Context: an optimization exercise on an open-source flow, tuned for small area and a short achievable clock period. The choices shown serve that exercise and are no tape-out recipe.
Where RTL was checked, it was by simulation tests only, not by an equivalence proof against the original.
Some runs may be left out. An edit can pass the tests and still lose a function that they never use.
For runs 2, 4, 6, 7 and 9, only the layout was checked, not whether the RTL still works.
No activity file was given, so power comes from the tool's default toggle rates.

File: flow/design.v
localparam [31:0]
  P_ALIGN              = 32'h7B4A_4ABC, 
  P_CONT               = 32'h9999_AA7C,
  P_DMAT               = 32'h3636_B57C,
  P_EOF                = 32'hD5D5_B57C,
  P_HOLD               = 32'hD5D5_AA7C,
  P_HOLDA              = 32'h9595_AA7C,
  P_PMNAK              = 32'hF5F5_957C,
  P_PMREQ_P            = 32'h1717_B57C,
  P_PMREQ_S            = 32'h7575_957C,
  P_R_ERR              = 32'h5656_B57C,
  P_R_IP               = 32'h5555_B57C,
  P_R_OK               = 32'h3535_B57C,
  P_R_RDY              = 32'h4A4A_957C,
  P_SOF                = 32'h3737_B57C,
  P_SYNC               = 32'hB5B5_957C,
  P_WTRM               = 32'h5858_B57C,
  P_X_RDY              = 32'h5757_B57C;
localparam [3:0]
  C_R_OK  = 4'h1,
  C_R_ERR = 4'h2,
  C_SYNC  = 4'h3,
  C_GOOD  = 4'h4,
  C_BAD   = 4'h5,
  C_SRCV  = 4'h6;
function [4:0] encode_prim;
   input [31:0] prim;
   begin
      case (prim)
	P_ALIGN   : encode_prim = 5'h01;
	P_SYNC    : encode_prim = 5'h02;
	P_CONT    : encode_prim = 5'h03;
	P_SOF     : encode_prim = 5'h04;
	P_EOF     : encode_prim = 5'h05;
	P_HOLD    : encode_prim = 5'h06;
	P_WTRM    : encode_prim = 5'h07;
	P_HOLDA   : encode_prim = 5'h10;
	P_R_ERR   : encode_prim = 5'h11;
	P_R_IP    : encode_prim = 5'h12;
	P_R_OK    : encode_prim = 5'h13;
	P_R_RDY   : encode_prim = 5'h14;
	P_X_RDY   : encode_prim = 5'h15;
	P_DMAT    : encode_prim = 5'h1c;
	P_PMNAK   : encode_prim = 5'h1d;
	P_PMREQ_P : encode_prim = 5'h1e;
	P_PMREQ_S : encode_prim = 5'h1f;
	default   : encode_prim = 5'h00;
      endcase
   end
endfunction
function [64:0] prim2ascii;
   input [31:0] prim;
   begin
      case (prim)
	P_ALIGN   : prim2ascii = "ALIGN";
	P_SYNC    : prim2ascii = "SYNC";
	P_CONT    : prim2ascii = "CONT ";
	P_SOF     : prim2ascii = "SOF";
	P_EOF     : prim2ascii = "EOF  ";
	P_HOLD    : prim2ascii = "HOLD ";
	P_WTRM    : prim2ascii = "WTRM";
	P_HOLDA   : prim2ascii = "HOLDA";
	P_R_ERR   : prim2ascii = "R_ERR";
	P_R_IP    : prim2ascii = "R_IP";
	P_R_OK    : prim2ascii = "R_OK";
	P_R_RDY   : prim2ascii = "R_RDY";
	P_X_RDY   : prim2ascii = "X_RDY";
	P_DMAT    : prim2ascii = "DMAT ";
	P_PMNAK   : prim2ascii = "PMNAK";
	P_PMREQ_P : prim2ascii = "PMREQ_P";
	P_PMREQ_S : prim2ascii = "PMREQ_S";
	default   : prim2ascii = "       ";
      endcase
   end
endfunction 
function [7:0] Swap_inv;
   input [7:0] Byte;
   begin
      Swap_inv[7]  = ~Byte[0];
      Swap_inv[6]  = ~Byte[1];
      Swap_inv[5]  = ~Byte[2];
      Swap_inv[4]  = ~Byte[3];
      Swap_inv[3]  = ~Byte[4];
      Swap_inv[2]  = ~Byte[5];
      Swap_inv[1]  = ~Byte[6];
      Swap_inv[0]  = ~Byte[7];
   end
endfunction  
function [7:0] Swap;
   input [7:0] Byte;
   begin
      Swap[7]  = Byte[0];
      Swap[6]  = Byte[1];
      Swap[5]  = Byte[2];
      Swap[4]  = Byte[3];
      Swap[3]  = Byte[4];
      Swap[2]  = Byte[5];
      Swap[1]  = Byte[6];
      Swap[0]  = Byte[7];
   end
endfunction  
module crc ( 
   crc_out,
   clk_75m, crc_rst, data_in, data_valid
   );
   input clk_75m;
   input crc_rst;
   input [31:0] data_in;
   input data_valid;
   output [31:0] crc_out;
   reg 		crc_valid;
   wire [31:0] 	new_bit;
   wire [31:0] 	crc_bit;
   reg  [31:0]	crc_out;
   always @(posedge clk_75m)
     begin
	if(crc_rst) 
          crc_out <= 32'h52325032;
	else if(data_valid)
          begin
             crc_out <= new_bit;
          end
     end   
   assign crc_bit = data_in ^ crc_out ; 
   assign new_bit[31] = crc_bit[31] ^ crc_bit[30] ^ crc_bit[29] ^
			crc_bit[28] ^ crc_bit[27] ^ crc_bit[25] ^
			crc_bit[24] ^ crc_bit[23] ^ crc_bit[15] ^
			crc_bit[11] ^ crc_bit[9]  ^ crc_bit[8]  ^ crc_bit[5];
   assign new_bit[30] = crc_bit[30] ^ crc_bit[29] ^ crc_bit[28] ^
			crc_bit[27] ^ crc_bit[26] ^ crc_bit[24] ^
			crc_bit[23] ^ crc_bit[22] ^ crc_bit[14] ^
			crc_bit[10] ^ crc_bit[8]  ^ crc_bit[7]  ^ crc_bit[4];
   assign new_bit[29] = crc_bit[31] ^ crc_bit[29] ^ crc_bit[28] ^
			crc_bit[27] ^ crc_bit[26] ^ crc_bit[25] ^
			crc_bit[23] ^ crc_bit[22] ^ crc_bit[21] ^
			crc_bit[13] ^ crc_bit[9]  ^ crc_bit[7]  ^
			crc_bit[6]  ^ crc_bit[3];
   assign new_bit[28] = crc_bit[30] ^ crc_bit[28] ^ crc_bit[27] ^
			crc_bit[26] ^ crc_bit[25] ^ crc_bit[24] ^
			crc_bit[22] ^ crc_bit[21] ^ crc_bit[20] ^
			crc_bit[12] ^ crc_bit[8]  ^ crc_bit[6]  ^
			crc_bit[5]  ^ crc_bit[2];
   assign new_bit[27] = crc_bit[29] ^ crc_bit[27] ^ crc_bit[26] ^
			crc_bit[25] ^ crc_bit[24] ^ crc_bit[23] ^
			crc_bit[21] ^ crc_bit[20] ^ crc_bit[19] ^
			crc_bit[11] ^ crc_bit[7]  ^ crc_bit[5]  ^
			crc_bit[4]  ^ crc_bit[1];
   assign new_bit[26] = crc_bit[31] ^ crc_bit[28] ^ crc_bit[26] ^
			crc_bit[25] ^ crc_bit[24] ^ crc_bit[23] ^
			crc_bit[22] ^ crc_bit[20] ^ crc_bit[19] ^
			crc_bit[18] ^ crc_bit[10] ^ crc_bit[6]  ^
			crc_bit[4]  ^ crc_bit[3]  ^ crc_bit[0];
   assign new_bit[25] = crc_bit[31] ^ crc_bit[29] ^ crc_bit[28] ^
			crc_bit[22] ^ crc_bit[21] ^ crc_bit[19] ^
			crc_bit[18] ^ crc_bit[17] ^ crc_bit[15] ^
			crc_bit[11] ^ crc_bit[8]  ^ crc_bit[3]  ^ crc_bit[2];
   assign new_bit[24] = crc_bit[30] ^ crc_bit[28] ^ crc_bit[27] ^
			crc_bit[21] ^ crc_bit[20] ^ crc_bit[18] ^
			crc_bit[17] ^ crc_bit[16] ^ crc_bit[14] ^
			crc_bit[10] ^ crc_bit[7]  ^ crc_bit[2]  ^ crc_bit[1];
   assign new_bit[23] = crc_bit[31] ^ crc_bit[29] ^ crc_bit[27] ^
			crc_bit[26] ^ crc_bit[20] ^ crc_bit[19] ^
			crc_bit[17] ^ crc_bit[16] ^ crc_bit[15] ^
			crc_bit[13] ^ crc_bit[9]  ^ crc_bit[6]  ^
			crc_bit[1]  ^ crc_bit[0];
   assign new_bit[22] = crc_bit[31] ^ crc_bit[29] ^ crc_bit[27] ^
			crc_bit[26] ^ crc_bit[24] ^ crc_bit[23] ^
			crc_bit[19] ^ crc_bit[18] ^ crc_bit[16] ^
			crc_bit[14] ^ crc_bit[12] ^ crc_bit[11] ^
			crc_bit[9]  ^ crc_bit[0];
   assign new_bit[21] = crc_bit[31] ^ crc_bit[29] ^ crc_bit[27] ^
			crc_bit[26] ^ crc_bit[24] ^ crc_bit[22] ^
			crc_bit[18] ^ crc_bit[17] ^ crc_bit[13] ^
			crc_bit[10] ^ crc_bit[9]  ^ crc_bit[5];
   assign new_bit[20] = crc_bit[30] ^ crc_bit[28] ^ crc_bit[26] ^
			crc_bit[25] ^ crc_bit[23] ^ crc_bit[21] ^
			crc_bit[17] ^ crc_bit[16] ^ crc_bit[12] ^
			crc_bit[9]  ^ crc_bit[8]  ^ crc_bit[4];
   assign new_bit[19] = crc_bit[29] ^ crc_bit[27] ^ crc_bit[25] ^
			crc_bit[24] ^ crc_bit[22] ^ crc_bit[20] ^
			crc_bit[16] ^ crc_bit[15] ^ crc_bit[11] ^
			crc_bit[8]  ^ crc_bit[7]  ^ crc_bit[3];
   assign new_bit[18] = crc_bit[31] ^ crc_bit[28] ^ crc_bit[26] ^
			crc_bit[24] ^ crc_bit[23] ^ crc_bit[21] ^
			crc_bit[19] ^ crc_bit[15] ^ crc_bit[14] ^
			crc_bit[10] ^ crc_bit[7]  ^ crc_bit[6]  ^ crc_bit[2];
   assign new_bit[17] = crc_bit[31] ^ crc_bit[30] ^ crc_bit[27] ^
			crc_bit[25] ^ crc_bit[23] ^ crc_bit[22] ^
			crc_bit[20] ^ crc_bit[18] ^ crc_bit[14] ^
			crc_bit[13] ^ crc_bit[9]  ^ crc_bit[6]  ^
			crc_bit[5]  ^ crc_bit[1];
   assign new_bit[16] = crc_bit[30] ^ crc_bit[29] ^ crc_bit[26] ^
			crc_bit[24] ^ crc_bit[22] ^ crc_bit[21] ^
			crc_bit[19] ^ crc_bit[17] ^ crc_bit[13] ^
			crc_bit[12] ^ crc_bit[8]  ^ crc_bit[5]  ^
			crc_bit[4]  ^ crc_bit[0];
   assign new_bit[15] = crc_bit[30] ^ crc_bit[27] ^ crc_bit[24] ^
			crc_bit[21] ^ crc_bit[20] ^ crc_bit[18] ^
			crc_bit[16] ^ crc_bit[15] ^ crc_bit[12] ^
			crc_bit[9]  ^ crc_bit[8]  ^ crc_bit[7]  ^
			crc_bit[5]  ^ crc_bit[4]  ^ crc_bit[3];
   assign new_bit[14] = crc_bit[29] ^ crc_bit[26] ^ crc_bit[23] ^
			crc_bit[20] ^ crc_bit[19] ^ crc_bit[17] ^
			crc_bit[15] ^ crc_bit[14] ^ crc_bit[11] ^
			crc_bit[8]  ^ crc_bit[7]  ^ crc_bit[6]  ^
			crc_bit[4]  ^ crc_bit[3]  ^ crc_bit[2];
   assign new_bit[13] = crc_bit[31] ^ crc_bit[28] ^ crc_bit[25] ^
			crc_bit[22] ^ crc_bit[19] ^ crc_bit[18] ^
			crc_bit[16] ^ crc_bit[14] ^ crc_bit[13] ^
			crc_bit[10] ^ crc_bit[7]  ^ crc_bit[6]  ^
			crc_bit[5]  ^ crc_bit[3]  ^ crc_bit[2]  ^ crc_bit[1];
   assign new_bit[12] = crc_bit[31] ^ crc_bit[30] ^ crc_bit[27] ^
			crc_bit[24] ^ crc_bit[21] ^ crc_bit[18] ^
			crc_bit[17] ^ crc_bit[15] ^ crc_bit[13] ^
			crc_bit[12] ^ crc_bit[9]  ^ crc_bit[6]  ^
			crc_bit[5]  ^ crc_bit[4]  ^ crc_bit[2]  ^
			crc_bit[1]  ^ crc_bit[0];
   assign new_bit[11] = crc_bit[31] ^ crc_bit[28] ^ crc_bit[27] ^
			crc_bit[26] ^ crc_bit[25] ^ crc_bit[24] ^
			crc_bit[20] ^ crc_bit[17] ^ crc_bit[16] ^
			crc_bit[15] ^ crc_bit[14] ^ crc_bit[12] ^
			crc_bit[9]  ^ crc_bit[4]  ^ crc_bit[3]  ^
			crc_bit[1]  ^ crc_bit[0];
   assign new_bit[10] = crc_bit[31] ^ crc_bit[29] ^ crc_bit[28] ^
			crc_bit[26] ^ crc_bit[19] ^ crc_bit[16] ^
			crc_bit[14] ^ crc_bit[13] ^ crc_bit[9] ^
			crc_bit[5]  ^ crc_bit[3]  ^ crc_bit[2] ^ crc_bit[0];
   assign new_bit[9] = crc_bit[29] ^ crc_bit[24] ^ crc_bit[23] ^
		       crc_bit[18] ^ crc_bit[13] ^ crc_bit[12] ^
		       crc_bit[11] ^ crc_bit[9]  ^ crc_bit[5]  ^
		       crc_bit[4]  ^ crc_bit[2]  ^ crc_bit[1];
   assign new_bit[8] = crc_bit[31] ^ crc_bit[28] ^ crc_bit[23] ^
		       crc_bit[22] ^ crc_bit[17] ^ crc_bit[12] ^
		       crc_bit[11] ^ crc_bit[10] ^ crc_bit[8]  ^
		       crc_bit[4]  ^ crc_bit[3]  ^ crc_bit[1]  ^ crc_bit[0];
   assign new_bit[7] = crc_bit[29] ^ crc_bit[28] ^ crc_bit[25] ^
		       crc_bit[24] ^ crc_bit[23] ^ crc_bit[22] ^
		       crc_bit[21] ^ crc_bit[16] ^ crc_bit[15] ^
		       crc_bit[10] ^ crc_bit[8]  ^ crc_bit[7]  ^
		       crc_bit[5]  ^ crc_bit[3]  ^ crc_bit[2]  ^ crc_bit[0];
   assign new_bit[6] = crc_bit[30] ^ crc_bit[29] ^ crc_bit[25] ^
		       crc_bit[22] ^ crc_bit[21] ^ crc_bit[20] ^
		       crc_bit[14] ^ crc_bit[11] ^ crc_bit[8]  ^
		       crc_bit[7]  ^ crc_bit[6]  ^ crc_bit[5]  ^
		       crc_bit[4]  ^ crc_bit[2]  ^ crc_bit[1];
   assign new_bit[5] = crc_bit[29] ^ crc_bit[28] ^ crc_bit[24] ^
		       crc_bit[21] ^ crc_bit[20] ^ crc_bit[19] ^
		       crc_bit[13] ^ crc_bit[10] ^ crc_bit[7]  ^
		       crc_bit[6]  ^ crc_bit[5]  ^ crc_bit[4]  ^
		       crc_bit[3]  ^ crc_bit[1]  ^ crc_bit[0];
   assign new_bit[4] = crc_bit[31] ^ crc_bit[30] ^ crc_bit[29] ^
		       crc_bit[25] ^ crc_bit[24] ^ crc_bit[20] ^
		       crc_bit[19] ^ crc_bit[18] ^ crc_bit[15] ^
		       crc_bit[12] ^ crc_bit[11] ^ crc_bit[8]  ^
		       crc_bit[6]  ^ crc_bit[4]  ^ crc_bit[3]  ^
		       crc_bit[2]  ^ crc_bit[0];
   assign new_bit[3] = crc_bit[31] ^ crc_bit[27] ^ crc_bit[25] ^
		       crc_bit[19] ^ crc_bit[18] ^ crc_bit[17] ^
		       crc_bit[15] ^ crc_bit[14] ^ crc_bit[10] ^
		       crc_bit[9]  ^ crc_bit[8]  ^ crc_bit[7]  ^
		       crc_bit[3]  ^ crc_bit[2]  ^ crc_bit[1];
   assign new_bit[2] = crc_bit[31] ^ crc_bit[30] ^ crc_bit[26] ^
		       crc_bit[24] ^ crc_bit[18] ^ crc_bit[17] ^
		       crc_bit[16] ^ crc_bit[14] ^ crc_bit[13] ^
		       crc_bit[9]  ^ crc_bit[8]  ^ crc_bit[7]  ^
		       crc_bit[6]  ^ crc_bit[2]  ^ crc_bit[1]  ^ crc_bit[0];
   assign new_bit[1] = crc_bit[28] ^ crc_bit[27] ^ crc_bit[24] ^
		       crc_bit[17] ^ crc_bit[16] ^ crc_bit[13] ^
		       crc_bit[12] ^ crc_bit[11] ^ crc_bit[9]  ^
		       crc_bit[7]  ^ crc_bit[6]  ^ crc_bit[1]  ^ crc_bit[0];
   assign new_bit[0] = crc_bit[31] ^ crc_bit[30] ^ crc_bit[29] ^
		       crc_bit[28] ^ crc_bit[26] ^ crc_bit[25] ^
		       crc_bit[24] ^ crc_bit[16] ^ crc_bit[12] ^
		       crc_bit[10] ^ crc_bit[9]  ^ crc_bit[6]  ^ crc_bit[0];
endmodule
module scrambler( 
   scrambler,
   clk_75m, crc_rst, data_valid
   );
   input         clk_75m;
   input         crc_rst;
   input         data_valid;
   output [31:0] scrambler;
   reg [15:0]scr_context;
   wire scrambler_rst;
   assign scrambler_rst = crc_rst;
   always @(posedge clk_75m)
     if(scrambler_rst)
       scr_context <= 16'hF0F6;
     else if(data_valid)
       scr_context <= scrambler[31:16];
   wire [15:0] now;
   wire  [31:0] next;
   assign now = scr_context[15:0];
   assign scrambler = next[31:0];
   assign        next[31] = now[12] ^ now[10] ^ now[7] ^ now[3] ^ now[1] ^ now[0];
   assign        next[30] = now[15] ^ now[14] ^ now[12] ^ now[11] ^ now[9] ^ now[6]    ^  now[3]  ^ now[2]  ^ now[0];
   assign        next[29] = now[15] ^ now[13] ^ now[12] ^ now[11] ^ now[10] ^ now[8]   ^  now[5]  ^ now[3]  ^ now[2]  ^ now[1];
   assign        next[28] = now[14] ^ now[12] ^ now[11] ^ now[10] ^ now[9] ^ now[7]    ^  now[4]  ^ now[2]  ^ now[1]  ^ now[0];
   assign        next[27] = now[15] ^ now[14] ^ now[13] ^ now[12] ^ now[11] ^ now[10]  ^  now[9]  ^ now[8]  ^ now[6]  ^ now[1] ^ now[0];
   assign        next[26] = now[15] ^ now[13] ^ now[11] ^ now[10] ^ now[9] ^ now[8]    ^  now[7]  ^ now[5]  ^ now[3]  ^ now[0];
   assign        next[25] = now[15] ^ now[10] ^ now[9] ^ now[8] ^ now[7] ^ now[6]      ^  now[4]  ^ now[3]  ^ now[2];
   assign        next[24] = now[14] ^ now[9] ^ now[8] ^ now[7] ^ now[6] ^ now[5]       ^  now[3]  ^ now[2]  ^ now[1];
   assign        next[23] = now[13] ^ now[8] ^ now[7] ^ now[6] ^ now[5] ^ now[4]       ^  now[2]  ^ now[1]  ^ now[0];
   assign        next[22] = now[15] ^ now[14] ^ now[7] ^ now[6] ^ now[5] ^ now[4]      ^  now[1]  ^ now[0];
   assign        next[21] = now[15] ^ now[13] ^ now[12] ^ now[6] ^ now[5] ^ now[4]     ^  now[0];
   assign        next[20] = now[15] ^ now[11] ^ now[5] ^ now[4];
   assign        next[19] = now[14] ^ now[10] ^ now[4] ^ now[3];
   assign        next[18] = now[13] ^ now[9] ^ now[3] ^ now[2];
   assign        next[17] = now[12] ^ now[8] ^ now[2] ^ now[1];
   assign        next[16] = now[11] ^ now[7] ^ now[1] ^ now[0];
   assign        next[15] = now[15] ^ now[14] ^ now[12] ^ now[10] ^ now[6] ^ now[3]    ^ now[0];
   assign        next[14] = now[15] ^ now[13] ^ now[12] ^ now[11] ^ now[9] ^ now[5]    ^ now[3]   ^ now[2];
   assign        next[13] = now[14] ^ now[12] ^ now[11] ^ now[10] ^ now[8] ^ now[4]    ^ now[2]   ^ now[1];
   assign        next[12] = now[13] ^ now[11] ^ now[10] ^ now[9] ^ now[7] ^ now[3]     ^ now[1]   ^ now[0];
   assign        next[11] = now[15] ^ now[14] ^ now[10] ^ now[9] ^ now[8] ^ now[6]     ^ now[3]   ^ now[2]  ^ now[0];
   assign        next[10] = now[15] ^ now[13] ^ now[12] ^ now[9] ^ now[8] ^ now[7]     ^ now[5]   ^ now[3]  ^ now[2]  ^ now[1];
   assign        next[9] = now[14] ^ now[12] ^ now[11] ^ now[8] ^ now[7] ^ now[6]      ^ now[4]   ^ now[2]  ^ now[1]  ^ now[0];
   assign        next[8] = now[15] ^ now[14] ^ now[13] ^ now[12] ^ now[11] ^ now[10]   ^ now[7]   ^ now[6]  ^ now[5]  ^ now[1] ^ now[0];
   assign        next[7] = now[15] ^ now[13] ^ now[11] ^ now[10] ^ now[9] ^ now[6]     ^ now[5]   ^ now[4]  ^ now[3]  ^ now[0];
   assign        next[6] = now[15] ^ now[10] ^ now[9] ^ now[8] ^ now[5] ^ now[4]       ^ now[2];
   assign        next[5] = now[14] ^ now[9] ^ now[8] ^ now[7] ^ now[4] ^ now[3]        ^ now[1];
   assign        next[4] = now[13] ^ now[8] ^ now[7] ^ now[6] ^ now[3] ^ now[2]        ^ now[0];
   assign        next[3] = now[15] ^ now[14] ^ now[7] ^ now[6] ^ now[5] ^ now[3]       ^ now[2]   ^ now[1];
   assign        next[2] = now[14] ^ now[13] ^ now[6] ^ now[5] ^ now[4] ^ now[2]       ^ now[1]   ^ now[0];
   assign        next[1] = now[15] ^ now[14] ^ now[13] ^ now[5] ^ now[4] ^ now[1]      ^ now[0];
   assign        next[0] = now[15] ^ now[13] ^ now[4] ^ now[0];
endmodule  
module srl16e_fifo_protect
 #(parameter
    c_width  = 8,
    c_awidth = 4,
    c_depth  = 16
  )
  (
    input                Clk,        
    input                Rst,      
    input                WR_EN,      
    input                RD_EN,      
    input  [c_width-1:0] DIN,        
    output [c_width-1:0] DOUT,       
    output               ALMOST_FULL,
    output               FULL,       
    output               ALMOST_EMPTY,
    output               EMPTY       
  );
localparam [c_awidth-1:0] c_empty     = ~(0);
localparam [c_awidth-1:0] c_empty_pre =  (0);
localparam [c_awidth-1:0] c_empty_pre1=  (1);
localparam [c_awidth-1:0] c_full      = c_empty-1;
localparam [c_awidth-1:0] c_full_pre  = c_full-1;
localparam [c_awidth-1:0] c_full_pre1 = c_full-2;
reg  [c_width-1:0] memory [c_depth-1:0];
reg [c_awidth-1:0] cnt_read;
always @(posedge Clk) begin : blkSRL
integer i;
  if (WR_EN) begin
    for (i = 0; i < c_depth-1; i = i + 1) begin
      memory[i+1] <= memory[i];
    end
    memory[0] <= DIN;
  end
end
always @(posedge Clk) begin
  if (Rst) cnt_read <= c_empty;
  else if ( WR_EN & !RD_EN & !FULL)  cnt_read <= cnt_read + 1;
  else if (!WR_EN &  RD_EN & !EMPTY) cnt_read <= cnt_read - 1;
end
assign FULL  = (cnt_read == c_full);
assign EMPTY = (cnt_read == c_empty);
assign ALMOST_FULL  = (cnt_read == c_full_pre  || c_full_pre1  == cnt_read);
assign ALMOST_EMPTY = (cnt_read == c_empty_pre || c_empty_pre1 == cnt_read);
assign DOUT  = (c_depth == 1) ? memory[0] : memory[cnt_read];
endmodule  
module link_fsm( 
   link2cs_char, link2cs_chark, trn_tfifo_rst, ll2cs_sof, ll2cs_eof,
   ll2cs_datav, trn_csrc_rdy_n, trn_csrc_dsc_n, trn_cd, trn_csof_n,
   trn_ceof_n, trn_tdst_dsc_n, state_idle, lfsm_state, link_fsm2dbg,
   tx_sync,
   clk_75m, host_rst, link_up, rxdata, rxdatak, txdata, txdatak,
   txdatak_pop, cs2link_crc_ok, cs2link_crc_rdy, cs2link_char,
   cs2link_kchar, rd_sof, rd_eof, rd_empty, rd_almost_empty,
   trn_cdst_rdy_n, trn_cdst_dsc_n, trn_rsof_n, trn_reof_n, trn_rd,
   trn_rsrc_rdy_n, trn_rsrc_dsc_n, trn_rdst_rdy_n, trn_rdst_dsc_n,
   trn_tsof_n, trn_teof_n, trn_td, trn_tsrc_rdy_n, trn_tsrc_dsc_n,
   trn_tdst_rdy_n
   );
localparam [31:0]
  P_ALIGN              = 32'h7B4A_4ABC, 
  P_CONT               = 32'h9999_AA7C,
  P_DMAT               = 32'h3636_B57C,
  P_EOF                = 32'hD5D5_B57C,
  P_HOLD               = 32'hD5D5_AA7C,
  P_HOLDA              = 32'h9595_AA7C,
  P_PMNAK              = 32'hF5F5_957C,
  P_PMREQ_P            = 32'h1717_B57C,
  P_PMREQ_S            = 32'h7575_957C,
  P_R_ERR              = 32'h5656_B57C,
  P_R_IP               = 32'h5555_B57C,
  P_R_OK               = 32'h3535_B57C,
  P_R_RDY              = 32'h4A4A_957C,
  P_SOF                = 32'h3737_B57C,
  P_SYNC               = 32'hB5B5_957C,
  P_WTRM               = 32'h5858_B57C,
  P_X_RDY              = 32'h5757_B57C;
localparam [3:0]
  C_R_OK  = 4'h1,
  C_R_ERR = 4'h2,
  C_SYNC  = 4'h3,
  C_GOOD  = 4'h4,
  C_BAD   = 4'h5,
  C_SRCV  = 4'h6;
function [4:0] encode_prim;
   input [31:0] prim;
   begin
      case (prim)
	P_ALIGN   : encode_prim = 5'h01;
	P_SYNC    : encode_prim = 5'h02;
	P_CONT    : encode_prim = 5'h03;
	P_SOF     : encode_prim = 5'h04;
	P_EOF     : encode_prim = 5'h05;
	P_HOLD    : encode_prim = 5'h06;
	P_WTRM    : encode_prim = 5'h07;
	P_HOLDA   : encode_prim = 5'h10;
	P_R_ERR   : encode_prim = 5'h11;
	P_R_IP    : encode_prim = 5'h12;
	P_R_OK    : encode_prim = 5'h13;
	P_R_RDY   : encode_prim = 5'h14;
	P_X_RDY   : encode_prim = 5'h15;
	P_DMAT    : encode_prim = 5'h1c;
	P_PMNAK   : encode_prim = 5'h1d;
	P_PMREQ_P : encode_prim = 5'h1e;
	P_PMREQ_S : encode_prim = 5'h1f;
	default   : encode_prim = 5'h00;
      endcase
   end
endfunction
function [64:0] prim2ascii;
   input [31:0] prim;
   begin
      case (prim)
	P_ALIGN   : prim2ascii = "ALIGN";
	P_SYNC    : prim2ascii = "SYNC";
	P_CONT    : prim2ascii = "CONT ";
	P_SOF     : prim2ascii = "SOF";
	P_EOF     : prim2ascii = "EOF  ";
	P_HOLD    : prim2ascii = "HOLD ";
	P_WTRM    : prim2ascii = "WTRM";
	P_HOLDA   : prim2ascii = "HOLDA";
	P_R_ERR   : prim2ascii = "R_ERR";
	P_R_IP    : prim2ascii = "R_IP";
	P_R_OK    : prim2ascii = "R_OK";
	P_R_RDY   : prim2ascii = "R_RDY";
	P_X_RDY   : prim2ascii = "X_RDY";
	P_DMAT    : prim2ascii = "DMAT ";
	P_PMNAK   : prim2ascii = "PMNAK";
	P_PMREQ_P : prim2ascii = "PMREQ_P";
	P_PMREQ_S : prim2ascii = "PMREQ_S";
	default   : prim2ascii = "       ";
      endcase
   end
endfunction 
function [7:0] Swap_inv;
   input [7:0] Byte;
   begin
      Swap_inv[7]  = ~Byte[0];
      Swap_inv[6]  = ~Byte[1];
      Swap_inv[5]  = ~Byte[2];
      Swap_inv[4]  = ~Byte[3];
      Swap_inv[3]  = ~Byte[4];
      Swap_inv[2]  = ~Byte[5];
      Swap_inv[1]  = ~Byte[6];
      Swap_inv[0]  = ~Byte[7];
   end
endfunction  
function [7:0] Swap;
   input [7:0] Byte;
   begin
      Swap[7]  = Byte[0];
      Swap[6]  = Byte[1];
      Swap[5]  = Byte[2];
      Swap[4]  = Byte[3];
      Swap[3]  = Byte[4];
      Swap[2]  = Byte[5];
      Swap[1]  = Byte[6];
      Swap[0]  = Byte[7];
   end
endfunction  
   input         clk_75m;
   input         host_rst;
   input         link_up;
   input [31:0]  rxdata;
   input         rxdatak;
   input [31:0]  txdata;
   input         txdatak;
   input 	 txdatak_pop;
   input 	 cs2link_crc_ok;
   input 	 cs2link_crc_rdy;
   input [31:0]  cs2link_char;
   input         cs2link_kchar;
   output [31:0] link2cs_char;
   output        link2cs_chark;
   output        trn_tfifo_rst;
   wire          phy2link_rdy;
   assign        phy2link_rdy = 1'b1;  
   output 	 ll2cs_sof;
   output 	 ll2cs_eof;
   output 	 ll2cs_datav;
   input 	 rd_sof;
   input 	 rd_eof;
   input 	 rd_empty;
   input 	 rd_almost_empty;
   input         trn_cdst_rdy_n;
   input         trn_cdst_dsc_n;
   output        trn_csrc_rdy_n;
   output        trn_csrc_dsc_n;
   output [31:0] trn_cd;
   output        trn_csof_n;
   output        trn_ceof_n;
   input         trn_rsof_n;
   input         trn_reof_n;
   input [31:0]  trn_rd;
   input 	 trn_rsrc_rdy_n;
   input 	 trn_rsrc_dsc_n;
   input 	 trn_rdst_rdy_n;
   input 	 trn_rdst_dsc_n;
   input 	 trn_tsof_n;
   input 	 trn_teof_n;
   input [31:0]  trn_td;
   input 	 trn_tsrc_rdy_n;
   input 	 trn_tsrc_dsc_n;
   input 	 trn_tdst_rdy_n;   
   output 	 trn_tdst_dsc_n;   
   output        state_idle;
   output [7:0]  lfsm_state;
   output        tx_sync;
   reg [31:0]		link2cs_char;
   reg			link2cs_chark;
   reg [31:0]		trn_cd;
   reg			trn_ceof_n;
   reg			trn_csof_n;
   reg			trn_csrc_dsc_n;
   reg			trn_csrc_rdy_n;
   reg			trn_tdst_dsc_n;
   reg			trn_tfifo_rst;
   wire          trn_rd_rdy;
   wire          trn_rd_rdy1;
   wire          trn_rd_rdy2;
   assign        trn_rd_rdy1= (rd_empty | rd_almost_empty) && rd_eof;
   assign        trn_rd_rdy2= ~(rd_empty | rd_almost_empty) && ~rd_eof;
   assign        trn_rd_rdy = trn_rd_rdy1 || trn_rd_rdy2;
   localparam [4:0]        
     S_IDLE               = 5'h00,
     S_H_SENDCHKRDY       = 5'h01,
     S_L_SENDSOF          = 5'h02,
     S_L_SENDDATA         = 5'h03, 
     S_L_RCVRHOLD         = 5'h04, 
     S_L_SENDHOLD         = 5'h05,
     S_L_SENDCRC          = 5'h06,
     S_L_SENDEOF          = 5'h07,
     S_L_WAIT             = 5'h08,
     S_L_SYNCESCAPE       = 5'h09,
     S_L_RCVWAITFIFO      = 5'h0a,
     S_L_RCVCHKRDY        = 5'h0b,
     S_L_RCVDATA          = 5'h0c,
     S_L_HOLD             = 5'h0d,
     S_L_RCVHOLD          = 5'h0e,
     S_L_RCVEOF           = 5'h0f,
     S_L_GOODCRC          = 5'h10,
     S_L_GOODEND          = 5'h11,
     S_L_BADEND           = 5'h12,
     S_PM_DENY            = 5'h13,
     S_L_NoCommErr        = 5'h14,
     S_L_NoComm           = 5'h15,
     S_L_SendAlign        = 5'h16,
     S_L_SEND_RCV         = 5'h18,  
     S_L_SEND_SYNC        = 5'h19,  
     S_L_SEND_RERR        = 5'h1a,  
     S_L_SEND_ROK         = 5'h1b,  
     S_L_RCV_SYNC         = 5'h1c,  
     S_L_RCV_GOOD         = 5'h1d,  
     S_L_RCV_BAD          = 5'h1e,  
     S_L_RCV_ABORT        = 5'h1f;  
   reg [4:0]              
			 state, next_state;
   always @(posedge clk_75m)
     begin
	if (host_rst || ~link_up)
	  begin
	     state <= S_IDLE;
	  end
	else
	  begin
	     state <= next_state; 
	  end
     end
   always @(*)
     begin
	next_state  = state;
	case (state)
          S_IDLE: 
            begin
               if (rd_sof && ~rd_empty &&  
		   phy2link_rdy)
		 begin
                    next_state = S_H_SENDCHKRDY;
		 end
	       else if (cs2link_kchar && cs2link_char == P_X_RDY && 
			phy2link_rdy)
		 begin		 
		    next_state = S_L_RCVWAITFIFO;
		 end	
               else if ((cs2link_char == P_PMREQ_P && cs2link_kchar) |  
			(cs2link_char == P_PMREQ_S && cs2link_kchar))
		 begin
		    next_state = S_PM_DENY;
		 end
	       else if (~phy2link_rdy)  
		 begin
		    next_state = S_L_NoCommErr;
		 end
            end  
          S_L_SYNCESCAPE:
            begin
	       if (cs2link_kchar &&
		   (cs2link_char == P_SYNC |
		    cs2link_char == P_X_RDY))
		 begin		 
                    next_state = S_IDLE;
                 end
	       else if (~phy2link_rdy)
		 begin		 
		    next_state = S_L_NoCommErr;
		 end
	    end
	  S_L_NoCommErr:
	    begin
	       next_state = S_L_NoComm;
	    end
	  S_L_NoComm:
	    begin
	       if (~phy2link_rdy)
		 begin
		    next_state = S_L_NoComm;
		 end
	       else
		 begin
		    next_state = S_L_SendAlign;
		 end
	    end  
	  S_L_SendAlign:
	    begin
	       if (~phy2link_rdy)
		 begin
		    next_state = S_L_NoCommErr;
		 end
	       else
		 begin
		    next_state = S_IDLE;
		 end
	    end
          S_PM_DENY:
            begin
               if (cs2link_kchar && 
		   (cs2link_char != P_PMREQ_P ||
		    cs2link_char != P_PMREQ_S))
		 begin
                    next_state = S_IDLE;
		 end	
            end
          S_H_SENDCHKRDY:
            begin
               if (cs2link_kchar && cs2link_char == P_R_RDY &&
		   phy2link_rdy && 
		   ~rd_empty &&
	           rd_sof)
		 begin		 
                    next_state = S_L_SENDSOF;
		 end	
               else if (cs2link_kchar && cs2link_char == P_X_RDY &&
			phy2link_rdy)
		 begin		 
		    next_state = S_L_SEND_RCV;
		 end
	       else if (~phy2link_rdy)
		 begin		 
		    next_state = S_L_NoCommErr;
		 end
            end  
	  S_L_SEND_RCV:
	    begin
	       if (trn_cdst_rdy_n == 1'b0)
		 begin
	            next_state = S_L_RCVWAITFIFO;
		 end
	    end
          S_L_SENDSOF:
            begin
	       if (~phy2link_rdy)
		 begin		 
		    next_state = S_L_NoCommErr;
		 end
               else if (cs2link_kchar && cs2link_char == P_SYNC)
		 begin		 
                    next_state = S_L_SEND_SYNC;
                 end
	       else if (phy2link_rdy && 
			~rd_empty &&
			rd_sof &&
			txdatak_pop)
		 begin		 
		    next_state = S_L_SENDDATA;
		 end
	    end  
          S_L_SENDDATA:
            begin
               if (trn_rd_rdy2 &&
		   cs2link_kchar && cs2link_char == P_HOLD)
		 begin		 
                    next_state = S_L_RCVRHOLD;
                 end
	       else if ((rd_empty | rd_almost_empty) &&
		        ~rd_eof &&
			cs2link_kchar && cs2link_char != P_SYNC)
		 begin		 
		    next_state = S_L_SENDHOLD;
		 end
	       else if (~rd_empty &&
			rd_eof &&
			cs2link_kchar && cs2link_char != P_SYNC)
		 begin
		    next_state = S_L_SENDCRC;
		 end
               else if (cs2link_kchar && cs2link_char == P_SYNC)
		 begin		 
                    next_state = S_L_SEND_SYNC;
                 end
	       else if (~phy2link_rdy)
		 begin		 
		    next_state = S_L_NoCommErr;
		 end
               else if (trn_tsrc_dsc_n == 1'b0)
		 begin		 
                    next_state = S_L_SYNCESCAPE;
                 end
            end
          S_L_RCVRHOLD:
            begin
	       if (trn_rd_rdy &&
		   (cs2link_kchar &&
		    ~(cs2link_char == P_HOLD ||
		      cs2link_char == P_SYNC)) &&
		   phy2link_rdy)
		 begin		 
		    next_state = S_L_SENDDATA;
		 end
	       else if (~rd_empty &&
			cs2link_kchar && cs2link_char == P_HOLD)
		 begin		 
                    next_state = S_L_RCVRHOLD;
                 end
               else if (~rd_empty &&
			cs2link_kchar && cs2link_char == P_SYNC)
		 begin		 
                    next_state = S_L_SEND_SYNC;
                 end
	       else if (~phy2link_rdy)
		 begin		 
		    next_state = S_L_NoCommErr;
		 end
               else if (trn_tsrc_dsc_n == 1'b0)
		 begin		 
                    next_state = S_L_SYNCESCAPE;
                 end
	       else if (cs2link_kchar && cs2link_char == P_SYNC)
		 begin		 
		    next_state = S_L_SEND_SYNC;
		 end
            end  
	  S_L_SEND_SYNC:
	    begin
	       if (trn_cdst_rdy_n == 1'b0) 
		 begin
	            next_state = S_IDLE;
		 end
	    end
          S_L_SENDHOLD:
            begin
	       if (trn_rd_rdy &&
		   cs2link_kchar &&
		   ~(cs2link_char == P_HOLD ||
		     cs2link_char == P_SYNC) &&
		   txdatak_pop)
		 begin		 
		    next_state = S_L_SENDDATA;
		 end
               else if (~rd_empty &&
			cs2link_kchar && cs2link_char == P_HOLD)
		 begin		 
                    next_state = S_L_RCVRHOLD;
                 end
               else if (cs2link_kchar && cs2link_char == P_SYNC)
		 begin		 
                    next_state = S_L_SEND_SYNC;
                 end
	       else if (~phy2link_rdy)
		 begin		 
		    next_state = S_L_NoCommErr;
		 end
               else if (trn_tsrc_dsc_n == 1'b0)
		 begin		 
                    next_state = S_L_SYNCESCAPE;
                 end
            end
          S_L_SENDCRC:
            begin
               if (phy2link_rdy &&
		   cs2link_kchar && cs2link_char != P_SYNC &&
		   txdatak_pop)
		 begin		 
		    next_state = S_L_SENDEOF;
		 end
	       else if (~phy2link_rdy)
		 begin		 
		    next_state = S_L_NoCommErr;
		 end
	       else if (phy2link_rdy &&
			cs2link_kchar && cs2link_char == P_SYNC)
		 begin		 
                    next_state = S_L_SEND_SYNC;
                 end
            end
          S_L_SENDEOF:
            begin
	       if (phy2link_rdy &&
		   cs2link_kchar && cs2link_char != P_SYNC &&
		   txdatak_pop)
		 begin		 
		    next_state = S_L_WAIT;
		 end		
	       else if (~phy2link_rdy)
		 begin		 
		    next_state = S_L_NoCommErr;
		 end
	       else if (phy2link_rdy &&
			cs2link_kchar & cs2link_char == P_SYNC)
		 begin		 
                    next_state = S_L_SEND_SYNC;
                 end
            end
          S_L_WAIT:
            begin
               if (cs2link_kchar && cs2link_char == P_R_OK)
		 begin		 
                    next_state = S_L_SEND_ROK;
                 end
               else if (cs2link_kchar && cs2link_char == P_R_ERR)
		 begin		 
                    next_state = S_L_SEND_RERR;
                 end
               else if (cs2link_kchar && cs2link_char == P_SYNC)
		 begin		 
                    next_state = S_L_SEND_SYNC;
                 end
	       else if (~phy2link_rdy)
		 begin		 
		    next_state = S_L_NoCommErr;
		 end
            end  
	  S_L_SEND_RERR:
	    begin
	       if (trn_cdst_rdy_n == 1'b0)
		 begin
		    next_state = S_IDLE;
		 end
	    end
	  S_L_SEND_ROK:
	    begin
	       if (trn_cdst_rdy_n == 1'b0)
		 begin
		    next_state = S_IDLE;
		 end
	    end
          S_L_RCVWAITFIFO:
            begin
               if (cs2link_kchar && cs2link_char == P_X_RDY &&
		   trn_rdst_rdy_n == 1'b0)
		 begin		 
                    next_state = S_L_RCVCHKRDY;
                 end
	       else if (cs2link_kchar && cs2link_char == P_X_RDY &&
			trn_rdst_rdy_n == 1'b1)
		 begin		 
                    next_state = S_L_RCVWAITFIFO;
                 end
               else if (cs2link_kchar && cs2link_char != P_X_RDY)
		 begin		 
                    next_state = S_IDLE;
                 end
	       else if (~phy2link_rdy)
		 begin		 
		    next_state = S_L_NoCommErr;
		 end
            end
          S_L_RCVCHKRDY:
            begin
	       if (cs2link_char == P_X_RDY && cs2link_kchar) 
		 begin		 
                    next_state = S_L_RCVCHKRDY;
                 end
	       else if (cs2link_char == P_SOF && cs2link_kchar)
		 begin		 
		    next_state = S_L_RCVDATA;
		 end
	       else if (cs2link_kchar && 
			(cs2link_char != P_SOF ||
			 cs2link_char != P_X_RDY))
		 begin		 
                    next_state = S_IDLE;
                 end
	       else if (~phy2link_rdy)
		 begin		 
		    next_state = S_L_NoCommErr;
		 end
            end  
          S_L_RCVDATA:
            begin
	       if (cs2link_char == P_HOLDA && cs2link_kchar)
		 begin		 
		    next_state = S_L_RCVDATA;
		 end
               else if (cs2link_char == P_EOF && cs2link_kchar)
		 begin		 
                    next_state = S_L_RCVEOF;
                 end
               else if (trn_rdst_rdy_n == 1'b1)
		 begin		 
                    next_state = S_L_HOLD;
                 end
               else if (cs2link_char == P_HOLD && cs2link_kchar)
		 begin		 
                    next_state = S_L_RCVHOLD;
                 end
               else if (cs2link_char == P_WTRM && cs2link_kchar)
		 begin		 
                    next_state = S_L_BADEND;
                 end
               else if (cs2link_char == P_SYNC && cs2link_kchar)
		 begin		 
                    next_state = S_L_RCV_SYNC; 
                 end
	       else if (~phy2link_rdy)
		 begin		 
		    next_state = S_L_NoCommErr;
		 end
               else if (trn_rdst_dsc_n == 1'b0)
		 begin		 
                    next_state = S_L_RCV_ABORT;
                 end
            end  
          S_L_HOLD:
            begin
               if (trn_rdst_rdy_n == 1'b0 &&
		   cs2link_char == P_HOLD && cs2link_kchar)
		 begin		 
                    next_state = S_L_RCVHOLD;
                 end
	       else if (cs2link_char == P_EOF && cs2link_kchar)
		 begin		 
                    next_state = S_L_RCVEOF;
                 end
	       else if (~phy2link_rdy)
		 begin		 
		    next_state = S_L_NoCommErr;
		 end
               else if (cs2link_char == P_SYNC && cs2link_kchar)
		 begin		 
                    next_state = S_L_RCV_SYNC;
                 end
               else if (trn_rdst_dsc_n == 1'b0)
		 begin		 
                    next_state = S_L_RCV_ABORT;
                 end
               else if (trn_rdst_rdy_n == 1'b0)
		 begin		 
                    next_state = S_L_RCVDATA;
                 end
            end
          S_L_RCVHOLD:
            begin
	       if (cs2link_char == P_HOLD && cs2link_kchar)
		 begin		 
		    next_state = S_L_RCVHOLD;
		 end
	       else if (cs2link_char == P_EOF && cs2link_kchar)
		 begin		 
                    next_state = S_L_RCVEOF;
                 end
               else if (cs2link_char == P_SYNC && cs2link_kchar)
		 begin		 
                    next_state = S_L_RCV_SYNC;
                 end
	       else if (~phy2link_rdy)
		 begin		 
		    next_state = S_L_NoCommErr;
		 end
               else if (trn_rdst_dsc_n == 1'b0)
		 begin		 
                    next_state = S_IDLE;
                 end
	       else              
		 begin
		    next_state = S_L_RCVDATA;
		 end
            end  
          S_L_RCVEOF:
            begin
               if (cs2link_crc_ok && cs2link_crc_rdy)
		 begin
                    next_state = S_L_GOODCRC;
                 end
               else if (~cs2link_crc_ok && cs2link_crc_rdy)
		 begin
                    next_state = S_L_BADEND;
                 end
            end  
          S_L_GOODCRC:
            begin
	       begin		 
		  if (cs2link_char == P_SYNC && cs2link_kchar)
		    begin
		       next_state = S_L_RCV_SYNC;
		    end
		  else
		    begin
                       next_state = S_L_RCV_GOOD;
		    end
	       end
            end  
	  S_L_RCV_GOOD:
	    begin
	       if (cs2link_char == P_SYNC && cs2link_kchar)
		 begin
		    next_state = S_L_RCV_SYNC;
		 end
	       else if (trn_cdst_rdy_n == 1'b0 && trn_cdst_dsc_n == 1'b1)
		 begin
		    next_state = S_L_GOODEND;
		 end
	       else if (trn_cdst_rdy_n == 1'b0 && trn_cdst_dsc_n == 1'b0)
		 begin
		    next_state = S_L_RCV_ABORT;		    
		 end
	    end  
          S_L_GOODEND:
            begin
               if (cs2link_char == P_SYNC && cs2link_kchar)
		 begin		 
                    next_state = S_IDLE;
                 end
	       else if (~phy2link_rdy)
		 begin		 
		    next_state = S_L_NoCommErr;
		 end
            end
          S_L_BADEND:
            begin
	       if (cs2link_char == P_SYNC && cs2link_kchar)
		 begin		 
                    next_state = S_L_RCV_BAD;
                 end
	       else if (~phy2link_rdy)
		 begin		 
		    next_state = S_L_NoCommErr;
		 end
            end  
	  S_L_RCV_ABORT:
	    begin
	       if (trn_cdst_dsc_n == 1'b1)
		 begin
		    next_state = S_IDLE;
		 end
	    end
	  S_L_RCV_SYNC:
	    begin
	       if (trn_cdst_rdy_n == 1'b0)
		 begin
		    next_state = S_IDLE;
		 end
	    end
	  S_L_RCV_BAD:
	    begin
	       if (trn_cdst_rdy_n == 1'b0)
		 begin
		    next_state = S_IDLE;
		 end
	    end
        endcase
     end  
   always @(posedge clk_75m)
     begin
	if (state == S_L_SEND_RCV)
	  begin
	     trn_csrc_rdy_n <= 1'b0;
	     trn_csrc_dsc_n <= 1'b1;
	     trn_csof_n     <= 1'b0;
	     trn_ceof_n     <= 1'b0;
	     trn_cd         <= C_SRCV;	     
	     trn_tfifo_rst  <= 1'b1;
	  end
	else if (state == S_L_SEND_SYNC)
	  begin
	     trn_csrc_rdy_n <= 1'b0;
	     trn_csrc_dsc_n <= 1'b1;
	     trn_csof_n     <= 1'b0;
	     trn_ceof_n     <= 1'b0;
	     trn_cd         <= C_SYNC;
	     trn_tfifo_rst  <= 1'b1;
	  end
	else if (state == S_L_SEND_ROK)
	  begin
	     trn_csrc_rdy_n <= 1'b0;
	     trn_csrc_dsc_n <= 1'b1;
	     trn_csof_n     <= 1'b0;
	     trn_ceof_n     <= 1'b0;
	     trn_cd         <= C_R_OK;
	     trn_tfifo_rst  <= 1'b1;
	  end
	else if (state == S_L_SEND_RERR)
	  begin
	     trn_csrc_rdy_n <= 1'b0;
	     trn_csrc_dsc_n <= 1'b1;
	     trn_csof_n     <= 1'b0;
	     trn_ceof_n     <= 1'b0;
	     trn_cd         <= C_R_ERR;
	     trn_tfifo_rst  <= 1'b1;
	  end
	else if (state == S_L_RCV_SYNC)
	  begin
	     trn_csrc_rdy_n <= 1'b0;
	     trn_csrc_dsc_n <= 1'b1;
	     trn_csof_n     <= 1'b0;
	     trn_ceof_n     <= 1'b0;
	     trn_cd         <= C_SYNC;
	     trn_tfifo_rst  <= 1'b1;
	  end
	else if (state == S_L_RCV_GOOD)
	  begin
	     trn_csrc_rdy_n <= 1'b0;
	     trn_csrc_dsc_n <= 1'b1;	     
	     trn_csof_n     <= 1'b0;
	     trn_ceof_n     <= 1'b0;
	     trn_cd         <= C_GOOD;
	     trn_tfifo_rst  <= 1'b1;
	  end
	else if (state == S_L_RCV_BAD)
	  begin
	     trn_csrc_rdy_n <= 1'b0;
	     trn_csrc_dsc_n <= 1'b1;
	     trn_csof_n     <= 1'b0;
	     trn_ceof_n     <= 1'b0;
	     trn_cd         <= C_BAD;	     	     	     
	     trn_tfifo_rst  <= 1'b1;
	  end
	else
	  begin
	     trn_csrc_rdy_n <= 1'b1;
	     trn_csrc_dsc_n <= 1'b1;
	     trn_csof_n     <= 1'b1;
	     trn_ceof_n     <= 1'b1;
	     trn_cd         <= 8'h0;
	     trn_tfifo_rst  <= ~link_up;
	  end
     end  
   always @(posedge clk_75m)
     begin
	if (state == S_L_RCVWAITFIFO ||
	    state == S_L_RCVCHKRDY ||
	    state == S_L_RCVDATA ||
	    state == S_L_HOLD    ||
	    state == S_L_RCVHOLD ||
	    state == S_L_RCVEOF  ||
	    state == S_L_GOODCRC ||
	    state == S_L_GOODEND ||
	    state == S_L_BADEND  ||
	    state == S_L_RCV_ABORT ||
	    state == S_L_RCV_SYNC  ||
	    state == S_L_RCV_GOOD  ||
	    state == S_L_RCV_BAD)
	  begin
	     trn_tdst_dsc_n <= 1'b0;	     
	  end
	else
	  begin
	     trn_tdst_dsc_n <= 1'b1;	     
	  end
     end  
   always @(posedge clk_75m)
     begin
        case (next_state)
          S_IDLE: 
            begin
               link2cs_char      <= P_SYNC;
               link2cs_chark     <= 1'b1;
            end
          S_L_SYNCESCAPE:
            begin
               link2cs_char      <= P_SYNC;
               link2cs_chark     <= 1'b1;
            end 
	  S_L_NoCommErr:
            begin
            end 
	  S_L_NoComm, S_L_SendAlign:
            begin
               link2cs_char      <= P_ALIGN;
               link2cs_chark     <= 1'b1;
            end 
          S_PM_DENY:
            begin
               link2cs_char      <= P_PMNAK;
               link2cs_chark     <= 1'b1;
            end
          S_H_SENDCHKRDY:
            begin
               link2cs_char      <= P_X_RDY;
               link2cs_chark     <= 1'b1;
            end
	  S_L_SENDSOF:
	    begin
               link2cs_char      <= P_SOF;
               link2cs_chark     <= 1'b1;
	    end
	  S_L_SENDDATA:
	    begin
	       link2cs_char      <= 32'h0;
               link2cs_chark     <= 1'b0;	       	       	       
	    end
	  S_L_SENDCRC:
	    begin
	       link2cs_char      <= 32'h0;
               link2cs_chark     <= 1'b0;
	    end
	  S_L_SENDEOF:
	    begin
	       link2cs_char      <= P_EOF;
               link2cs_chark     <= 1'b1;
	    end
          S_L_RCVRHOLD:
            begin
               link2cs_char      <= P_HOLDA;
               link2cs_chark     <= 1'b1;                 
            end
          S_L_SENDHOLD:
            begin
               link2cs_char      <= P_HOLD;
               link2cs_chark     <= 1'b1;
            end           
          S_L_WAIT:
            begin
               link2cs_char      <= P_WTRM;
               link2cs_chark     <= 1'b1;  
            end
          S_L_RCVWAITFIFO:
            begin
               link2cs_char      <= P_SYNC;
               link2cs_chark     <= 1'b1;
            end
          S_L_RCVCHKRDY:
            begin
               link2cs_char      <= P_R_RDY;
               link2cs_chark     <= 1'b1;
            end
          S_L_RCVDATA:
            begin
               link2cs_char      <= P_R_IP;
               link2cs_chark     <= 1'b1;
            end
          S_L_HOLD:
            begin
               link2cs_char      <= P_HOLD;
               link2cs_chark     <= 1'b1;
            end        
          S_L_RCVHOLD:
            begin
               link2cs_char      <= P_HOLDA;
               link2cs_chark     <= 1'b1;
            end 
          S_L_RCVEOF:
            begin
               link2cs_char      <= P_R_IP;
               link2cs_chark     <= 1'b1;
            end          
          S_L_GOODCRC:
            begin
               link2cs_char      <= P_R_IP;
               link2cs_chark     <= 1'b1;
            end            
          S_L_GOODEND:
            begin
               link2cs_char      <= P_R_OK;
               link2cs_chark     <= 1'b1;
            end
          S_L_RCV_GOOD:
            begin
               link2cs_char      <= P_R_IP;
               link2cs_chark     <= 1'b1;
            end	  
          S_L_BADEND:
            begin
               link2cs_char      <= P_R_ERR;
               link2cs_chark     <= 1'b1;
            end
          S_L_SEND_RCV, S_L_SEND_SYNC, S_L_SEND_RERR, S_L_SEND_ROK:
	    begin
               link2cs_char      <= P_SYNC;
               link2cs_chark     <= 1'b1;	       
	    end
	  S_L_RCV_SYNC, S_L_RCV_BAD, S_L_RCV_ABORT:
	    begin
               link2cs_char      <= P_SYNC;
               link2cs_chark     <= 1'b1;	       	       
	    end
        endcase
     end  
   assign ll2cs_sof = state == S_L_RCVCHKRDY && 
		      cs2link_char == P_SOF && cs2link_kchar;
   assign ll2cs_eof = (state == S_L_RCVDATA  ||
		       state == S_L_HOLD     ||
		       state == S_L_RCVHOLD) && 
		      cs2link_char == P_EOF && cs2link_kchar;
   assign ll2cs_datav=(state == S_L_RCVDATA && ~cs2link_kchar) |
		      (state == S_L_RCVHOLD && ~cs2link_kchar) |
		      (state == S_L_HOLD    && ~cs2link_kchar);
   assign state_idle = state == S_IDLE;
   assign lfsm_state = state;
   wire dead_lock;
   reg [8:0] dead_cnt;
   always @(posedge clk_75m)
     begin
	if (state == S_L_RCVRHOLD ||
		 state == S_L_SENDHOLD ||
		 state == S_L_RCVRHOLD ||
		 state == S_L_HOLD ||
		 state == S_L_WAIT)
	  begin
	     dead_cnt <= dead_cnt + 1'b1;
	  end
	else
	  begin
	     dead_cnt <= 0;
	  end
     end  
   assign dead_lock = &dead_cnt;
   reg tx_sync;
   always @(posedge clk_75m)
     begin
        if (next_state == S_L_SEND_SYNC && state != S_L_SEND_SYNC)
	  tx_sync <= 1;
	else 
	  tx_sync <= 0;
     end
   output [127:0] link_fsm2dbg;
   assign link_fsm2dbg[7:0]  = state;
   assign link_fsm2dbg[15:8] = encode_prim(cs2link_char);
   assign link_fsm2dbg[23:16]= encode_prim(link2cs_char);
   assign link_fsm2dbg[24]   = cs2link_crc_ok;
   assign link_fsm2dbg[25]   = cs2link_crc_rdy;
   assign link_fsm2dbg[26]   = trn_rsof_n;
   assign link_fsm2dbg[27]   = trn_reof_n;
   assign link_fsm2dbg[28]   = trn_rsrc_rdy_n;
   assign link_fsm2dbg[29]   = trn_rdst_rdy_n;
   assign link_fsm2dbg[30]   = trn_rsrc_dsc_n;
   assign link_fsm2dbg[31]   = trn_rdst_dsc_n;
   assign link_fsm2dbg[63:32]= trn_rd;
   assign link_fsm2dbg[95:64]= trn_td;
   assign link_fsm2dbg[96]   = txdatak;
   assign link_fsm2dbg[97]   = trn_tsof_n;
   assign link_fsm2dbg[98]   = trn_teof_n;
   assign link_fsm2dbg[99]   = trn_tsrc_rdy_n;
   assign link_fsm2dbg[100]  = trn_tsrc_dsc_n;
   assign link_fsm2dbg[101]  = trn_tdst_rdy_n;
   assign link_fsm2dbg[102]  = trn_tdst_dsc_n;
   assign link_fsm2dbg[103]  = trn_cdst_rdy_n;
   assign link_fsm2dbg[104]  = trn_cdst_dsc_n;
   assign link_fsm2dbg[105]  = trn_csrc_rdy_n;
   assign link_fsm2dbg[106]  = dead_lock;
   assign link_fsm2dbg[107]  = trn_csof_n;
   assign link_fsm2dbg[108]  = trn_ceof_n;
   assign link_fsm2dbg[112:109]=trn_cd;
   assign link_fsm2dbg[113]  = 1'b0;
   reg [63:0] cs2link_char_ascii;
   reg [63:0] link2cs_char_ascii;
   always @(*)
     begin
	cs2link_char_ascii = prim2ascii(cs2link_char);
	link2cs_char_ascii = prim2ascii(link2cs_char);
     end
   reg [103:0]		state_ascii;		 
   always @(state) begin
      case ({state})
	S_IDLE:          state_ascii = "idle         ";
	S_H_SENDCHKRDY:  state_ascii = "h_sendchkrdy ";
	S_L_SENDSOF:     state_ascii = "l_sendsof    ";
	S_L_SENDDATA:    state_ascii = "l_senddata   ";
	S_L_RCVRHOLD:    state_ascii = "l_rcvrhold   ";
	S_L_SENDHOLD:    state_ascii = "l_sendhold   ";
	S_L_SENDCRC:     state_ascii = "l_sendcrc    ";
	S_L_SENDEOF:     state_ascii = "l_sendeof    ";
	S_L_WAIT:        state_ascii = "l_wait       ";
	S_L_SYNCESCAPE:  state_ascii = "l_syncescape ";
	S_L_RCVWAITFIFO: state_ascii = "l_rcvwaitfifo";
	S_L_RCVCHKRDY:   state_ascii = "l_rcvchkrdy  ";
	S_L_RCVDATA:     state_ascii = "l_rcvdata    ";
	S_L_HOLD:        state_ascii = "l_hold       ";
	S_L_RCVHOLD:     state_ascii = "l_rcvhold    ";
	S_L_RCVEOF:      state_ascii = "l_rcveof     ";
	S_L_GOODCRC:     state_ascii = "l_goodcrc    ";
	S_L_GOODEND:     state_ascii = "l_goodend    ";
	S_L_BADEND:      state_ascii = "l_badend     ";
	S_PM_DENY:       state_ascii = "pm_deny      ";
	S_L_NoCommErr:   state_ascii = "l_nocommerr  ";
	S_L_NoComm:      state_ascii = "l_nocomm     ";
	S_L_SendAlign:   state_ascii = "l_sendalign  ";
	S_L_SEND_RCV:    state_ascii = "l_send_rcv   ";
	S_L_SEND_SYNC:   state_ascii = "l_send_sync  ";
	S_L_SEND_RERR:   state_ascii = "l_send_rerr  ";
	S_L_SEND_ROK:    state_ascii = "l_send_rok   ";
	S_L_RCV_SYNC:    state_ascii = "l_rcv_sync   ";
	S_L_RCV_GOOD:    state_ascii = "l_rcv_good   ";
	S_L_RCV_BAD:     state_ascii = "l_rcv_bad    ";
	S_L_RCV_ABORT:   state_ascii = "l_rcv_abort  ";
	default:         state_ascii = "%Error       ";
      endcase
   end
endmodule
module rx_cs ( 
   cs2link_char, cs2link_kchar, cs2link_crc_ok, cs2link_crc_rdy,
   trn_rsof_n, trn_reof_n, trn_rd, trn_rsrc_rdy_n, trn_rsrc_dsc_n,
   cs2dcr_prim, cs2dcr_cnt, err_ack_dfis, err_ack_ndfis, rx_cs2dbg,
   clk_75m, host_rst, phy2cs_k, phy2cs_data, trn_rdst_rdy_n,
   trn_rdst_dsc_n, ll2cs_sof, ll2cs_eof, ll2cs_datav, dcr2cs_pop,
   dcr2cs_clk, txdatak, txdata, state_idle, lfsm_state, port_state,
   gtx_txdata, gtx_txdatak, gtx_rxdata, gtx_rxdatak, err_req
   );
   parameter C_LINKFSM_DEBUG = 0;
   parameter C_HW_CRC = 0;
   parameter C_HW_FAKE_ERROR = 0;
localparam [31:0]
  P_ALIGN              = 32'h7B4A_4ABC, 
  P_CONT               = 32'h9999_AA7C,
  P_DMAT               = 32'h3636_B57C,
  P_EOF                = 32'hD5D5_B57C,
  P_HOLD               = 32'hD5D5_AA7C,
  P_HOLDA              = 32'h9595_AA7C,
  P_PMNAK              = 32'hF5F5_957C,
  P_PMREQ_P            = 32'h1717_B57C,
  P_PMREQ_S            = 32'h7575_957C,
  P_R_ERR              = 32'h5656_B57C,
  P_R_IP               = 32'h5555_B57C,
  P_R_OK               = 32'h3535_B57C,
  P_R_RDY              = 32'h4A4A_957C,
  P_SOF                = 32'h3737_B57C,
  P_SYNC               = 32'hB5B5_957C,
  P_WTRM               = 32'h5858_B57C,
  P_X_RDY              = 32'h5757_B57C;
localparam [3:0]
  C_R_OK  = 4'h1,
  C_R_ERR = 4'h2,
  C_SYNC  = 4'h3,
  C_GOOD  = 4'h4,
  C_BAD   = 4'h5,
  C_SRCV  = 4'h6;
function [4:0] encode_prim;
   input [31:0] prim;
   begin
      case (prim)
	P_ALIGN   : encode_prim = 5'h01;
	P_SYNC    : encode_prim = 5'h02;
	P_CONT    : encode_prim = 5'h03;
	P_SOF     : encode_prim = 5'h04;
	P_EOF     : encode_prim = 5'h05;
	P_HOLD    : encode_prim = 5'h06;
	P_WTRM    : encode_prim = 5'h07;
	P_HOLDA   : encode_prim = 5'h10;
	P_R_ERR   : encode_prim = 5'h11;
	P_R_IP    : encode_prim = 5'h12;
	P_R_OK    : encode_prim = 5'h13;
	P_R_RDY   : encode_prim = 5'h14;
	P_X_RDY   : encode_prim = 5'h15;
	P_DMAT    : encode_prim = 5'h1c;
	P_PMNAK   : encode_prim = 5'h1d;
	P_PMREQ_P : encode_prim = 5'h1e;
	P_PMREQ_S : encode_prim = 5'h1f;
	default   : encode_prim = 5'h00;
      endcase
   end
endfunction
function [64:0] prim2ascii;
   input [31:0] prim;
   begin
      case (prim)
	P_ALIGN   : prim2ascii = "ALIGN";
	P_SYNC    : prim2ascii = "SYNC";
	P_CONT    : prim2ascii = "CONT ";
	P_SOF     : prim2ascii = "SOF";
	P_EOF     : prim2ascii = "EOF  ";
	P_HOLD    : prim2ascii = "HOLD ";
	P_WTRM    : prim2ascii = "WTRM";
	P_HOLDA   : prim2ascii = "HOLDA";
	P_R_ERR   : prim2ascii = "R_ERR";
	P_R_IP    : prim2ascii = "R_IP";
	P_R_OK    : prim2ascii = "R_OK";
	P_R_RDY   : prim2ascii = "R_RDY";
	P_X_RDY   : prim2ascii = "X_RDY";
	P_DMAT    : prim2ascii = "DMAT ";
	P_PMNAK   : prim2ascii = "PMNAK";
	P_PMREQ_P : prim2ascii = "PMREQ_P";
	P_PMREQ_S : prim2ascii = "PMREQ_S";
	default   : prim2ascii = "       ";
      endcase
   end
endfunction 
function [7:0] Swap_inv;
   input [7:0] Byte;
   begin
      Swap_inv[7]  = ~Byte[0];
      Swap_inv[6]  = ~Byte[1];
      Swap_inv[5]  = ~Byte[2];
      Swap_inv[4]  = ~Byte[3];
      Swap_inv[3]  = ~Byte[4];
      Swap_inv[2]  = ~Byte[5];
      Swap_inv[1]  = ~Byte[6];
      Swap_inv[0]  = ~Byte[7];
   end
endfunction  
function [7:0] Swap;
   input [7:0] Byte;
   begin
      Swap[7]  = Byte[0];
      Swap[6]  = Byte[1];
      Swap[5]  = Byte[2];
      Swap[4]  = Byte[3];
      Swap[3]  = Byte[4];
      Swap[2]  = Byte[5];
      Swap[1]  = Byte[6];
      Swap[0]  = Byte[7];
   end
endfunction  
   input clk_75m;
   input host_rst;
   input phy2cs_k;
   input [31:0] phy2cs_data;
   output [31:0] cs2link_char;
   output        cs2link_kchar;
   output 	 cs2link_crc_ok;
   output 	 cs2link_crc_rdy;
   output 	 trn_rsof_n;
   output 	 trn_reof_n;
   output [31:0] trn_rd;
   output 	 trn_rsrc_rdy_n;
   output        trn_rsrc_dsc_n;
   input 	 trn_rdst_rdy_n;
   input 	 trn_rdst_dsc_n;
   input         ll2cs_sof;
   input         ll2cs_eof;
   input         ll2cs_datav;
   output [35:0] cs2dcr_prim;
   output [8:0]  cs2dcr_cnt;
   input         dcr2cs_pop;
   input         dcr2cs_clk;
   input 	 txdatak;
   input [31:0]  txdata;
   input 	 state_idle;
   input [7:0]   lfsm_state;
   input [7:0]   port_state;
   input [31:0]  gtx_txdata;
   input [3:0] 	 gtx_txdatak;
   input [31:0]  gtx_rxdata;
   input [3:0] 	 gtx_rxdatak;
   input [7:0] 	 err_req;
   output 	 err_ack_dfis;
   output 	 err_ack_ndfis;
   reg			cs2link_crc_ok;
   reg			cs2link_crc_rdy;
   reg			err_ack_dfis;
   reg			err_ack_ndfis;
   reg [31:0]		trn_rd;
   reg			trn_reof_n;
   reg			trn_rsof_n;
   reg			trn_rsrc_dsc_n;
   reg			trn_rsrc_rdy_n;
   wire cs_sof;
   wire cs_eof;
   wire cs_datav;
   assign cs_sof = ll2cs_sof;
   assign cs_eof = ll2cs_eof;
   assign cs_datav=ll2cs_datav;
   reg  cs_kvalid;
   reg  cs_kvalid1;
   reg  cs_kvalid2;
   reg 	cs_kchar;
   reg [31:0] cs_char;
   reg 	cs_kchar_d1;
   reg [31:0] cs_char_d1;
   reg 	      cs_cont_mask;
   always @(posedge clk_75m)
     begin
	if (host_rst)
	  begin
	     cs_cont_mask<= 1'b0;
	     cs_kchar    <= 1'b0;
	     cs_kvalid   <= 1'b0;
	  end
	else if (phy2cs_k && phy2cs_data == P_CONT)
	  begin
	     cs_cont_mask<= 1'b1;
	     cs_kvalid   <= 1'b1;
	  end
	else if (phy2cs_k && phy2cs_data == P_ALIGN)
	  begin  
	     cs_kvalid   <= 1'b0;
	  end
	else if ((phy2cs_k && phy2cs_data != P_CONT) ||
		 (~cs_cont_mask))
	  begin
	     cs_cont_mask<= 1'b0;
	     cs_kvalid   <= 1'b1;
	     cs_kchar    <= phy2cs_k;
	     cs_kchar_d1 <= cs_kchar;
	     cs_char     <= phy2cs_data;
	     cs_char_d1  <= cs_char;
	  end
     end  
   assign cs2link_char = cs_char;
   assign cs2link_kchar= cs_kchar;
   wire [31:0] scrambler_out;
   wire [31:0] crc_out;
   wire        crc_rdy;
   scrambler
     rx_scrambler (.scrambler(scrambler_out),
		   .clk_75m(clk_75m),
		   .crc_rst(cs_sof),
		   .data_valid(cs_datav && cs_kvalid));
   wire [31:0] rd_do;
   wire        rd_sof;
   wire        rd_eof;
   wire        rd_en;
   wire        rd_empty;
   reg [31:0]  wr_di;
   reg 	       wr_sof;
   reg 	       wr_eof;
   reg 	       wr_en;
   wire        wr_almost_full;
   srl16e_fifo_protect
     rx_fifo (
	      .DOUT			({rd_sof, rd_eof, rd_do}),
	      .ALMOST_FULL		(wr_almost_full),
	      .FULL			(),
	      .ALMOST_EMPTY		(),
	      .EMPTY			(rd_empty),
	      .Clk			(clk_75m),
	      .Rst			(host_rst),
	      .WR_EN			(wr_en),
	      .RD_EN			(rd_en),
	      .DIN			({wr_sof, wr_eof, wr_di}));
   defparam rx_fifo.c_width = 34;
   defparam rx_fifo.c_depth = 16;
   defparam rx_fifo.c_awidth= 4;
   always @(posedge clk_75m)
     begin
	if (cs_sof)
	  begin
	     wr_en  <= 1'b1;
	     wr_sof <= 1'b1;
	     wr_eof <= 1'b0;
	     wr_di  <= 32'h0;
	  end
	else if (cs_datav && cs_kvalid)
	  begin
	     wr_en  <= 1'b1;
	     wr_sof <= 1'b0;
	     wr_eof <= 1'b0;
	     wr_di  <= scrambler_out ^ cs_char;
	  end
	else if (cs_eof)
	  begin
	     wr_en  <= 1'b1;
	     wr_sof <= 1'b0;
	     wr_eof <= 1'b1;
	  end
	else
	  begin
	     wr_en  <= 1'b0;	     
	  end
     end  
   assign rd_en = wr_almost_full | (wr_eof && ~rd_empty);
   reg rd_sof1;
   reg rd_sof2;
   reg rd_sof3;   
   reg rd_eof1;
   reg rd_eof2;
   reg rd_eof3;
   reg [31:0] rd_do1;
   reg [31:0] rd_do2;
   reg [31:0] rd_do3;
   reg 	      rd_rdy1;
   reg 	      rd_rdy2;
   reg 	      rd_rdy3;
   always @(posedge clk_75m)
     begin
	rd_sof1 <= rd_sof;
	rd_eof1 <= rd_eof;
	rd_do1  <= rd_do;
	rd_rdy1 <= rd_en;
	rd_sof2 <= rd_sof1;
	rd_eof2 <= rd_eof1;
	rd_do2  <= rd_do1;
	rd_rdy2 <= rd_rdy1;
	rd_sof3 <= rd_sof2;
	rd_eof3 <= rd_eof2;
	rd_do3  <= rd_do2;
	rd_rdy3 <= rd_rdy2;
     end  
   reg eof_sent;
   wire rdy_case;
   wire eof_case;
   assign rdy_case = rd_rdy3 && ~eof_sent;
   assign eof_case = rd_eof;
   always @(posedge clk_75m)
     begin
	if (cs_sof)
	  begin
	     eof_sent <= 1'b0;
	  end
	else if (rdy_case && eof_case)
	  begin
	     eof_sent <= 1'b1;
	  end
     end  
   always @(posedge clk_75m)
     begin
	trn_rd         <= rd_do2;
	trn_rsrc_rdy_n <= ~rdy_case;
	trn_rsof_n     <= ~(rdy_case && rd_sof3);
	trn_reof_n     <= ~(rdy_case && eof_case);
     end
   wire crc_valid;
   assign crc_valid = wr_en && wr_sof == 1'b0 && wr_eof == 1'b0;
   wire [31:0] crc_out_hw;
   wire [31:0] crc_out_lut;
   reg [31:0]  crc_out_inv;
   reg [31:0]  wr_di_swap;
generate if (C_HW_CRC == 0)
begin
   crc
     rx_crc (.crc_out(crc_out_lut),
	     .clk_75m(clk_75m),
	     .crc_rst(cs_sof),
	     .data_in(wr_di),
	     .data_valid(crc_valid));
   assign crc_out = crc_out_lut;
   assign crc_rdy = cs_eof;
end
endgenerate
   reg fake_crc_err_dfis;
   reg fake_crc_err_ndfis;
generate if (C_HW_FAKE_ERROR == 1)
  begin
   always @(posedge clk_75m)
     begin
	if (host_rst || crc_rdy)
	  begin
	     fake_crc_err_dfis  <= 1'b0;
	     fake_crc_err_ndfis <= 1'b0;
	  end
	else if (trn_rsof_n == 1'b0)
	  begin
	     fake_crc_err_dfis  <= err_req[0] && trn_rd[7:0] == 8'h46;
	     fake_crc_err_ndfis <= err_req[1] && trn_rd[7:0] != 8'h46;
	  end
     end  
  end  
endgenerate
generate if (C_HW_FAKE_ERROR == 0)
  begin
     always @(posedge clk_75m)
     begin
	fake_crc_err_dfis  <= 1'b0;	
	fake_crc_err_ndfis <= 1'b0;
     end
  end
endgenerate   
   reg fake_crc_err_dfis_d0;
   reg fake_crc_err_ndfis_d0;
   always @(posedge clk_75m)
     begin
	fake_crc_err_dfis_d0  <= fake_crc_err_dfis;
	fake_crc_err_ndfis_d0 <= fake_crc_err_ndfis;
	err_ack_dfis  <= fake_crc_err_dfis_d0 ^ fake_crc_err_dfis;
	err_ack_ndfis <= fake_crc_err_ndfis_d0 ^ fake_crc_err_ndfis;
     end
   always @(posedge clk_75m)
     begin
	if (crc_rdy)
	  begin
	     cs2link_crc_ok <= crc_out == wr_di && ~(fake_crc_err_dfis | fake_crc_err_ndfis);
	     cs2link_crc_rdy<= 1'b1;
	  end
	else if (cs_sof)
	  begin
	     cs2link_crc_rdy<= 1'b0;
	     cs2link_crc_ok <= 1'b0;
	  end
     end  
   reg [7:0]  rx_wi;
   reg 	      rx_we;
   reg [7:0]  tx_wi;
   reg 	      tx_we;
   reg [31:0] phy2cs_data_d1;
   reg [31:0] txdata_d1;
   always @(posedge clk_75m)
     begin
	if (state_idle)
	  begin
	     txdata_d1 <= 32'h0;
	  end
	else if (txdatak)
	  begin
	     txdata_d1 <= txdata;
	  end
     end
   always @(posedge clk_75m)
     begin
	if (state_idle)
	  begin
	     phy2cs_data_d1<= 32'h0;
	  end
	else if (phy2cs_k && phy2cs_data != P_CONT)
	  begin
	     phy2cs_data_d1 <= phy2cs_data;
	  end
     end  
   always @(posedge clk_75m)
     begin
	if (phy2cs_k &&
	    phy2cs_data_d1 != phy2cs_data &&
	    phy2cs_data != P_ALIGN &&
            ~state_idle)
	  begin
	     rx_wi[6:0] <= encode_prim(phy2cs_data);
	     rx_wi[7]   <= 1'b1;
	     rx_we      <= 1'b1;
	  end
	else
	  begin
	     rx_wi[6:0] <= encode_prim(phy2cs_data);
	     rx_wi[7]   <= 1'b0;
	     rx_we      <= 1'b0;
	  end
     end  
   always @(posedge clk_75m)
     begin
	if (txdatak &&
	    txdata_d1 != txdata &&
	    ~state_idle)
	  begin
	     tx_wi[6:0] <= encode_prim(txdata);
	     tx_wi[7]   <= 1'b1;
	     tx_we      <= 1'b1;
	  end
	else
	  begin
	     tx_wi[6:0] <= encode_prim(txdata);
	     tx_wi[7]   <= 1'b0;
	     tx_we      <= 1'b0;
	  end
     end  
   wire cs2dcr_we;
   wire [35:0] cs2dcr_wi;
   assign cs2dcr_wi[7:0] = rx_wi;
   assign cs2dcr_wi[15:8]= tx_wi;
   assign cs2dcr_wi[23:16]=lfsm_state;
   assign cs2dcr_wi[31:24]=port_state;
   assign cs2dcr_wi[35:32]=4'h0;
   assign cs2dcr_we = rx_we | tx_we;
   wire [8:0]		cs2dcr_cnt;
   wire [35:0]		cs2dcr_prim;
   assign cs2dcr_prim = 36'h0;
   assign cs2dcr_cnt = 9'h0;
   reg [63:0] phy2cs_ascii;
   always @(*)
   begin
	phy2cs_ascii = prim2ascii(phy2cs_data);
   end
   output [127:0] rx_cs2dbg;
   assign rx_cs2dbg[31:0] = phy2cs_data;
   assign rx_cs2dbg[32]   = phy2cs_k;
   assign rx_cs2dbg[64:33]= trn_rd;
   assign rx_cs2dbg[65]   = trn_rsrc_rdy_n;
   assign rx_cs2dbg[66]   = trn_rdst_rdy_n;
   assign rx_cs2dbg[67]   = trn_rdst_dsc_n;
   assign rx_cs2dbg[68]   = trn_rsof_n;
   assign rx_cs2dbg[69]   = trn_reof_n;
endmodule  
module tx_cs ( 
   trn_tdst_rdy_n, txdata, txdatak, rd_sof, rd_eof, rd_empty,
   rd_almost_empty, tx_cs2dbg, err_ack_dfis_tx, err_ack_ndfis_tx,
   clk_75m, host_rst, link2cs_char, link2cs_chark, trn_tsof_n,
   trn_teof_n, trn_td, trn_tsrc_rdy_n, trn_tsrc_dsc_n, trn_tdst_dsc_n,
   trn_tfifo_rst, txdatak_pop, gtx_tune, err_req, link_up, tx_sync
   );
   parameter C_HW_CRC = 0;
   parameter C_HW_FAKE_ERROR = 1;
localparam [31:0]
  P_ALIGN              = 32'h7B4A_4ABC, 
  P_CONT               = 32'h9999_AA7C,
  P_DMAT               = 32'h3636_B57C,
  P_EOF                = 32'hD5D5_B57C,
  P_HOLD               = 32'hD5D5_AA7C,
  P_HOLDA              = 32'h9595_AA7C,
  P_PMNAK              = 32'hF5F5_957C,
  P_PMREQ_P            = 32'h1717_B57C,
  P_PMREQ_S            = 32'h7575_957C,
  P_R_ERR              = 32'h5656_B57C,
  P_R_IP               = 32'h5555_B57C,
  P_R_OK               = 32'h3535_B57C,
  P_R_RDY              = 32'h4A4A_957C,
  P_SOF                = 32'h3737_B57C,
  P_SYNC               = 32'hB5B5_957C,
  P_WTRM               = 32'h5858_B57C,
  P_X_RDY              = 32'h5757_B57C;
localparam [3:0]
  C_R_OK  = 4'h1,
  C_R_ERR = 4'h2,
  C_SYNC  = 4'h3,
  C_GOOD  = 4'h4,
  C_BAD   = 4'h5,
  C_SRCV  = 4'h6;
function [4:0] encode_prim;
   input [31:0] prim;
   begin
      case (prim)
	P_ALIGN   : encode_prim = 5'h01;
	P_SYNC    : encode_prim = 5'h02;
	P_CONT    : encode_prim = 5'h03;
	P_SOF     : encode_prim = 5'h04;
	P_EOF     : encode_prim = 5'h05;
	P_HOLD    : encode_prim = 5'h06;
	P_WTRM    : encode_prim = 5'h07;
	P_HOLDA   : encode_prim = 5'h10;
	P_R_ERR   : encode_prim = 5'h11;
	P_R_IP    : encode_prim = 5'h12;
	P_R_OK    : encode_prim = 5'h13;
	P_R_RDY   : encode_prim = 5'h14;
	P_X_RDY   : encode_prim = 5'h15;
	P_DMAT    : encode_prim = 5'h1c;
	P_PMNAK   : encode_prim = 5'h1d;
	P_PMREQ_P : encode_prim = 5'h1e;
	P_PMREQ_S : encode_prim = 5'h1f;
	default   : encode_prim = 5'h00;
      endcase
   end
endfunction
function [64:0] prim2ascii;
   input [31:0] prim;
   begin
      case (prim)
	P_ALIGN   : prim2ascii = "ALIGN";
	P_SYNC    : prim2ascii = "SYNC";
	P_CONT    : prim2ascii = "CONT ";
	P_SOF     : prim2ascii = "SOF";
	P_EOF     : prim2ascii = "EOF  ";
	P_HOLD    : prim2ascii = "HOLD ";
	P_WTRM    : prim2ascii = "WTRM";
	P_HOLDA   : prim2ascii = "HOLDA";
	P_R_ERR   : prim2ascii = "R_ERR";
	P_R_IP    : prim2ascii = "R_IP";
	P_R_OK    : prim2ascii = "R_OK";
	P_R_RDY   : prim2ascii = "R_RDY";
	P_X_RDY   : prim2ascii = "X_RDY";
	P_DMAT    : prim2ascii = "DMAT ";
	P_PMNAK   : prim2ascii = "PMNAK";
	P_PMREQ_P : prim2ascii = "PMREQ_P";
	P_PMREQ_S : prim2ascii = "PMREQ_S";
	default   : prim2ascii = "       ";
      endcase
   end
endfunction 
function [7:0] Swap_inv;
   input [7:0] Byte;
   begin
      Swap_inv[7]  = ~Byte[0];
      Swap_inv[6]  = ~Byte[1];
      Swap_inv[5]  = ~Byte[2];
      Swap_inv[4]  = ~Byte[3];
      Swap_inv[3]  = ~Byte[4];
      Swap_inv[2]  = ~Byte[5];
      Swap_inv[1]  = ~Byte[6];
      Swap_inv[0]  = ~Byte[7];
   end
endfunction  
function [7:0] Swap;
   input [7:0] Byte;
   begin
      Swap[7]  = Byte[0];
      Swap[6]  = Byte[1];
      Swap[5]  = Byte[2];
      Swap[4]  = Byte[3];
      Swap[3]  = Byte[4];
      Swap[2]  = Byte[5];
      Swap[1]  = Byte[6];
      Swap[0]  = Byte[7];
   end
endfunction  
   input clk_75m;
   input host_rst;
   input link_up;
   input tx_sync;
   input [31:0] link2cs_char;
   input 	link2cs_chark;
   input        trn_tsof_n;
   input        trn_teof_n;
   input [31:0] trn_td;
   input        trn_tsrc_rdy_n;
   output 	trn_tdst_rdy_n;
   input 	trn_tsrc_dsc_n;
   input 	trn_tdst_dsc_n;
   input        trn_tfifo_rst;
   output [31:0] txdata;
   output 	 txdatak;
   input 	 txdatak_pop;
   output 	 rd_sof;
   output 	 rd_eof;
   output 	 rd_empty;
   output 	 rd_almost_empty;
   input [31:0]  gtx_tune;
   input [7:0] 	 err_req;
   output 	 err_ack_dfis_tx;
   output 	 err_ack_ndfis_tx;
   reg  	 err_ack_dfis_tx;
   reg  	 err_ack_ndfis_tx;
   reg           txcs_rst;
   wire [31:0] rd_do;
   wire        rd_sof;
   wire        rd_eof;
   wire        rd_en;
   wire        rd_empty;
   wire        rd_almost_empty;
   wire        wr_almost_full;
   wire        wr_full;
   wire        align_send;
   reg [31:0]  wr_di;
   reg 	       wr_sof;
   reg 	       wr_eof;
   reg 	       wr_en;
   reg [31:0] link2cs_char_d;
   reg        prim_insert;
   srl16e_fifo_protect
     cs_fifo (
	      .DOUT			({rd_eof, rd_sof, rd_do}),
	      .ALMOST_FULL		(wr_almost_full),
	      .FULL			(wr_full),
	      .ALMOST_EMPTY		(rd_almost_empty),
	      .EMPTY			(rd_empty),
	      .Clk			(clk_75m),
	      .Rst			(host_rst | trn_tfifo_rst),
	      .WR_EN			(wr_en),
	      .RD_EN			(rd_en),
	      .DIN			({wr_eof, wr_sof, wr_di}));
   defparam cs_fifo.c_width = 34;
   defparam cs_fifo.c_awidth= 4;
   defparam cs_fifo.c_depth = 16;
   assign trn_tdst_rdy_n = ~(~(wr_almost_full|wr_full) && trn_tsrc_rdy_n == 1'b0);
   wire [31:0] trn_scrambler;
   wire [31:0] trn_crc_lut;
   wire [31:0] trn_crc_int;
   wire        trn_rst;
   wire        trn_xfer;
   assign trn_rst  = trn_tsrc_rdy_n == 1'b1 && trn_tsof_n == 1'b0;
   assign trn_xfer = trn_tdst_rdy_n == 1'b0 && trn_tsrc_rdy_n == 1'b0;
   scrambler
     cs_scrambler (.scrambler (trn_scrambler),
		   .clk_75m   (clk_75m),
		   .crc_rst   (txcs_rst || tx_sync),
		   .data_valid(trn_xfer));
   reg [31:0]  trn_td_swap;
   wire [31:0] trn_crc_hw;
   reg [31:0]  trn_crc_inv;
generate if (C_HW_CRC == 0)
begin
   crc
     cs_crc       (.crc_out   (trn_crc_lut),
		   .clk_75m   (clk_75m),
		   .crc_rst   (txcs_rst || tx_sync),
		   .data_valid(trn_xfer),
		   .data_in   (trn_td));
   assign trn_crc_int = trn_crc_lut;
end
endgenerate
   reg 	       eof_reg, eof_reg_d;
   always @(posedge clk_75m)
     begin
	eof_reg <= trn_xfer && trn_teof_n == 1'b0;
	eof_reg_d <= eof_reg;
     end
   reg fake_crc_err_dfis_tx;
   reg fake_crc_err_ndfis_tx;
   wire fake_crc_en;
   wire [31:0] crc_xor;
   assign fake_crc_en = fake_crc_err_dfis_tx | fake_crc_err_ndfis_tx;
   assign crc_xor = trn_scrambler ^ trn_crc_int;
   always @(posedge clk_75m)
     begin
        if (host_rst)
          begin
             wr_en <= 1'b0;
             txcs_rst <= 1'b1;
          end
        else if (trn_xfer)
          begin
             wr_en  <= 1'b1;
             wr_di  <= trn_scrambler ^ trn_td;
             wr_sof <= ~trn_tsof_n;
             wr_eof <= ~trn_teof_n;
             txcs_rst <= 1'b0;
          end
        else if (eof_reg_d)
          begin
             wr_di  <= fake_crc_en ? ~crc_xor : crc_xor;
             wr_en  <= 1'b1;
             txcs_rst <= 1'b1;
          end
        else
          begin
             wr_en <= 1'b0;
             txcs_rst <= 1'b0;
          end
     end  
   reg trn_eof_reg;
   always @(posedge clk_75m)
     begin
	if (rd_eof && rd_en)
	  begin
	     trn_eof_reg <= 1'b1;
	  end
	else if (rd_sof)
	  begin
	     trn_eof_reg <= 1'b0;
	  end
     end  
   reg link2cs_chark_d1, link2cs_chark_d2;
   wire data_insert0;
   wire data_insert1;
   assign rd_en  =(~link2cs_chark && ~align_send && ~prim_insert) | data_insert0 | data_insert1 ;
   assign txdatak= (link2cs_chark | align_send | prim_insert) && ~data_insert0 && ~data_insert1; 
   assign txdata = align_send ? P_ALIGN : 
		   (~align_send && ~data_insert0 && ~data_insert1 && prim_insert)? link2cs_char_d :
		   ((data_insert0|data_insert1) && ~trn_eof_reg) ? rd_do :
		   ((data_insert0|data_insert1) && trn_eof_reg) ? wr_di :
		   link2cs_chark ? link2cs_char :
		   trn_eof_reg? wr_di  :  rd_do;
generate if (C_HW_FAKE_ERROR == 1)
  begin
   always @(posedge clk_75m)
     begin
	if (host_rst || trn_eof_reg)
	  begin
	     fake_crc_err_dfis_tx  <= 1'b0;
	     fake_crc_err_ndfis_tx <= 1'b0;
	  end
	else if (trn_xfer && (trn_tsof_n == 1'b0))
	  begin
	     fake_crc_err_dfis_tx  <= err_req[4] && trn_td[7:0] == 8'h46;
	     fake_crc_err_ndfis_tx <= err_req[5] && trn_td[7:0] != 8'h46;
	  end
     end  
  end  
endgenerate
generate if (C_HW_FAKE_ERROR == 0)
  begin
     always @(posedge clk_75m)
     begin
	fake_crc_err_dfis_tx  <= 1'b0;	
	fake_crc_err_ndfis_tx <= 1'b0;
     end
  end
endgenerate   
   reg fake_crc_err_dfis_d1;
   reg fake_crc_err_ndfis_d1;
   always @(posedge clk_75m)
     begin
	fake_crc_err_dfis_d1  <= fake_crc_err_dfis_tx;
	fake_crc_err_ndfis_d1 <= fake_crc_err_ndfis_tx;
	err_ack_dfis_tx  <= fake_crc_err_dfis_d1 ^ fake_crc_err_dfis_tx;
	err_ack_ndfis_tx <= fake_crc_err_ndfis_d1 ^ fake_crc_err_ndfis_tx;
     end
   always @(posedge clk_75m)
     begin
	link2cs_chark_d1 <= link2cs_chark;
        link2cs_chark_d2 <= link2cs_chark_d1;
     end
   always @(posedge clk_75m)
     begin
	if ((align_send | data_insert0 | data_insert1) && link2cs_chark && (link2cs_char == P_SOF | 
		link2cs_char == P_EOF))
	   begin
	     link2cs_char_d <= link2cs_char;
	     prim_insert <= 1;
	   end
	else if (~align_send && (data_insert0|data_insert1) && prim_insert)
	   begin
	     prim_insert <= 1;
           end
	else if (~align_send | host_rst)
	   begin
	     prim_insert <= 0;
	   end
     end
   reg [7:0] align_cnt;
   assign data_insert0 = align_cnt == 1 && ~link2cs_chark_d2;
   assign data_insert1 = align_cnt == 2 && ~link2cs_chark_d2;
   assign align_send = align_cnt == 0 | &align_cnt;
   always @(posedge clk_75m)
     begin
	if (host_rst | ~link_up)
	   begin
	     align_cnt <= 1;
	   end 
	else
	   begin
	     align_cnt <= align_cnt + 1;
	   end
     end
   output [127:0] tx_cs2dbg;
endmodule
module sata_link( 
   trn_rsof_n, trn_reof_n, trn_rd, trn_rsrc_rdy_n,
   trn_tdst_rdy_n, trn_tdst_dsc_n, trn_csof_n, trn_ceof_n, trn_cd,
   trn_csrc_rdy_n, trn_csrc_dsc_n, txdata, txdatak,
   phyclk, host_rst, trn_rdst_rdy_n, trn_rdst_dsc_n, trn_tsof_n,
   trn_teof_n, trn_td, trn_tsrc_rdy_n, trn_tsrc_dsc_n, trn_cdst_rdy_n,
   trn_cdst_dsc_n, txdatak_pop, rxdata, rxdatak, linkup
   );
   parameter C_LINKFSM_DEBUG = 0;
   parameter C_HW_CRC = 0;
   parameter C_HW_FAKE_ERROR = 0;
localparam [31:0]
  P_ALIGN              = 32'h7B4A_4ABC, 
  P_CONT               = 32'h9999_AA7C,
  P_DMAT               = 32'h3636_B57C,
  P_EOF                = 32'hD5D5_B57C,
  P_HOLD               = 32'hD5D5_AA7C,
  P_HOLDA              = 32'h9595_AA7C,
  P_PMNAK              = 32'hF5F5_957C,
  P_PMREQ_P            = 32'h1717_B57C,
  P_PMREQ_S            = 32'h7575_957C,
  P_R_ERR              = 32'h5656_B57C,
  P_R_IP               = 32'h5555_B57C,
  P_R_OK               = 32'h3535_B57C,
  P_R_RDY              = 32'h4A4A_957C,
  P_SOF                = 32'h3737_B57C,
  P_SYNC               = 32'hB5B5_957C,
  P_WTRM               = 32'h5858_B57C,
  P_X_RDY              = 32'h5757_B57C;
localparam [3:0]
  C_R_OK  = 4'h1,
  C_R_ERR = 4'h2,
  C_SYNC  = 4'h3,
  C_GOOD  = 4'h4,
  C_BAD   = 4'h5,
  C_SRCV  = 4'h6;
function [4:0] encode_prim;
   input [31:0] prim;
   begin
      case (prim)
	P_ALIGN   : encode_prim = 5'h01;
	P_SYNC    : encode_prim = 5'h02;
	P_CONT    : encode_prim = 5'h03;
	P_SOF     : encode_prim = 5'h04;
	P_EOF     : encode_prim = 5'h05;
	P_HOLD    : encode_prim = 5'h06;
	P_WTRM    : encode_prim = 5'h07;
	P_HOLDA   : encode_prim = 5'h10;
	P_R_ERR   : encode_prim = 5'h11;
	P_R_IP    : encode_prim = 5'h12;
	P_R_OK    : encode_prim = 5'h13;
	P_R_RDY   : encode_prim = 5'h14;
	P_X_RDY   : encode_prim = 5'h15;
	P_DMAT    : encode_prim = 5'h1c;
	P_PMNAK   : encode_prim = 5'h1d;
	P_PMREQ_P : encode_prim = 5'h1e;
	P_PMREQ_S : encode_prim = 5'h1f;
	default   : encode_prim = 5'h00;
      endcase
   end
endfunction
function [64:0] prim2ascii;
   input [31:0] prim;
   begin
      case (prim)
	P_ALIGN   : prim2ascii = "ALIGN";
	P_SYNC    : prim2ascii = "SYNC";
	P_CONT    : prim2ascii = "CONT ";
	P_SOF     : prim2ascii = "SOF";
	P_EOF     : prim2ascii = "EOF  ";
	P_HOLD    : prim2ascii = "HOLD ";
	P_WTRM    : prim2ascii = "WTRM";
	P_HOLDA   : prim2ascii = "HOLDA";
	P_R_ERR   : prim2ascii = "R_ERR";
	P_R_IP    : prim2ascii = "R_IP";
	P_R_OK    : prim2ascii = "R_OK";
	P_R_RDY   : prim2ascii = "R_RDY";
	P_X_RDY   : prim2ascii = "X_RDY";
	P_DMAT    : prim2ascii = "DMAT ";
	P_PMNAK   : prim2ascii = "PMNAK";
	P_PMREQ_P : prim2ascii = "PMREQ_P";
	P_PMREQ_S : prim2ascii = "PMREQ_S";
	default   : prim2ascii = "       ";
      endcase
   end
endfunction 
function [7:0] Swap_inv;
   input [7:0] Byte;
   begin
      Swap_inv[7]  = ~Byte[0];
      Swap_inv[6]  = ~Byte[1];
      Swap_inv[5]  = ~Byte[2];
      Swap_inv[4]  = ~Byte[3];
      Swap_inv[3]  = ~Byte[4];
      Swap_inv[2]  = ~Byte[5];
      Swap_inv[1]  = ~Byte[6];
      Swap_inv[0]  = ~Byte[7];
   end
endfunction  
function [7:0] Swap;
   input [7:0] Byte;
   begin
      Swap[7]  = Byte[0];
      Swap[6]  = Byte[1];
      Swap[5]  = Byte[2];
      Swap[4]  = Byte[3];
      Swap[3]  = Byte[4];
      Swap[2]  = Byte[5];
      Swap[1]  = Byte[6];
      Swap[0]  = Byte[7];
   end
endfunction  
   input         phyclk;
   input         host_rst;
   output 	 trn_rsof_n;
   output 	 trn_reof_n;
   output [31:0] trn_rd;
   output 	 trn_rsrc_rdy_n;
   input 	 trn_rdst_rdy_n;
   input 	 trn_rdst_dsc_n;
   input 	 trn_tsof_n;
   input 	 trn_teof_n;
   input [31:0]  trn_td;
   input 	 trn_tsrc_rdy_n;
   output 	 trn_tdst_rdy_n;
   input 	 trn_tsrc_dsc_n;
   output 	 trn_tdst_dsc_n;
   output 	 trn_csof_n;
   output 	 trn_ceof_n;
   output [31:0] trn_cd;
   output 	 trn_csrc_rdy_n;
   input 	 trn_cdst_rdy_n;
   output	 trn_csrc_dsc_n;
   input 	 trn_cdst_dsc_n;
   output [31:0] txdata;
   output        txdatak;
   input         txdatak_pop;
   input [31:0]  rxdata;
   input    	 rxdatak;
   input 	 linkup;
   wire           plllock = 1'b1;
   wire [127:0]   rx_cs2dbg;
   wire [127:0]   tx_cs2dbg;
   wire [127:0]   link_fsm2dbg;
   wire [35:0]    cs2dcr_prim;
   wire [8:0]     cs2dcr_cnt;
   wire           dcr2cs_pop = 1'b0;
   wire           dcr2cs_clk = 1'b0;
   wire [7:0]     port_state = 8'h0;
   wire [31:0]    gtx_txdata = 32'h0;
   wire [3:0]     gtx_txdatak = 4'h0;
   wire [31:0]    gtx_rxdata = 32'h0;
   wire [3:0]     gtx_rxdatak = 4'h0;
   wire [31:0]    gtx_tune = 32'h0;
   wire [7:0]     err_req = 8'h0;
   wire [7:0]     err_ack;
   wire           trn_rsrc_dsc_n;
   wire           link_up;
   wire [31:0]		cs2link_char;		 
   wire			cs2link_crc_ok;		 
   wire			cs2link_crc_rdy;	 
   wire			cs2link_kchar;		 
   wire			err_ack_dfis;		 
   wire			err_ack_ndfis;		 
   wire			err_ack_dfis_tx;	 
   wire			err_ack_ndfis_tx;	 
   wire [7:0]		lfsm_state;		 
   wire [31:0]		link2cs_char;		 
   wire			link2cs_chark;		 
   wire			ll2cs_datav;		 
   wire			ll2cs_eof;		 
   wire			ll2cs_sof;		 
   wire			rd_almost_empty;	 
   wire			rd_empty;		 
   wire			rd_eof;			 
   wire			rd_sof;			 
   wire			state_idle;		 
   wire			trn_tfifo_rst;		 
   wire [31:0] 	  phy2cs_data;
   wire           tx_sync;		
   assign               phy2cs_data 	   = rxdata;
   assign               phy2cs_k    	   = rxdatak;
   assign               link_up     	   = linkup;
   assign err_ack[0]   = err_ack_dfis;
   assign err_ack[1]   = err_ack_ndfis;
   assign err_ack[4]   = err_ack_dfis_tx;
   assign err_ack[5]   = err_ack_ndfis_tx;
   assign err_ack[3:2] = 0;
   assign err_ack[7:6] = 0;
   link_fsm 
     link_fsm(.clk_75m(phyclk),
	      .link2cs_char		(link2cs_char[31:0]),
	      .link2cs_chark		(link2cs_chark),
	      .trn_tfifo_rst		(trn_tfifo_rst),
	      .ll2cs_sof		(ll2cs_sof),
	      .ll2cs_eof		(ll2cs_eof),
	      .ll2cs_datav		(ll2cs_datav),
	      .trn_csrc_rdy_n		(trn_csrc_rdy_n),
	      .trn_csrc_dsc_n		(trn_csrc_dsc_n),
	      .trn_cd			(trn_cd[31:0]),
	      .trn_csof_n		(trn_csof_n),
	      .trn_ceof_n		(trn_ceof_n),
	      .trn_tdst_dsc_n		(trn_tdst_dsc_n),
	      .state_idle		(state_idle),
	      .lfsm_state		(lfsm_state[7:0]),
	      .link_fsm2dbg		(link_fsm2dbg[127:0]),
	      .tx_sync                  (tx_sync),
	      .host_rst			(host_rst),
	      .link_up			(link_up),
	      .rxdata			(rxdata[31:0]),
	      .rxdatak			(rxdatak),
	      .txdata			(txdata[31:0]),
	      .txdatak			(txdatak),
	      .txdatak_pop		(txdatak_pop),
	      .cs2link_crc_ok		(cs2link_crc_ok),
	      .cs2link_crc_rdy		(cs2link_crc_rdy),
	      .cs2link_char		(cs2link_char[31:0]),
	      .cs2link_kchar		(cs2link_kchar),
	      .rd_sof			(rd_sof),
	      .rd_eof			(rd_eof),
	      .rd_empty			(rd_empty),
	      .rd_almost_empty		(rd_almost_empty),
	      .trn_cdst_rdy_n		(trn_cdst_rdy_n),
	      .trn_cdst_dsc_n		(trn_cdst_dsc_n),
	      .trn_rsof_n		(trn_rsof_n),
	      .trn_reof_n		(trn_reof_n),
	      .trn_rd			(trn_rd[31:0]),
	      .trn_rsrc_rdy_n		(trn_rsrc_rdy_n),
	      .trn_rsrc_dsc_n		(trn_rsrc_dsc_n),
	      .trn_rdst_rdy_n		(trn_rdst_rdy_n),
	      .trn_rdst_dsc_n		(trn_rdst_dsc_n),
	      .trn_tsof_n		(trn_tsof_n),
	      .trn_teof_n		(trn_teof_n),
	      .trn_td			(trn_td[31:0]),
	      .trn_tsrc_rdy_n		(trn_tsrc_rdy_n),
	      .trn_tsrc_dsc_n		(trn_tsrc_dsc_n),
	      .trn_tdst_rdy_n		(trn_tdst_rdy_n));
   rx_cs #( 
	   .C_LINKFSM_DEBUG		(C_LINKFSM_DEBUG),
	   .C_HW_CRC			(C_HW_CRC),
	   .C_HW_FAKE_ERROR		(C_HW_FAKE_ERROR))
   rx_cs (
	  .clk_75m			(phyclk),
	  .cs2link_char			(cs2link_char[31:0]),
	  .cs2link_kchar		(cs2link_kchar),
	  .cs2link_crc_ok		(cs2link_crc_ok),
	  .cs2link_crc_rdy		(cs2link_crc_rdy),
	  .trn_rsof_n			(trn_rsof_n),
	  .trn_reof_n			(trn_reof_n),
	  .trn_rd			(trn_rd[31:0]),
	  .trn_rsrc_rdy_n		(trn_rsrc_rdy_n),
	  .trn_rsrc_dsc_n		(trn_rsrc_dsc_n),
	  .cs2dcr_prim			(cs2dcr_prim[35:0]),
	  .cs2dcr_cnt			(cs2dcr_cnt[8:0]),
	  .err_ack_dfis			(err_ack_dfis),
	  .err_ack_ndfis		(err_ack_ndfis),
	  .rx_cs2dbg			(rx_cs2dbg[127:0]),
	  .host_rst			(host_rst),
	  .phy2cs_k			(phy2cs_k),
	  .phy2cs_data			(phy2cs_data[31:0]),
	  .trn_rdst_rdy_n		(trn_rdst_rdy_n),
	  .trn_rdst_dsc_n		(trn_rdst_dsc_n),
	  .ll2cs_sof			(ll2cs_sof),
	  .ll2cs_eof			(ll2cs_eof),
	  .ll2cs_datav			(ll2cs_datav),
	  .dcr2cs_pop			(dcr2cs_pop),
	  .dcr2cs_clk			(dcr2cs_clk),
	  .txdatak			(txdatak),
	  .txdata			(txdata[31:0]),
	  .state_idle			(state_idle),
	  .lfsm_state			(lfsm_state[7:0]),
	  .port_state			(port_state[7:0]),
	  .gtx_txdata			(gtx_txdata[31:0]),
	  .gtx_txdatak			(gtx_txdatak[3:0]),
	  .gtx_rxdata			(gtx_rxdata[31:0]),
	  .gtx_rxdatak			(gtx_rxdatak[3:0]),
	  .err_req			(err_req[7:0]));
   tx_cs #( 
	   .C_HW_CRC			(C_HW_CRC),
	   .C_HW_FAKE_ERROR		(C_HW_FAKE_ERROR))
   tx_cs (
	  .clk_75m			(phyclk),
	  .trn_tdst_rdy_n		(trn_tdst_rdy_n),
	  .txdata			(txdata[31:0]),
	  .txdatak			(txdatak),
	  .rd_sof			(rd_sof),
	  .rd_eof			(rd_eof),
	  .rd_empty			(rd_empty),
	  .rd_almost_empty		(rd_almost_empty),
	  .err_ack_dfis_tx		(err_ack_dfis_tx),
	  .err_ack_ndfis_tx		(err_ack_ndfis_tx),
	  .tx_cs2dbg			(tx_cs2dbg[127:0]),
	  .host_rst			(host_rst),
	  .link_up			(link_up),
	  .link2cs_char			(link2cs_char[31:0]),
	  .link2cs_chark		(link2cs_chark),
	  .tx_sync                      (tx_sync),
	  .trn_tsof_n			(trn_tsof_n),
	  .trn_teof_n			(trn_teof_n),
	  .trn_td			(trn_td[31:0]),
	  .trn_tsrc_rdy_n		(trn_tsrc_rdy_n),
	  .trn_tsrc_dsc_n		(trn_tsrc_dsc_n),
	  .trn_tdst_dsc_n		(trn_tdst_dsc_n),
	  .trn_tfifo_rst		(trn_tfifo_rst),
	  .txdatak_pop			(txdatak_pop),
	  .gtx_tune			(gtx_tune[31:0]),
          .err_req			(err_req[7:0]));
endmodule
File: flow/run.sh
#!/bin/bash
# synth_recipe.tcl (not shown) runs the flow's synth.tcl, then flattens the netlist and writes it again
# the make line also repeats each setting of config.mk as NAME=value (left out here)
make -C /OpenROAD-flow-scripts/flow DESIGN_CONFIG=/design/flow/config.mk WORK_HOME=/design/flow/orfs CLKGATE_MAP_FILE= SYNTH_SCRIPT=/design/flow/synth_recipe.tcl finish
File: flow/config.mk
export PLATFORM = sky130hd
export DESIGN_NAME = sata_link
export DESIGN_NICKNAME = sata_link
export VERILOG_FILES = /design/flow/design.v
export SDC_FILE = /design/flow/constraint.sdc
export NUM_CORES = 4
export LEC_CHECK = 0
export CAP_MARGIN = 20
export CORE_MARGIN = 2
export CORE_UTILIZATION = 45
export PLACE_DENSITY = 0.6
export SLEW_MARGIN = 20
File: flow/constraint.sdc
create_clock -name core_clock -period 6.5 [get_ports {phyclk}]
set_input_delay 1.3000 -clock core_clock [delete_from_list [all_inputs] [get_ports {phyclk}]]
set_output_delay 1.3000 -clock core_clock [all_outputs]
set_load 0.01 [all_outputs]
==> summary.txt, run 1 <==
Cells and area
  – Multi-input gates: 2650
  – Largest regs: rx_cs.rx_fifo.memory x544, tx_cs.cs_fifo.memory x544
  – Design Area, Final: 69580 um^2
  – Layout Cells excl Fill: about 6500
  – Final #Nets: approximately 4600
  – Number of fill cells in the layout: roughly 12000
  – Final Util: 51.36%
  – Bufs w/o clock: between 200 and 250
  – Buffering overhead: 3.161%
  – Area occupied by multi-input gates: between 15000 and 20000 um^2
  – FF+latch area: 41290 um^2
  – # diodes: 1
  – Fraction of layout cells with a size suffix above 1: 8.030%
  – Area delta synth->final: 13.37%
  – Most frequent cells in the layout: 1190 x edfxtp_1, 632 x xnor2_1, 274 x dfxtp_1
  – Invs w/o clock: 37

Global route
  – Met3 global-route usage: 4.543%
  – Initial antenna violation count: 2
  – Met1 Use GR: around 35%
  – First-pass GRT wire length: 244.9 mm
  – GRT met2 Usage: a little over a third
  – Global route overflow: 0
  – Vias in the first global route: around 37000
  – Gr busiest metal: met2
  – Pin count of the biggest net entering global routing: 215

STA
  – Final period util: 97.20%
  – Fmax: between 0.15 and 0.2 GHz
  – Slack of the critical path: 181.8 ps
  – Final hold slack: 317.9 ps
  – Setup tns final: 0 ps
  – Final hold viol count: 0
  – Clk_skew: 34.08 ps
  – Slew Viols, Final: 0
  – Worst slew margin: a little over a fifth
  – Worst slew pin tran: ~1200 ps
  – Final Setup Violations: 0
  – Fin crit period: between 6000 and 7000 ps

Synth
  – Fraction of registers with async set/reset: 0%
  – Main area contributors after synthesis: edfxtp_1 58%, dfxtp_1 9.0%, xnor2_1 9.0%
  – Post-Synthesis Cells: 4413
  – Synth Area in Compound Gates: 10.82%
  – Post-synth EDFFs: 1190
  – Post-Syn Area: between 60000 and 70000 um^2
  – Simple-gate share of the synthesized area: under 10%
  – Synth cell count leaders: 1190 x edfxtp_1, 632 x xnor2_1, 277 x dfxtp_1
  – Post-synthesis sequential area ratio: 67.26%
  – Post-Synth XOR/XNOR Area: 11.54%
  – Adder-Cell Fraction of Synth Area: less than 1%
  – Main combinational cell family by area after synthesis: XOR/XNOR gates
  – Distinct cells, synth: 100
  – Syn_area_per_cell: 13.91 um^2
  – #FFs+latches synth: 1467
  – YS warnings: 8
  – Post-synth top area share: around three fifths
  – Leading area contributor after synthesis: edfxtp_1

Critical path
  – CP most frequent cell: buf_4
  – Setup crit end kind: primary output
  – CP required: 5200 ps
  – Crit-path cells: or4_1 > nor3_1 > nor3b_1 > nand2b_1 > buf_4 > o221ai_1 > nor2b_1 > o21ai_0 > buf_4 > clkdlybuf4s50_1
  – Reg2Reg Capture Point: link_fsm.link2cs_char[24]$_DFFE_PP_
  – Cell family with the largest share of critical-path delay: simple AND/OR/NAND/NOR gates
  – Critical path depth: 10
  – Critical Path Start: tx_cs.align_cnt[3]$_SDFF_PP0_
  – Arr. time, crit path: approximately 5000 ps
  – WP buf/inv: 3
  – Crit path kind: flip-flop to primary output
  – Crit-path slowest cell: nor3b_1
  – Crit path to: txdata[3]
  – CP max FO: 12
  – CP Launch Type: flip-flop
  – Reg2reg start: tx_cs.cs_fifo.cnt_read[2]$_SDFFE_PP1P_

Pwr
  – Static leakage: about 23 nW
  – Sw power: 0.008012 W
  – P per Cell Area: 383.6 nW/um^2
  – Clk network pwr share: about a third
  – P_clk: about 0.0084 W
  – Total power: 0.02669 W
  – Largest power group: sequential cells
  – Sw frac: 30.02%
  – Comb power: approximately 0.0068 W
  – Max IR drop VDD: about 0.43 mV
  – Seq pwr share: a little over two fifths
  – Sequential power: between 0.01 and 0.015 W

Placement
  – Final GP Congestion: 0.9032
  – Placed Instance Area: 64700 um^2
  – Pre-CTS setup slack: 1128 ps
  – PortBufs: 152
  – Post-DP HPWL: about 110 mm
  – Dpl cells: 6167

Die
  – I/O Pins: 183
  – Site row count: ~140
  – Width of the chip: 373.3 um
  – Starting Density: 45.30%
  – Tap Count: 1781
  – Die height: 373.3 um

Route
  – Met3 wire len: about 14 mm
  – 1st-iter DRT viols: 4970
  – Top routing layer used: met4
  – Wirelength per Cell: 25.64 um
  – Vias per cell: a little under 6
  – Pre-antenna DRT Iters: 6
  – Metal2 WL: 73.62 mm
  – # DRC: 0
  – Total wire length: 165.5 mm
  – M1 WL: 74.83 mm

CTS
  – Longest Clk Path Bufs: 3
  – Max H-tree Level: 4
  – CTS Root Cell: clkbuf_16
  – Skew-Pair Late Insertion Delay: 800 ps
  – CTS Buf Count: 152
  – CTS clk-pin slew, worst paths: 60 ps
  – TritonCTS clock tree: done
  – Hold_buf cts: 0
  – Post-CTS Resized: 0

Run status
  – Status: finished clean

Hold path
  – Worst hold path endpoint: rx_cs.rd_do2[12]$_DFF_P_
  – Hold WC Path Type: flip-flop to flip-flop
  – HP Start: rx_cs.rd_do1[12]$_DFF_P_
  – WHS Path Cells: 0
run_1/util_map.png
Scale: 1 px per um. 37 x 37 tiles, from dark blue (low) to red (high), 0 to 100% covered.
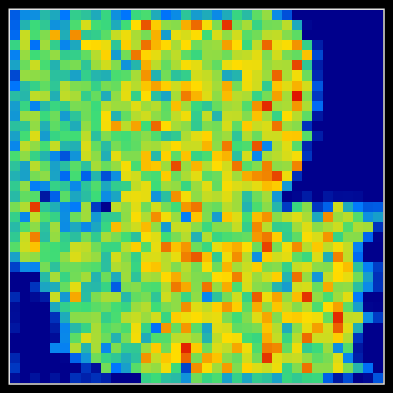
nearly empty tiles: 14%
emptiest ninth of the die: north-east
fullest tile: 98%
tiles over 75% full: 13%
mean over tiles: 48%

run_1/m1.png
Scale: 1 px per um. Supply wires on this layer in grey.
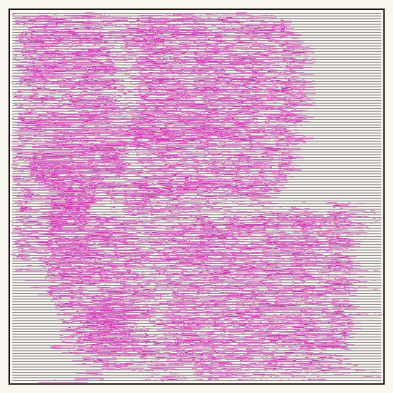
share of all routed wire: 45%
nets with wire on the layer: 4435
longest straight run: 68.1 um

run_1/routed.png
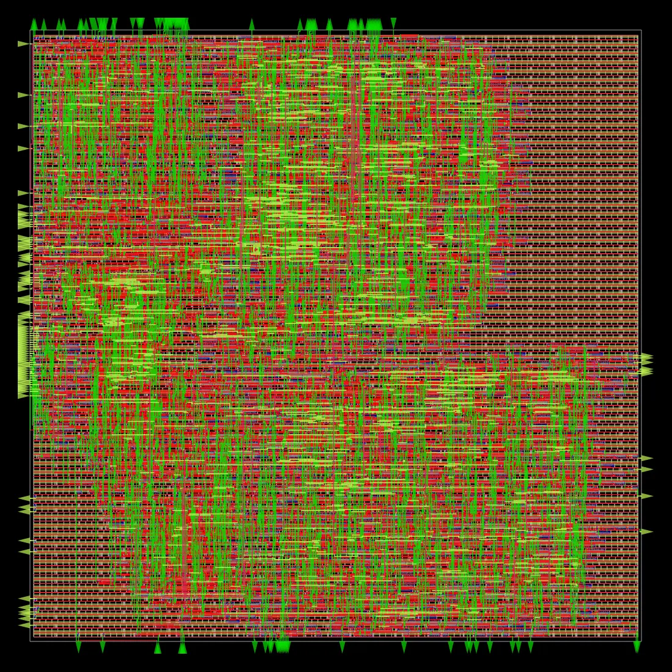
via count: 38040
GRT Total Usage: 23.24%

run_1/ff_map.png
Scale: 1 px per um.
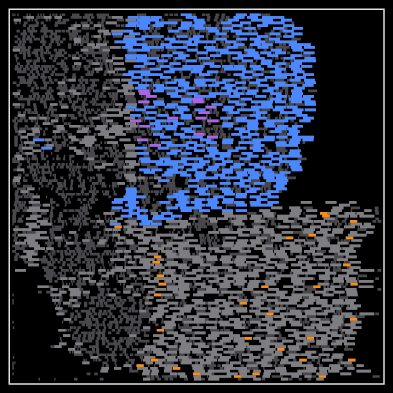
legend:
  purple:
    signal: tx_cs.link2cs_char_d
    placed_flops: 17
  blue:
    signal: tx_cs.cs_fifo.memory
    placed_flops: 544
  orange:
    signal: rx_cs.rd_do1
    placed_flops: 32
not coloured: 874

run_1/top_view.png
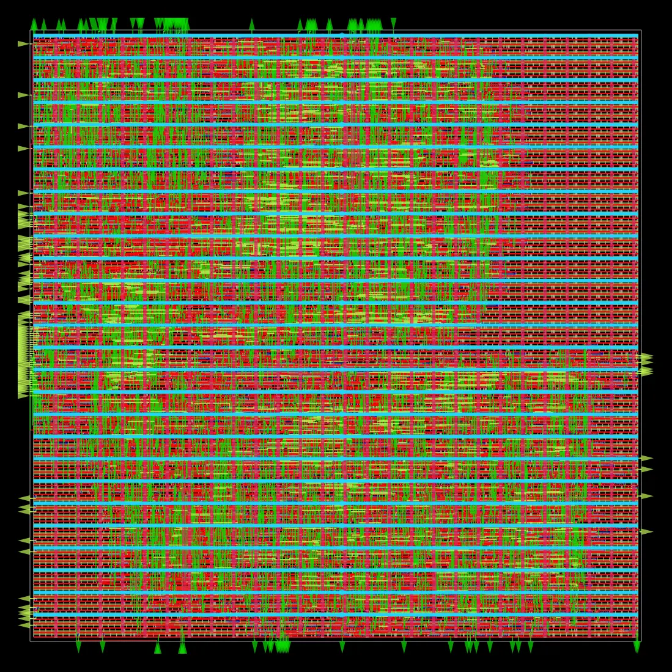

## Run 2: files that changed since run 1, shown whole
==> flow/design.v <==
localparam [31:0]
  P_ALIGN              = 32'h7B4A_4ABC,
  P_CONT               = 32'h9999_AA7C,
  P_DMAT               = 32'h3636_B57C,
  P_EOF                = 32'hD5D5_B57C,
  P_HOLD               = 32'hD5D5_AA7C,
  P_HOLDA              = 32'h9595_AA7C,
  P_PMNAK              = 32'hF5F5_957C,
  P_PMREQ_P            = 32'h1717_B57C,
  P_PMREQ_S            = 32'h7575_957C,
  P_R_ERR              = 32'h5656_B57C,
  P_R_IP               = 32'h5555_B57C,
  P_R_OK               = 32'h3535_B57C,
  P_R_RDY              = 32'h4A4A_957C,
  P_SOF                = 32'h3737_B57C,
  P_SYNC               = 32'hB5B5_957C,
  P_WTRM               = 32'h5858_B57C,
  P_X_RDY              = 32'h5757_B57C;
localparam [3:0]
  C_R_OK  = 4'h1,
  C_R_ERR = 4'h2,
  C_SYNC  = 4'h3,
  C_GOOD  = 4'h4,
  C_BAD   = 4'h5,
  C_SRCV  = 4'h6;
localparam [3:0]
  K_OTHER   = 4'd0,
  K_X_RDY   = 4'd1,
  K_PMREQ_P = 4'd2,
  K_PMREQ_S = 4'd3,
  K_SYNC    = 4'd4,
  K_R_RDY   = 4'd5,
  K_HOLD    = 4'd6,
  K_R_OK    = 4'd7,
  K_R_ERR   = 4'd8,
  K_SOF     = 4'd9,
  K_HOLDA   = 4'd10,
  K_EOF     = 4'd11,
  K_WTRM    = 4'd12;
module crc_next (
   input  [31:0] crc,
   input  [31:0] data_in,
   output [31:0] new_bit
   );
   wire [31:0] crc_bit = data_in ^ crc;
   assign new_bit[31] = crc_bit[31] ^ crc_bit[30] ^ crc_bit[29] ^
			crc_bit[28] ^ crc_bit[27] ^ crc_bit[25] ^
			crc_bit[24] ^ crc_bit[23] ^ crc_bit[15] ^
			crc_bit[11] ^ crc_bit[9]  ^ crc_bit[8]  ^ crc_bit[5];
   assign new_bit[30] = crc_bit[30] ^ crc_bit[29] ^ crc_bit[28] ^
			crc_bit[27] ^ crc_bit[26] ^ crc_bit[24] ^
			crc_bit[23] ^ crc_bit[22] ^ crc_bit[14] ^
			crc_bit[10] ^ crc_bit[8]  ^ crc_bit[7]  ^ crc_bit[4];
   assign new_bit[29] = crc_bit[31] ^ crc_bit[29] ^ crc_bit[28] ^
			crc_bit[27] ^ crc_bit[26] ^ crc_bit[25] ^
			crc_bit[23] ^ crc_bit[22] ^ crc_bit[21] ^
			crc_bit[13] ^ crc_bit[9]  ^ crc_bit[7]  ^
			crc_bit[6]  ^ crc_bit[3];
   assign new_bit[28] = crc_bit[30] ^ crc_bit[28] ^ crc_bit[27] ^
			crc_bit[26] ^ crc_bit[25] ^ crc_bit[24] ^
			crc_bit[22] ^ crc_bit[21] ^ crc_bit[20] ^
			crc_bit[12] ^ crc_bit[8]  ^ crc_bit[6]  ^
			crc_bit[5]  ^ crc_bit[2];
   assign new_bit[27] = crc_bit[29] ^ crc_bit[27] ^ crc_bit[26] ^
			crc_bit[25] ^ crc_bit[24] ^ crc_bit[23] ^
			crc_bit[21] ^ crc_bit[20] ^ crc_bit[19] ^
			crc_bit[11] ^ crc_bit[7]  ^ crc_bit[5]  ^
			crc_bit[4]  ^ crc_bit[1];
   assign new_bit[26] = crc_bit[31] ^ crc_bit[28] ^ crc_bit[26] ^
			crc_bit[25] ^ crc_bit[24] ^ crc_bit[23] ^
			crc_bit[22] ^ crc_bit[20] ^ crc_bit[19] ^
			crc_bit[18] ^ crc_bit[10] ^ crc_bit[6]  ^
			crc_bit[4]  ^ crc_bit[3]  ^ crc_bit[0];
   assign new_bit[25] = crc_bit[31] ^ crc_bit[29] ^ crc_bit[28] ^
			crc_bit[22] ^ crc_bit[21] ^ crc_bit[19] ^
			crc_bit[18] ^ crc_bit[17] ^ crc_bit[15] ^
			crc_bit[11] ^ crc_bit[8]  ^ crc_bit[3]  ^ crc_bit[2];
   assign new_bit[24] = crc_bit[30] ^ crc_bit[28] ^ crc_bit[27] ^
			crc_bit[21] ^ crc_bit[20] ^ crc_bit[18] ^
			crc_bit[17] ^ crc_bit[16] ^ crc_bit[14] ^
			crc_bit[10] ^ crc_bit[7]  ^ crc_bit[2]  ^ crc_bit[1];
   assign new_bit[23] = crc_bit[31] ^ crc_bit[29] ^ crc_bit[27] ^
			crc_bit[26] ^ crc_bit[20] ^ crc_bit[19] ^
			crc_bit[17] ^ crc_bit[16] ^ crc_bit[15] ^
			crc_bit[13] ^ crc_bit[9]  ^ crc_bit[6]  ^
			crc_bit[1]  ^ crc_bit[0];
   assign new_bit[22] = crc_bit[31] ^ crc_bit[29] ^ crc_bit[27] ^
			crc_bit[26] ^ crc_bit[24] ^ crc_bit[23] ^
			crc_bit[19] ^ crc_bit[18] ^ crc_bit[16] ^
			crc_bit[14] ^ crc_bit[12] ^ crc_bit[11] ^
			crc_bit[9]  ^ crc_bit[0];
   assign new_bit[21] = crc_bit[31] ^ crc_bit[29] ^ crc_bit[27] ^
			crc_bit[26] ^ crc_bit[24] ^ crc_bit[22] ^
			crc_bit[18] ^ crc_bit[17] ^ crc_bit[13] ^
			crc_bit[10] ^ crc_bit[9]  ^ crc_bit[5];
   assign new_bit[20] = crc_bit[30] ^ crc_bit[28] ^ crc_bit[26] ^
			crc_bit[25] ^ crc_bit[23] ^ crc_bit[21] ^
			crc_bit[17] ^ crc_bit[16] ^ crc_bit[12] ^
			crc_bit[9]  ^ crc_bit[8]  ^ crc_bit[4];
   assign new_bit[19] = crc_bit[29] ^ crc_bit[27] ^ crc_bit[25] ^
			crc_bit[24] ^ crc_bit[22] ^ crc_bit[20] ^
			crc_bit[16] ^ crc_bit[15] ^ crc_bit[11] ^
			crc_bit[8]  ^ crc_bit[7]  ^ crc_bit[3];
   assign new_bit[18] = crc_bit[31] ^ crc_bit[28] ^ crc_bit[26] ^
			crc_bit[24] ^ crc_bit[23] ^ crc_bit[21] ^
			crc_bit[19] ^ crc_bit[15] ^ crc_bit[14] ^
			crc_bit[10] ^ crc_bit[7]  ^ crc_bit[6]  ^ crc_bit[2];
   assign new_bit[17] = crc_bit[31] ^ crc_bit[30] ^ crc_bit[27] ^
			crc_bit[25] ^ crc_bit[23] ^ crc_bit[22] ^
			crc_bit[20] ^ crc_bit[18] ^ crc_bit[14] ^
			crc_bit[13] ^ crc_bit[9]  ^ crc_bit[6]  ^
			crc_bit[5]  ^ crc_bit[1];
   assign new_bit[16] = crc_bit[30] ^ crc_bit[29] ^ crc_bit[26] ^
			crc_bit[24] ^ crc_bit[22] ^ crc_bit[21] ^
			crc_bit[19] ^ crc_bit[17] ^ crc_bit[13] ^
			crc_bit[12] ^ crc_bit[8]  ^ crc_bit[5]  ^
			crc_bit[4]  ^ crc_bit[0];
   assign new_bit[15] = crc_bit[30] ^ crc_bit[27] ^ crc_bit[24] ^
			crc_bit[21] ^ crc_bit[20] ^ crc_bit[18] ^
			crc_bit[16] ^ crc_bit[15] ^ crc_bit[12] ^
			crc_bit[9]  ^ crc_bit[8]  ^ crc_bit[7]  ^
			crc_bit[5]  ^ crc_bit[4]  ^ crc_bit[3];
   assign new_bit[14] = crc_bit[29] ^ crc_bit[26] ^ crc_bit[23] ^
			crc_bit[20] ^ crc_bit[19] ^ crc_bit[17] ^
			crc_bit[15] ^ crc_bit[14] ^ crc_bit[11] ^
			crc_bit[8]  ^ crc_bit[7]  ^ crc_bit[6]  ^
			crc_bit[4]  ^ crc_bit[3]  ^ crc_bit[2];
   assign new_bit[13] = crc_bit[31] ^ crc_bit[28] ^ crc_bit[25] ^
			crc_bit[22] ^ crc_bit[19] ^ crc_bit[18] ^
			crc_bit[16] ^ crc_bit[14] ^ crc_bit[13] ^
			crc_bit[10] ^ crc_bit[7]  ^ crc_bit[6]  ^
			crc_bit[5]  ^ crc_bit[3]  ^ crc_bit[2]  ^ crc_bit[1];
   assign new_bit[12] = crc_bit[31] ^ crc_bit[30] ^ crc_bit[27] ^
			crc_bit[24] ^ crc_bit[21] ^ crc_bit[18] ^
			crc_bit[17] ^ crc_bit[15] ^ crc_bit[13] ^
			crc_bit[12] ^ crc_bit[9]  ^ crc_bit[6]  ^
			crc_bit[5]  ^ crc_bit[4]  ^ crc_bit[2]  ^
			crc_bit[1]  ^ crc_bit[0];
   assign new_bit[11] = crc_bit[31] ^ crc_bit[28] ^ crc_bit[27] ^
			crc_bit[26] ^ crc_bit[25] ^ crc_bit[24] ^
			crc_bit[20] ^ crc_bit[17] ^ crc_bit[16] ^
			crc_bit[15] ^ crc_bit[14] ^ crc_bit[12] ^
			crc_bit[9]  ^ crc_bit[4]  ^ crc_bit[3]  ^
			crc_bit[1]  ^ crc_bit[0];
   assign new_bit[10] = crc_bit[31] ^ crc_bit[29] ^ crc_bit[28] ^
			crc_bit[26] ^ crc_bit[19] ^ crc_bit[16] ^
			crc_bit[14] ^ crc_bit[13] ^ crc_bit[9] ^
			crc_bit[5]  ^ crc_bit[3]  ^ crc_bit[2] ^ crc_bit[0];
   assign new_bit[9] = crc_bit[29] ^ crc_bit[24] ^ crc_bit[23] ^
		       crc_bit[18] ^ crc_bit[13] ^ crc_bit[12] ^
		       crc_bit[11] ^ crc_bit[9]  ^ crc_bit[5]  ^
		       crc_bit[4]  ^ crc_bit[2]  ^ crc_bit[1];
   assign new_bit[8] = crc_bit[31] ^ crc_bit[28] ^ crc_bit[23] ^
		       crc_bit[22] ^ crc_bit[17] ^ crc_bit[12] ^
		       crc_bit[11] ^ crc_bit[10] ^ crc_bit[8]  ^
		       crc_bit[4]  ^ crc_bit[3]  ^ crc_bit[1]  ^ crc_bit[0];
   assign new_bit[7] = crc_bit[29] ^ crc_bit[28] ^ crc_bit[25] ^
		       crc_bit[24] ^ crc_bit[23] ^ crc_bit[22] ^
		       crc_bit[21] ^ crc_bit[16] ^ crc_bit[15] ^
		       crc_bit[10] ^ crc_bit[8]  ^ crc_bit[7]  ^
		       crc_bit[5]  ^ crc_bit[3]  ^ crc_bit[2]  ^ crc_bit[0];
   assign new_bit[6] = crc_bit[30] ^ crc_bit[29] ^ crc_bit[25] ^
		       crc_bit[22] ^ crc_bit[21] ^ crc_bit[20] ^
		       crc_bit[14] ^ crc_bit[11] ^ crc_bit[8]  ^
		       crc_bit[7]  ^ crc_bit[6]  ^ crc_bit[5]  ^
		       crc_bit[4]  ^ crc_bit[2]  ^ crc_bit[1];
   assign new_bit[5] = crc_bit[29] ^ crc_bit[28] ^ crc_bit[24] ^
		       crc_bit[21] ^ crc_bit[20] ^ crc_bit[19] ^
		       crc_bit[13] ^ crc_bit[10] ^ crc_bit[7]  ^
		       crc_bit[6]  ^ crc_bit[5]  ^ crc_bit[4]  ^
		       crc_bit[3]  ^ crc_bit[1]  ^ crc_bit[0];
   assign new_bit[4] = crc_bit[31] ^ crc_bit[30] ^ crc_bit[29] ^
		       crc_bit[25] ^ crc_bit[24] ^ crc_bit[20] ^
		       crc_bit[19] ^ crc_bit[18] ^ crc_bit[15] ^
		       crc_bit[12] ^ crc_bit[11] ^ crc_bit[8]  ^
		       crc_bit[6]  ^ crc_bit[4]  ^ crc_bit[3]  ^
		       crc_bit[2]  ^ crc_bit[0];
   assign new_bit[3] = crc_bit[31] ^ crc_bit[27] ^ crc_bit[25] ^
		       crc_bit[19] ^ crc_bit[18] ^ crc_bit[17] ^
		       crc_bit[15] ^ crc_bit[14] ^ crc_bit[10] ^
		       crc_bit[9]  ^ crc_bit[8]  ^ crc_bit[7]  ^
		       crc_bit[3]  ^ crc_bit[2]  ^ crc_bit[1];
   assign new_bit[2] = crc_bit[31] ^ crc_bit[30] ^ crc_bit[26] ^
		       crc_bit[24] ^ crc_bit[18] ^ crc_bit[17] ^
		       crc_bit[16] ^ crc_bit[14] ^ crc_bit[13] ^
		       crc_bit[9]  ^ crc_bit[8]  ^ crc_bit[7]  ^
		       crc_bit[6]  ^ crc_bit[2]  ^ crc_bit[1]  ^ crc_bit[0];
   assign new_bit[1] = crc_bit[28] ^ crc_bit[27] ^ crc_bit[24] ^
		       crc_bit[17] ^ crc_bit[16] ^ crc_bit[13] ^
		       crc_bit[12] ^ crc_bit[11] ^ crc_bit[9]  ^
		       crc_bit[7]  ^ crc_bit[6]  ^ crc_bit[1]  ^ crc_bit[0];
   assign new_bit[0] = crc_bit[31] ^ crc_bit[30] ^ crc_bit[29] ^
		       crc_bit[28] ^ crc_bit[26] ^ crc_bit[25] ^
		       crc_bit[24] ^ crc_bit[16] ^ crc_bit[12] ^
		       crc_bit[10] ^ crc_bit[9]  ^ crc_bit[6]  ^ crc_bit[0];
endmodule
module scrambler_next (
   input  [15:0] now,
   output [31:0] next
   );
   assign        next[31] = now[12] ^ now[10] ^ now[7] ^ now[3] ^ now[1] ^ now[0];
   assign        next[30] = now[15] ^ now[14] ^ now[12] ^ now[11] ^ now[9] ^ now[6]    ^  now[3]  ^ now[2]  ^ now[0];
   assign        next[29] = now[15] ^ now[13] ^ now[12] ^ now[11] ^ now[10] ^ now[8]   ^  now[5]  ^ now[3]  ^ now[2]  ^ now[1];
   assign        next[28] = now[14] ^ now[12] ^ now[11] ^ now[10] ^ now[9] ^ now[7]    ^  now[4]  ^ now[2]  ^ now[1]  ^ now[0];
   assign        next[27] = now[15] ^ now[14] ^ now[13] ^ now[12] ^ now[11] ^ now[10]  ^  now[9]  ^ now[8]  ^ now[6]  ^ now[1] ^ now[0];
   assign        next[26] = now[15] ^ now[13] ^ now[11] ^ now[10] ^ now[9] ^ now[8]    ^  now[7]  ^ now[5]  ^ now[3]  ^ now[0];
   assign        next[25] = now[15] ^ now[10] ^ now[9] ^ now[8] ^ now[7] ^ now[6]      ^  now[4]  ^ now[3]  ^ now[2];
   assign        next[24] = now[14] ^ now[9] ^ now[8] ^ now[7] ^ now[6] ^ now[5]       ^  now[3]  ^ now[2]  ^ now[1];
   assign        next[23] = now[13] ^ now[8] ^ now[7] ^ now[6] ^ now[5] ^ now[4]       ^  now[2]  ^ now[1]  ^ now[0];
   assign        next[22] = now[15] ^ now[14] ^ now[7] ^ now[6] ^ now[5] ^ now[4]      ^  now[1]  ^ now[0];
   assign        next[21] = now[15] ^ now[13] ^ now[12] ^ now[6] ^ now[5] ^ now[4]     ^  now[0];
   assign        next[20] = now[15] ^ now[11] ^ now[5] ^ now[4];
   assign        next[19] = now[14] ^ now[10] ^ now[4] ^ now[3];
   assign        next[18] = now[13] ^ now[9] ^ now[3] ^ now[2];
   assign        next[17] = now[12] ^ now[8] ^ now[2] ^ now[1];
   assign        next[16] = now[11] ^ now[7] ^ now[1] ^ now[0];
   assign        next[15] = now[15] ^ now[14] ^ now[12] ^ now[10] ^ now[6] ^ now[3]    ^ now[0];
   assign        next[14] = now[15] ^ now[13] ^ now[12] ^ now[11] ^ now[9] ^ now[5]    ^ now[3]   ^ now[2];
   assign        next[13] = now[14] ^ now[12] ^ now[11] ^ now[10] ^ now[8] ^ now[4]    ^ now[2]   ^ now[1];
   assign        next[12] = now[13] ^ now[11] ^ now[10] ^ now[9] ^ now[7] ^ now[3]     ^ now[1]   ^ now[0];
   assign        next[11] = now[15] ^ now[14] ^ now[10] ^ now[9] ^ now[8] ^ now[6]     ^ now[3]   ^ now[2]  ^ now[0];
   assign        next[10] = now[15] ^ now[13] ^ now[12] ^ now[9] ^ now[8] ^ now[7]     ^ now[5]   ^ now[3]  ^ now[2]  ^ now[1];
   assign        next[9] = now[14] ^ now[12] ^ now[11] ^ now[8] ^ now[7] ^ now[6]      ^ now[4]   ^ now[2]  ^ now[1]  ^ now[0];
   assign        next[8] = now[15] ^ now[14] ^ now[13] ^ now[12] ^ now[11] ^ now[10]   ^ now[7]   ^ now[6]  ^ now[5]  ^ now[1] ^ now[0];
   assign        next[7] = now[15] ^ now[13] ^ now[11] ^ now[10] ^ now[9] ^ now[6]     ^ now[5]   ^ now[4]  ^ now[3]  ^ now[0];
   assign        next[6] = now[15] ^ now[10] ^ now[9] ^ now[8] ^ now[5] ^ now[4]       ^ now[2];
   assign        next[5] = now[14] ^ now[9] ^ now[8] ^ now[7] ^ now[4] ^ now[3]        ^ now[1];
   assign        next[4] = now[13] ^ now[8] ^ now[7] ^ now[6] ^ now[3] ^ now[2]        ^ now[0];
   assign        next[3] = now[15] ^ now[14] ^ now[7] ^ now[6] ^ now[5] ^ now[3]       ^ now[2]   ^ now[1];
   assign        next[2] = now[14] ^ now[13] ^ now[6] ^ now[5] ^ now[4] ^ now[2]       ^ now[1]   ^ now[0];
   assign        next[1] = now[15] ^ now[14] ^ now[13] ^ now[5] ^ now[4] ^ now[1]      ^ now[0];
   assign        next[0] = now[15] ^ now[13] ^ now[4] ^ now[0];
endmodule
module sata_link(
   trn_rsof_n, trn_reof_n, trn_rd, trn_rsrc_rdy_n,
   trn_tdst_rdy_n, trn_tdst_dsc_n, trn_csof_n, trn_ceof_n, trn_cd,
   trn_csrc_rdy_n, trn_csrc_dsc_n, txdata, txdatak,
   phyclk, host_rst, trn_rdst_rdy_n, trn_rdst_dsc_n, trn_tsof_n,
   trn_teof_n, trn_td, trn_tsrc_rdy_n, trn_tsrc_dsc_n, trn_cdst_rdy_n,
   trn_cdst_dsc_n, txdatak_pop, rxdata, rxdatak, linkup
   );
localparam [31:0]
  P_ALIGN              = 32'h7B4A_4ABC,
  P_CONT               = 32'h9999_AA7C,
  P_DMAT               = 32'h3636_B57C,
  P_EOF                = 32'hD5D5_B57C,
  P_HOLD               = 32'hD5D5_AA7C,
  P_HOLDA              = 32'h9595_AA7C,
  P_PMNAK              = 32'hF5F5_957C,
  P_PMREQ_P            = 32'h1717_B57C,
  P_PMREQ_S            = 32'h7575_957C,
  P_R_ERR              = 32'h5656_B57C,
  P_R_IP               = 32'h5555_B57C,
  P_R_OK               = 32'h3535_B57C,
  P_R_RDY              = 32'h4A4A_957C,
  P_SOF                = 32'h3737_B57C,
  P_SYNC               = 32'hB5B5_957C,
  P_WTRM               = 32'h5858_B57C,
  P_X_RDY              = 32'h5757_B57C;
localparam [3:0]
  C_R_OK  = 4'h1,
  C_R_ERR = 4'h2,
  C_SYNC  = 4'h3,
  C_GOOD  = 4'h4,
  C_BAD   = 4'h5,
  C_SRCV  = 4'h6;
localparam [3:0]
  K_OTHER   = 4'd0,
  K_X_RDY   = 4'd1,
  K_PMREQ_P = 4'd2,
  K_PMREQ_S = 4'd3,
  K_SYNC    = 4'd4,
  K_R_RDY   = 4'd5,
  K_HOLD    = 4'd6,
  K_R_OK    = 4'd7,
  K_R_ERR   = 4'd8,
  K_SOF     = 4'd9,
  K_HOLDA   = 4'd10,
  K_EOF     = 4'd11,
  K_WTRM    = 4'd12;
   input         phyclk;
   input         host_rst;
   output        trn_rsof_n;
   output        trn_reof_n;
   output [31:0] trn_rd;
   output        trn_rsrc_rdy_n;
   input         trn_rdst_rdy_n;
   input         trn_rdst_dsc_n;
   input         trn_tsof_n;
   input         trn_teof_n;
   input [31:0]  trn_td;
   input         trn_tsrc_rdy_n;
   output        trn_tdst_rdy_n;
   input         trn_tsrc_dsc_n;
   output        trn_tdst_dsc_n;
   output        trn_csof_n;
   output        trn_ceof_n;
   output [31:0] trn_cd;
   output        trn_csrc_rdy_n;
   input         trn_cdst_rdy_n;
   output        trn_csrc_dsc_n;
   input         trn_cdst_dsc_n;
   output [31:0] txdata;
   output        txdatak;
   input         txdatak_pop;
   input [31:0]  rxdata;
   input         rxdatak;
   input         linkup;
   localparam [4:0]
     S_IDLE               = 5'h00,
     S_H_SENDCHKRDY       = 5'h01,
     S_L_SENDSOF          = 5'h02,
     S_L_SENDDATA         = 5'h03,
     S_L_RCVRHOLD         = 5'h04,
     S_L_SENDHOLD         = 5'h05,
     S_L_SENDCRC          = 5'h06,
     S_L_SENDEOF          = 5'h07,
     S_L_WAIT             = 5'h08,
     S_L_SYNCESCAPE       = 5'h09,
     S_L_RCVWAITFIFO      = 5'h0a,
     S_L_RCVCHKRDY        = 5'h0b,
     S_L_RCVDATA          = 5'h0c,
     S_L_HOLD             = 5'h0d,
     S_L_RCVHOLD          = 5'h0e,
     S_L_RCVEOF           = 5'h0f,
     S_L_GOODCRC          = 5'h10,
     S_L_GOODEND          = 5'h11,
     S_L_BADEND           = 5'h12,
     S_PM_DENY            = 5'h13,
     S_L_SEND_RCV         = 5'h18,
     S_L_SEND_SYNC        = 5'h19,
     S_L_SEND_RERR        = 5'h1a,
     S_L_SEND_ROK         = 5'h1b,
     S_L_RCV_SYNC         = 5'h1c,
     S_L_RCV_GOOD         = 5'h1d,
     S_L_RCV_BAD          = 5'h1e,
     S_L_RCV_ABORT        = 5'h1f;
   reg        cs_kvalid;
   reg        cs_kchar;
   reg [31:0] cs_char;
   reg [3:0]  cs_code;
   reg        cs_cont_mask;
   reg [3:0]  rx_code;
   always @(*)
     case (rxdata)
       P_X_RDY:   rx_code = K_X_RDY;
       P_PMREQ_P: rx_code = K_PMREQ_P;
       P_PMREQ_S: rx_code = K_PMREQ_S;
       P_SYNC:    rx_code = K_SYNC;
       P_R_RDY:   rx_code = K_R_RDY;
       P_HOLD:    rx_code = K_HOLD;
       P_R_OK:    rx_code = K_R_OK;
       P_R_ERR:   rx_code = K_R_ERR;
       P_SOF:     rx_code = K_SOF;
       P_HOLDA:   rx_code = K_HOLDA;
       P_EOF:     rx_code = K_EOF;
       P_WTRM:    rx_code = K_WTRM;
       default:   rx_code = K_OTHER;
     endcase
   always @(posedge phyclk)
     begin
        if (host_rst)
          begin
             cs_cont_mask <= 1'b0;
             cs_kchar     <= 1'b0;
             cs_kvalid    <= 1'b0;
          end
        else if (rxdatak && rxdata == P_CONT)
          begin
             cs_cont_mask <= 1'b1;
             cs_kvalid    <= 1'b1;
          end
        else if (rxdatak && rxdata == P_ALIGN)
          begin
             cs_kvalid    <= 1'b0;
          end
        else if (rxdatak || ~cs_cont_mask)
          begin
             cs_cont_mask <= 1'b0;
             cs_kvalid    <= 1'b1;
             cs_kchar     <= rxdatak;
             cs_char      <= rxdata;
             cs_code      <= rx_code;
          end
     end
   wire k       = cs_kchar;
   wire k_xrdy  = k && cs_code == K_X_RDY;
   wire k_pmreq = k && (cs_code == K_PMREQ_P || cs_code == K_PMREQ_S);
   wire k_sync  = k && cs_code == K_SYNC;
   wire k_rrdy  = k && cs_code == K_R_RDY;
   wire k_hold  = k && cs_code == K_HOLD;
   wire k_rok   = k && cs_code == K_R_OK;
   wire k_rerr  = k && cs_code == K_R_ERR;
   wire k_sof   = k && cs_code == K_SOF;
   wire k_holda = k && cs_code == K_HOLDA;
   wire k_eof   = k && cs_code == K_EOF;
   wire k_wtrm  = k && cs_code == K_WTRM;
   reg [33:0] tmem [0:15];      
   reg [3:0]  tcnt;
   reg        t_empty;          
   reg        t_low;            
   reg        t_full;           
   reg        rd_sof, rd_eof;   
   reg [4:0] state, next_state;
   wire rdy_low = t_low;
   wire trn_rd_rdy1 = rdy_low && rd_eof;
   wire trn_rd_rdy2 = ~rdy_low && ~rd_eof;
   wire trn_rd_rdy  = trn_rd_rdy1 || trn_rd_rdy2;
   always @(*)
     begin
        next_state = state;
        case (state)
          S_IDLE:
            if (rd_sof && ~t_empty)                    next_state = S_H_SENDCHKRDY;
            else if (k_xrdy)                           next_state = S_L_RCVWAITFIFO;
            else if (k_pmreq)                          next_state = S_PM_DENY;
          S_L_SYNCESCAPE:
            if (k_sync || k_xrdy)                      next_state = S_IDLE;
          S_PM_DENY:
            if (k)                                     next_state = S_IDLE;
          S_H_SENDCHKRDY:
            if (k_rrdy && ~t_empty && rd_sof)          next_state = S_L_SENDSOF;
            else if (k_xrdy)                           next_state = S_L_SEND_RCV;
          S_L_SEND_RCV:
            if (~trn_cdst_rdy_n)                       next_state = S_L_RCVWAITFIFO;
          S_L_SENDSOF:
            if (k_sync)                                next_state = S_L_SEND_SYNC;
            else if (~t_empty && rd_sof && txdatak_pop) next_state = S_L_SENDDATA;
          S_L_SENDDATA:
            if (trn_rd_rdy2 && k_hold)                 next_state = S_L_RCVRHOLD;
            else if (rdy_low && ~rd_eof && k && ~k_sync) next_state = S_L_SENDHOLD;
            else if (~t_empty && rd_eof && k && ~k_sync) next_state = S_L_SENDCRC;
            else if (k_sync)                           next_state = S_L_SEND_SYNC;
            else if (~trn_tsrc_dsc_n)                  next_state = S_L_SYNCESCAPE;
          S_L_RCVRHOLD:
            if (trn_rd_rdy && k && ~k_hold && ~k_sync) next_state = S_L_SENDDATA;
            else if (~t_empty && k_hold)               next_state = S_L_RCVRHOLD;
            else if (~t_empty && k_sync)               next_state = S_L_SEND_SYNC;
            else if (~trn_tsrc_dsc_n)                  next_state = S_L_SYNCESCAPE;
            else if (k_sync)                           next_state = S_L_SEND_SYNC;
          S_L_SEND_SYNC:
            if (~trn_cdst_rdy_n)                       next_state = S_IDLE;
          S_L_SENDHOLD:
            if (trn_rd_rdy && k && ~k_hold && ~k_sync && txdatak_pop) next_state = S_L_SENDDATA;
            else if (~t_empty && k_hold)               next_state = S_L_RCVRHOLD;
            else if (k_sync)                           next_state = S_L_SEND_SYNC;
            else if (~trn_tsrc_dsc_n)                  next_state = S_L_SYNCESCAPE;
          S_L_SENDCRC:
            if (k && ~k_sync && txdatak_pop)           next_state = S_L_SENDEOF;
            else if (k_sync)                           next_state = S_L_SEND_SYNC;
          S_L_SENDEOF:
            if (k && ~k_sync && txdatak_pop)           next_state = S_L_WAIT;
            else if (k_sync)                           next_state = S_L_SEND_SYNC;
          S_L_WAIT:
            if (k_rok)                                 next_state = S_L_SEND_ROK;
            else if (k_rerr)                           next_state = S_L_SEND_RERR;
            else if (k_sync)                           next_state = S_L_SEND_SYNC;
          S_L_SEND_RERR:
            if (~trn_cdst_rdy_n)                       next_state = S_IDLE;
          S_L_SEND_ROK:
            if (~trn_cdst_rdy_n)                       next_state = S_IDLE;
          S_L_RCVWAITFIFO:
            if (k_xrdy && ~trn_rdst_rdy_n)             next_state = S_L_RCVCHKRDY;
            else if (k && ~k_xrdy)                     next_state = S_IDLE;
          S_L_RCVCHKRDY:
            if (k_xrdy)                                next_state = S_L_RCVCHKRDY;
            else if (k_sof)                            next_state = S_L_RCVDATA;
            else if (k)                                next_state = S_IDLE;
          S_L_RCVDATA:
            if (k_holda)                               next_state = S_L_RCVDATA;
            else if (k_eof)                            next_state = S_L_RCVEOF;
            else if (trn_rdst_rdy_n)                   next_state = S_L_HOLD;
            else if (k_hold)                           next_state = S_L_RCVHOLD;
            else if (k_wtrm)                           next_state = S_L_BADEND;
            else if (k_sync)                           next_state = S_L_RCV_SYNC;
            else if (~trn_rdst_dsc_n)                  next_state = S_L_RCV_ABORT;
          S_L_HOLD:
            if (~trn_rdst_rdy_n && k_hold)             next_state = S_L_RCVHOLD;
            else if (k_eof)                            next_state = S_L_RCVEOF;
            else if (k_sync)                           next_state = S_L_RCV_SYNC;
            else if (~trn_rdst_dsc_n)                  next_state = S_L_RCV_ABORT;
            else if (~trn_rdst_rdy_n)                  next_state = S_L_RCVDATA;
          S_L_RCVHOLD:
            if (k_hold)                                next_state = S_L_RCVHOLD;
            else if (k_eof)                            next_state = S_L_RCVEOF;
            else if (k_sync)                           next_state = S_L_RCV_SYNC;
            else if (~trn_rdst_dsc_n)                  next_state = S_IDLE;
            else                                       next_state = S_L_RCVDATA;
          S_L_RCVEOF:
            if (cs2link_crc_rdy && cs2link_crc_ok)     next_state = S_L_GOODCRC;
            else if (cs2link_crc_rdy)                  next_state = S_L_BADEND;
          S_L_GOODCRC:
            if (k_sync)                                next_state = S_L_RCV_SYNC;
            else                                       next_state = S_L_RCV_GOOD;
          S_L_RCV_GOOD:
            if (k_sync)                                next_state = S_L_RCV_SYNC;
            else if (~trn_cdst_rdy_n && trn_cdst_dsc_n)  next_state = S_L_GOODEND;
            else if (~trn_cdst_rdy_n && ~trn_cdst_dsc_n) next_state = S_L_RCV_ABORT;
          S_L_GOODEND:
            if (k_sync)                                next_state = S_IDLE;
          S_L_BADEND:
            if (k_sync)                                next_state = S_L_RCV_BAD;
          S_L_RCV_ABORT:
            if (trn_cdst_dsc_n)                        next_state = S_IDLE;
          S_L_RCV_SYNC:
            if (~trn_cdst_rdy_n)                       next_state = S_IDLE;
          S_L_RCV_BAD:
            if (~trn_cdst_rdy_n)                       next_state = S_IDLE;
          default: ;
        endcase
     end
   always @(posedge phyclk)
     if (host_rst || ~linkup)
       state <= S_IDLE;
     else
       state <= next_state;
   reg        c_n;              
   reg [2:0]  cd;
   reg        trn_tfifo_rst;
   reg        tdst_dsc_n;
   always @(posedge phyclk)
     begin
        c_n           <= 1'b0;
        trn_tfifo_rst <= 1'b1;
        case (state)
          S_L_SEND_RCV:  cd <= C_SRCV;
          S_L_SEND_SYNC: cd <= C_SYNC;
          S_L_SEND_ROK:  cd <= C_R_OK;
          S_L_SEND_RERR: cd <= C_R_ERR;
          S_L_RCV_SYNC:  cd <= C_SYNC;
          S_L_RCV_GOOD:  cd <= C_GOOD;
          S_L_RCV_BAD:   cd <= C_BAD;
          default:
            begin
               c_n           <= 1'b1;
               cd            <= 3'h0;
               trn_tfifo_rst <= ~linkup;
            end
        endcase
        tdst_dsc_n <= ~(state == S_L_RCVWAITFIFO || state == S_L_RCVCHKRDY ||
                        state == S_L_RCVDATA     || state == S_L_HOLD      ||
                        state == S_L_RCVHOLD     || state == S_L_RCVEOF    ||
                        state == S_L_GOODCRC     || state == S_L_GOODEND   ||
                        state == S_L_BADEND      || state == S_L_RCV_ABORT ||
                        state == S_L_RCV_SYNC    || state == S_L_RCV_GOOD  ||
                        state == S_L_RCV_BAD);
     end
   assign trn_csrc_rdy_n = c_n;
   assign trn_csof_n     = c_n;
   assign trn_ceof_n     = c_n;
   assign trn_csrc_dsc_n = 1'b1;
   assign trn_cd         = {29'h0, cd};
   assign trn_tdst_dsc_n = tdst_dsc_n;
   reg        ns_k;
   reg [31:0] ns_char;
   always @(*)
     begin
        ns_k    = 1'b1;
        ns_char = P_SYNC;
        case (next_state)
          S_PM_DENY:       ns_char = P_PMNAK;
          S_H_SENDCHKRDY:  ns_char = P_X_RDY;
          S_L_SENDSOF:     ns_char = P_SOF;
          S_L_SENDDATA,
          S_L_SENDCRC:     begin ns_char = 32'h0; ns_k = 1'b0; end
          S_L_SENDEOF:     ns_char = P_EOF;
          S_L_RCVRHOLD:    ns_char = P_HOLDA;
          S_L_SENDHOLD:    ns_char = P_HOLD;
          S_L_WAIT:        ns_char = P_WTRM;
          S_L_RCVCHKRDY:   ns_char = P_R_RDY;
          S_L_RCVDATA:     ns_char = P_R_IP;
          S_L_HOLD:        ns_char = P_HOLD;
          S_L_RCVHOLD:     ns_char = P_HOLDA;
          S_L_RCVEOF:      ns_char = P_R_IP;
          S_L_GOODCRC:     ns_char = P_R_IP;
          S_L_GOODEND:     ns_char = P_R_OK;
          S_L_RCV_GOOD:    ns_char = P_R_IP;
          S_L_BADEND:      ns_char = P_R_ERR;
          default:         ns_char = P_SYNC;
        endcase
     end
   wire ns_sof = next_state == S_L_SENDSOF;
   wire ns_eof = next_state == S_L_SENDEOF;
   reg  lk;                      
   reg  lk_sof, lk_eof;          
   reg  tx_sync;
   always @(posedge phyclk)
     begin
        lk      <= ns_k;
        lk_sof  <= ns_sof;
        lk_eof  <= ns_eof;
        tx_sync <= next_state == S_L_SEND_SYNC && state != S_L_SEND_SYNC;
     end
   wire cs_sof   = state == S_L_RCVCHKRDY && k_sof;
   wire rcv_st   = state == S_L_RCVDATA || state == S_L_HOLD || state == S_L_RCVHOLD;
   wire cs_eof   = rcv_st && k_eof;
   wire cs_datav = rcv_st && ~k;
   reg  [15:0] rscr;
   wire [31:0] rscr_out;
   scrambler_next rx_scr (.now(rscr), .next(rscr_out));
   always @(posedge phyclk)
     if (cs_sof)
       rscr <= 16'hF0F6;
     else if (cs_datav && cs_kvalid)
       rscr <= rscr_out[31:16];
   reg [31:0] r_wr_di;
   reg        r_wr_sof, r_wr_eof, r_wr_en;
   always @(posedge phyclk)
     begin
        if (cs_sof)
          begin
             r_wr_en  <= 1'b1;
             r_wr_sof <= 1'b1;
             r_wr_eof <= 1'b0;
             r_wr_di  <= 32'h0;
          end
        else if (cs_datav && cs_kvalid)
          begin
             r_wr_en  <= 1'b1;
             r_wr_sof <= 1'b0;
             r_wr_eof <= 1'b0;
             r_wr_di  <= rscr_out ^ cs_char;
          end
        else if (cs_eof)
          begin
             r_wr_en  <= 1'b1;
             r_wr_sof <= 1'b0;
             r_wr_eof <= 1'b1;
          end
        else
          r_wr_en <= 1'b0;
     end
   reg [33:0] rmem [0:15];      
   reg [3:0]  rcnt;
   wire r_empty = rcnt == 4'hf;
   wire r_afull = rcnt == 4'hc || rcnt == 4'hd;
   wire r_full  = rcnt == 4'he;
   wire r_rd_en = r_afull | (r_wr_eof && ~r_empty);
   wire [33:0] r_dout = rmem[rcnt];
   always @(posedge phyclk)
     if (r_wr_en)
       begin : rshift
          integer i;
          for (i = 15; i > 0; i = i - 1)
            rmem[i] <= rmem[i-1];
          rmem[0] <= {r_wr_sof, r_wr_eof, r_wr_di};
       end
   always @(posedge phyclk)
     if (host_rst)
       rcnt <= 4'hf;
     else if (r_wr_en && ~r_rd_en && ~r_full)
       rcnt <= rcnt + 1'b1;
     else if (~r_wr_en && r_rd_en && ~r_empty)
       rcnt <= rcnt - 1'b1;
   reg        rd_sof1, rd_sof2, rd_sof3;
   reg [31:0] rd_do1, rd_do2;
   reg        rd_rdy1, rd_rdy2, rd_rdy3;
   reg [31:0] trn_rd_q;
   reg        rsrc_rdy_n, rsof_n, reof_n;
   reg        eof_sent;
   wire       r_rd_eof = r_dout[32];
   wire       rdy_case = rd_rdy3 && ~eof_sent;
   always @(posedge phyclk)
     begin
        rd_sof1 <= r_dout[33];
        rd_do1  <= r_dout[31:0];
        rd_rdy1 <= r_rd_en;
        rd_sof2 <= rd_sof1;
        rd_do2  <= rd_do1;
        rd_rdy2 <= rd_rdy1;
        rd_sof3 <= rd_sof2;
        rd_rdy3 <= rd_rdy2;
        if (cs_sof)
          eof_sent <= 1'b0;
        else if (rdy_case && r_rd_eof)
          eof_sent <= 1'b1;
        trn_rd_q   <= rd_do2;
        rsrc_rdy_n <= ~rdy_case;
        rsof_n     <= ~(rdy_case && rd_sof3);
        reof_n     <= ~(rdy_case && r_rd_eof);
     end
   assign trn_rd         = trn_rd_q;
   assign trn_rsrc_rdy_n = rsrc_rdy_n;
   assign trn_rsof_n     = rsof_n;
   assign trn_reof_n     = reof_n;
   reg  [31:0] rcrc;
   wire [31:0] rcrc_next;
   crc_next rx_crc (.crc(rcrc), .data_in(r_wr_di), .new_bit(rcrc_next));
   always @(posedge phyclk)
     if (cs_sof)
       rcrc <= 32'h52325032;
     else if (r_wr_en && ~r_wr_sof && ~r_wr_eof)
       rcrc <= rcrc_next;
   reg cs2link_crc_ok, cs2link_crc_rdy;
   always @(posedge phyclk)
     if (cs_eof)
       begin
          cs2link_crc_ok  <= rcrc == r_wr_di;
          cs2link_crc_rdy <= 1'b1;
       end
     else if (cs_sof)
       begin
          cs2link_crc_ok  <= 1'b0;
          cs2link_crc_rdy <= 1'b0;
       end
   reg  afull_q;                        
   assign trn_tdst_rdy_n = trn_tsrc_rdy_n | afull_q;
   wire trn_xfer = ~trn_tsrc_rdy_n & ~afull_q;
   reg         txcs_rst;
   wire        tx_rst = txcs_rst || tx_sync;
   reg  [15:0] tscr;
   wire [31:0] tscr_out;
   scrambler_next tx_scr (.now(tscr), .next(tscr_out));
   always @(posedge phyclk)
     if (tx_rst)
       tscr <= 16'hF0F6;
     else if (trn_xfer)
       tscr <= tscr_out[31:16];
   reg  [31:0] tcrc;
   wire [31:0] tcrc_next;
   crc_next tx_crc (.crc(tcrc), .data_in(trn_td), .new_bit(tcrc_next));
   always @(posedge phyclk)
     if (tx_rst)
       tcrc <= 32'h52325032;
     else if (trn_xfer)
       tcrc <= tcrc_next;
   reg eof_reg, eof_reg_d;
   always @(posedge phyclk)
     begin
        eof_reg   <= trn_xfer && ~trn_teof_n;
        eof_reg_d <= eof_reg;
     end
   reg [31:0] wr_di;
   reg        wr_sof, wr_eof, wr_en;
   reg [31:0] wr_di_n;
   reg        wr_sof_n, wr_eof_n, wr_en_n, txcs_rst_n;
   always @(*)
     begin
        wr_di_n    = wr_di;
        wr_sof_n   = wr_sof;
        wr_eof_n   = wr_eof;
        wr_en_n    = 1'b0;
        txcs_rst_n = 1'b0;
        if (host_rst)
          txcs_rst_n = 1'b1;
        else if (trn_xfer)
          begin
             wr_en_n  = 1'b1;
             wr_di_n  = tscr_out ^ trn_td;
             wr_sof_n = ~trn_tsof_n;
             wr_eof_n = ~trn_teof_n;
          end
        else if (eof_reg_d)
          begin
             wr_en_n    = 1'b1;
             wr_di_n    = tscr_out ^ tcrc;
             txcs_rst_n = 1'b1;
          end
     end
   always @(posedge phyclk)
     begin
        wr_di    <= wr_di_n;
        wr_sof   <= wr_sof_n;
        wr_eof   <= wr_eof_n;
        wr_en    <= wr_en_n;
        txcs_rst <= txcs_rst_n;
     end
   reg [7:0] align_cnt;
   reg       as_q;               
   reg       c12_q;              
   reg       lk_d1, lk_d2;
   reg       prim_insert;
   reg       char_d_eof;         
   reg       trn_eof_reg;
   reg       rd_en;              
   wire di      = c12_q & ~lk_d2;             
   wire align_rst = host_rst | ~linkup;
   wire [7:0] align_cnt_n = align_rst ? 8'd1 : align_cnt + 8'd1;
   wire as_n  = align_cnt_n == 8'd0 || align_cnt_n == 8'hff;
   wire c12_n = align_cnt_n == 8'd1 || align_cnt_n == 8'd2;
   wire di_n  = c12_n & ~lk_d1;
   reg pi_n, cde_n;
   always @(*)
     begin
        pi_n  = prim_insert;
        cde_n = char_d_eof;
        if ((as_q | di) && (lk_sof | lk_eof))
          begin
             cde_n = lk_eof;
             pi_n  = 1'b1;
          end
        else if (~as_q && di && prim_insert)
          pi_n = 1'b1;
        else if (~as_q | host_rst)
          pi_n = 1'b0;
     end
   wire eofr_n = (rd_eof && rd_en) ? 1'b1 : rd_sof ? 1'b0 : trn_eof_reg;
   wire t_rst = host_rst | trn_tfifo_rst;
   wire t_inc = wr_en & ~rd_en & ~t_full;
   wire t_dec = ~wr_en & rd_en & ~t_empty;
   wire [3:0] tcnt_a = t_inc ? tcnt + 4'd1 : t_dec ? tcnt - 4'd1 : tcnt;
   wire [3:0] tcnt_n = t_rst ? 4'hf : tcnt_a;
   reg  [3:0]  hidx;
   reg         hwr;
   wire [33:0] head_a = hwr ? {wr_eof, wr_sof, wr_di} : tmem[hidx];
   wire [33:0] head_r = wr_en ? tmem[14] : tmem[15];
   wire [33:0] head_n = t_rst ? head_r : head_a;
   wire rd_en_n = (~ns_k & ~as_n & ~pi_n) | di_n;
   wire full_n  = tcnt_n == 4'he;
   wire empty_n = tcnt_n == 4'hf;
   wire hdec_n  = wr_en_n ? (rd_en_n | full_n) : (rd_en_n & ~empty_n);
   wire [3:0] hidx_n = hdec_n ? tcnt_n - 4'd1 : tcnt_n;
   wire hwr_n   = wr_en_n & (rd_en_n ? tcnt_n == 4'h0 : empty_n);
   always @(posedge phyclk)
     if (wr_en)
       begin : tshift
          integer i;
          for (i = 15; i > 0; i = i - 1)
            tmem[i] <= tmem[i-1];
          tmem[0] <= {wr_eof, wr_sof, wr_di};
       end
   always @(posedge phyclk)
     begin
        tcnt    <= tcnt_n;
        rd_en   <= rd_en_n;
        hidx    <= hidx_n;
        hwr     <= hwr_n;
        t_empty <= tcnt_n == 4'hf;
        t_low   <= tcnt_n == 4'hf || tcnt_n == 4'h0 || tcnt_n == 4'h1;
        t_full  <= tcnt_n == 4'he;
        afull_q <= tcnt_n == 4'hc || tcnt_n == 4'hd || tcnt_n == 4'he;
        rd_sof  <= head_n[32];
        rd_eof  <= head_n[33];
     end
   wire [31:0] dat_n = eofr_n ? wr_di_n : head_n[31:0];
   reg  [31:0] txdata_n;
   reg         txdatak_n;
   always @(*)
     begin
        txdatak_n = (ns_k | as_n | pi_n) && ~di_n;
        if (as_n)
          txdata_n = P_ALIGN;
        else if (pi_n && ~di_n)
          txdata_n = cde_n ? P_EOF : P_SOF;
        else if (di_n || ~ns_k)
          txdata_n = dat_n;
        else
          txdata_n = ns_char;
     end
   reg [31:0] txdata_q;
   reg        txdatak_q;
   always @(posedge phyclk)
     begin
        align_cnt   <= align_cnt_n;
        as_q        <= as_n;
        c12_q       <= c12_n;
        lk_d1       <= lk;
        lk_d2       <= lk_d1;
        prim_insert <= pi_n;
        char_d_eof  <= cde_n;
        trn_eof_reg <= eofr_n;
        txdata_q    <= txdata_n;
        txdatak_q   <= txdatak_n;
     end
   assign txdata  = txdata_q;
   assign txdatak = txdatak_q;
endmodule
==> flow/config.mk <==
export PLATFORM = sky130hd
export DESIGN_NAME = sata_link
export DESIGN_NICKNAME = sata_link
export VERILOG_FILES = /design/flow/design.v
export SDC_FILE = /design/flow/constraint.sdc
export NUM_CORES = 4
export LEC_CHECK = 0
export CAP_MARGIN = 20
export CORE_MARGIN = 2
export CORE_UTILIZATION = 45
export PLACE_DENSITY = 0.6
export SETUP_SLACK_MARGIN = 3.2
export SLEW_MARGIN = 20
export TNS_END_PERCENT = 10
run_2/top_view.png
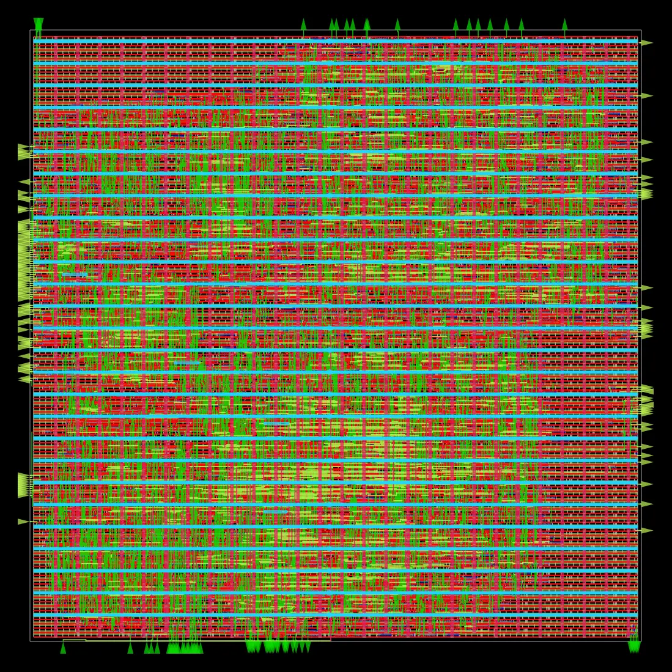
Final Util: 52.66%
total wire length: 179.5 mm

==> run 2 against run 1 <==
  * Critical endpoint is now hidx[1]$_DFF_P_
  * Sequential power hardly changed
  * Hold slack got worse by 7.7 ps
  * Register-to-register slack better by 1900 ps
  * Fmax up 81%
  * Die area up 1.9%
  * Sequential share of layout area shrank 3.2 points
  * Sequential cell count is 20 higher
  * Still clean on timing, DRC and antenna
  * Combinational power is 29% higher
  * Global-route usage grew 1.7 points
  * Count of clock-buffer cells in the layout rose by 17
==> summary.txt, run 2 <==
Run status
  – Status: finished clean

Route
  – Via count: 40630 (+6.8%)
  – Pre-antenna DRT Iters: 8 (+2)
  – Vias per cell: 6.007 (+1.9%)
  – 1st-iter DRT viols: 5173 (+4.1%)
  – Metal2 WL: 77.78 mm (+5.7%)
  – Wirelength per Cell: 26.53 um (+3.5%)
  – Met3 wire len: 17.59 mm (+29%)
  – M1 WL: 80.28 mm (+7.3%)
  – Top routing layer used: met5
  – Post-route ant nets: 0
  – # DRC: 0 (unchanged)

Cells and area
  – Area occupied by multi-input gates: 21120 um^2 (+12%)
  – Fraction of layout cells with a size suffix above 1: 12.33% (+4.3 points)
  – Sequential cell area share: 56.19%
  – # clk buffers: 223
  – Bufs w/o clock: 318 (+36%)
  – Commonest non-fill, non-tap cell in the layout: edfxtp_1
  – Sequential cell count: 1487
  – Buffering overhead: 4.006% (+0.84 points)
  – Clk cell area share: 7.326%
  – Leading cell kind: sequential cells
  – # diodes: 0 (-1)
  – Design Area, Final: 72500 um^2 (+4.2%)
  – Largest regs: rmem x544, tmem x544
  – Layout Cells excl Fill: 6764 (+4.8%)
  – Fraction of area in multi-input gates: between 20% and 30%
  – FF+latch area: 40740 um^2 (-1.3%)
  – Final #Nets: 4937 (+6.5%)
  – Most frequent cells in the layout: 1093 x edfxtp_1, 660 x xnor2_1, 383 x dfxtp_1
  – Area delta synth->final: 15.91%
  – Number of fill cells in the layout: 11560 (+0.37%)
  – Multi-input gates: 2830 (+6.8%)
  – Invs w/o clock: 46 (+24%)

Die
  – Site row count: 136 (+0.74%)
  – Die area: between 100000 and 150000 um^2
  – Starting Density: 45.43% (+0.13 points)
  – Width of the chip: 376.8 um (+0.94%)
  – I/O Pins: 183 (unchanged)
  – Tap Count: 1794 (+0.73%)
  – Die height: 376.8 um (+0.94%)
  – Core ar.: 137700 um^2

CTS
  – Sink Count: 1487
  – CTS Buf Count: 155 (+2.0%)
  – TritonCTS clock tree: done
  – Skew-Pair Late Insertion Delay: 810 ps (about the same)
  – Hold_buf cts: 0 (unchanged)
  – CTS clk-pin slew, worst paths: 60 ps (about the same)
  – CTS Root Cell: clkbuf_16
  – Post-CTS setup buffers: 57
  – Max H-tree Level: 4 (unchanged)
  – Longest Clk Path Bufs: 3 (unchanged)
  – Post-CTS Resized: 134 (+134)

Pwr
  – Total power: 0.02949 W (+10%)
  – Gate power share: roughly 30%
  – P per Cell Area: 406.8 nW/um^2 (+6.0%)
  – Largest power group: sequential cells
  – Comb power: 0.00876 W (+29%)
  – Clk network pwr share: 31.2% (-0.4 points)
  – Seq pwr share: 39.1% (-3.9 points)
  – Static leakage: 24.69 nW (+7.2%)
  – P_int: ~0.02 W
  – Sw frac: 32.35% (+2.3 points)
  – Max IR drop VDD: 0.4316 mV (+0.57%)
  – P_clk: 0.00919 W (+8.9%)
  – Sequential power: 0.0115 W (about the same)
  – Sw power: 0.009540 W (+19%)

STA
  – Final Setup Violations: 0 (unchanged)
  – Final hold slack: 310.2 ps (-7.679 ps)
  – Worst slew pin tran: 1096 ps (-74.66 ps)
  – Setup tns final: 0 ps (unchanged)
  – Final hold viol count: 0 (unchanged)
  – RSZ-0062 raised after global routing: true
  – Slew Viols, Final: 0 (unchanged)
  – Fin crit period: 3495 ps (-2823 ps)
  – Final period util: 53.78% (-43 points)
  – Clk_skew: 27.73 ps (-6.359 ps)
  – Fmax: 0.2861 GHz (+81%)
  – Worst slew margin: 26.40% (+5.0 points)
  – Slack of the critical path: 3005 ps (+2823 ps)

Hold path
  – Worst hold path endpoint: trn_rd_q[20]$_DFF_P_
  – HP Start: rd_do2[20]$_DFF_P_
  – Hold WC Path Type: flip-flop to flip-flop
  – WHS Path Cells: 0 (unchanged)

Synth
  – Post-synth top area share: 52.48% (-5.8 points)
  – Synth Area in Compound Gates: 12.39% (+1.6 points)
  – Mux cell area share after synthesis: 0.8822%
  – Fraction of registers with async set/reset: 0% (unchanged)
  – Syn_area_per_cell: 13.43 um^2 (-3.4%)
  – Post-synthesis sequential area ratio: 65.09% (-2.2 points)
  – Post-Synthesis Cells: 4657 (+5.5%)
  – Post-synth top flop: edfxtp_1
  – Main area contributors after synthesis: edfxtp_1 52%, dfxtp_1 13%, xnor2_1 9.3%
  – Leading area contributor after synthesis: edfxtp_1
  – Simple-gate share of the synthesized area: 6.880% (-0.18 points)
  – Post-Synth XOR/XNOR Area: 11.82% (+0.28 points)
  – Count leader, synth: edfxtp_1
  – #FFs+latches synth: 1487 (+1.4%)
  – Distinct cells, synth: 95 (-5.0%)
  – Post-Syn Area: 62550 um^2 (+1.9%)
  – Post-synth EDFFs: 1093 (-8.2%)
  – Adder-Cell Fraction of Synth Area: 0.4401% (+0.073 points)
  – YS warnings: 3 (-5)
  – Synth cell count leaders: 1093 x edfxtp_1, 661 x xnor2_1, 394 x dfxtp_1
  – Main combinational cell family by area after synthesis: compound AO/OA/AOI/OAI gates

Critical path
  – R2R depth: 16
  – Reg2Reg Capture Point: hidx[1]$_DFF_P_
  – CP most frequent cell: buf_6
  – Crit-path max cell delay: 530 ps
  – R2R Setup Slk: 3000 ps
  – WP buf/inv: 5 (+2)
  – Setup crit end kind: flip-flop
  – Critical Path Start: cs_code[0]$_DFFE_PP_
  – Reg2reg start: cs_code[0]$_DFFE_PP_
  – Critical path depth: 16 (+6)
  – CP Launch Type: flip-flop
  – Arr. time, crit path: 4180 ps (-840 ps)
  – Crit path to: hidx[1]$_DFF_P_
  – CP required: 7180 ps (+1980 ps)
  – Crit-path slowest cell: or4_4
  – Crit-path cells: buf_6 > buf_6 > or4_4 > a31oi_1 > and3_1 > nand4_1 > nor2_4 > buf_6 > ha_4 > inv_2 > a31oi_4 > o2111ai_2 > buf_4 > a21oi_2 > o22a_1 > mux2_4
  – Cell family with the largest share of critical-path delay: simple AND/OR/NAND/NOR gates
  – CP max FO: 8 (-4)
  – Crit path kind: flip-flop to flip-flop

Global route
  – Met1 Use GR: 37.13% (+2.6 points)
  – Gr busiest metal: met1
  – Initial antenna violation count: 8 (+6)
  – Met3 global-route usage: 6.026% (+1.5 points)
  – Pin count of the biggest net entering global routing: 137 (-36%)
  – Global route overflow: 0 (unchanged)
  – First-pass GRT wire length: 262.9 mm (+7.4%)
  – GRT met2 Usage: 36.21% (+1.3 points)
  – GRT Total Usage: 24.89% (+1.7 points)
  – Vias in the first global route: 39310 (+5.9%)

Run
  – Max Cap Viol: 0

Placement
  – Final GP Congestion: 0.9143 (+1.2%)
  – Placed Instance Area: 66120 um^2 (+2.2%)
  – Post-DP HPWL: 115.3 mm (+9.0%)
  – PortBufs: 152 (unchanged)
  – Dpl cells: 6408 (+3.9%)
  – Pre-CTS setup slack: 1135 ps (+6.710 ps)
run_2/ff_map.png
Scale: 1 px per um.
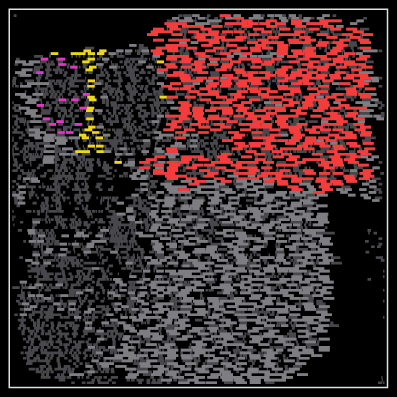
legend:
  yellow:
    signal: r_wr_di
    placed_flops: 32
    where: north-west
  red:
    signal: rmem
    placed_flops: 544
  magenta:
    signal: rscr
    placed_flops: 16
    where: north-west

## Run 3: what changed since run 2
--- a/flow/design.v
+++ b/flow/design.v
@@ -774,4 +774,4 @@
    reg       trn_eof_reg;
-   reg       rd_en;              
    wire di      = c12_q & ~lk_d2;             
+   wire rd_en   = (~lk & ~as_q & ~prim_insert) | di;
    wire align_rst = host_rst | ~linkup;
@@ -802,13 +802,7 @@
    wire [3:0] tcnt_n = t_rst ? 4'hf : tcnt_a;
-   reg  [3:0]  hidx;
-   reg         hwr;
-   wire [33:0] head_a = hwr ? {wr_eof, wr_sof, wr_di} : tmem[hidx];
+   wire [3:0] hidx_a = wr_en ? tcnt_a - 4'd1 : tcnt_a;
+   wire       hwr_a  = wr_en && tcnt_a == 4'd0;
+   wire [33:0] head_a = hwr_a ? {wr_eof, wr_sof, wr_di} : tmem[hidx_a];
    wire [33:0] head_r = wr_en ? tmem[14] : tmem[15];
    wire [33:0] head_n = t_rst ? head_r : head_a;
-   wire rd_en_n = (~ns_k & ~as_n & ~pi_n) | di_n;
-   wire full_n  = tcnt_n == 4'he;
-   wire empty_n = tcnt_n == 4'hf;
-   wire hdec_n  = wr_en_n ? (rd_en_n | full_n) : (rd_en_n & ~empty_n);
-   wire [3:0] hidx_n = hdec_n ? tcnt_n - 4'd1 : tcnt_n;
-   wire hwr_n   = wr_en_n & (rd_en_n ? tcnt_n == 4'h0 : empty_n);
    always @(posedge phyclk)
@@ -824,5 +818,2 @@
         tcnt    <= tcnt_n;
-        rd_en   <= rd_en_n;
-        hidx    <= hidx_n;
-        hwr     <= hwr_n;
         t_empty <= tcnt_n == 4'hf;
--- a/flow/config.mk
+++ b/flow/config.mk
@@ -11,4 +11,2 @@
 export PLACE_DENSITY = 0.6
-export SETUP_SLACK_MARGIN = 3.2
 export SLEW_MARGIN = 20
-export TNS_END_PERCENT = 10
==> run 3 against run 2 <==
  * Non-clock buffer count is 29 lower
  * Highest routed layer unchanged
  * Area after synthesis is 2.1% higher
  * Cell area is 0.86% higher
  * Utilization fell by 0.89 points
  * Setup slack lost 1700 ps
  * Synthesized cell count grew 6.6%
  * Wire length rose by 6.7%
  * Sequential cell count down 6
==> summary.txt, run 3 <==
Run status
  – Status: finished clean

CTS
  – Post-CTS setup buffers: 0 (-100%)
  – Skew-Pair Late Insertion Delay: 820 ps (about the same)
  – CTS Root Cell: clkbuf_16
  – CTS Buf Count: 158 (+1.9%)

Hold path
  – Hold WC Path Type: flip-flop to flip-flop

Route
  – Total wire length: 191.5 mm (+6.7%)
  – Via count: 42800 (+5.3%)
  – Metal2 WL: 82.22 mm (+5.7%)
  – # DRC: 0 (unchanged)
  – Met3 wire len: 20.47 mm (+16%)
  – Pre-antenna DRT Iters: 6 (-2)
  – Vias per cell: 5.999 (-0.13%)
  – 1st-iter DRT viols: 5442 (+5.2%)

Pwr
  – Clk network pwr share: 31.3% (about the same)
  – Sw power: 0.009463 W (-0.80%)
  – Static leakage: 24.45 nW (-0.97%)
  – P_int: 0.01974 W (-1.1%)
  – Total power: 0.02921 W (-0.97%)

Critical path
  – Crit-path cells: or3_1 > a211oi_2 > a311o_1 > inv_2 > ha_4 > inv_2 > a221o_2 > nand2_2 > nor4_1 > buf_4 > a221o_1 > a2111oi_0 > o21a_1 > o21ai_1
  – Cell family with the largest share of critical-path delay: compound AO/OA/AOI/OAI gates
  – Setup crit end kind: flip-flop
  – CP max FO: 21 (+13)
  – Crit path to: txdata_q[30]$_SDFF_PP1_
  – CP Launch Type: flip-flop
  – Reg2Reg Capture Point: txdata_q[30]$_SDFF_PP1_
  – Arr. time, crit path: 5880 ps (+1700 ps)
  – Crit-path slowest cell: a2111oi_0
  – Reg2reg start: as_q$_DFF_P_
  – CP most frequent cell: inv_2
  – Critical Path Start: as_q$_DFF_P_

Global route
  – Global route overflow: 0 (unchanged)
  – Initial antenna violation count: 9 (+1)
  – Met3 global-route usage: 6.849% (+0.82 points)
  – Met1 Use GR: 37.83% (+0.71 points)
  – Vias in the first global route: 40990 (+4.3%)
  – Pin count of the biggest net entering global routing: 201 (+47%)

Synth
  – Synth cell count leaders: 1093 x edfxtp_1, 677 x xnor2_1, 388 x dfxtp_1
  – Post-Syn Area: 63830 um^2 (+2.1%)
  – Distinct cells, synth: 105 (+11%)
  – Syn_area_per_cell: 12.86 um^2 (-4.2%)
  – Post-synth EDFFs: 1093 (unchanged)
  – #FFs+latches synth: 1481 (-0.40%)
  – Main combinational cell family by area after synthesis: compound AO/OA/AOI/OAI gates
  – YS warnings: 3 (unchanged)
  – Synth Area in Compound Gates: 12.12% (-0.27 points)
  – Count leader, synth: edfxtp_1

Cells and area
  – Clk cell area share: 7.282% (-0.044 points)
  – Sequential cell count: 1481 (-0.40%)
  – Leading cell kind: sequential cells
  – Sequential cell area share: 55.52% (-0.67 points)
  – Buffering overhead: 3.617% (-0.39 points)
  – Area delta synth->final: 14.55%
  – # diodes: 1 (+1)
  – Invs w/o clock: 49 (+6.5%)
  – Layout Cells excl Fill: 7135 (+5.5%)
  – Area occupied by multi-input gates: 22000 um^2 (+4.2%)

Placement
  – Post-DP HPWL: 126.9 mm (+10%)
  – Pre-CTS setup slack: 1302 ps (+167.6 ps)
  – PortBufs: 152 (unchanged)
  – Final GP Congestion: 0.9352 (+2.3%)
  – Dpl cells: 6839 (+6.7%)
  – Placed Instance Area: 67790 um^2 (+2.5%)

Die
  – I/O Pins: 183 (unchanged)
  – Core ar.: 141200 um^2 (+2.6%)
  – Site row count: 138 (+1.5%)
  – Starting Density: 45.19% (-0.24 points)
  – Die height: 380.6 um (+1.0%)

STA
  – RSZ-0062 raised after global routing: false
  – Final period util: 80.24% (+26 points)
  – Slack of the critical path: 1285 ps (-1720 ps)
  – Slew Viols, Final: 0 (unchanged)
  – Final Setup Violations: 0 (unchanged)
  – Worst slew pin tran: 1159 ps (+63.33 ps)
  – Final hold slack: 314.6 ps (+4.424 ps)

Run
  – Max Cap Viol: 0 (unchanged)
run_3/m1.png
Scale: 1 px per um. Supply wires on this layer in grey.
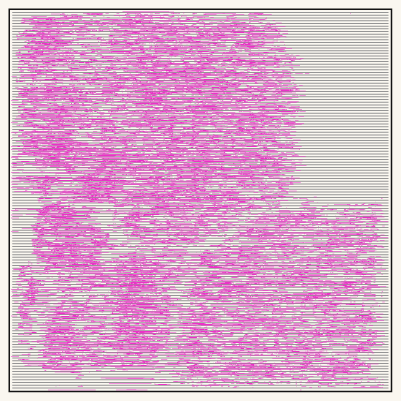
wire length on this layer: 83.3 mm
main direction: horizontal
share of all routed wire: 44%
nets with wire on the layer: 4920

run_3/ff_map.png
Scale: 1 px per um.
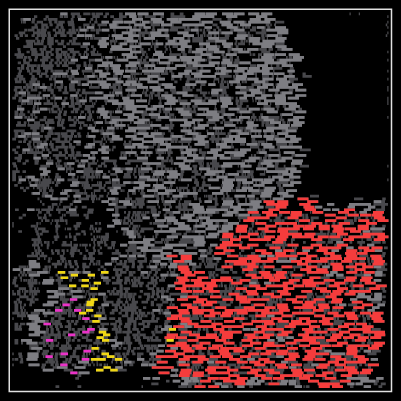
legend:
  yellow:
    signal: r_wr_di
    placed_flops: 32
    where: south-west
  red:
    signal: rmem
    placed_flops: 544
  magenta:
    signal: rscr
    placed_flops: 16
    where: south-west

run_3/util_map.png
Scale: 1 px per um. 38 x 38 tiles, from dark blue (low) to red (high), 0 to 100% covered.
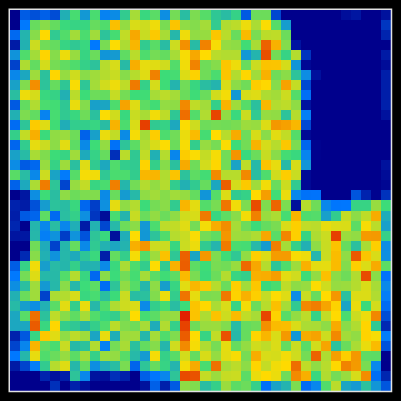

## Run 4: what changed since run 3
--- a/flow/design.v
+++ b/flow/design.v
@@ -340,21 +340,5 @@
    reg [31:0] cs_char;
-   reg [3:0]  cs_code;
    reg        cs_cont_mask;
-   reg [3:0]  rx_code;
-   always @(*)
-     case (rxdata)
-       P_X_RDY:   rx_code = K_X_RDY;
-       P_PMREQ_P: rx_code = K_PMREQ_P;
-       P_PMREQ_S: rx_code = K_PMREQ_S;
-       P_SYNC:    rx_code = K_SYNC;
-       P_R_RDY:   rx_code = K_R_RDY;
-       P_HOLD:    rx_code = K_HOLD;
-       P_R_OK:    rx_code = K_R_OK;
-       P_R_ERR:   rx_code = K_R_ERR;
-       P_SOF:     rx_code = K_SOF;
-       P_HOLDA:   rx_code = K_HOLDA;
-       P_EOF:     rx_code = K_EOF;
-       P_WTRM:    rx_code = K_WTRM;
-       default:   rx_code = K_OTHER;
-     endcase
+   reg k_xrdy, k_pmreq, k_sync, k_rrdy, k_hold, k_rok, k_rerr, k_sof,
+       k_holda, k_eof, k_wtrm;
    always @(posedge phyclk)
@@ -366,2 +350,5 @@
              cs_kvalid    <= 1'b0;
+             k_xrdy  <= 1'b0; k_pmreq <= 1'b0; k_sync  <= 1'b0; k_rrdy  <= 1'b0;
+             k_hold  <= 1'b0; k_rok   <= 1'b0; k_rerr  <= 1'b0; k_sof   <= 1'b0;
+             k_holda <= 1'b0; k_eof   <= 1'b0; k_wtrm  <= 1'b0;
           end
@@ -382,17 +369,16 @@
              cs_char      <= rxdata;
-             cs_code      <= rx_code;
+             k_xrdy  <= rxdatak && rxdata == P_X_RDY;
+             k_pmreq <= rxdatak && (rxdata == P_PMREQ_P || rxdata == P_PMREQ_S);
+             k_sync  <= rxdatak && rxdata == P_SYNC;
+             k_rrdy  <= rxdatak && rxdata == P_R_RDY;
+             k_hold  <= rxdatak && rxdata == P_HOLD;
+             k_rok   <= rxdatak && rxdata == P_R_OK;
+             k_rerr  <= rxdatak && rxdata == P_R_ERR;
+             k_sof   <= rxdatak && rxdata == P_SOF;
+             k_holda <= rxdatak && rxdata == P_HOLDA;
+             k_eof   <= rxdatak && rxdata == P_EOF;
+             k_wtrm  <= rxdatak && rxdata == P_WTRM;
           end
      end
-   wire k       = cs_kchar;
-   wire k_xrdy  = k && cs_code == K_X_RDY;
-   wire k_pmreq = k && (cs_code == K_PMREQ_P || cs_code == K_PMREQ_S);
-   wire k_sync  = k && cs_code == K_SYNC;
-   wire k_rrdy  = k && cs_code == K_R_RDY;
-   wire k_hold  = k && cs_code == K_HOLD;
-   wire k_rok   = k && cs_code == K_R_OK;
-   wire k_rerr  = k && cs_code == K_R_ERR;
-   wire k_sof   = k && cs_code == K_SOF;
-   wire k_holda = k && cs_code == K_HOLDA;
-   wire k_eof   = k && cs_code == K_EOF;
-   wire k_wtrm  = k && cs_code == K_WTRM;
+   wire k = cs_kchar;
    reg [33:0] tmem [0:15];      
@@ -774,4 +760,4 @@
    reg       trn_eof_reg;
+   reg       rd_en;              
    wire di      = c12_q & ~lk_d2;             
-   wire rd_en   = (~lk & ~as_q & ~prim_insert) | di;
    wire align_rst = host_rst | ~linkup;
@@ -802,7 +788,10 @@
    wire [3:0] tcnt_n = t_rst ? 4'hf : tcnt_a;
-   wire [3:0] hidx_a = wr_en ? tcnt_a - 4'd1 : tcnt_a;
-   wire       hwr_a  = wr_en && tcnt_a == 4'd0;
-   wire [33:0] head_a = hwr_a ? {wr_eof, wr_sof, wr_di} : tmem[hidx_a];
+   reg  [3:0]  tcnt_m1;         
+   wire hdec = wr_en ? (rd_en | t_full) : (rd_en & ~t_empty);
+   wire hwr  = wr_en & (rd_en ? tcnt == 4'h0 : t_empty);
+   wire [3:0]  hidx = hdec ? tcnt_m1 : tcnt;
+   wire [33:0] head_a = hwr ? {wr_eof, wr_sof, wr_di} : tmem[hidx];
    wire [33:0] head_r = wr_en ? tmem[14] : tmem[15];
    wire [33:0] head_n = t_rst ? head_r : head_a;
+   wire rd_en_n = (~ns_k & ~as_n & ~pi_n) | di_n;
    always @(posedge phyclk)
@@ -818,2 +807,4 @@
         tcnt    <= tcnt_n;
+        rd_en   <= rd_en_n;
+        tcnt_m1 <= tcnt_n - 4'd1;
         t_empty <= tcnt_n == 4'hf;
--- a/flow/config.mk
+++ b/flow/config.mk
@@ -10,3 +10,7 @@
 export CORE_UTILIZATION = 45
+export CTS_CLUSTER_DIAMETER = 100
+export CTS_CLUSTER_SIZE = 25
 export PLACE_DENSITY = 0.6
+export SETUP_SLACK_MARGIN = 3.2
 export SLEW_MARGIN = 20
+export TNS_END_PERCENT = 10
run_4/util_map.png
Scale: 1 px per um. 38 x 38 tiles, from dark blue (low) to red (high), 0 to 100% covered.
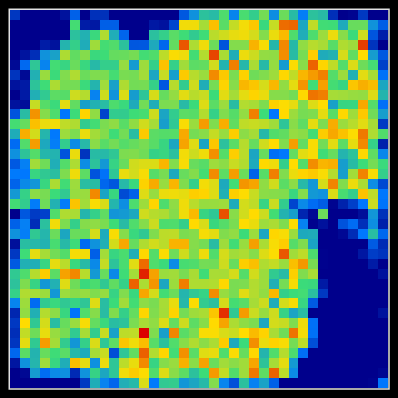
mean over tiles: 48%
emptiest ninth of the die: south-east
nearly empty tiles: 11%
fullest tile: 100%
tiles over 75% full: 11%

==> run 4 against run 3 <==
  * Register-to-register slack gained 1800 ps
  * Clock skew shrank 21 ps
  * Combinational power grew 2%
  * Final cell count shrank 3.9%
  * Via count shrank 4.3%
  * Clock power shrank 41%
  * Cell area shrank 3.1%
  * Hold slack gained 6.3 ps
  * Utilization shrank 0.84 points
  * Wire length shrank 1.1%
  * Largest cell class unchanged
  * Still clean
  * Global-route usage grew 0.098 points
==> summary.txt, run 4 <==
Route
  – Wirelength per Cell: between 20 and 30 um
  – Top routing layer used: met5
  – Vias per cell: 5.973 (-0.44%)
  – Pre-antenna DRT Iters: 6 (unchanged)
  – # DRC: 0 (unchanged)
  – M1 WL: 83.55 mm
  – Metal2 WL: 82.49 mm (+0.33%)
  – Met3 wire len: 18.83 mm (-8.0%)
  – Via count: 40970 (-4.3%)
  – 1st-iter DRT viols: 5483 (+0.75%)
  – Post-route ant nets: 0

Placement
  – Pre-CTS setup slack: 892.0 ps (-410.4 ps)
  – PortBufs: 152 (unchanged)
  – Dpl cells: 6629 (-3.1%)
  – Final GP Congestion: 0.9069 (-3.0%)
  – Post-DP HPWL: 124.8 mm (-1.7%)
  – Placed Instance Area: 66920 um^2 (-1.3%)

Critical path
  – Crit-path slowest cell: xnor2_1
  – Setup crit end kind: flip-flop
  – Crit-path cells: clkdlybuf4s50_1 > xnor2_1 > xnor2_1 > xnor2_1 > xnor2_1 > xnor2_1 > o211ai_1
  – Crit path kind: input port to flip-flop
  – R2R Setup Slk: 3070 ps
  – Cell family with the largest share of critical-path delay: XOR/XNOR gates
  – WP buf/inv: 1
  – Arr. time, crit path: 4060 ps (-1820 ps)
  – Crit path to: tcrc[21]$_SDFFE_PP1P_
  – Reg2reg start: state[0]$_SDFF_PP0_
  – Critical path depth: 7
  – CP Launch Type: input port
  – CP required: 7060 ps
  – Crit-path max cell delay: 890 ps
  – Reg2Reg Capture Point: txdata_q[29]$_SDFF_PP1_
  – CP most frequent cell: xnor2_1
  – CP max FO: 5 (-76%)
  – R2R depth: 14
  – Critical Path Start: trn_td[13]

Hold path
  – HP Start: rd_do2[24]$_DFF_P_
  – Hold WC Path Type: flip-flop to flip-flop
  – WHS Path Cells: 0
  – Worst hold path endpoint: trn_rd_q[24]$_DFF_P_

Cells and area
  – # clk buffers: ~120
  – Sequential cell count: 1493 (+0.81%)
  – Most frequent cells in the layout: 1089 x edfxtp_1, 660 x xnor2_1, 391 x dfxtp_1
  – Design Area, Final: just over 70000 um^2
  – Number of fill cells in the layout: 12060
  – Final #Nets: 5026
  – Leading cell kind: sequential cells
  – Sequential cell area share: 57.60% (+2.1 points)
  – Area delta synth->final: 12.52%
  – Final Util: 50.93%
  – Multi-input gates: 2950
  – Commonest non-fill, non-tap cell in the layout: edfxtp_1
  – Area occupied by multi-input gates: 21800 um^2 (-0.93%)
  – Fraction of area in multi-input gates: a little under a third
  – Largest regs: rmem x544, tmem x544
  – Buffering overhead: 4.873% (+1.3 points)
  – Bufs w/o clock: 363
  – # diodes: 0 (-1)
  – Clk cell area share: 3.191% (-4.1 points)
  – Fraction of layout cells with a size suffix above 1: 11.36%
  – FF+latch area: about 41000 um^2
  – Invs w/o clock: 45 (-8.2%)

Pwr
  – Total power: 0.02573 W (-12%)
  – Gate power share: 34.5%
  – P per Cell Area: 362.9 nW/um^2
  – Sw power: 0.008915 W (-5.8%)
  – Static leakage: 23.32 nW (-4.6%)
  – Max IR drop VDD: 0.5690 mV
  – P_clk: 0.00538 W
  – Comb power: 0.00887 W
  – Sequential power: 0.0115 W
  – P_int: 0.01681 W (-15%)
  – Seq pwr share: between 40% and 50%
  – Largest power group: sequential cells
  – Sw frac: 34.65%
  – Clk network pwr share: 20.9% (-10 points)

Synth
  – Simple-gate share of the synthesized area: 7.416%
  – Main combinational cell family by area after synthesis: compound AO/OA/AOI/OAI gates
  – Main area contributors after synthesis: edfxtp_1 52%, dfxtp_1 13%, xnor2_1 9.3%
  – Post-Synthesis Cells: ~4800
  – Fraction of registers with async set/reset: 0%
  – Post-synthesis sequential area ratio: 64.75%
  – Adder-Cell Fraction of Synth Area: 0.4727%
  – #FFs+latches synth: 1493 (+0.81%)
  – Mux cell area share after synthesis: 1.065%
  – Syn_area_per_cell: 13.22 um^2 (+2.8%)
  – Post-Syn Area: 63000 um^2 (-1.3%)
  – Post-synth EDFFs: 1089 (-0.37%)
  – Synth cell count leaders: 1089 x edfxtp_1, 670 x xnor2_1, 404 x dfxtp_1
  – Distinct cells, synth: 103 (-1.9%)
  – Post-synth top flop: edfxtp_1
  – Synth Area in Compound Gates: 11.95% (-0.18 points)
  – Post-synth top area share: 51.91%
  – YS warnings: 3 (unchanged)
  – Leading area contributor after synthesis: edfxtp_1
  – Count leader, synth: edfxtp_1
  – Post-Synth XOR/XNOR Area: between 10% and 20%

Die
  – Starting Density: 45.26% (+0.066 points)
  – Core ar.: 139200 um^2 (-1.5%)
  – Site row count: 137 (-0.72%)
  – Tap Count: 1876

Global route
  – Initial antenna violation count: 9 (unchanged)
  – GRT met2 Usage: 38.24%
  – GRT Total Usage: 25.95%
  – First-pass GRT wire length: 272.8 mm
  – Met1 Use GR: 39.11% (+1.3 points)
  – Pin count of the biggest net entering global routing: 158 (-21%)
  – Met3 global-route usage: 4.937% (-1.9 points)
  – Gr busiest metal: met1
  – Vias in the first global route: 39000 (-4.9%)
  – Global route overflow: 0 (unchanged)

STA
  – Fmax: 0.2856 GHz
  – Clk_skew: 31.24 ps
  – Worst slew margin: around a quarter
  – Final Setup Violations: 0 (unchanged)
  – Final hold viol count: 0
  – Slew Viols, Final: 0 (unchanged)
  – RSZ-0062 raised after global routing: true
  – Worst slew pin tran: 1113 ps (-46.77 ps)
  – Final hold slack: 320.9 ps (+6.293 ps)
  – Fin crit period: 3501 ps
  – Final period util: 53.86% (-26 points)
  – Setup tns final: 0 ps
  – Slack of the critical path: 2999 ps (+1714 ps)

CTS
  – Max H-tree Level: 3
  – CTS Root Cell: clkbuf_16
  – CTS clk-pin slew, worst paths: 100 ps
  – Skew-Pair Late Insertion Delay: 720 ps (-100 ps)
  – Hold_buf cts: 0
  – Sink Count: about 1500
  – Longest Clk Path Bufs: 3
  – CTS Buf Count: 73 (-54%)
  – TritonCTS clock tree: done
  – Post-CTS Resized: 167
  – Post-CTS setup buffers: 68 (+68)

Run
  – Max Cap Viol: 0 (unchanged)

Run status
  – Status: finished clean
run_4/top_view.png
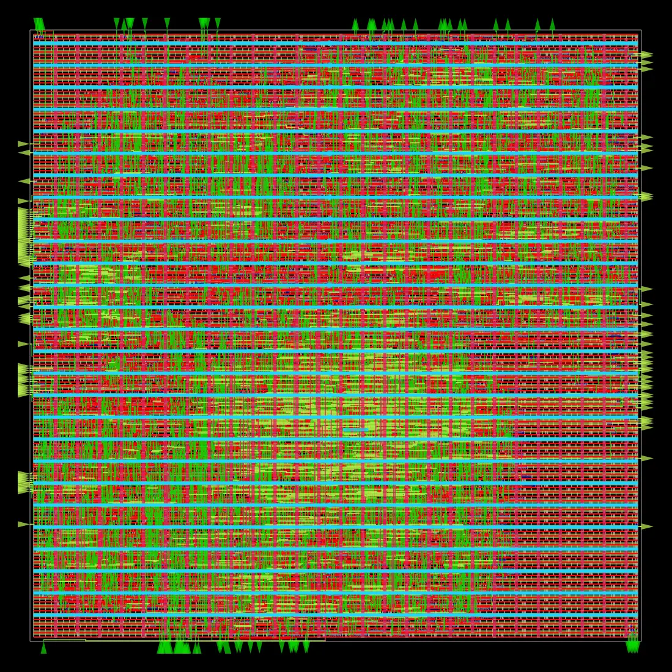
I/O Pins: 183
width of the chip: 378.2 um
total wire length: 189.4 mm
Layout Cells excl Fill: 6859
die area: 143000 um^2

## Run 5: what changed since run 4
--- a/flow/design.v
+++ b/flow/design.v
@@ -308,31 +308,33 @@
    input         linkup;
-   localparam [4:0]
-     S_IDLE               = 5'h00,
-     S_H_SENDCHKRDY       = 5'h01,
-     S_L_SENDSOF          = 5'h02,
-     S_L_SENDDATA         = 5'h03,
-     S_L_RCVRHOLD         = 5'h04,
-     S_L_SENDHOLD         = 5'h05,
-     S_L_SENDCRC          = 5'h06,
-     S_L_SENDEOF          = 5'h07,
-     S_L_WAIT             = 5'h08,
-     S_L_SYNCESCAPE       = 5'h09,
-     S_L_RCVWAITFIFO      = 5'h0a,
-     S_L_RCVCHKRDY        = 5'h0b,
-     S_L_RCVDATA          = 5'h0c,
-     S_L_HOLD             = 5'h0d,
-     S_L_RCVHOLD          = 5'h0e,
-     S_L_RCVEOF           = 5'h0f,
-     S_L_GOODCRC          = 5'h10,
-     S_L_GOODEND          = 5'h11,
-     S_L_BADEND           = 5'h12,
-     S_PM_DENY            = 5'h13,
-     S_L_SEND_RCV         = 5'h18,
-     S_L_SEND_SYNC        = 5'h19,
-     S_L_SEND_RERR        = 5'h1a,
-     S_L_SEND_ROK         = 5'h1b,
-     S_L_RCV_SYNC         = 5'h1c,
-     S_L_RCV_GOOD         = 5'h1d,
-     S_L_RCV_BAD          = 5'h1e,
-     S_L_RCV_ABORT        = 5'h1f;
+   localparam integer NS = 28;
+   localparam [NS-1:0] ONE = 1;
+   localparam integer
+     S_IDLE               = 0,
+     S_H_SENDCHKRDY       = 1,
+     S_L_SENDSOF          = 2,
+     S_L_SENDDATA         = 3,
+     S_L_RCVRHOLD         = 4,
+     S_L_SENDHOLD         = 5,
+     S_L_SENDCRC          = 6,
+     S_L_SENDEOF          = 7,
+     S_L_WAIT             = 8,
+     S_L_SYNCESCAPE       = 9,
+     S_L_RCVWAITFIFO      = 10,
+     S_L_RCVCHKRDY        = 11,
+     S_L_RCVDATA          = 12,
+     S_L_HOLD             = 13,
+     S_L_RCVHOLD          = 14,
+     S_L_RCVEOF           = 15,
+     S_L_GOODCRC          = 16,
+     S_L_GOODEND          = 17,
+     S_L_BADEND           = 18,
+     S_PM_DENY            = 19,
+     S_L_SEND_RCV         = 20,
+     S_L_SEND_SYNC        = 21,
+     S_L_SEND_RERR        = 22,
+     S_L_SEND_ROK         = 23,
+     S_L_RCV_SYNC         = 24,
+     S_L_RCV_GOOD         = 25,
+     S_L_RCV_BAD          = 26,
+     S_L_RCV_ABORT        = 27;
    reg        cs_kvalid;
@@ -389,3 +391,3 @@
    reg        rd_sof, rd_eof;   
-   reg [4:0] state, next_state;
+   reg [NS-1:0] st, ns;
    wire rdy_low = t_low;
@@ -396,102 +398,181 @@
      begin
-        next_state = state;
-        case (state)
-          S_IDLE:
-            if (rd_sof && ~t_empty)                    next_state = S_H_SENDCHKRDY;
-            else if (k_xrdy)                           next_state = S_L_RCVWAITFIFO;
-            else if (k_pmreq)                          next_state = S_PM_DENY;
-          S_L_SYNCESCAPE:
-            if (k_sync || k_xrdy)                      next_state = S_IDLE;
-          S_PM_DENY:
-            if (k)                                     next_state = S_IDLE;
-          S_H_SENDCHKRDY:
-            if (k_rrdy && ~t_empty && rd_sof)          next_state = S_L_SENDSOF;
-            else if (k_xrdy)                           next_state = S_L_SEND_RCV;
-          S_L_SEND_RCV:
-            if (~trn_cdst_rdy_n)                       next_state = S_L_RCVWAITFIFO;
-          S_L_SENDSOF:
-            if (k_sync)                                next_state = S_L_SEND_SYNC;
-            else if (~t_empty && rd_sof && txdatak_pop) next_state = S_L_SENDDATA;
-          S_L_SENDDATA:
-            if (trn_rd_rdy2 && k_hold)                 next_state = S_L_RCVRHOLD;
-            else if (rdy_low && ~rd_eof && k && ~k_sync) next_state = S_L_SENDHOLD;
-            else if (~t_empty && rd_eof && k && ~k_sync) next_state = S_L_SENDCRC;
-            else if (k_sync)                           next_state = S_L_SEND_SYNC;
-            else if (~trn_tsrc_dsc_n)                  next_state = S_L_SYNCESCAPE;
-          S_L_RCVRHOLD:
-            if (trn_rd_rdy && k && ~k_hold && ~k_sync) next_state = S_L_SENDDATA;
-            else if (~t_empty && k_hold)               next_state = S_L_RCVRHOLD;
-            else if (~t_empty && k_sync)               next_state = S_L_SEND_SYNC;
-            else if (~trn_tsrc_dsc_n)                  next_state = S_L_SYNCESCAPE;
-            else if (k_sync)                           next_state = S_L_SEND_SYNC;
-          S_L_SEND_SYNC:
-            if (~trn_cdst_rdy_n)                       next_state = S_IDLE;
-          S_L_SENDHOLD:
-            if (trn_rd_rdy && k && ~k_hold && ~k_sync && txdatak_pop) next_state = S_L_SENDDATA;
-            else if (~t_empty && k_hold)               next_state = S_L_RCVRHOLD;
-            else if (k_sync)                           next_state = S_L_SEND_SYNC;
-            else if (~trn_tsrc_dsc_n)                  next_state = S_L_SYNCESCAPE;
-          S_L_SENDCRC:
-            if (k && ~k_sync && txdatak_pop)           next_state = S_L_SENDEOF;
-            else if (k_sync)                           next_state = S_L_SEND_SYNC;
-          S_L_SENDEOF:
-            if (k && ~k_sync && txdatak_pop)           next_state = S_L_WAIT;
-            else if (k_sync)                           next_state = S_L_SEND_SYNC;
-          S_L_WAIT:
-            if (k_rok)                                 next_state = S_L_SEND_ROK;
-            else if (k_rerr)                           next_state = S_L_SEND_RERR;
-            else if (k_sync)                           next_state = S_L_SEND_SYNC;
-          S_L_SEND_RERR:
-            if (~trn_cdst_rdy_n)                       next_state = S_IDLE;
-          S_L_SEND_ROK:
-            if (~trn_cdst_rdy_n)                       next_state = S_IDLE;
-          S_L_RCVWAITFIFO:
-            if (k_xrdy && ~trn_rdst_rdy_n)             next_state = S_L_RCVCHKRDY;
-            else if (k && ~k_xrdy)                     next_state = S_IDLE;
-          S_L_RCVCHKRDY:
-            if (k_xrdy)                                next_state = S_L_RCVCHKRDY;
-            else if (k_sof)                            next_state = S_L_RCVDATA;
-            else if (k)                                next_state = S_IDLE;
-          S_L_RCVDATA:
-            if (k_holda)                               next_state = S_L_RCVDATA;
-            else if (k_eof)                            next_state = S_L_RCVEOF;
-            else if (trn_rdst_rdy_n)                   next_state = S_L_HOLD;
-            else if (k_hold)                           next_state = S_L_RCVHOLD;
-            else if (k_wtrm)                           next_state = S_L_BADEND;
-            else if (k_sync)                           next_state = S_L_RCV_SYNC;
-            else if (~trn_rdst_dsc_n)                  next_state = S_L_RCV_ABORT;
-          S_L_HOLD:
-            if (~trn_rdst_rdy_n && k_hold)             next_state = S_L_RCVHOLD;
-            else if (k_eof)                            next_state = S_L_RCVEOF;
-            else if (k_sync)                           next_state = S_L_RCV_SYNC;
-            else if (~trn_rdst_dsc_n)                  next_state = S_L_RCV_ABORT;
-            else if (~trn_rdst_rdy_n)                  next_state = S_L_RCVDATA;
-          S_L_RCVHOLD:
-            if (k_hold)                                next_state = S_L_RCVHOLD;
-            else if (k_eof)                            next_state = S_L_RCVEOF;
-            else if (k_sync)                           next_state = S_L_RCV_SYNC;
-            else if (~trn_rdst_dsc_n)                  next_state = S_IDLE;
-            else                                       next_state = S_L_RCVDATA;
-          S_L_RCVEOF:
-            if (cs2link_crc_rdy && cs2link_crc_ok)     next_state = S_L_GOODCRC;
-            else if (cs2link_crc_rdy)                  next_state = S_L_BADEND;
-          S_L_GOODCRC:
-            if (k_sync)                                next_state = S_L_RCV_SYNC;
-            else                                       next_state = S_L_RCV_GOOD;
-          S_L_RCV_GOOD:
-            if (k_sync)                                next_state = S_L_RCV_SYNC;
-            else if (~trn_cdst_rdy_n && trn_cdst_dsc_n)  next_state = S_L_GOODEND;
-            else if (~trn_cdst_rdy_n && ~trn_cdst_dsc_n) next_state = S_L_RCV_ABORT;
-          S_L_GOODEND:
-            if (k_sync)                                next_state = S_IDLE;
-          S_L_BADEND:
-            if (k_sync)                                next_state = S_L_RCV_BAD;
-          S_L_RCV_ABORT:
-            if (trn_cdst_dsc_n)                        next_state = S_IDLE;
-          S_L_RCV_SYNC:
-            if (~trn_cdst_rdy_n)                       next_state = S_IDLE;
-          S_L_RCV_BAD:
-            if (~trn_cdst_rdy_n)                       next_state = S_IDLE;
-          default: ;
-        endcase
+        ns = {NS{1'b0}};
+        if (st[S_IDLE])
+          begin
+             if (rd_sof && ~t_empty) ns[S_H_SENDCHKRDY] = 1'b1;
+             else if (k_xrdy) ns[S_L_RCVWAITFIFO] = 1'b1;
+             else if (k_pmreq) ns[S_PM_DENY] = 1'b1;
+             else ns[S_IDLE] = 1'b1;
+          end
+        if (st[S_L_SYNCESCAPE])
+          begin
+             if (k_sync || k_xrdy) ns[S_IDLE] = 1'b1;
+             else ns[S_L_SYNCESCAPE] = 1'b1;
+          end
+        if (st[S_PM_DENY])
+          begin
+             if (k) ns[S_IDLE] = 1'b1;
+             else ns[S_PM_DENY] = 1'b1;
+          end
+        if (st[S_H_SENDCHKRDY])
+          begin
+             if (k_rrdy && ~t_empty && rd_sof) ns[S_L_SENDSOF] = 1'b1;
+             else if (k_xrdy) ns[S_L_SEND_RCV] = 1'b1;
+             else ns[S_H_SENDCHKRDY] = 1'b1;
+          end
+        if (st[S_L_SEND_RCV])
+          begin
+             if (~trn_cdst_rdy_n) ns[S_L_RCVWAITFIFO] = 1'b1;
+             else ns[S_L_SEND_RCV] = 1'b1;
+          end
+        if (st[S_L_SENDSOF])
+          begin
+             if (k_sync) ns[S_L_SEND_SYNC] = 1'b1;
+             else if (~t_empty && rd_sof && txdatak_pop) ns[S_L_SENDDATA] = 1'b1;
+             else ns[S_L_SENDSOF] = 1'b1;
+          end
+        if (st[S_L_SENDDATA])
+          begin
+             if (trn_rd_rdy2 && k_hold) ns[S_L_RCVRHOLD] = 1'b1;
+             else if (rdy_low && ~rd_eof && k && ~k_sync) ns[S_L_SENDHOLD] = 1'b1;
+             else if (~t_empty && rd_eof && k && ~k_sync) ns[S_L_SENDCRC] = 1'b1;
+             else if (k_sync) ns[S_L_SEND_SYNC] = 1'b1;
+             else if (~trn_tsrc_dsc_n) ns[S_L_SYNCESCAPE] = 1'b1;
+             else ns[S_L_SENDDATA] = 1'b1;
+          end
+        if (st[S_L_RCVRHOLD])
+          begin
+             if (trn_rd_rdy && k && ~k_hold && ~k_sync) ns[S_L_SENDDATA] = 1'b1;
+             else if (~t_empty && k_hold) ns[S_L_RCVRHOLD] = 1'b1;
+             else if (~t_empty && k_sync) ns[S_L_SEND_SYNC] = 1'b1;
+             else if (~trn_tsrc_dsc_n) ns[S_L_SYNCESCAPE] = 1'b1;
+             else if (k_sync) ns[S_L_SEND_SYNC] = 1'b1;
+             else ns[S_L_RCVRHOLD] = 1'b1;
+          end
+        if (st[S_L_SEND_SYNC])
+          begin
+             if (~trn_cdst_rdy_n) ns[S_IDLE] = 1'b1;
+             else ns[S_L_SEND_SYNC] = 1'b1;
+          end
+        if (st[S_L_SENDHOLD])
+          begin
+             if (trn_rd_rdy && k && ~k_hold && ~k_sync && txdatak_pop) ns[S_L_SENDDATA] = 1'b1;
+             else if (~t_empty && k_hold) ns[S_L_RCVRHOLD] = 1'b1;
+             else if (k_sync) ns[S_L_SEND_SYNC] = 1'b1;
+             else if (~trn_tsrc_dsc_n) ns[S_L_SYNCESCAPE] = 1'b1;
+             else ns[S_L_SENDHOLD] = 1'b1;
+          end
+        if (st[S_L_SENDCRC])
+          begin
+             if (k && ~k_sync && txdatak_pop) ns[S_L_SENDEOF] = 1'b1;
+             else if (k_sync) ns[S_L_SEND_SYNC] = 1'b1;
+             else ns[S_L_SENDCRC] = 1'b1;
+          end
+        if (st[S_L_SENDEOF])
+          begin
+             if (k && ~k_sync && txdatak_pop) ns[S_L_WAIT] = 1'b1;
+             else if (k_sync) ns[S_L_SEND_SYNC] = 1'b1;
+             else ns[S_L_SENDEOF] = 1'b1;
+          end
+        if (st[S_L_WAIT])
+          begin
+             if (k_rok) ns[S_L_SEND_ROK] = 1'b1;
+             else if (k_rerr) ns[S_L_SEND_RERR] = 1'b1;
+             else if (k_sync) ns[S_L_SEND_SYNC] = 1'b1;
+             else ns[S_L_WAIT] = 1'b1;
+          end
+        if (st[S_L_SEND_RERR])
+          begin
+             if (~trn_cdst_rdy_n) ns[S_IDLE] = 1'b1;
+             else ns[S_L_SEND_RERR] = 1'b1;
+          end
+        if (st[S_L_SEND_ROK])
+          begin
+             if (~trn_cdst_rdy_n) ns[S_IDLE] = 1'b1;
+             else ns[S_L_SEND_ROK] = 1'b1;
+          end
+        if (st[S_L_RCVWAITFIFO])
+          begin
+             if (k_xrdy && ~trn_rdst_rdy_n) ns[S_L_RCVCHKRDY] = 1'b1;
+             else if (k && ~k_xrdy) ns[S_IDLE] = 1'b1;
+             else ns[S_L_RCVWAITFIFO] = 1'b1;
+          end
+        if (st[S_L_RCVCHKRDY])
+          begin
+             if (k_xrdy) ns[S_L_RCVCHKRDY] = 1'b1;
+             else if (k_sof) ns[S_L_RCVDATA] = 1'b1;
+             else if (k) ns[S_IDLE] = 1'b1;
+             else ns[S_L_RCVCHKRDY] = 1'b1;
+          end
+        if (st[S_L_RCVDATA])
+          begin
+             if (k_holda) ns[S_L_RCVDATA] = 1'b1;
+             else if (k_eof) ns[S_L_RCVEOF] = 1'b1;
+             else if (trn_rdst_rdy_n) ns[S_L_HOLD] = 1'b1;
+             else if (k_hold) ns[S_L_RCVHOLD] = 1'b1;
+             else if (k_wtrm) ns[S_L_BADEND] = 1'b1;
+             else if (k_sync) ns[S_L_RCV_SYNC] = 1'b1;
+             else if (~trn_rdst_dsc_n) ns[S_L_RCV_ABORT] = 1'b1;
+             else ns[S_L_RCVDATA] = 1'b1;
+          end
+        if (st[S_L_HOLD])
+          begin
+             if (~trn_rdst_rdy_n && k_hold) ns[S_L_RCVHOLD] = 1'b1;
+             else if (k_eof) ns[S_L_RCVEOF] = 1'b1;
+             else if (k_sync) ns[S_L_RCV_SYNC] = 1'b1;
+             else if (~trn_rdst_dsc_n) ns[S_L_RCV_ABORT] = 1'b1;
+             else if (~trn_rdst_rdy_n) ns[S_L_RCVDATA] = 1'b1;
+             else ns[S_L_HOLD] = 1'b1;
+          end
+        if (st[S_L_RCVHOLD])
+          begin
+             if (k_hold) ns[S_L_RCVHOLD] = 1'b1;
+             else if (k_eof) ns[S_L_RCVEOF] = 1'b1;
+             else if (k_sync) ns[S_L_RCV_SYNC] = 1'b1;
+             else if (~trn_rdst_dsc_n) ns[S_IDLE] = 1'b1;
+             else ns[S_L_RCVDATA] = 1'b1;
+          end
+        if (st[S_L_RCVEOF])
+          begin
+             if (cs2link_crc_rdy && cs2link_crc_ok) ns[S_L_GOODCRC] = 1'b1;
+             else if (cs2link_crc_rdy) ns[S_L_BADEND] = 1'b1;
+             else ns[S_L_RCVEOF] = 1'b1;
+          end
+        if (st[S_L_GOODCRC])
+          begin
+             if (k_sync) ns[S_L_RCV_SYNC] = 1'b1;
+             else ns[S_L_RCV_GOOD] = 1'b1;
+          end
+        if (st[S_L_RCV_GOOD])
+          begin
+             if (k_sync) ns[S_L_RCV_SYNC] = 1'b1;
+             else if (~trn_cdst_rdy_n && trn_cdst_dsc_n) ns[S_L_GOODEND] = 1'b1;
+             else if (~trn_cdst_rdy_n && ~trn_cdst_dsc_n) ns[S_L_RCV_ABORT] = 1'b1;
+             else ns[S_L_RCV_GOOD] = 1'b1;
+          end
+        if (st[S_L_GOODEND])
+          begin
+             if (k_sync) ns[S_IDLE] = 1'b1;
+             else ns[S_L_GOODEND] = 1'b1;
+          end
+        if (st[S_L_BADEND])
+          begin
+             if (k_sync) ns[S_L_RCV_BAD] = 1'b1;
+             else ns[S_L_BADEND] = 1'b1;
+          end
+        if (st[S_L_RCV_ABORT])
+          begin
+             if (trn_cdst_dsc_n) ns[S_IDLE] = 1'b1;
+             else ns[S_L_RCV_ABORT] = 1'b1;
+          end
+        if (st[S_L_RCV_SYNC])
+          begin
+             if (~trn_cdst_rdy_n) ns[S_IDLE] = 1'b1;
+             else ns[S_L_RCV_SYNC] = 1'b1;
+          end
+        if (st[S_L_RCV_BAD])
+          begin
+             if (~trn_cdst_rdy_n) ns[S_IDLE] = 1'b1;
+             else ns[S_L_RCV_BAD] = 1'b1;
+          end
      end
@@ -499,5 +580,8 @@
      if (host_rst || ~linkup)
-       state <= S_IDLE;
+       st <= ONE << S_IDLE;
      else
-       state <= next_state;
+       st <= ns;
+   wire st_stat = st[S_L_SEND_RCV] | st[S_L_SEND_SYNC] | st[S_L_SEND_ROK] |
+                  st[S_L_SEND_RERR] | st[S_L_RCV_SYNC] | st[S_L_RCV_GOOD] |
+                  st[S_L_RCV_BAD];
    reg        c_n;              
@@ -508,26 +592,12 @@
      begin
-        c_n           <= 1'b0;
-        trn_tfifo_rst <= 1'b1;
-        case (state)
-          S_L_SEND_RCV:  cd <= C_SRCV;
-          S_L_SEND_SYNC: cd <= C_SYNC;
-          S_L_SEND_ROK:  cd <= C_R_OK;
-          S_L_SEND_RERR: cd <= C_R_ERR;
-          S_L_RCV_SYNC:  cd <= C_SYNC;
-          S_L_RCV_GOOD:  cd <= C_GOOD;
-          S_L_RCV_BAD:   cd <= C_BAD;
-          default:
-            begin
-               c_n           <= 1'b1;
-               cd            <= 3'h0;
-               trn_tfifo_rst <= ~linkup;
-            end
-        endcase
-        tdst_dsc_n <= ~(state == S_L_RCVWAITFIFO || state == S_L_RCVCHKRDY ||
-                        state == S_L_RCVDATA     || state == S_L_HOLD      ||
-                        state == S_L_RCVHOLD     || state == S_L_RCVEOF    ||
-                        state == S_L_GOODCRC     || state == S_L_GOODEND   ||
-                        state == S_L_BADEND      || state == S_L_RCV_ABORT ||
-                        state == S_L_RCV_SYNC    || state == S_L_RCV_GOOD  ||
-                        state == S_L_RCV_BAD);
+        c_n           <= ~st_stat;
+        trn_tfifo_rst <= st_stat | ~linkup;
+        cd[0] <= st[S_L_SEND_ROK] | st[S_L_SEND_SYNC] | st[S_L_RCV_SYNC] | st[S_L_RCV_BAD];
+        cd[1] <= st[S_L_SEND_RERR] | st[S_L_SEND_SYNC] | st[S_L_RCV_SYNC] | st[S_L_SEND_RCV];
+        cd[2] <= st[S_L_RCV_GOOD] | st[S_L_RCV_BAD] | st[S_L_SEND_RCV];
+        tdst_dsc_n <= ~(st[S_L_RCVWAITFIFO] | st[S_L_RCVCHKRDY] | st[S_L_RCVDATA] |
+                        st[S_L_HOLD]        | st[S_L_RCVHOLD]   | st[S_L_RCVEOF]  |
+                        st[S_L_GOODCRC]     | st[S_L_GOODEND]   | st[S_L_BADEND]  |
+                        st[S_L_RCV_ABORT]   | st[S_L_RCV_SYNC]  | st[S_L_RCV_GOOD] |
+                        st[S_L_RCV_BAD]);
      end
@@ -539,32 +609,22 @@
    assign trn_tdst_dsc_n = tdst_dsc_n;
-   reg        ns_k;
+   wire ns_k = ~(ns[S_L_SENDDATA] | ns[S_L_SENDCRC]);
    reg [31:0] ns_char;
    always @(*)
-     begin
-        ns_k    = 1'b1;
-        ns_char = P_SYNC;
-        case (next_state)
-          S_PM_DENY:       ns_char = P_PMNAK;
-          S_H_SENDCHKRDY:  ns_char = P_X_RDY;
-          S_L_SENDSOF:     ns_char = P_SOF;
-          S_L_SENDDATA,
-          S_L_SENDCRC:     begin ns_char = 32'h0; ns_k = 1'b0; end
-          S_L_SENDEOF:     ns_char = P_EOF;
-          S_L_RCVRHOLD:    ns_char = P_HOLDA;
-          S_L_SENDHOLD:    ns_char = P_HOLD;
-          S_L_WAIT:        ns_char = P_WTRM;
-          S_L_RCVCHKRDY:   ns_char = P_R_RDY;
-          S_L_RCVDATA:     ns_char = P_R_IP;
-          S_L_HOLD:        ns_char = P_HOLD;
-          S_L_RCVHOLD:     ns_char = P_HOLDA;
-          S_L_RCVEOF:      ns_char = P_R_IP;
-          S_L_GOODCRC:     ns_char = P_R_IP;
-          S_L_GOODEND:     ns_char = P_R_OK;
-          S_L_RCV_GOOD:    ns_char = P_R_IP;
-          S_L_BADEND:      ns_char = P_R_ERR;
-          default:         ns_char = P_SYNC;
-        endcase
-     end
-   wire ns_sof = next_state == S_L_SENDSOF;
-   wire ns_eof = next_state == S_L_SENDEOF;
+     ns_char = ({32{ns[S_PM_DENY]}}      & P_PMNAK) |
+               ({32{ns[S_H_SENDCHKRDY]}} & P_X_RDY) |
+               ({32{ns[S_L_SENDSOF]}}    & P_SOF)   |
+               ({32{ns[S_L_SENDEOF]}}    & P_EOF)   |
+               ({32{ns[S_L_RCVRHOLD] | ns[S_L_RCVHOLD]}} & P_HOLDA) |
+               ({32{ns[S_L_SENDHOLD] | ns[S_L_HOLD]}}    & P_HOLD)  |
+               ({32{ns[S_L_WAIT]}}       & P_WTRM)  |
+               ({32{ns[S_L_RCVCHKRDY]}}  & P_R_RDY) |
+               ({32{ns[S_L_RCVDATA] | ns[S_L_RCVEOF] | ns[S_L_GOODCRC] | ns[S_L_RCV_GOOD]}} & P_R_IP) |
+               ({32{ns[S_L_GOODEND]}}    & P_R_OK)  |
+               ({32{ns[S_L_BADEND]}}     & P_R_ERR) |
+               ({32{ns[S_IDLE] | ns[S_L_SYNCESCAPE] | ns[S_L_RCVWAITFIFO] |
+                    ns[S_L_SEND_RCV] | ns[S_L_SEND_SYNC] | ns[S_L_SEND_RERR] |
+                    ns[S_L_SEND_ROK] | ns[S_L_RCV_SYNC] | ns[S_L_RCV_BAD] |
+                    ns[S_L_RCV_ABORT]}} & P_SYNC);
+   wire ns_sof = ns[S_L_SENDSOF];
+   wire ns_eof = ns[S_L_SENDEOF];
    reg  lk;                      
@@ -577,6 +637,6 @@
         lk_eof  <= ns_eof;
-        tx_sync <= next_state == S_L_SEND_SYNC && state != S_L_SEND_SYNC;
+        tx_sync <= ns[S_L_SEND_SYNC] & ~st[S_L_SEND_SYNC];
      end
-   wire cs_sof   = state == S_L_RCVCHKRDY && k_sof;
-   wire rcv_st   = state == S_L_RCVDATA || state == S_L_HOLD || state == S_L_RCVHOLD;
+   wire cs_sof   = st[S_L_RCVCHKRDY] && k_sof;
+   wire rcv_st   = st[S_L_RCVDATA] | st[S_L_HOLD] | st[S_L_RCVHOLD];
    wire cs_eof   = rcv_st && k_eof;
==> flow/flow/run.sh (new file) <==
#!/bin/bash
# Layout flow: the standard ORFS flow (standard.sh, unchanged synthesis,
# floorplan, power grid, placement, CTS and routing) with two extra ORFS
# settings:
#  - port buffers are sky130_fd_sc_hd__buf_2 instead of the delay cell
#    buffer_ports picks by default (BUFFER_PORTS_ARGS);
#  - the resizer may change a cell's footprint (MATCH_CELL_FOOTPRINT=0), so
#    port buffers and gates on critical paths can be sized freely.
# The full output of the run goes to standard.log in the work folder.
set -euo pipefail
bash standard.sh \
  "BUFFER_PORTS_ARGS=-buffer_cell sky130_fd_sc_hd__buf_2" \
  MATCH_CELL_FOOTPRINT=0 \
  finish > standard.log 2>&1
==> flow/standard.sh (new file) <==
#!/bin/bash
# synth_recipe.tcl (not shown) runs the flow's synth.tcl, then flattens the netlist and writes it again
# the make line also repeats each setting of config.mk as NAME=value (left out here)
make -C /OpenROAD-flow-scripts/flow DESIGN_CONFIG=/design/flow/config.mk WORK_HOME=/design/flow/orfs CLKGATE_MAP_FILE= SYNTH_SCRIPT=/design/flow/synth_recipe.tcl "${@:-finish}"
--- a/flow/config.mk
+++ b/flow/config.mk
@@ -13,3 +13,3 @@
 export PLACE_DENSITY = 0.6
-export SETUP_SLACK_MARGIN = 3.2
+export SETUP_SLACK_MARGIN = 3.4
 export SLEW_MARGIN = 20
removed: flow/run.sh
run_5/m1.png
Scale: 1 px per um. Supply wires on this layer in grey.
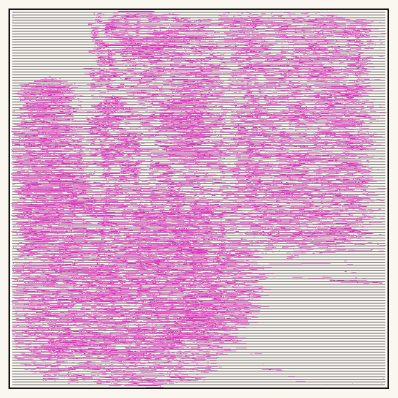
wire length on this layer: 78.9 mm
longest straight run: 83.8 um
main direction: horizontal
nets with wire on the layer: 4664

==> run 5 against run 4 <==
  * Combinational power up 9.0%
  * Sequential power about the same
  * Critical path depth up 2
  * Largest power group unchanged
==> summary.txt, run 5 <==
Run status
  – Status: finished clean

Run
  – Max Cap Viol: 0 (unchanged)

Route
  – Met3 wire len: 17.42 mm (-7.5%)
  – Wirelength per Cell: 28.21 um (+2.2%)
  – M1 WL: 78.87 mm (-5.6%)
  – Post-route ant nets: 0 (unchanged)
  – # DRC: 0 (unchanged)
  – Vias per cell: 6.079 (+1.8%)
  – Metal2 WL: 86.61 mm (+5.0%)

CTS
  – Max H-tree Level: 3 (unchanged)
  – Post-CTS Resized: 116 (-31%)
  – Sink Count: 1516 (+1.5%)
  – Skew-Pair Late Insertion Delay: 750 ps (+30 ps)
  – CTS Root Cell: clkbuf_16
  – TritonCTS clock tree: done
  – CTS clk-pin slew, worst paths: 110 ps (about the same)
  – Longest Clk Path Bufs: 3 (unchanged)

Placement
  – Final GP Congestion: 0.9655 (+6.5%)
  – PortBufs: 152 (unchanged)
  – Placed Instance Area: 65800 um^2 (-1.7%)

Global route
  – Met3 global-route usage: 4.393% (-0.54 points)
  – GRT met2 Usage: 40.20% (+2.0 points)
  – Met1 Use GR: 36.97% (-2.1 points)

Die
  – Die area: 142500 um^2 (-0.32%)
  – Site row count: 137 (unchanged)
  – Core ar.: 139000 um^2 (-0.12%)
  – I/O Pins: 183 (unchanged)
  – Width of the chip: 377.6 um (-0.16%)
  – Starting Density: 45.17% (-0.089 points)

Pwr
  – P_int: 0.01738 W (+3.4%)
  – Static leakage: 23.06 nW (-1.1%)
  – Max IR drop VDD: 0.5273 mV (-7.3%)
  – Gate power share: 36.0% (+1.5 points)
  – Clk network pwr share: 20.4% (-0.5 points)
  – Comb power: 0.00967 W (+9.0%)
  – P_clk: 0.00546 W (+1%)

Critical path
  – CP Launch Type: input port
  – Cell family with the largest share of critical-path delay: simple AND/OR/NAND/NOR gates
  – Critical Path Start: host_rst
  – Reg2Reg Capture Point: txdata_q[11]$_SDFF_PP1_
  – Crit path to: txdata_q[29]$_SDFF_PP1_
  – Crit-path max cell delay: 550 ps (-340 ps)
  – Crit path kind: input port to flip-flop
  – Arr. time, crit path: 3820 ps (-240 ps)
  – R2R depth: 12 (-2)

Synth
  – Post-synth EDFFs: 1089 (unchanged)
  – Main area contributors after synthesis: edfxtp_1 52%, dfxtp_1 14%, xnor2_1 8.9%
  – Post-synth top area share: 52.08% (+0.17 points)
  – Adder-Cell Fraction of Synth Area: 0.3387% (-0.13 points)
  – Distinct cells, synth: 96 (-6.8%)
  – Post-Synth XOR/XNOR Area: 11.66% (-0.18 points)
  – Main combinational cell family by area after synthesis: XOR/XNOR gates

Cells and area
  – Fraction of layout cells with a size suffix above 1: 12.94% (+1.6 points)
  – FF+latch area: 41280 um^2 (+1.1%)
  – Design Area, Final: 69440 um^2 (-2.0%)
  – Fraction of area in multi-input gates: 30.23% (-0.52 points)
  – # clk buffers: 124 (+6.9%)
  – # diodes: 3 (+3)
  – Area delta synth->final: 10.59%
  – Layout Cells excl Fill: 6771 (-1.3%)
  – Sequential cell count: 1516 (+1.5%)
  – Largest regs: rmem x544, tmem x544
  – Most frequent cells in the layout: 1089 x edfxtp_1, 636 x xnor2_1, 416 x dfxtp_1
  – Final #Nets: 4926 (-2.0%)
  – Number of fill cells in the layout: 12030 (-0.29%)
  – Commonest non-fill, non-tap cell in the layout: edfxtp_1

Hold path
  – HP Start: rd_do1[6]$_DFF_P_

STA
  – Slew Viols, Final: 0 (unchanged)
  – Final Setup Violations: 0 (unchanged)
  – RSZ-0062 raised after global routing: true
  – Worst slew pin tran: 1152 ps (+38.91 ps)
  – Fmax: 0.3119 GHz (+9.2%)
  – Worst slew margin: 22.67% (-3.0 points)
  – Final hold viol count: 0 (unchanged)
run_5/top_view.png
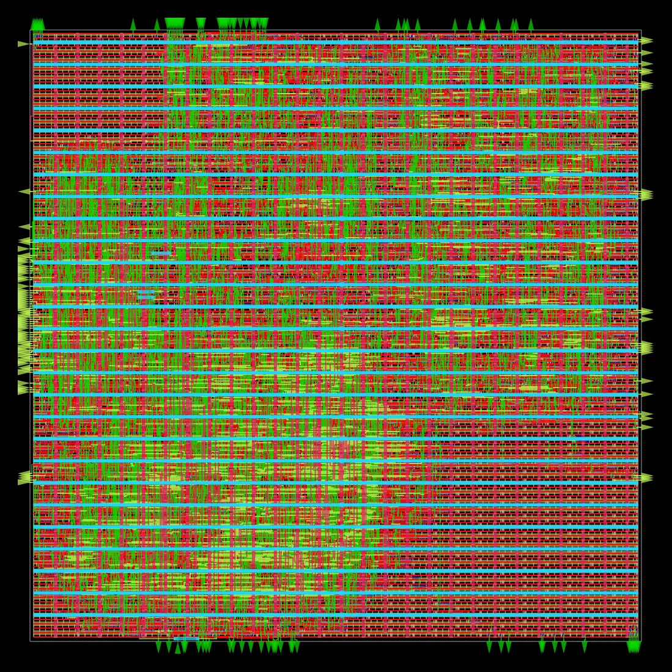
total wire length: 191.0 mm
Final Util: 49.95%

run_5/util_map.png
Scale: 1 px per um. 38 x 38 tiles, from dark blue (low) to red (high), 0 to 100% covered.
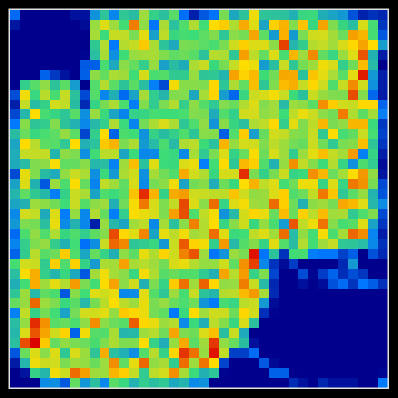

## Run 6: what changed since run 5
--- a/flow/design.v
+++ b/flow/design.v
@@ -781,2 +781,3 @@
    reg [31:0] wr_di_n;
+   wire [31:0] wr_src = trn_xfer ? trn_td : tcrc;
    reg        wr_sof_n, wr_eof_n, wr_en_n, txcs_rst_n;
@@ -794,3 +795,3 @@
              wr_en_n  = 1'b1;
-             wr_di_n  = tscr_out ^ trn_td;
+             wr_di_n  = tscr_out ^ wr_src;
              wr_sof_n = ~trn_tsof_n;
@@ -801,3 +802,3 @@
              wr_en_n    = 1'b1;
-             wr_di_n    = tscr_out ^ tcrc;
+             wr_di_n    = tscr_out ^ wr_src;
              txcs_rst_n = 1'b1;
--- a/flow/config.mk
+++ b/flow/config.mk
@@ -9,6 +9,6 @@
 export CORE_MARGIN = 2
-export CORE_UTILIZATION = 45
+export CORE_UTILIZATION = 55
 export CTS_CLUSTER_DIAMETER = 100
 export CTS_CLUSTER_SIZE = 25
-export PLACE_DENSITY = 0.6
+export PLACE_DENSITY = 0.65
 export SETUP_SLACK_MARGIN = 3.4
run_6/util_map.png
Scale: 1 px per um. 34 x 34 tiles, from dark blue (low) to red (high), 0 to 100% covered.
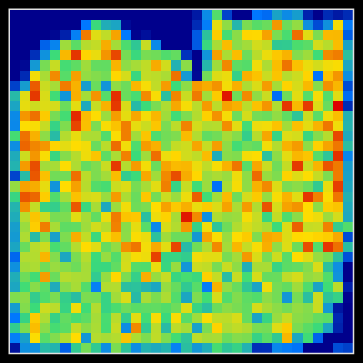
mean over tiles: 57%
tiles over 75% full: 21%
fullest tile: 100%
nearly empty tiles: 6.1%

run_6/ff_map.png
Scale: 1.5 px per um.
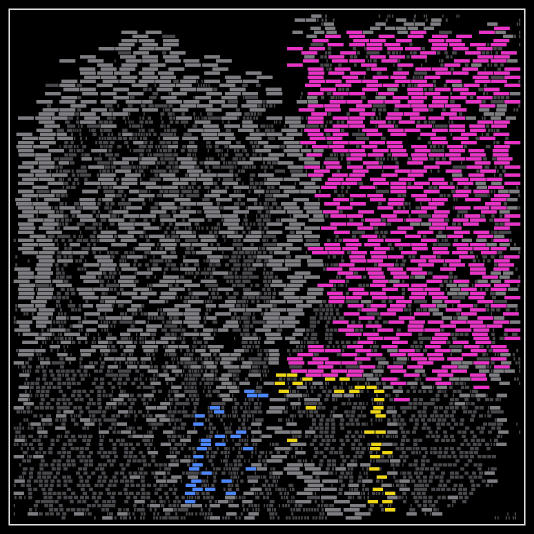
legend:
  yellow:
    signal: r_wr_di
    placed_flops: 32
  blue:
    signal: st
    placed_flops: 28
    where: south
  magenta:
    signal: rmem
    placed_flops: 544
not coloured: 912

==> run 6 against run 5 <==
  * Cell area down 0.33%
  * Total power is 9.0% lower
  * Fmax is 2.1% lower
  * Utilization is 11 points higher
  * Register-to-register slack got worse by 50 ps
  * Die area is 18% lower
  * Critical path type is now input port to primary output
  * Largest power group unchanged
==> summary.txt, run 6 <==
Cells and area
  – Sequential cell count: 1516 (unchanged)
  – Invs w/o clock: 39
  – Most frequent cells in the layout: 1089 x edfxtp_1, 630 x xnor2_1, 419 x dfxtp_1
  – Design Area, Final: 69210 um^2 (-0.33%)
  – Layout Cells excl Fill: 6439 (-4.9%)
  – Number of fill cells in the layout: 9007 (-25%)
  – FF+latch area: 41270 um^2 (about the same)
  – Area delta synth->final: 9.708%
  – Commonest non-fill, non-tap cell in the layout: edfxtp_1
  – Fraction of layout cells with a size suffix above 1: 12.94% (about the same)
  – # diodes: 3 (unchanged)
  – Buffering overhead: under 10%
  – Final Util: 60.70% (+11 points)
  – Final #Nets: 4961 (+0.71%)
  – # clk buffers: 118 (-4.8%)

CTS
  – CTS clk-pin slew, worst paths: 100 ps (about the same)
  – CTS Buf Count: between 70 and 80
  – Sink Count: 1516 (unchanged)
  – Post-CTS Resized: 72 (-38%)
  – Max H-tree Level: 3 (unchanged)
  – TritonCTS clock tree: done

Synth
  – Post-synth top area share: 51.83% (-0.24 points)
  – Post-Synth XOR/XNOR Area: 11.25% (-0.41 points)
  – Main combinational cell family by area after synthesis: compound AO/OA/AOI/OAI gates
  – Main area contributors after synthesis: edfxtp_1 52%, dfxtp_1 14%, xnor2_1 8.8%
  – Distinct cells, synth: 105 (+9.4%)
  – Post-synth EDFFs: 1089 (unchanged)
  – Adder-Cell Fraction of Synth Area: 0.3371% (-0.0016 points)

Critical path
  – R2R depth: 11 (-1)
  – Crit-path max cell delay: 150 ps (-400 ps)
  – Crit-path slowest cell: buf_12
  – Reg2Reg Capture Point: txdata_q[22]$_SDFF_PP1_
  – Arr. time, crit path: 1980 ps (-1840 ps)
  – Cell family with the largest share of critical-path delay: buffers and inverters
  – CP Launch Type: input port
  – Crit path to: trn_tdst_rdy_n
  – Critical Path Start: trn_tsrc_rdy_n

Placement
  – Final GP Congestion: 0.9470 (-1.9%)
  – PortBufs: 152 (unchanged)

STA
  – Fmax: 0.3053 GHz (-2.1%)
  – RSZ-0062 raised after global routing: true
  – Slew Viols, Final: 0 (unchanged)
  – Worst slew margin: 24.14% (+1.5 points)
  – Worst slew pin tran: 1130 ps (-21.79 ps)
  – Final Setup Violations: 0 (unchanged)
  – Final hold viol count: 0 (unchanged)

Die
  – Die area: 117400 um^2 (-18%)
  – Width of the chip: 342.7 um (-9.2%)
  – Starting Density: 55.32% (+10 points)
  – I/O Pins: 183 (unchanged)
  – Core ar.: 114000 um^2 (-18%)
  – Site row count: 124 (-9.5%)

Global route
  – Met3 global-route usage: 4.283% (-0.11 points)
  – GRT met2 Usage: 48.19% (+8.0 points)

Route
  – Met3 wire len: 15.92 mm (-8.6%)
  – Post-route ant nets: 0 (unchanged)
  – Total wire length: 185.4 mm (-2.9%)
  – M1 WL: 72.66 mm (-7.9%)
  – Wirelength per Cell: 28.80 um (+2.1%)
  – Metal2 WL: 84.85 mm (-2.0%)
  – Vias per cell: 6.446 (+6.0%)
  – # DRC: 0 (unchanged)
  – Via count: 41510

Run
  – Max Cap Viol: 0 (unchanged)

Hold path
  – HP Start: rd_do1[12]$_DFF_P_

Pwr
  – P_clk: 0.00530 W (-3%)
  – Comb power: 0.00753 W (-22%)
  – Static leakage: 23.73 nW (+2.9%)
  – Max IR drop VDD: 0.5044 mV (-4.3%)
  – P_int: 0.01647 W (-5.3%)

Run status
  – Status: finished clean
## Run 7: what changed since run 6
--- a/flow/design.v
+++ b/flow/design.v
@@ -196,2 +196,109 @@
 endmodule
+module crc_next_shared (
+   input  [31:0] crc,
+   input  [31:0] data_in,
+   output [31:0] new_bit
+   );
+   wire [31:0] b = data_in ^ crc;
+   wire t32 = b[9] ^ b[31];
+   wire t33 = b[24] ^ b[29];
+   wire t34 = b[10] ^ b[28];
+   wire t35 = b[27] ^ t32;
+   wire t36 = b[8] ^ b[30];
+   wire t37 = b[6] ^ b[7];
+   wire t38 = b[22] ^ b[25];
+   wire t39 = b[2] ^ b[14];
+   wire t40 = b[5] ^ b[21];
+   wire t41 = b[4] ^ b[20];
+   wire t42 = b[19] ^ b[26];
+   wire t43 = b[1] ^ b[17];
+   wire t44 = b[0] ^ b[16];
+   wire t45 = b[3] ^ b[15];
+   wire t46 = b[13] ^ b[18];
+   wire t47 = b[11] ^ t33;
+   wire t48 = b[12] ^ t36;
+   wire t49 = t37 ^ t39;
+   wire t50 = b[23] ^ t42;
+   wire t51 = b[7] ^ b[27];
+   wire t52 = b[8] ^ t45;
+   wire t53 = b[12] ^ t44;
+   wire t54 = b[31] ^ t34;
+   wire t55 = t33 ^ t34;
+   wire t56 = t40 ^ t41;
+   wire t57 = b[5] ^ t46;
+   wire t58 = b[4] ^ b[23];
+   wire t59 = b[24] ^ t43;
+   wire t60 = b[26] ^ b[28];
+   wire t61 = b[3] ^ t54;
+   wire t62 = b[3] ^ b[13];
+   wire t63 = b[1] ^ t56;
+   wire t64 = b[16] ^ t51;
+   wire t65 = b[2] ^ t40;
+   wire t66 = b[18] ^ b[19];
+   wire t67 = b[23] ^ t38;
+   wire t68 = b[6] ^ b[30];
+   wire t69 = b[17] ^ b[22];
+   wire t70 = b[14] ^ t35;
+   wire t71 = b[15] ^ t35;
+   wire t72 = b[1] ^ t57;
+   wire t73 = b[25] ^ t47;
+   wire t74 = b[11] ^ b[29];
+   wire t75 = b[26] ^ t55;
+   wire t76 = b[20] ^ t64;
+   wire t77 = b[24] ^ t38;
+   wire t78 = b[6] ^ t48;
+   wire t79 = b[7] ^ t52;
+   wire t80 = b[0] ^ t41;
+   wire t81 = t38 ^ t49;
+   wire t82 = t53 ^ t59;
+   wire t83 = t37 ^ t62;
+   wire t84 = t52 ^ t74;
+   wire t85 = t46 ^ t59;
+   wire t86 = t32 ^ t44;
+   wire t87 = b[2] ^ t66;
+   wire t88 = b[5] ^ b[28];
+   wire t89 = b[10] ^ t35;
+   wire t90 = b[0] ^ b[12];
+   wire t91 = b[9] ^ t58;
+   wire t92 = b[29] ^ t42;
+   wire t93 = b[18] ^ t50;
+   wire t94 = b[21] ^ t60;
+   wire t95 = t39 ^ t43;
+   wire t96 = t33 ^ t69;
+   wire t97 = b[31] ^ t87;
+   wire t98 = b[22] ^ t58;
+   wire t99 = t49 ^ t50;
+   assign new_bit[0] = (t75 ^ (t53 ^ (t68 ^ (b[25] ^ t32))));
+   assign new_bit[1] = ((((b[27] ^ b[28]) ^ t37) ^ (b[9] ^ (b[11] ^ b[13]))) ^ t82);
+   assign new_bit[2] = (t85 ^ (t86 ^ ((b[26] ^ t36) ^ t49)));
+   assign new_bit[3] = (t89 ^ (((b[25] ^ t66) ^ t95) ^ t79));
+   assign new_bit[4] = (((t45 ^ t80) ^ t73) ^ (t78 ^ t97));
+   assign new_bit[5] = (t63 ^ (t83 ^ ((b[0] ^ b[19]) ^ t55)));
+   assign new_bit[6] = (t81 ^ ((t36 ^ t74) ^ t63));
+   assign new_bit[7] = (t79 ^ ((t44 ^ t55) ^ (t65 ^ t67)));
+   assign new_bit[8] = (t61 ^ (t98 ^ (t90 ^ ((b[11] ^ b[8]) ^ t43))));
+   assign new_bit[9] = (t72 ^ (t91 ^ ((b[12] ^ b[2]) ^ t47)));
+   assign new_bit[10] = ((t86 ^ t92) ^ (t88 ^ (t39 ^ t62)));
+   assign new_bit[11] = (t82 ^ (((b[25] ^ t41) ^ (t45 ^ t60)) ^ t70));
+   assign new_bit[12] = ((t65 ^ (t90 ^ (b[4] ^ t68))) ^ (t71 ^ t85));
+   assign new_bit[13] = (((b[16] ^ b[19]) ^ t61) ^ (t72 ^ t81));
+   assign new_bit[14] = (t99 ^ ((b[17] ^ t41) ^ t84));
+   assign new_bit[15] = ((t48 ^ t56) ^ (t64 ^ (t45 ^ (b[9] ^ (b[18] ^ b[24])))));
+   assign new_bit[16] = (((b[4] ^ (b[0] ^ b[13])) ^ (t40 ^ t42)) ^ (t48 ^ t96));
+   assign new_bit[17] = (t72 ^ (((b[20] ^ t68) ^ t67) ^ t70));
+   assign new_bit[18] = (((b[24] ^ (b[15] ^ b[21])) ^ t54) ^ t99);
+   assign new_bit[19] = (t76 ^ (t52 ^ (t38 ^ t47)));
+   assign new_bit[20] = (((b[25] ^ (b[16] ^ b[17])) ^ t48) ^ (t91 ^ t94));
+   assign new_bit[21] = (t89 ^ (t96 ^ (b[26] ^ t57)));
+   assign new_bit[22] = (t93 ^ ((t47 ^ t53) ^ t70));
+   assign new_bit[23] = (t71 ^ (t92 ^ ((b[6] ^ (b[13] ^ b[20])) ^ (t43 ^ t44))));
+   assign new_bit[24] = (t76 ^ (t95 ^ (t34 ^ (b[30] ^ (b[18] ^ b[21])))));
+   assign new_bit[25] = (t97 ^ (((b[21] ^ b[28]) ^ t69) ^ t84));
+   assign new_bit[26] = ((t61 ^ t93) ^ (t80 ^ (b[6] ^ t77)));
+   assign new_bit[27] = (t73 ^ ((t51 ^ t50) ^ t63));
+   assign new_bit[28] = (t78 ^ (t77 ^ (((b[20] ^ b[27]) ^ t60) ^ t65)));
+   assign new_bit[29] = ((t67 ^ t83) ^ (t94 ^ (b[29] ^ t35)));
+   assign new_bit[30] = (t75 ^ (t98 ^ (t51 ^ (b[14] ^ t36))));
+   assign new_bit[31] = (t73 ^ ((t88 ^ (b[23] ^ t36)) ^ t71));
+endmodule
 module scrambler_next (
@@ -733,3 +840,3 @@
    wire [31:0] rcrc_next;
-   crc_next rx_crc (.crc(rcrc), .data_in(r_wr_di), .new_bit(rcrc_next));
+   crc_next_shared rx_crc (.crc(rcrc), .data_in(r_wr_di), .new_bit(rcrc_next));
    always @(posedge phyclk)
==> flow/flow/run.sh (replaced) <==
#!/bin/bash
# Layout flow: the standard ORFS flow (standard.sh: unchanged synthesis,
# floorplan, power grid, placement, CTS and routing) with three extra ORFS
# settings:
#  - port buffers are sky130_fd_sc_hd__buf_2 instead of the delay cell
#    buffer_ports picks by default (BUFFER_PORTS_ARGS);
#  - the resizer may change a cell's footprint (MATCH_CELL_FOOTPRINT=0), so
#    port buffers and gates on critical paths can be sized freely;
#  - CTS clusters up to 25 sinks within 100 um and adds no dummy loads
#    (CTS_ARGS; the other arguments are the ones cts.tcl uses by default).
# The full output of the run goes to standard.log in the work folder.
set -euo pipefail
bash standard.sh \
  "BUFFER_PORTS_ARGS=-buffer_cell sky130_fd_sc_hd__buf_2" \
  MATCH_CELL_FOOTPRINT=0 \
  "CTS_ARGS=-sink_clustering_enable -repair_clock_nets -sink_clustering_size 25 -sink_clustering_max_diameter 100 -dont_use_dummy_load" \
  finish > standard.log 2>&1
run_7/gates.png
Scale: 1.5 px per um.
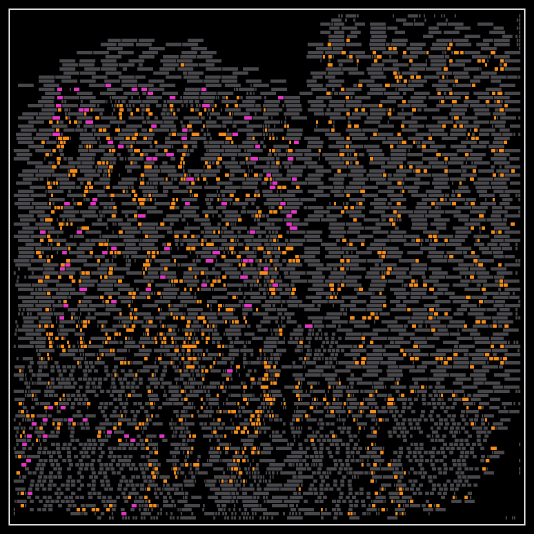
legend:
  magenta:
    family: mux cells
    cells: 91
    most_used: mux2i_1
  orange:
    family: aoi and oai cells
    cells: 858
    most_used: a22oi_1
    where: widely spread

run_7/util_map.png
Scale: 1 px per um. 34 x 34 tiles, from dark blue (low) to red (high), 0 to 100% covered.
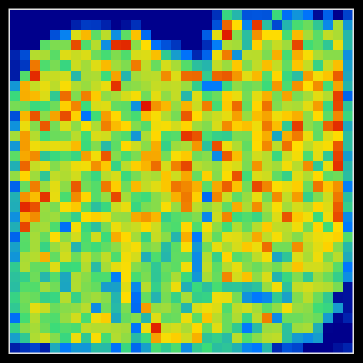
fullest tile: 98%
tiles over 75% full: 19%
nearly empty tiles: 5.1%
mean over tiles: 57%

==> run 7 against run 6 <==
  * Sequential cell count did not move
  * Utilization shrank 0.64 points
  * First-iteration DRC count is 1.8% lower
  * Via count down 0.93%
  * Clock skew grew 49 ps
  * Register-to-register slack worse by 80 ps
  * Synthesized cell count increased by 0.55%
  * Sequential power barely moved
==> summary.txt, run 7 <==
Run status
  – Status: finished clean

Route
  – Wirelength per Cell: 29.08 um (+0.99%)
  – Vias per cell: 6.454 (+0.12%)
  – Metal2 WL: 85.09 mm (+0.28%)
  – # DRC: 0 (unchanged)
  – Met3 wire len: 16.41 mm (+3.1%)
  – Post-route ant nets: 0 (unchanged)
  – Via count: 41120 (-0.93%)
  – Total wire length: 185.3 mm (about the same)

CTS
  – Post-CTS Resized: 111 (+54%)
  – Max H-tree Level: 3 (unchanged)
  – TritonCTS clock tree: done
  – CTS clk-pin slew, worst paths: 100 ps (about the same)

Cells and area
  – Final #Nets: 4954 (-0.14%)
  – Area delta synth->final: 8.595%
  – Sequential cell count: 1516 (unchanged)
  – Most frequent cells in the layout: 1089 x edfxtp_1, 609 x xnor2_1, 420 x dfxtp_1
  – Final Util: 60.05% (-0.64 points)
  – Buffering overhead: 3.126% (-0.44 points)
  – Number of fill cells in the layout: 8963 (-0.49%)
  – FF+latch area: 41270 um^2 (about the same)
  – Design Area, Final: 68480 um^2 (-1.1%)
  – Fraction of layout cells with a size suffix above 1: 12.25% (-0.69 points)
  – Invs w/o clock: 48 (+23%)
  – # diodes: 2 (-1)
  – Commonest non-fill, non-tap cell in the layout: edfxtp_1
  – # clk buffers: 72 (-39%)

Synth
  – Adder-Cell Fraction of Synth Area: 0.3571% (+0.020 points)
  – Post-synth EDFFs: 1089 (unchanged)
  – Main area contributors after synthesis: edfxtp_1 52%, dfxtp_1 14%, xnor2_1 8.5%
  – Fraction of registers with async set/reset: 0%
  – Distinct cells, synth: 92 (-12%)
  – Post-Synth XOR/XNOR Area: 10.88% (-0.37 points)
  – Main combinational cell family by area after synthesis: compound AO/OA/AOI/OAI gates

Critical path
  – CP Launch Type: flip-flop
  – Reg2Reg Capture Point: txdata_q[13]$_SDFF_PP0_
  – Crit-path max cell delay: 730 ps (+580 ps)
  – Arr. time, crit path: 3900 ps (+1920 ps)
  – R2R depth: 10 (-1)
  – Crit-path slowest cell: nor2_1
  – Cell family with the largest share of critical-path delay: simple AND/OR/NAND/NOR gates
  – Critical Path Start: rd_en$_DFF_P_
  – Crit path to: txdata_q[13]$_SDFF_PP0_

Pwr
  – Static leakage: 22.79 nW (-3.9%)
  – P_int: 0.01627 W (-1.2%)
  – P_clk: 0.00490 W (-7.5%)
  – Comb power: 0.00764 W (+1%)
  – Max IR drop VDD: 0.5020 mV (-0.48%)
  – Sequential power: 0.0116 W

Die
  – Die area: 117400 um^2 (about the same)
  – Site row count: 124 (unchanged)
  – Core ar.: 114000 um^2 (unchanged)
  – I/O Pins: 183 (unchanged)
  – Width of the chip: 342.6 um (about the same)
  – Starting Density: 55.30% (about the same)

Placement
  – PortBufs: 152 (unchanged)
  – Final GP Congestion: 0.9633 (+1.7%)

STA
  – RSZ-0062 raised after global routing: true
  – Worst slew pin tran: 1059 ps (-70.99 ps)
  – Fmax: 0.3031 GHz (-0.72%)
  – Worst slew margin: 28.90% (+4.8 points)
  – Final hold slack: 325.8 ps
  – Slew Viols, Final: 0 (unchanged)

Global route
  – Met3 global-route usage: 4.970% (+0.69 points)

Hold path
  – HP Start: eof_reg$_DFF_P_

Run
  – Max Cap Viol: 0 (unchanged)
## Run 8: what changed since run 7
--- a/flow/design.v
+++ b/flow/design.v
@@ -859,3 +859,4 @@
    reg  afull_q;                        
-   assign trn_tdst_rdy_n = trn_tsrc_rdy_n | afull_q;
+   reg  afull_nq;                       
+   assign trn_tdst_rdy_n = trn_tsrc_rdy_n | ~afull_nq;
    wire trn_xfer = ~trn_tsrc_rdy_n & ~afull_q;
@@ -981,2 +982,3 @@
         afull_q <= tcnt_n == 4'hc || tcnt_n == 4'hd || tcnt_n == 4'he;
+        afull_nq <= ~(tcnt_n == 4'hc || tcnt_n == 4'hd || tcnt_n == 4'he);
         rd_sof  <= head_n[32];
--- a/flow/config.mk
+++ b/flow/config.mk
@@ -13,3 +13,3 @@
 export PLACE_DENSITY = 0.65
-export SETUP_SLACK_MARGIN = 3.4
+export SETUP_SLACK_MARGIN = 3.6
 export SLEW_MARGIN = 20
run_8/m1.png
Scale: 1.5 px per um. Supply wires on this layer in grey.
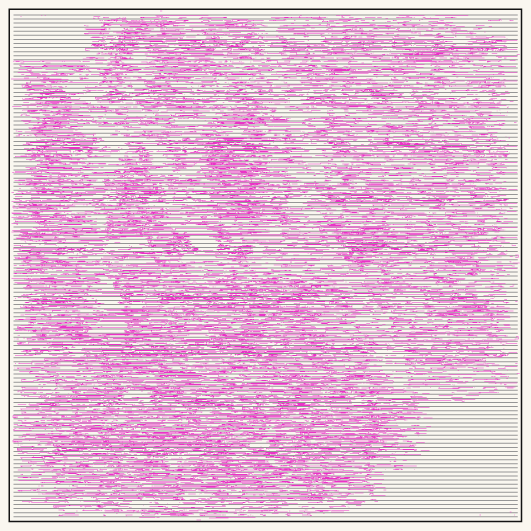
nets with wire on the layer: 4639
wire length on this layer: 73.8 mm
main direction: horizontal
share of all routed wire: 41%
longest straight run: 89.5 um

==> run 8 against run 7 <==
  * Combinational power rose by 6.7%
  * Critical path type is now input port to flip-flop
  * Final cell count fell by 1.3%
  * Critical endpoint is now txdata_q[6]$_SDFF_PP0_
  * Fmax rose by 2.3%
  * Total power rose by 1.9%
  * Register-to-register slack improved by 160 ps
  * Still clean
  * Via count fell by 1.8%
==> summary.txt, run 8 <==
Run status
  – Status: finished clean

CTS
  – Sink Count: 1517
  – Hold_buf cts: 0
  – Post-CTS Resized: 159 (+43%)
  – CTS Root Cell: clkbuf_16
  – Post-CTS setup buffers: 81
  – Skew-Pair Late Insertion Delay: 690 ps
  – Max H-tree Level: 3 (unchanged)
  – CTS clk-pin slew, worst paths: 100 ps (about the same)
  – TritonCTS clock tree: done

Synth
  – Mux cell area share after synthesis: under 10%
  – Main combinational cell family by area after synthesis: compound AO/OA/AOI/OAI gates
  – Main area contributors after synthesis: edfxtp_1 52%, dfxtp_1 14%, xnor2_1 8.7%
  – Syn_area_per_cell: 13.44 um^2
  – Fraction of registers with async set/reset: 0% (unchanged)
  – Post-synth EDFFs: 1089 (unchanged)
  – #FFs+latches synth: 1517
  – Adder-Cell Fraction of Synth Area: 0.3615% (+0.0043 points)
  – Post-Synth XOR/XNOR Area: 11.06% (+0.18 points)
  – Post-synthesis sequential area ratio: 66.24%
  – Simple-gate share of the synthesized area: between 7 and 8%
  – Post-Synthesis Cells: around 4600
  – Leading area contributor after synthesis: edfxtp_1
  – Synth Area in Compound Gates: 11.46%
  – Post-synth top area share: roughly 52%
  – Synth cell count leaders: 1089 x edfxtp_1, 621 x xnor2_1, 428 x dfxtp_1
  – Distinct cells, synth: 96 (+4.3%)
  – Count leader, synth: edfxtp_1

Cells and area
  – Sequential cell count: 1517 (+0.066%)
  – Area delta synth->final: 9.567%
  – # clk buffers: 72 (unchanged)
  – FF+latch area: 41290 um^2 (about the same)
  – Most frequent cells in the layout: 1089 x edfxtp_1, 609 x xnor2_1, 421 x dfxtp_1
  – Leading cell kind: sequential cells
  – Buffering overhead: 3.823% (+0.70 points)
  – # diodes: 2 (unchanged)
  – Number of fill cells in the layout: 8691 (-3.0%)
  – Fraction of layout cells with a size suffix above 1: 13.03% (+0.78 points)
  – Invs w/o clock: 40 (-17%)
  – Largest regs: rmem x544, tmem x544
  – Clk cell area share: under 10%
  – Area occupied by multi-input gates: roughly 21000 um^2
  – Final #Nets: 4886 (-1.4%)
  – Commonest non-fill, non-tap cell in the layout: edfxtp_1
  – Layout Cells excl Fill: 6291
  – Sequential cell area share: 60.49%
  – Final Util: 60.68% (+0.63 points)
  – Design Area, Final: 68260 um^2 (-0.32%)
  – Fraction of area in multi-input gates: between 30% and 40%

Critical path
  – CP max FO: 50
  – Crit path to: txdata_q[6]$_SDFF_PP0_
  – Reg2reg start: rd_eof$_DFF_P_
  – R2R depth: 12 (+2)
  – Arr. time, crit path: 3800 ps (-100 ps)
  – Critical Path Start: trn_tsrc_rdy_n
  – CP required: 7070 ps
  – Setup crit end kind: flip-flop
  – Crit-path max cell delay: 630 ps (-100 ps)
  – Crit path kind: input port to flip-flop
  – Reg2Reg Capture Point: txdata_q[23]$_SDFF_PP0_
  – Cell family with the largest share of critical-path delay: XOR/XNOR gates
  – Critical path depth: 9
  – CP Launch Type: input port
  – Crit-path slowest cell: mux2i_1

STA
  – RSZ-0062 raised after global routing: true
  – Final hold slack: 326.2 ps (+0.3340 ps)
  – Final period util: 49.60%
  – Final Setup Violations: 0
  – Worst slew margin: 27.55% (-1.4 points)
  – Fmax: 0.3102 GHz (+2.3%)
  – Slew Viols, Final: 0 (unchanged)
  – Worst slew pin tran: 1083 ps (+23.76 ps)
  – Final hold viol count: 0
  – Setup tns final: 0 ps
  – Slack of the critical path: approximately 3300 ps
  – Fin crit period: between 3000 and 4000 ps

Global route
  – Met3 global-route usage: 6.010% (+1.0 points)
  – Pin count of the biggest net entering global routing: 184
  – Met1 Use GR: between 40% and 50%
  – First-pass GRT wire length: 263.5 mm
  – GRT met2 Usage: 46.72%
  – Global route overflow: 0

Pwr
  – Sw frac: around 34%
  – Static leakage: 23.37 nW (+2.5%)
  – P_clk: 0.00488 W (about the same)
  – Largest power group: sequential cells
  – P_int: 0.01629 W (+0.16%)
  – Max IR drop VDD: 0.6068 mV (+21%)
  – P per Cell Area: 359.6 nW/um^2
  – Comb power: 0.00815 W (+6.7%)
  – Sequential power: 0.0115 W (about the same)
  – Gate power share: about a third
  – Total power: 0.02454 W

Die
  – Site row count: 123 (-0.81%)
  – Die area: 116000 um^2 (-1.2%)
  – Width of the chip: 340.6 um (-0.60%)
  – Core ar.: 112500 um^2 (-1.3%)
  – Starting Density: 55.38% (+0.082 points)
  – I/O Pins: 183 (unchanged)
  – Tap Count: 1500

Hold path
  – HP Start: rd_do1[9]$_DFF_P_
  – WHS Path Cells: 0
  – Worst hold path endpoint: rd_do2[9]$_DFF_P_

Route
  – Top routing layer used: met5
  – Total wire length: 181.0 mm (-2.3%)
  – Vias per cell: 6.418 (-0.57%)
  – Wirelength per Cell: 28.78 um (-1.1%)
  – Post-route ant nets: 0 (unchanged)
  – Met3 wire len: 19.07 mm (+16%)
  – M1 WL: 73.79 mm
  – Via count: 40370 (-1.8%)
  – Metal2 WL: 81.05 mm (-4.7%)
  – # DRC: 0 (unchanged)

Placement
  – PortBufs: 152 (unchanged)
  – Dpl cells: ~6100
  – Final GP Congestion: 0.9335 (-3.1%)
  – Post-DP HPWL: approximately 120 mm
  – Placed Instance Area: 64830 um^2

Run
  – Max Cap Viol: 0 (unchanged)
run_8/util_map.png
Scale: 1 px per um. 34 x 34 tiles, from dark blue (low) to red (high), 0 to 100% covered.
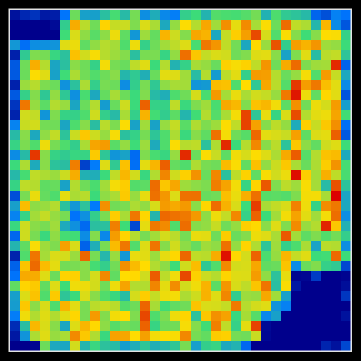
emptiest ninth of the die: south-east
nearly empty tiles: 5.4%
mean over tiles: 57%
tiles over 75% full: 20%

## Run 9: what changed since run 8
--- a/flow/design.v
+++ b/flow/design.v
@@ -958,4 +958,4 @@
    reg  [3:0]  tcnt_m1;         
-   wire hdec = wr_en ? (rd_en | t_full) : (rd_en & ~t_empty);
-   wire hwr  = wr_en & (rd_en ? tcnt == 4'h0 : t_empty);
+   reg         hdec;            
+   reg         hwr;             
    wire [3:0]  hidx = hdec ? tcnt_m1 : tcnt;
@@ -965,2 +965,6 @@
    wire rd_en_n = (~ns_k & ~as_n & ~pi_n) | di_n;
+   wire full_n  = tcnt_n == 4'he;
+   wire empty_n = tcnt_n == 4'hf;
+   wire hdec_n  = wr_en_n ? (rd_en_n | full_n) : (rd_en_n & ~empty_n);
+   wire hwr_n   = wr_en_n & (rd_en_n ? tcnt_n == 4'h0 : empty_n);
    always @(posedge phyclk)
@@ -978,2 +982,4 @@
         tcnt_m1 <= tcnt_n - 4'd1;
+        hdec    <= hdec_n;
+        hwr     <= hwr_n;
         t_empty <= tcnt_n == 4'hf;
run_9/ff_map.png
Scale: 1.5 px per um.
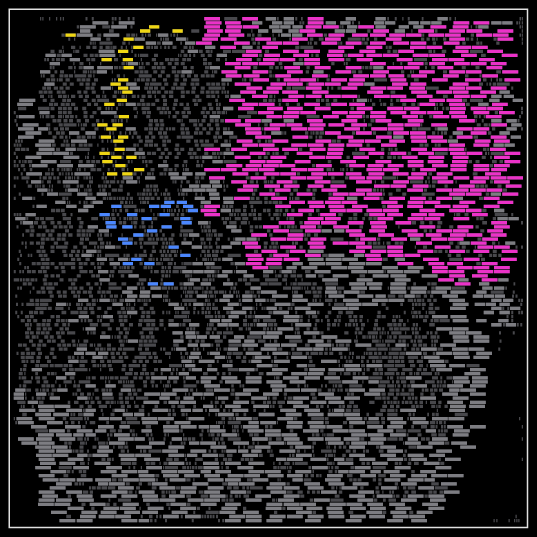
legend:
  blue:
    signal: st
    placed_flops: 28
    where: west
  yellow:
    signal: r_wr_di
    placed_flops: 32
    where: north-west
  magenta:
    signal: rmem
    placed_flops: 544
not coloured: 915

run_9/top_view.png
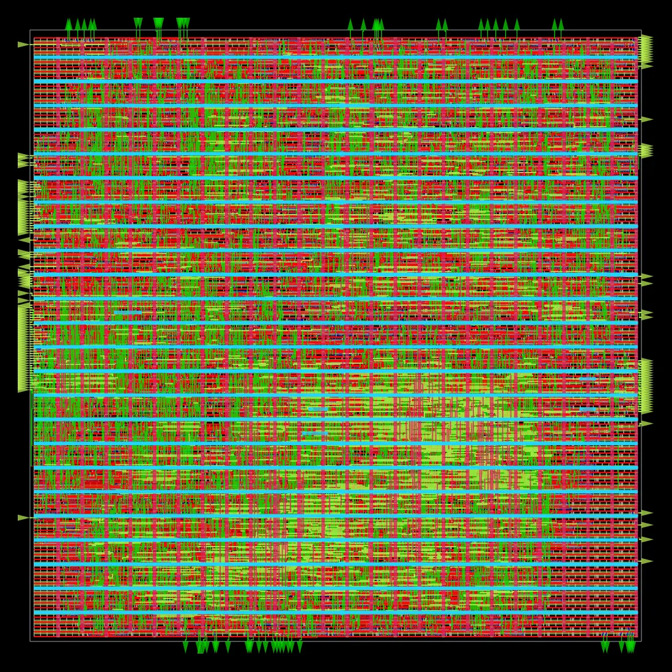
die area: 118700 um^2
width of the chip: 344.5 um
die height: 344.5 um

==> run 9 against run 8 <==
  * Still clean
  * Wire length rose by 3.4%
  * Hold slack got worse by 26 ps
  * Clock skew fell by 33 ps
  * Die area rose by 2.3%
  * Critical path type unchanged
==> summary.txt, run 9 <==
Global route
  – Met3 global-route usage: 6.966% (+0.96 points)
  – First-pass GRT wire length: 267.8 mm (+1.6%)
  – Pin count of the biggest net entering global routing: 181 (-1.6%)
  – GRT Total Usage: 30.79%
  – Global route overflow: 0 (unchanged)
  – Vias in the first global route: approximately 39000
  – GRT met2 Usage: 43.52% (-3.2 points)
  – Met1 Use GR: 47.57% (+3.3 points)
  – Gr busiest metal: met1
  – Initial antenna violation count: 11

CTS
  – CTS Root Cell: clkbuf_16
  – Post-CTS setup buffers: 30 (-63%)
  – Longest Clk Path Bufs: 3
  – Post-CTS Resized: 90 (-43%)
  – CTS clk-pin slew, worst paths: 100 ps (about the same)
  – Max H-tree Level: 3 (unchanged)
  – Skew-Pair Late Insertion Delay: 690 ps (about the same)
  – TritonCTS clock tree: done
  – Sink Count: 1519 (+0.13%)
  – Hold_buf cts: 0 (unchanged)
  – CTS Buf Count: 72

Route
  – Post-route ant nets: 0 (unchanged)
  – Met3 wire len: 22.63 mm (+19%)
  – Wirelength per Cell: 29.40 um (+2.2%)
  – Via count: 41780 (+3.5%)
  – M1 WL: 79.67 mm (+8.0%)
  – Metal2 WL: 79.49 mm (-1.9%)
  – Vias per cell: 6.562 (+2.3%)
  – Total wire length: 187.2 mm (+3.4%)
  – Pre-antenna DRT Iters: 6
  – # DRC: 0 (unchanged)
  – 1st-iter DRT viols: around 6500
  – Top routing layer used: met5

Synth
  – Post-synth top area share: 51.29% (-1.2 points)
  – Post-Synthesis Cells: 4766 (+2.8%)
  – #FFs+latches synth: 1519 (+0.13%)
  – Main combinational cell family by area after synthesis: compound AO/OA/AOI/OAI gates
  – Leading area contributor after synthesis: edfxtp_1
  – Post-synth EDFFs: 1089 (unchanged)
  – Distinct cells, synth: 104 (+8.3%)
  – Post-Syn Area: 63760 um^2
  – Simple-gate share of the synthesized area: 7.681% (+0.34 points)
  – Post-synth top flop: edfxtp_1
  – Post-Synth XOR/XNOR Area: 11.25% (+0.19 points)
  – Adder-Cell Fraction of Synth Area: 0.3336% (-0.028 points)
  – YS warnings: 3
  – Fraction of registers with async set/reset: 0% (unchanged)
  – Main area contributors after synthesis: edfxtp_1 51%, dfxtp_1 14%, xnor2_1 7.6%
  – Mux cell area share after synthesis: 1.584% (+0.43 points)
  – Post-synthesis sequential area ratio: 64.79% (-1.5 points)
  – Synth Area in Compound Gates: 11.85% (+0.39 points)
  – Synth cell count leaders: 1089 x edfxtp_1, 552 x xnor2_1, 430 x dfxtp_1
  – Count leader, synth: edfxtp_1
  – Syn_area_per_cell: 13.38 um^2 (-0.50%)

Critical path
  – CP required: 7060 ps (about the same)
  – Crit-path cells: clkbuf_4 > or2_2 > buf_4 > nand2_1 > a21boi_0 > xor2_1 > o21ai_0 > a211o_1 > o311a_1
  – CP max FO: 38 (-24%)
  – Critical Path Start: trn_tsrc_rdy_n
  – WP buf/inv: 2
  – Crit-path slowest cell: xor2_1
  – R2R Setup Slk: 3480 ps
  – Crit path to: txdata_q[21]$_SDFF_PP0_
  – Setup crit end kind: flip-flop
  – Crit-path max cell delay: 410 ps (-220 ps)
  – Crit path kind: input port to flip-flop
  – R2R depth: 7 (-5)
  – Cell family with the largest share of critical-path delay: compound AO/OA/AOI/OAI gates
  – Reg2reg start: tscr[14]$_SDFFE_PP1P_
  – Arr. time, crit path: 3650 ps (-150 ps)
  – Reg2Reg Capture Point: txdata_q[28]$_SDFF_PP1_
  – CP Launch Type: input port
  – Critical path depth: 9 (unchanged)

Cells and area
  – Invs w/o clock: 57 (+43%)
  – Final Util: 60.52% (-0.16 points)
  – Area occupied by multi-input gates: 21960 um^2 (+7.0%)
  – Layout Cells excl Fill: 6366 (+1.2%)
  – Fraction of area in multi-input gates: 31.65% (+1.6 points)
  – # clk buffers: 72 (unchanged)
  – Multi-input gates: 2911
  – FF+latch area: 41330 um^2 (+0.11%)
  – Final #Nets: 4947 (+1.2%)
  – Most frequent cells in the layout: 1089 x edfxtp_1, 541 x xnor2_1, 420 x dfxtp_1
  – Bufs w/o clock: between 200 and 300
  – Area delta synth->final: 8.831%
  – Buffering overhead: 3.139% (-0.68 points)
  – Largest regs: rmem x544, tmem x544
  – Design Area, Final: 69390 um^2 (+1.6%)
  – Clk cell area share: 2.597% (-0.043 points)
  – Leading cell kind: sequential cells
  – Sequential cell count: 1519 (+0.13%)
  – Fraction of layout cells with a size suffix above 1: 13.09% (+0.060 points)
  – Commonest non-fill, non-tap cell in the layout: edfxtp_1
  – Number of fill cells in the layout: 8988 (+3.4%)
  – Sequential cell area share: 59.57% (-0.92 points)
  – # diodes: 3 (+1)

Placement
  – Post-DP HPWL: 123.9 mm (+6.5%)
  – Final GP Congestion: 0.9645 (+3.3%)
  – Placed Instance Area: 66280 um^2 (+2.2%)
  – Dpl cells: 6244 (+2.0%)
  – PortBufs: 152 (unchanged)
  – Pre-CTS setup slack: around 1900 ps

Run
  – Max Cap Viol: 0 (unchanged)

STA
  – Slack of the critical path: 3408 ps (+132.2 ps)
  – Final hold viol count: 0 (unchanged)
  – Final Setup Violations: 0 (unchanged)
  – Final hold slack: 300.0 ps (-26.14 ps)
  – Fmax: 0.3235 GHz (+4.3%)
  – Worst slew pin tran: 1043 ps (-39.42 ps)
  – Fin crit period: 3092 ps (-132.2 ps)
  – RSZ-0062 raised after global routing: true
  – Slew Viols, Final: 0 (unchanged)
  – Worst slew margin: 29.96% (+2.4 points)
  – Setup tns final: 0 ps (unchanged)
  – Final period util: 47.56% (-2.0 points)
  – Clk_skew: 50.59 ps

Die
  – I/O Pins: 183 (unchanged)
  – Site row count: 124 (+0.81%)
  – Core ar.: 114700 um^2 (+1.9%)
  – Starting Density: 55.61% (+0.23 points)
  – Tap Count: 1512 (+0.80%)

Pwr
  – Comb power: 0.00758 W (-7.0%)
  – Largest power group: sequential cells
  – Clk network pwr share: 20.3%
  – Sw power: 0.007896 W
  – Sw frac: 32.67% (-0.94 points)
  – Max IR drop VDD: 0.4614 mV (-24%)
  – Seq pwr share: 48.3%
  – Sequential power: 0.0117 W (about the same)
  – P per Cell Area: 348.3 nW/um^2 (-3.1%)
  – P_int: 0.01627 W (-0.13%)
  – P_clk: 0.00490 W (about the same)
  – Static leakage: 21.66 nW (-7.3%)
  – Gate power share: 31.4% (-1.8 points)
  – Total power: 0.02417 W (-1.5%)

Hold path
  – Hold WC Path Type: flip-flop to flip-flop
  – WHS Path Cells: 0 (unchanged)
  – HP Start: rd_do1[0]$_DFF_P_
  – Worst hold path endpoint: rd_do2[0]$_DFF_P_

Run status
  – Status: finished clean
## Run 10: what changed since run 9
--- a/flow/design.v
+++ b/flow/design.v
@@ -993,16 +993,7 @@
    wire [31:0] dat_n = eofr_n ? wr_di_n : head_n[31:0];
-   reg  [31:0] txdata_n;
-   reg         txdatak_n;
-   always @(*)
-     begin
-        txdatak_n = (ns_k | as_n | pi_n) && ~di_n;
-        if (as_n)
-          txdata_n = P_ALIGN;
-        else if (pi_n && ~di_n)
-          txdata_n = cde_n ? P_EOF : P_SOF;
-        else if (di_n || ~ns_k)
-          txdata_n = dat_n;
-        else
-          txdata_n = ns_char;
-     end
+   wire        sel_ch = ~as_n & ~pi_n & ~di_n;          
+   wire [31:0] tx_y   = as_n ? P_ALIGN :
+                        (pi_n & ~di_n) ? (cde_n ? P_EOF : P_SOF) : dat_n;
+   wire [31:0] txdata_n  = (sel_ch & ns_k) ? ns_char : tx_y;
+   wire        txdatak_n = (ns_k | as_n | pi_n) && ~di_n;
    reg [31:0] txdata_q;
--- a/flow/config.mk
+++ b/flow/config.mk
@@ -9,6 +9,6 @@
 export CORE_MARGIN = 2
-export CORE_UTILIZATION = 55
+export CORE_UTILIZATION = 65
 export CTS_CLUSTER_DIAMETER = 100
 export CTS_CLUSTER_SIZE = 25
-export PLACE_DENSITY = 0.65
+export PLACE_DENSITY = 0.75
 export SETUP_SLACK_MARGIN = 3.6
run_10/util_map.png
Scale: 1 px per um. 31 x 31 tiles, from dark blue (low) to red (high), 0 to 100% covered.
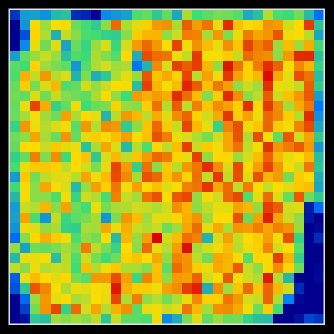
mean over tiles: 67%
tiles over 75% full: 40%
fullest tile: 100%
nearly empty tiles: 3.1%

run_10/ff_map.png
Scale: 1.5 px per um.
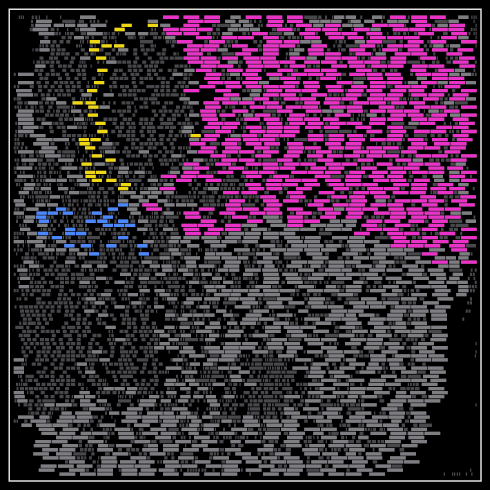
legend:
  yellow:
    signal: r_wr_di
    placed_flops: 32
    where: north-west
  blue:
    signal: st
    placed_flops: 28
    where: west
  magenta:
    signal: rmem
    placed_flops: 544

==> run 10 against run 9 <==
  * Utilization increased by 10 points
  * Hold slack lost 26 ps
  * Largest power group unchanged
  * Die area down 17%
  * Still clean
  * Register-to-register slack improved by 20 ps
  * Highest routed layer unchanged
==> summary.txt, run 10 <==
Synth
  – Main area contributors after synthesis: edfxtp_1 52%, dfxtp_1 14%, xnor2_1 8.4%
  – Post-Synthesis Cells: 4589 (-3.7%)
  – YS warnings: 3 (unchanged)
  – Count leader, synth: edfxtp_1
  – Fraction of registers with async set/reset: 0% (unchanged)
  – Synth Area in Compound Gates: 11.75% (-0.096 points)
  – Mux cell area share after synthesis: 1.265% (-0.32 points)
  – Post-synth top flop: edfxtp_1
  – Adder-Cell Fraction of Synth Area: 0.3415% (+0.0079 points)
  – Post-synth EDFFs: 1089 (unchanged)
  – Syn_area_per_cell: 13.57 um^2 (+1.5%)
  – Simple-gate share of the synthesized area: 6.846% (-0.84 points)
  – Synth cell count leaders: 1089 x edfxtp_1, 596 x xnor2_1, 430 x dfxtp_1
  – Leading area contributor after synthesis: edfxtp_1
  – Distinct cells, synth: 94 (-9.6%)
  – Post-Syn Area: 62290 um^2 (-2.3%)
  – Post-synthesis sequential area ratio: 66.32% (+1.5 points)

Route
  – Vias per cell: 6.794 (+3.5%)
  – # DRC: 0 (unchanged)
  – Via count: 40340 (-3.4%)
  – Pre-antenna DRT Iters: 9 (+3)
  – Top routing layer used: met5
  – M1 WL: 68.48 mm (-14%)
  – Metal2 WL: 73.13 mm (-8.0%)
  – Total wire length: 170.1 mm (-9.1%)
  – 1st-iter DRT viols: 6529 (+0.29%)
  – Wirelength per Cell: 28.64 um (-2.6%)
  – Met3 wire len: 23.30 mm (+2.9%)
  – Post-route ant nets: 0 (unchanged)

Cells and area
  – Clk cell area share: 2.644% (+0.047 points)
  – Sequential cell area share: 61.53% (+2.0 points)
  – Design Area, Final: 67200 um^2 (-3.2%)
  – Final #Nets: 4768 (-3.6%)
  – Multi-input gates: 2765 (-5.0%)
  – Number of fill cells in the layout: 6443 (-28%)
  – # diodes: 1 (-2)
  – Fraction of area in multi-input gates: 30.57% (-1.1 points)
  – Commonest non-fill, non-tap cell in the layout: edfxtp_1
  – Invs w/o clock: 49 (-14%)
  – Bufs w/o clock: 268 (-8.2%)
  – Area occupied by multi-input gates: 20540 um^2 (-6.5%)
  – Most frequent cells in the layout: 1089 x edfxtp_1, 589 x xnor2_1, 411 x dfxtp_1
  – Buffering overhead: 2.622% (-0.52 points)
  – Leading cell kind: sequential cells
  – Layout Cells excl Fill: 5938 (-6.7%)
  – Sequential cell count: 1519 (unchanged)
  – # clk buffers: 71 (-1.4%)
  – Fraction of layout cells with a size suffix above 1: 12.22% (-0.87 points)
  – Area delta synth->final: 7.884%
  – Largest regs: rmem x544, tmem x544

Hold path
  – Worst hold path endpoint: trn_rd_q[29]$_DFF_P_
  – Hold WC Path Type: flip-flop to flip-flop
  – HP Start: rd_do2[29]$_DFF_P_
  – WHS Path Cells: 0 (unchanged)

Placement
  – Final GP Congestion: 0.9654 (about the same)
  – PortBufs: 152 (unchanged)
  – Post-DP HPWL: 112.8 mm (-8.9%)
  – Pre-CTS setup slack: 1756 ps (-111.8 ps)
  – Dpl cells: 5830 (-6.6%)
  – Placed Instance Area: 64500 um^2 (-2.7%)

Global route
  – First-pass GRT wire length: 246.9 mm (-7.8%)
  – Vias in the first global route: 38060 (-1.7%)
  – Pin count of the biggest net entering global routing: 183 (+1.1%)
  – Gr busiest metal: met1
  – GRT met2 Usage: 48.30% (+4.8 points)
  – Met1 Use GR: 50.61% (+3.0 points)
  – Met3 global-route usage: 9.586% (+2.6 points)
  – Initial antenna violation count: 13 (+2)
  – GRT Total Usage: 33.66% (+2.9 points)

Pwr
  – P per Cell Area: 355.1 nW/um^2 (+2.0%)
  – Sw frac: 32.05% (-0.62 points)
  – Clk network pwr share: 20.2% (about the same)
  – Gate power share: 30.9% (-0.5 points)
  – Total power: 0.02386 W (-1.3%)
  – Comb power: 0.00737 W (-2.8%)
  – Largest power group: sequential cells
  – Max IR drop VDD: 0.5734 mV (+24%)
  – Sequential power: 0.0117 W (about the same)
  – Static leakage: 22.28 nW (+2.9%)
  – Sw power: 0.007649 W (-3.1%)
  – P_clk: 0.00482 W (-2%)

Die
  – Die height: 313.6 um (-9.0%)
  – Site row count: 113 (-8.9%)
  – Die area: 98320 um^2 (-17%)
  – Width of the chip: 313.6 um (-9.0%)
  – Tap Count: 1265 (-16%)
  – Starting Density: 65.56% (+10 points)
  – I/O Pins: 183 (unchanged)

STA
  – Worst slew pin tran: 1107 ps (+63.76 ps)
  – Fmax: 0.3257 GHz (+0.71%)
  – Final period util: 47.23% (-0.34 points)
  – Setup tns final: 0 ps (unchanged)
  – Final hold viol count: 0 (unchanged)
  – Final hold slack: 274.2 ps (-25.84 ps)
  – Worst slew margin: 25.67% (-4.3 points)
  – Final Setup Violations: 0 (unchanged)
  – Fin crit period: 3070 ps (-21.80 ps)
  – Clk_skew: 75.92 ps (+25.33 ps)
  – Slack of the critical path: 3430 ps (+21.80 ps)

Critical path
  – Crit path to: tcrc[12]$_SDFFE_PP1P_
  – Reg2reg start: rd_eof$_DFF_P_
  – CP Launch Type: input port
  – Reg2Reg Capture Point: txdata_q[26]$_DFF_P_
  – Critical path depth: 8 (-1)
  – Crit-path max cell delay: 780 ps (+370 ps)
  – Crit path kind: input port to flip-flop
  – R2R Setup Slk: 3500 ps (+20 ps)
  – Setup crit end kind: flip-flop
  – R2R depth: 10 (+3)
  – Arr. time, crit path: 3600 ps (-50 ps)
  – Crit-path cells: buf_2 > xnor2_1 > xnor2_1 > xnor2_1 > xnor2_1 > xnor2_1 > xnor2_1 > a21oi_1
  – Critical Path Start: trn_td[5]
  – WP buf/inv: 1 (-1)
  – CP required: 7030 ps (-30 ps)

CTS
  – Hold_buf cts: 0 (unchanged)
  – Sink Count: 1519 (unchanged)
  – Longest Clk Path Bufs: 3 (unchanged)
  – Skew-Pair Late Insertion Delay: 700 ps (about the same)
  – CTS Root Cell: clkbuf_16
  – Max H-tree Level: 3 (unchanged)
  – Post-CTS Resized: 88 (-2.2%)
  – TritonCTS clock tree: done
  – CTS Buf Count: 71 (-1.4%)
  – CTS clk-pin slew, worst paths: 90 ps (about the same)

Run status
  – Status: finished clean

==> notes/layouts.md <==
Pictures saved along the way, in no particular order.

Metal 1.
shot_01.png
Scale: 1.5 px per um. Supply wires on this layer in grey.
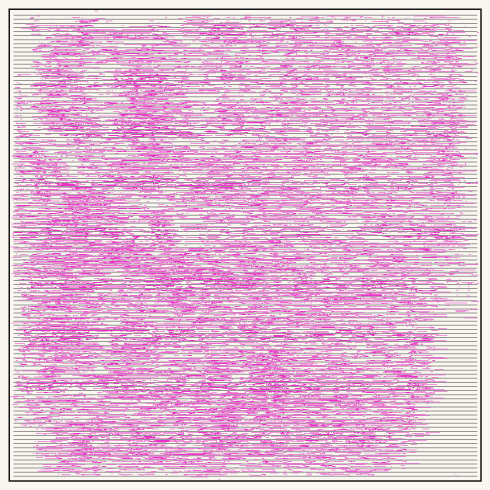
shot_02.png
Scale: 1 px per um. Supply wires on this layer in grey.
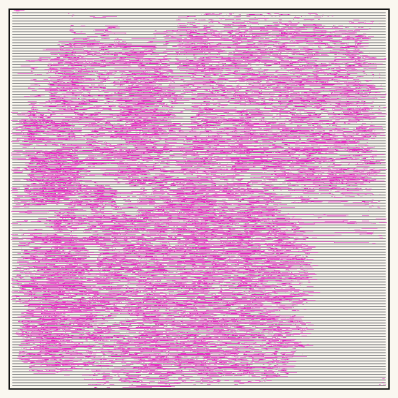
shot_03.png
Scale: 1.5 px per um. Supply wires on this layer in grey.
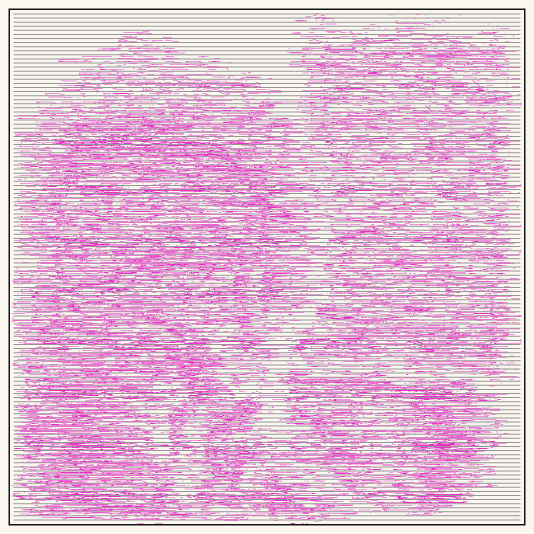
shot_02.png is run 4.
shot_01.png is run 10.
shot_03.png is run 6.

Key to shot_02.png:
main direction: horizontal
share of all routed wire: 44%


==> layout pictures side by side <==
Register map, names as in the netlist.
Plate I
Scale: 1 px per um.
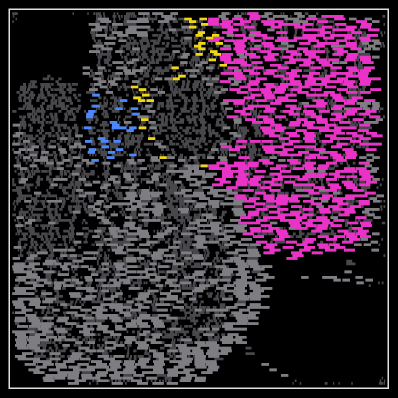
Plate II
Scale: 1 px per um.
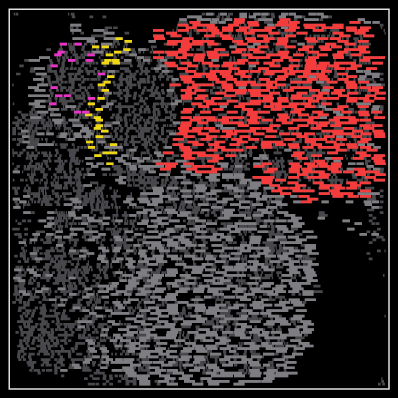
Plate III
Scale: 1.5 px per um.
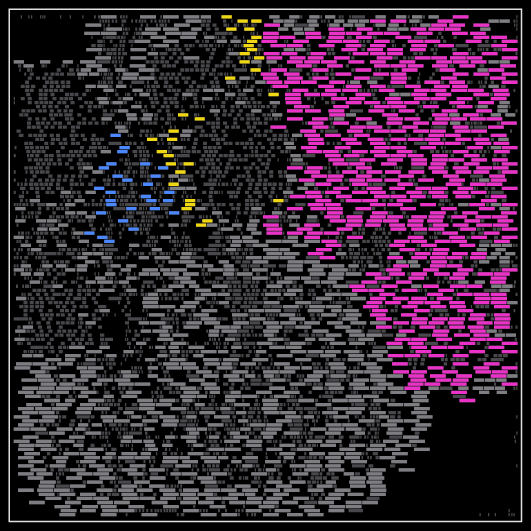
Plate IV
Scale: 1.5 px per um.
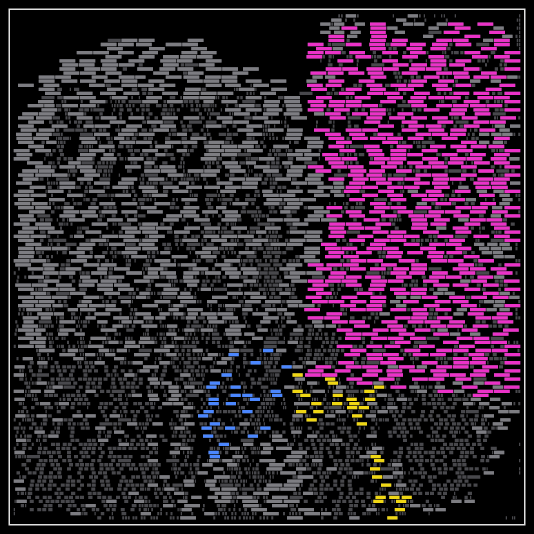
run 4: Plate II
run 7: Plate IV
run 5: Plate I
run 8: Plate III

Key to Plate II:
legend:
  red:
    signal: rmem
    placed_flops: 544
  yellow:
    signal: r_wr_di
    placed_flops: 32
    where: north-west
  magenta:
    signal: rscr
    placed_flops: 16
    where: north-west
not coloured: 901

==> separate check: timing with driven ports <==
No port has a modelled driver above. Below, the same layouts with a new extraction and two added sets of constraints. Step 1, drivers: a clkbuf_16 drives phyclk and a buf_2 each remaining input, both assumed. Step 2, shift: input delay + t, output delay - t, t = (earliest + latest rising clock arrival at the registers) / 2. This alone moves slack from input paths to output paths. Three values: ideal ports, drivers, drivers and shift; two values: the first two.
run | t, ns | setup slack, ns | hold WS [ns] | slew at the worst register clock pin (ns)
run 1 | 0.863 | 0.182 / 0.104 / 0.967 | 0.318 / 0.318 / 0.318 | 0.07 / 0.07
run 2 | 0.868 | 3.005 / 3.005 / 2.192 | 0.310 / 0.310 / 0.310 | 0.07 / 0.07
run 3 | 0.871 | 1.285 / 1.285 / 1.174 | 0.315 / 0.315 / 0.315 | 0.07 / 0.07
run 4 | 0.792 | 2.999 / 3.058 / 2.266 | 0.321 / 0.321 / 0.321 | 0.11 / 0.11
run 5 | 0.789 | 3.294 / 3.253 / 2.537 | 0.325 / 0.325 / 0.325 | 0.11 / 0.11
run 6 | 0.760 | 3.225 / 3.192 / 2.670 | 0.329 / 0.329 / 0.329 | 0.11 / 0.11
run 7 | 0.743 | 3.201 / 3.201 / 2.590 | 0.326 / 0.326 / 0.326 | 0.11 / 0.11
run 8 | 0.726 | 3.276 / 3.336 / 2.610 | 0.326 / 0.326 / 0.326 | 0.11 / 0.11
run 9 | 0.745 | 3.408 / 3.423 / 2.723 | 0.300 / 0.300 / 0.300 | 0.12 / 0.12
run 10 | 0.730 | 3.430 / 3.455 / 2.725 | 0.274 / 0.274 / 0.274 | 0.11 / 0.11
After both steps setup and hold are still met in every run listed. The setup slack of run 2, which loses most, moves by 0.000 ns with the drivers and by -0.813 ns with both steps.
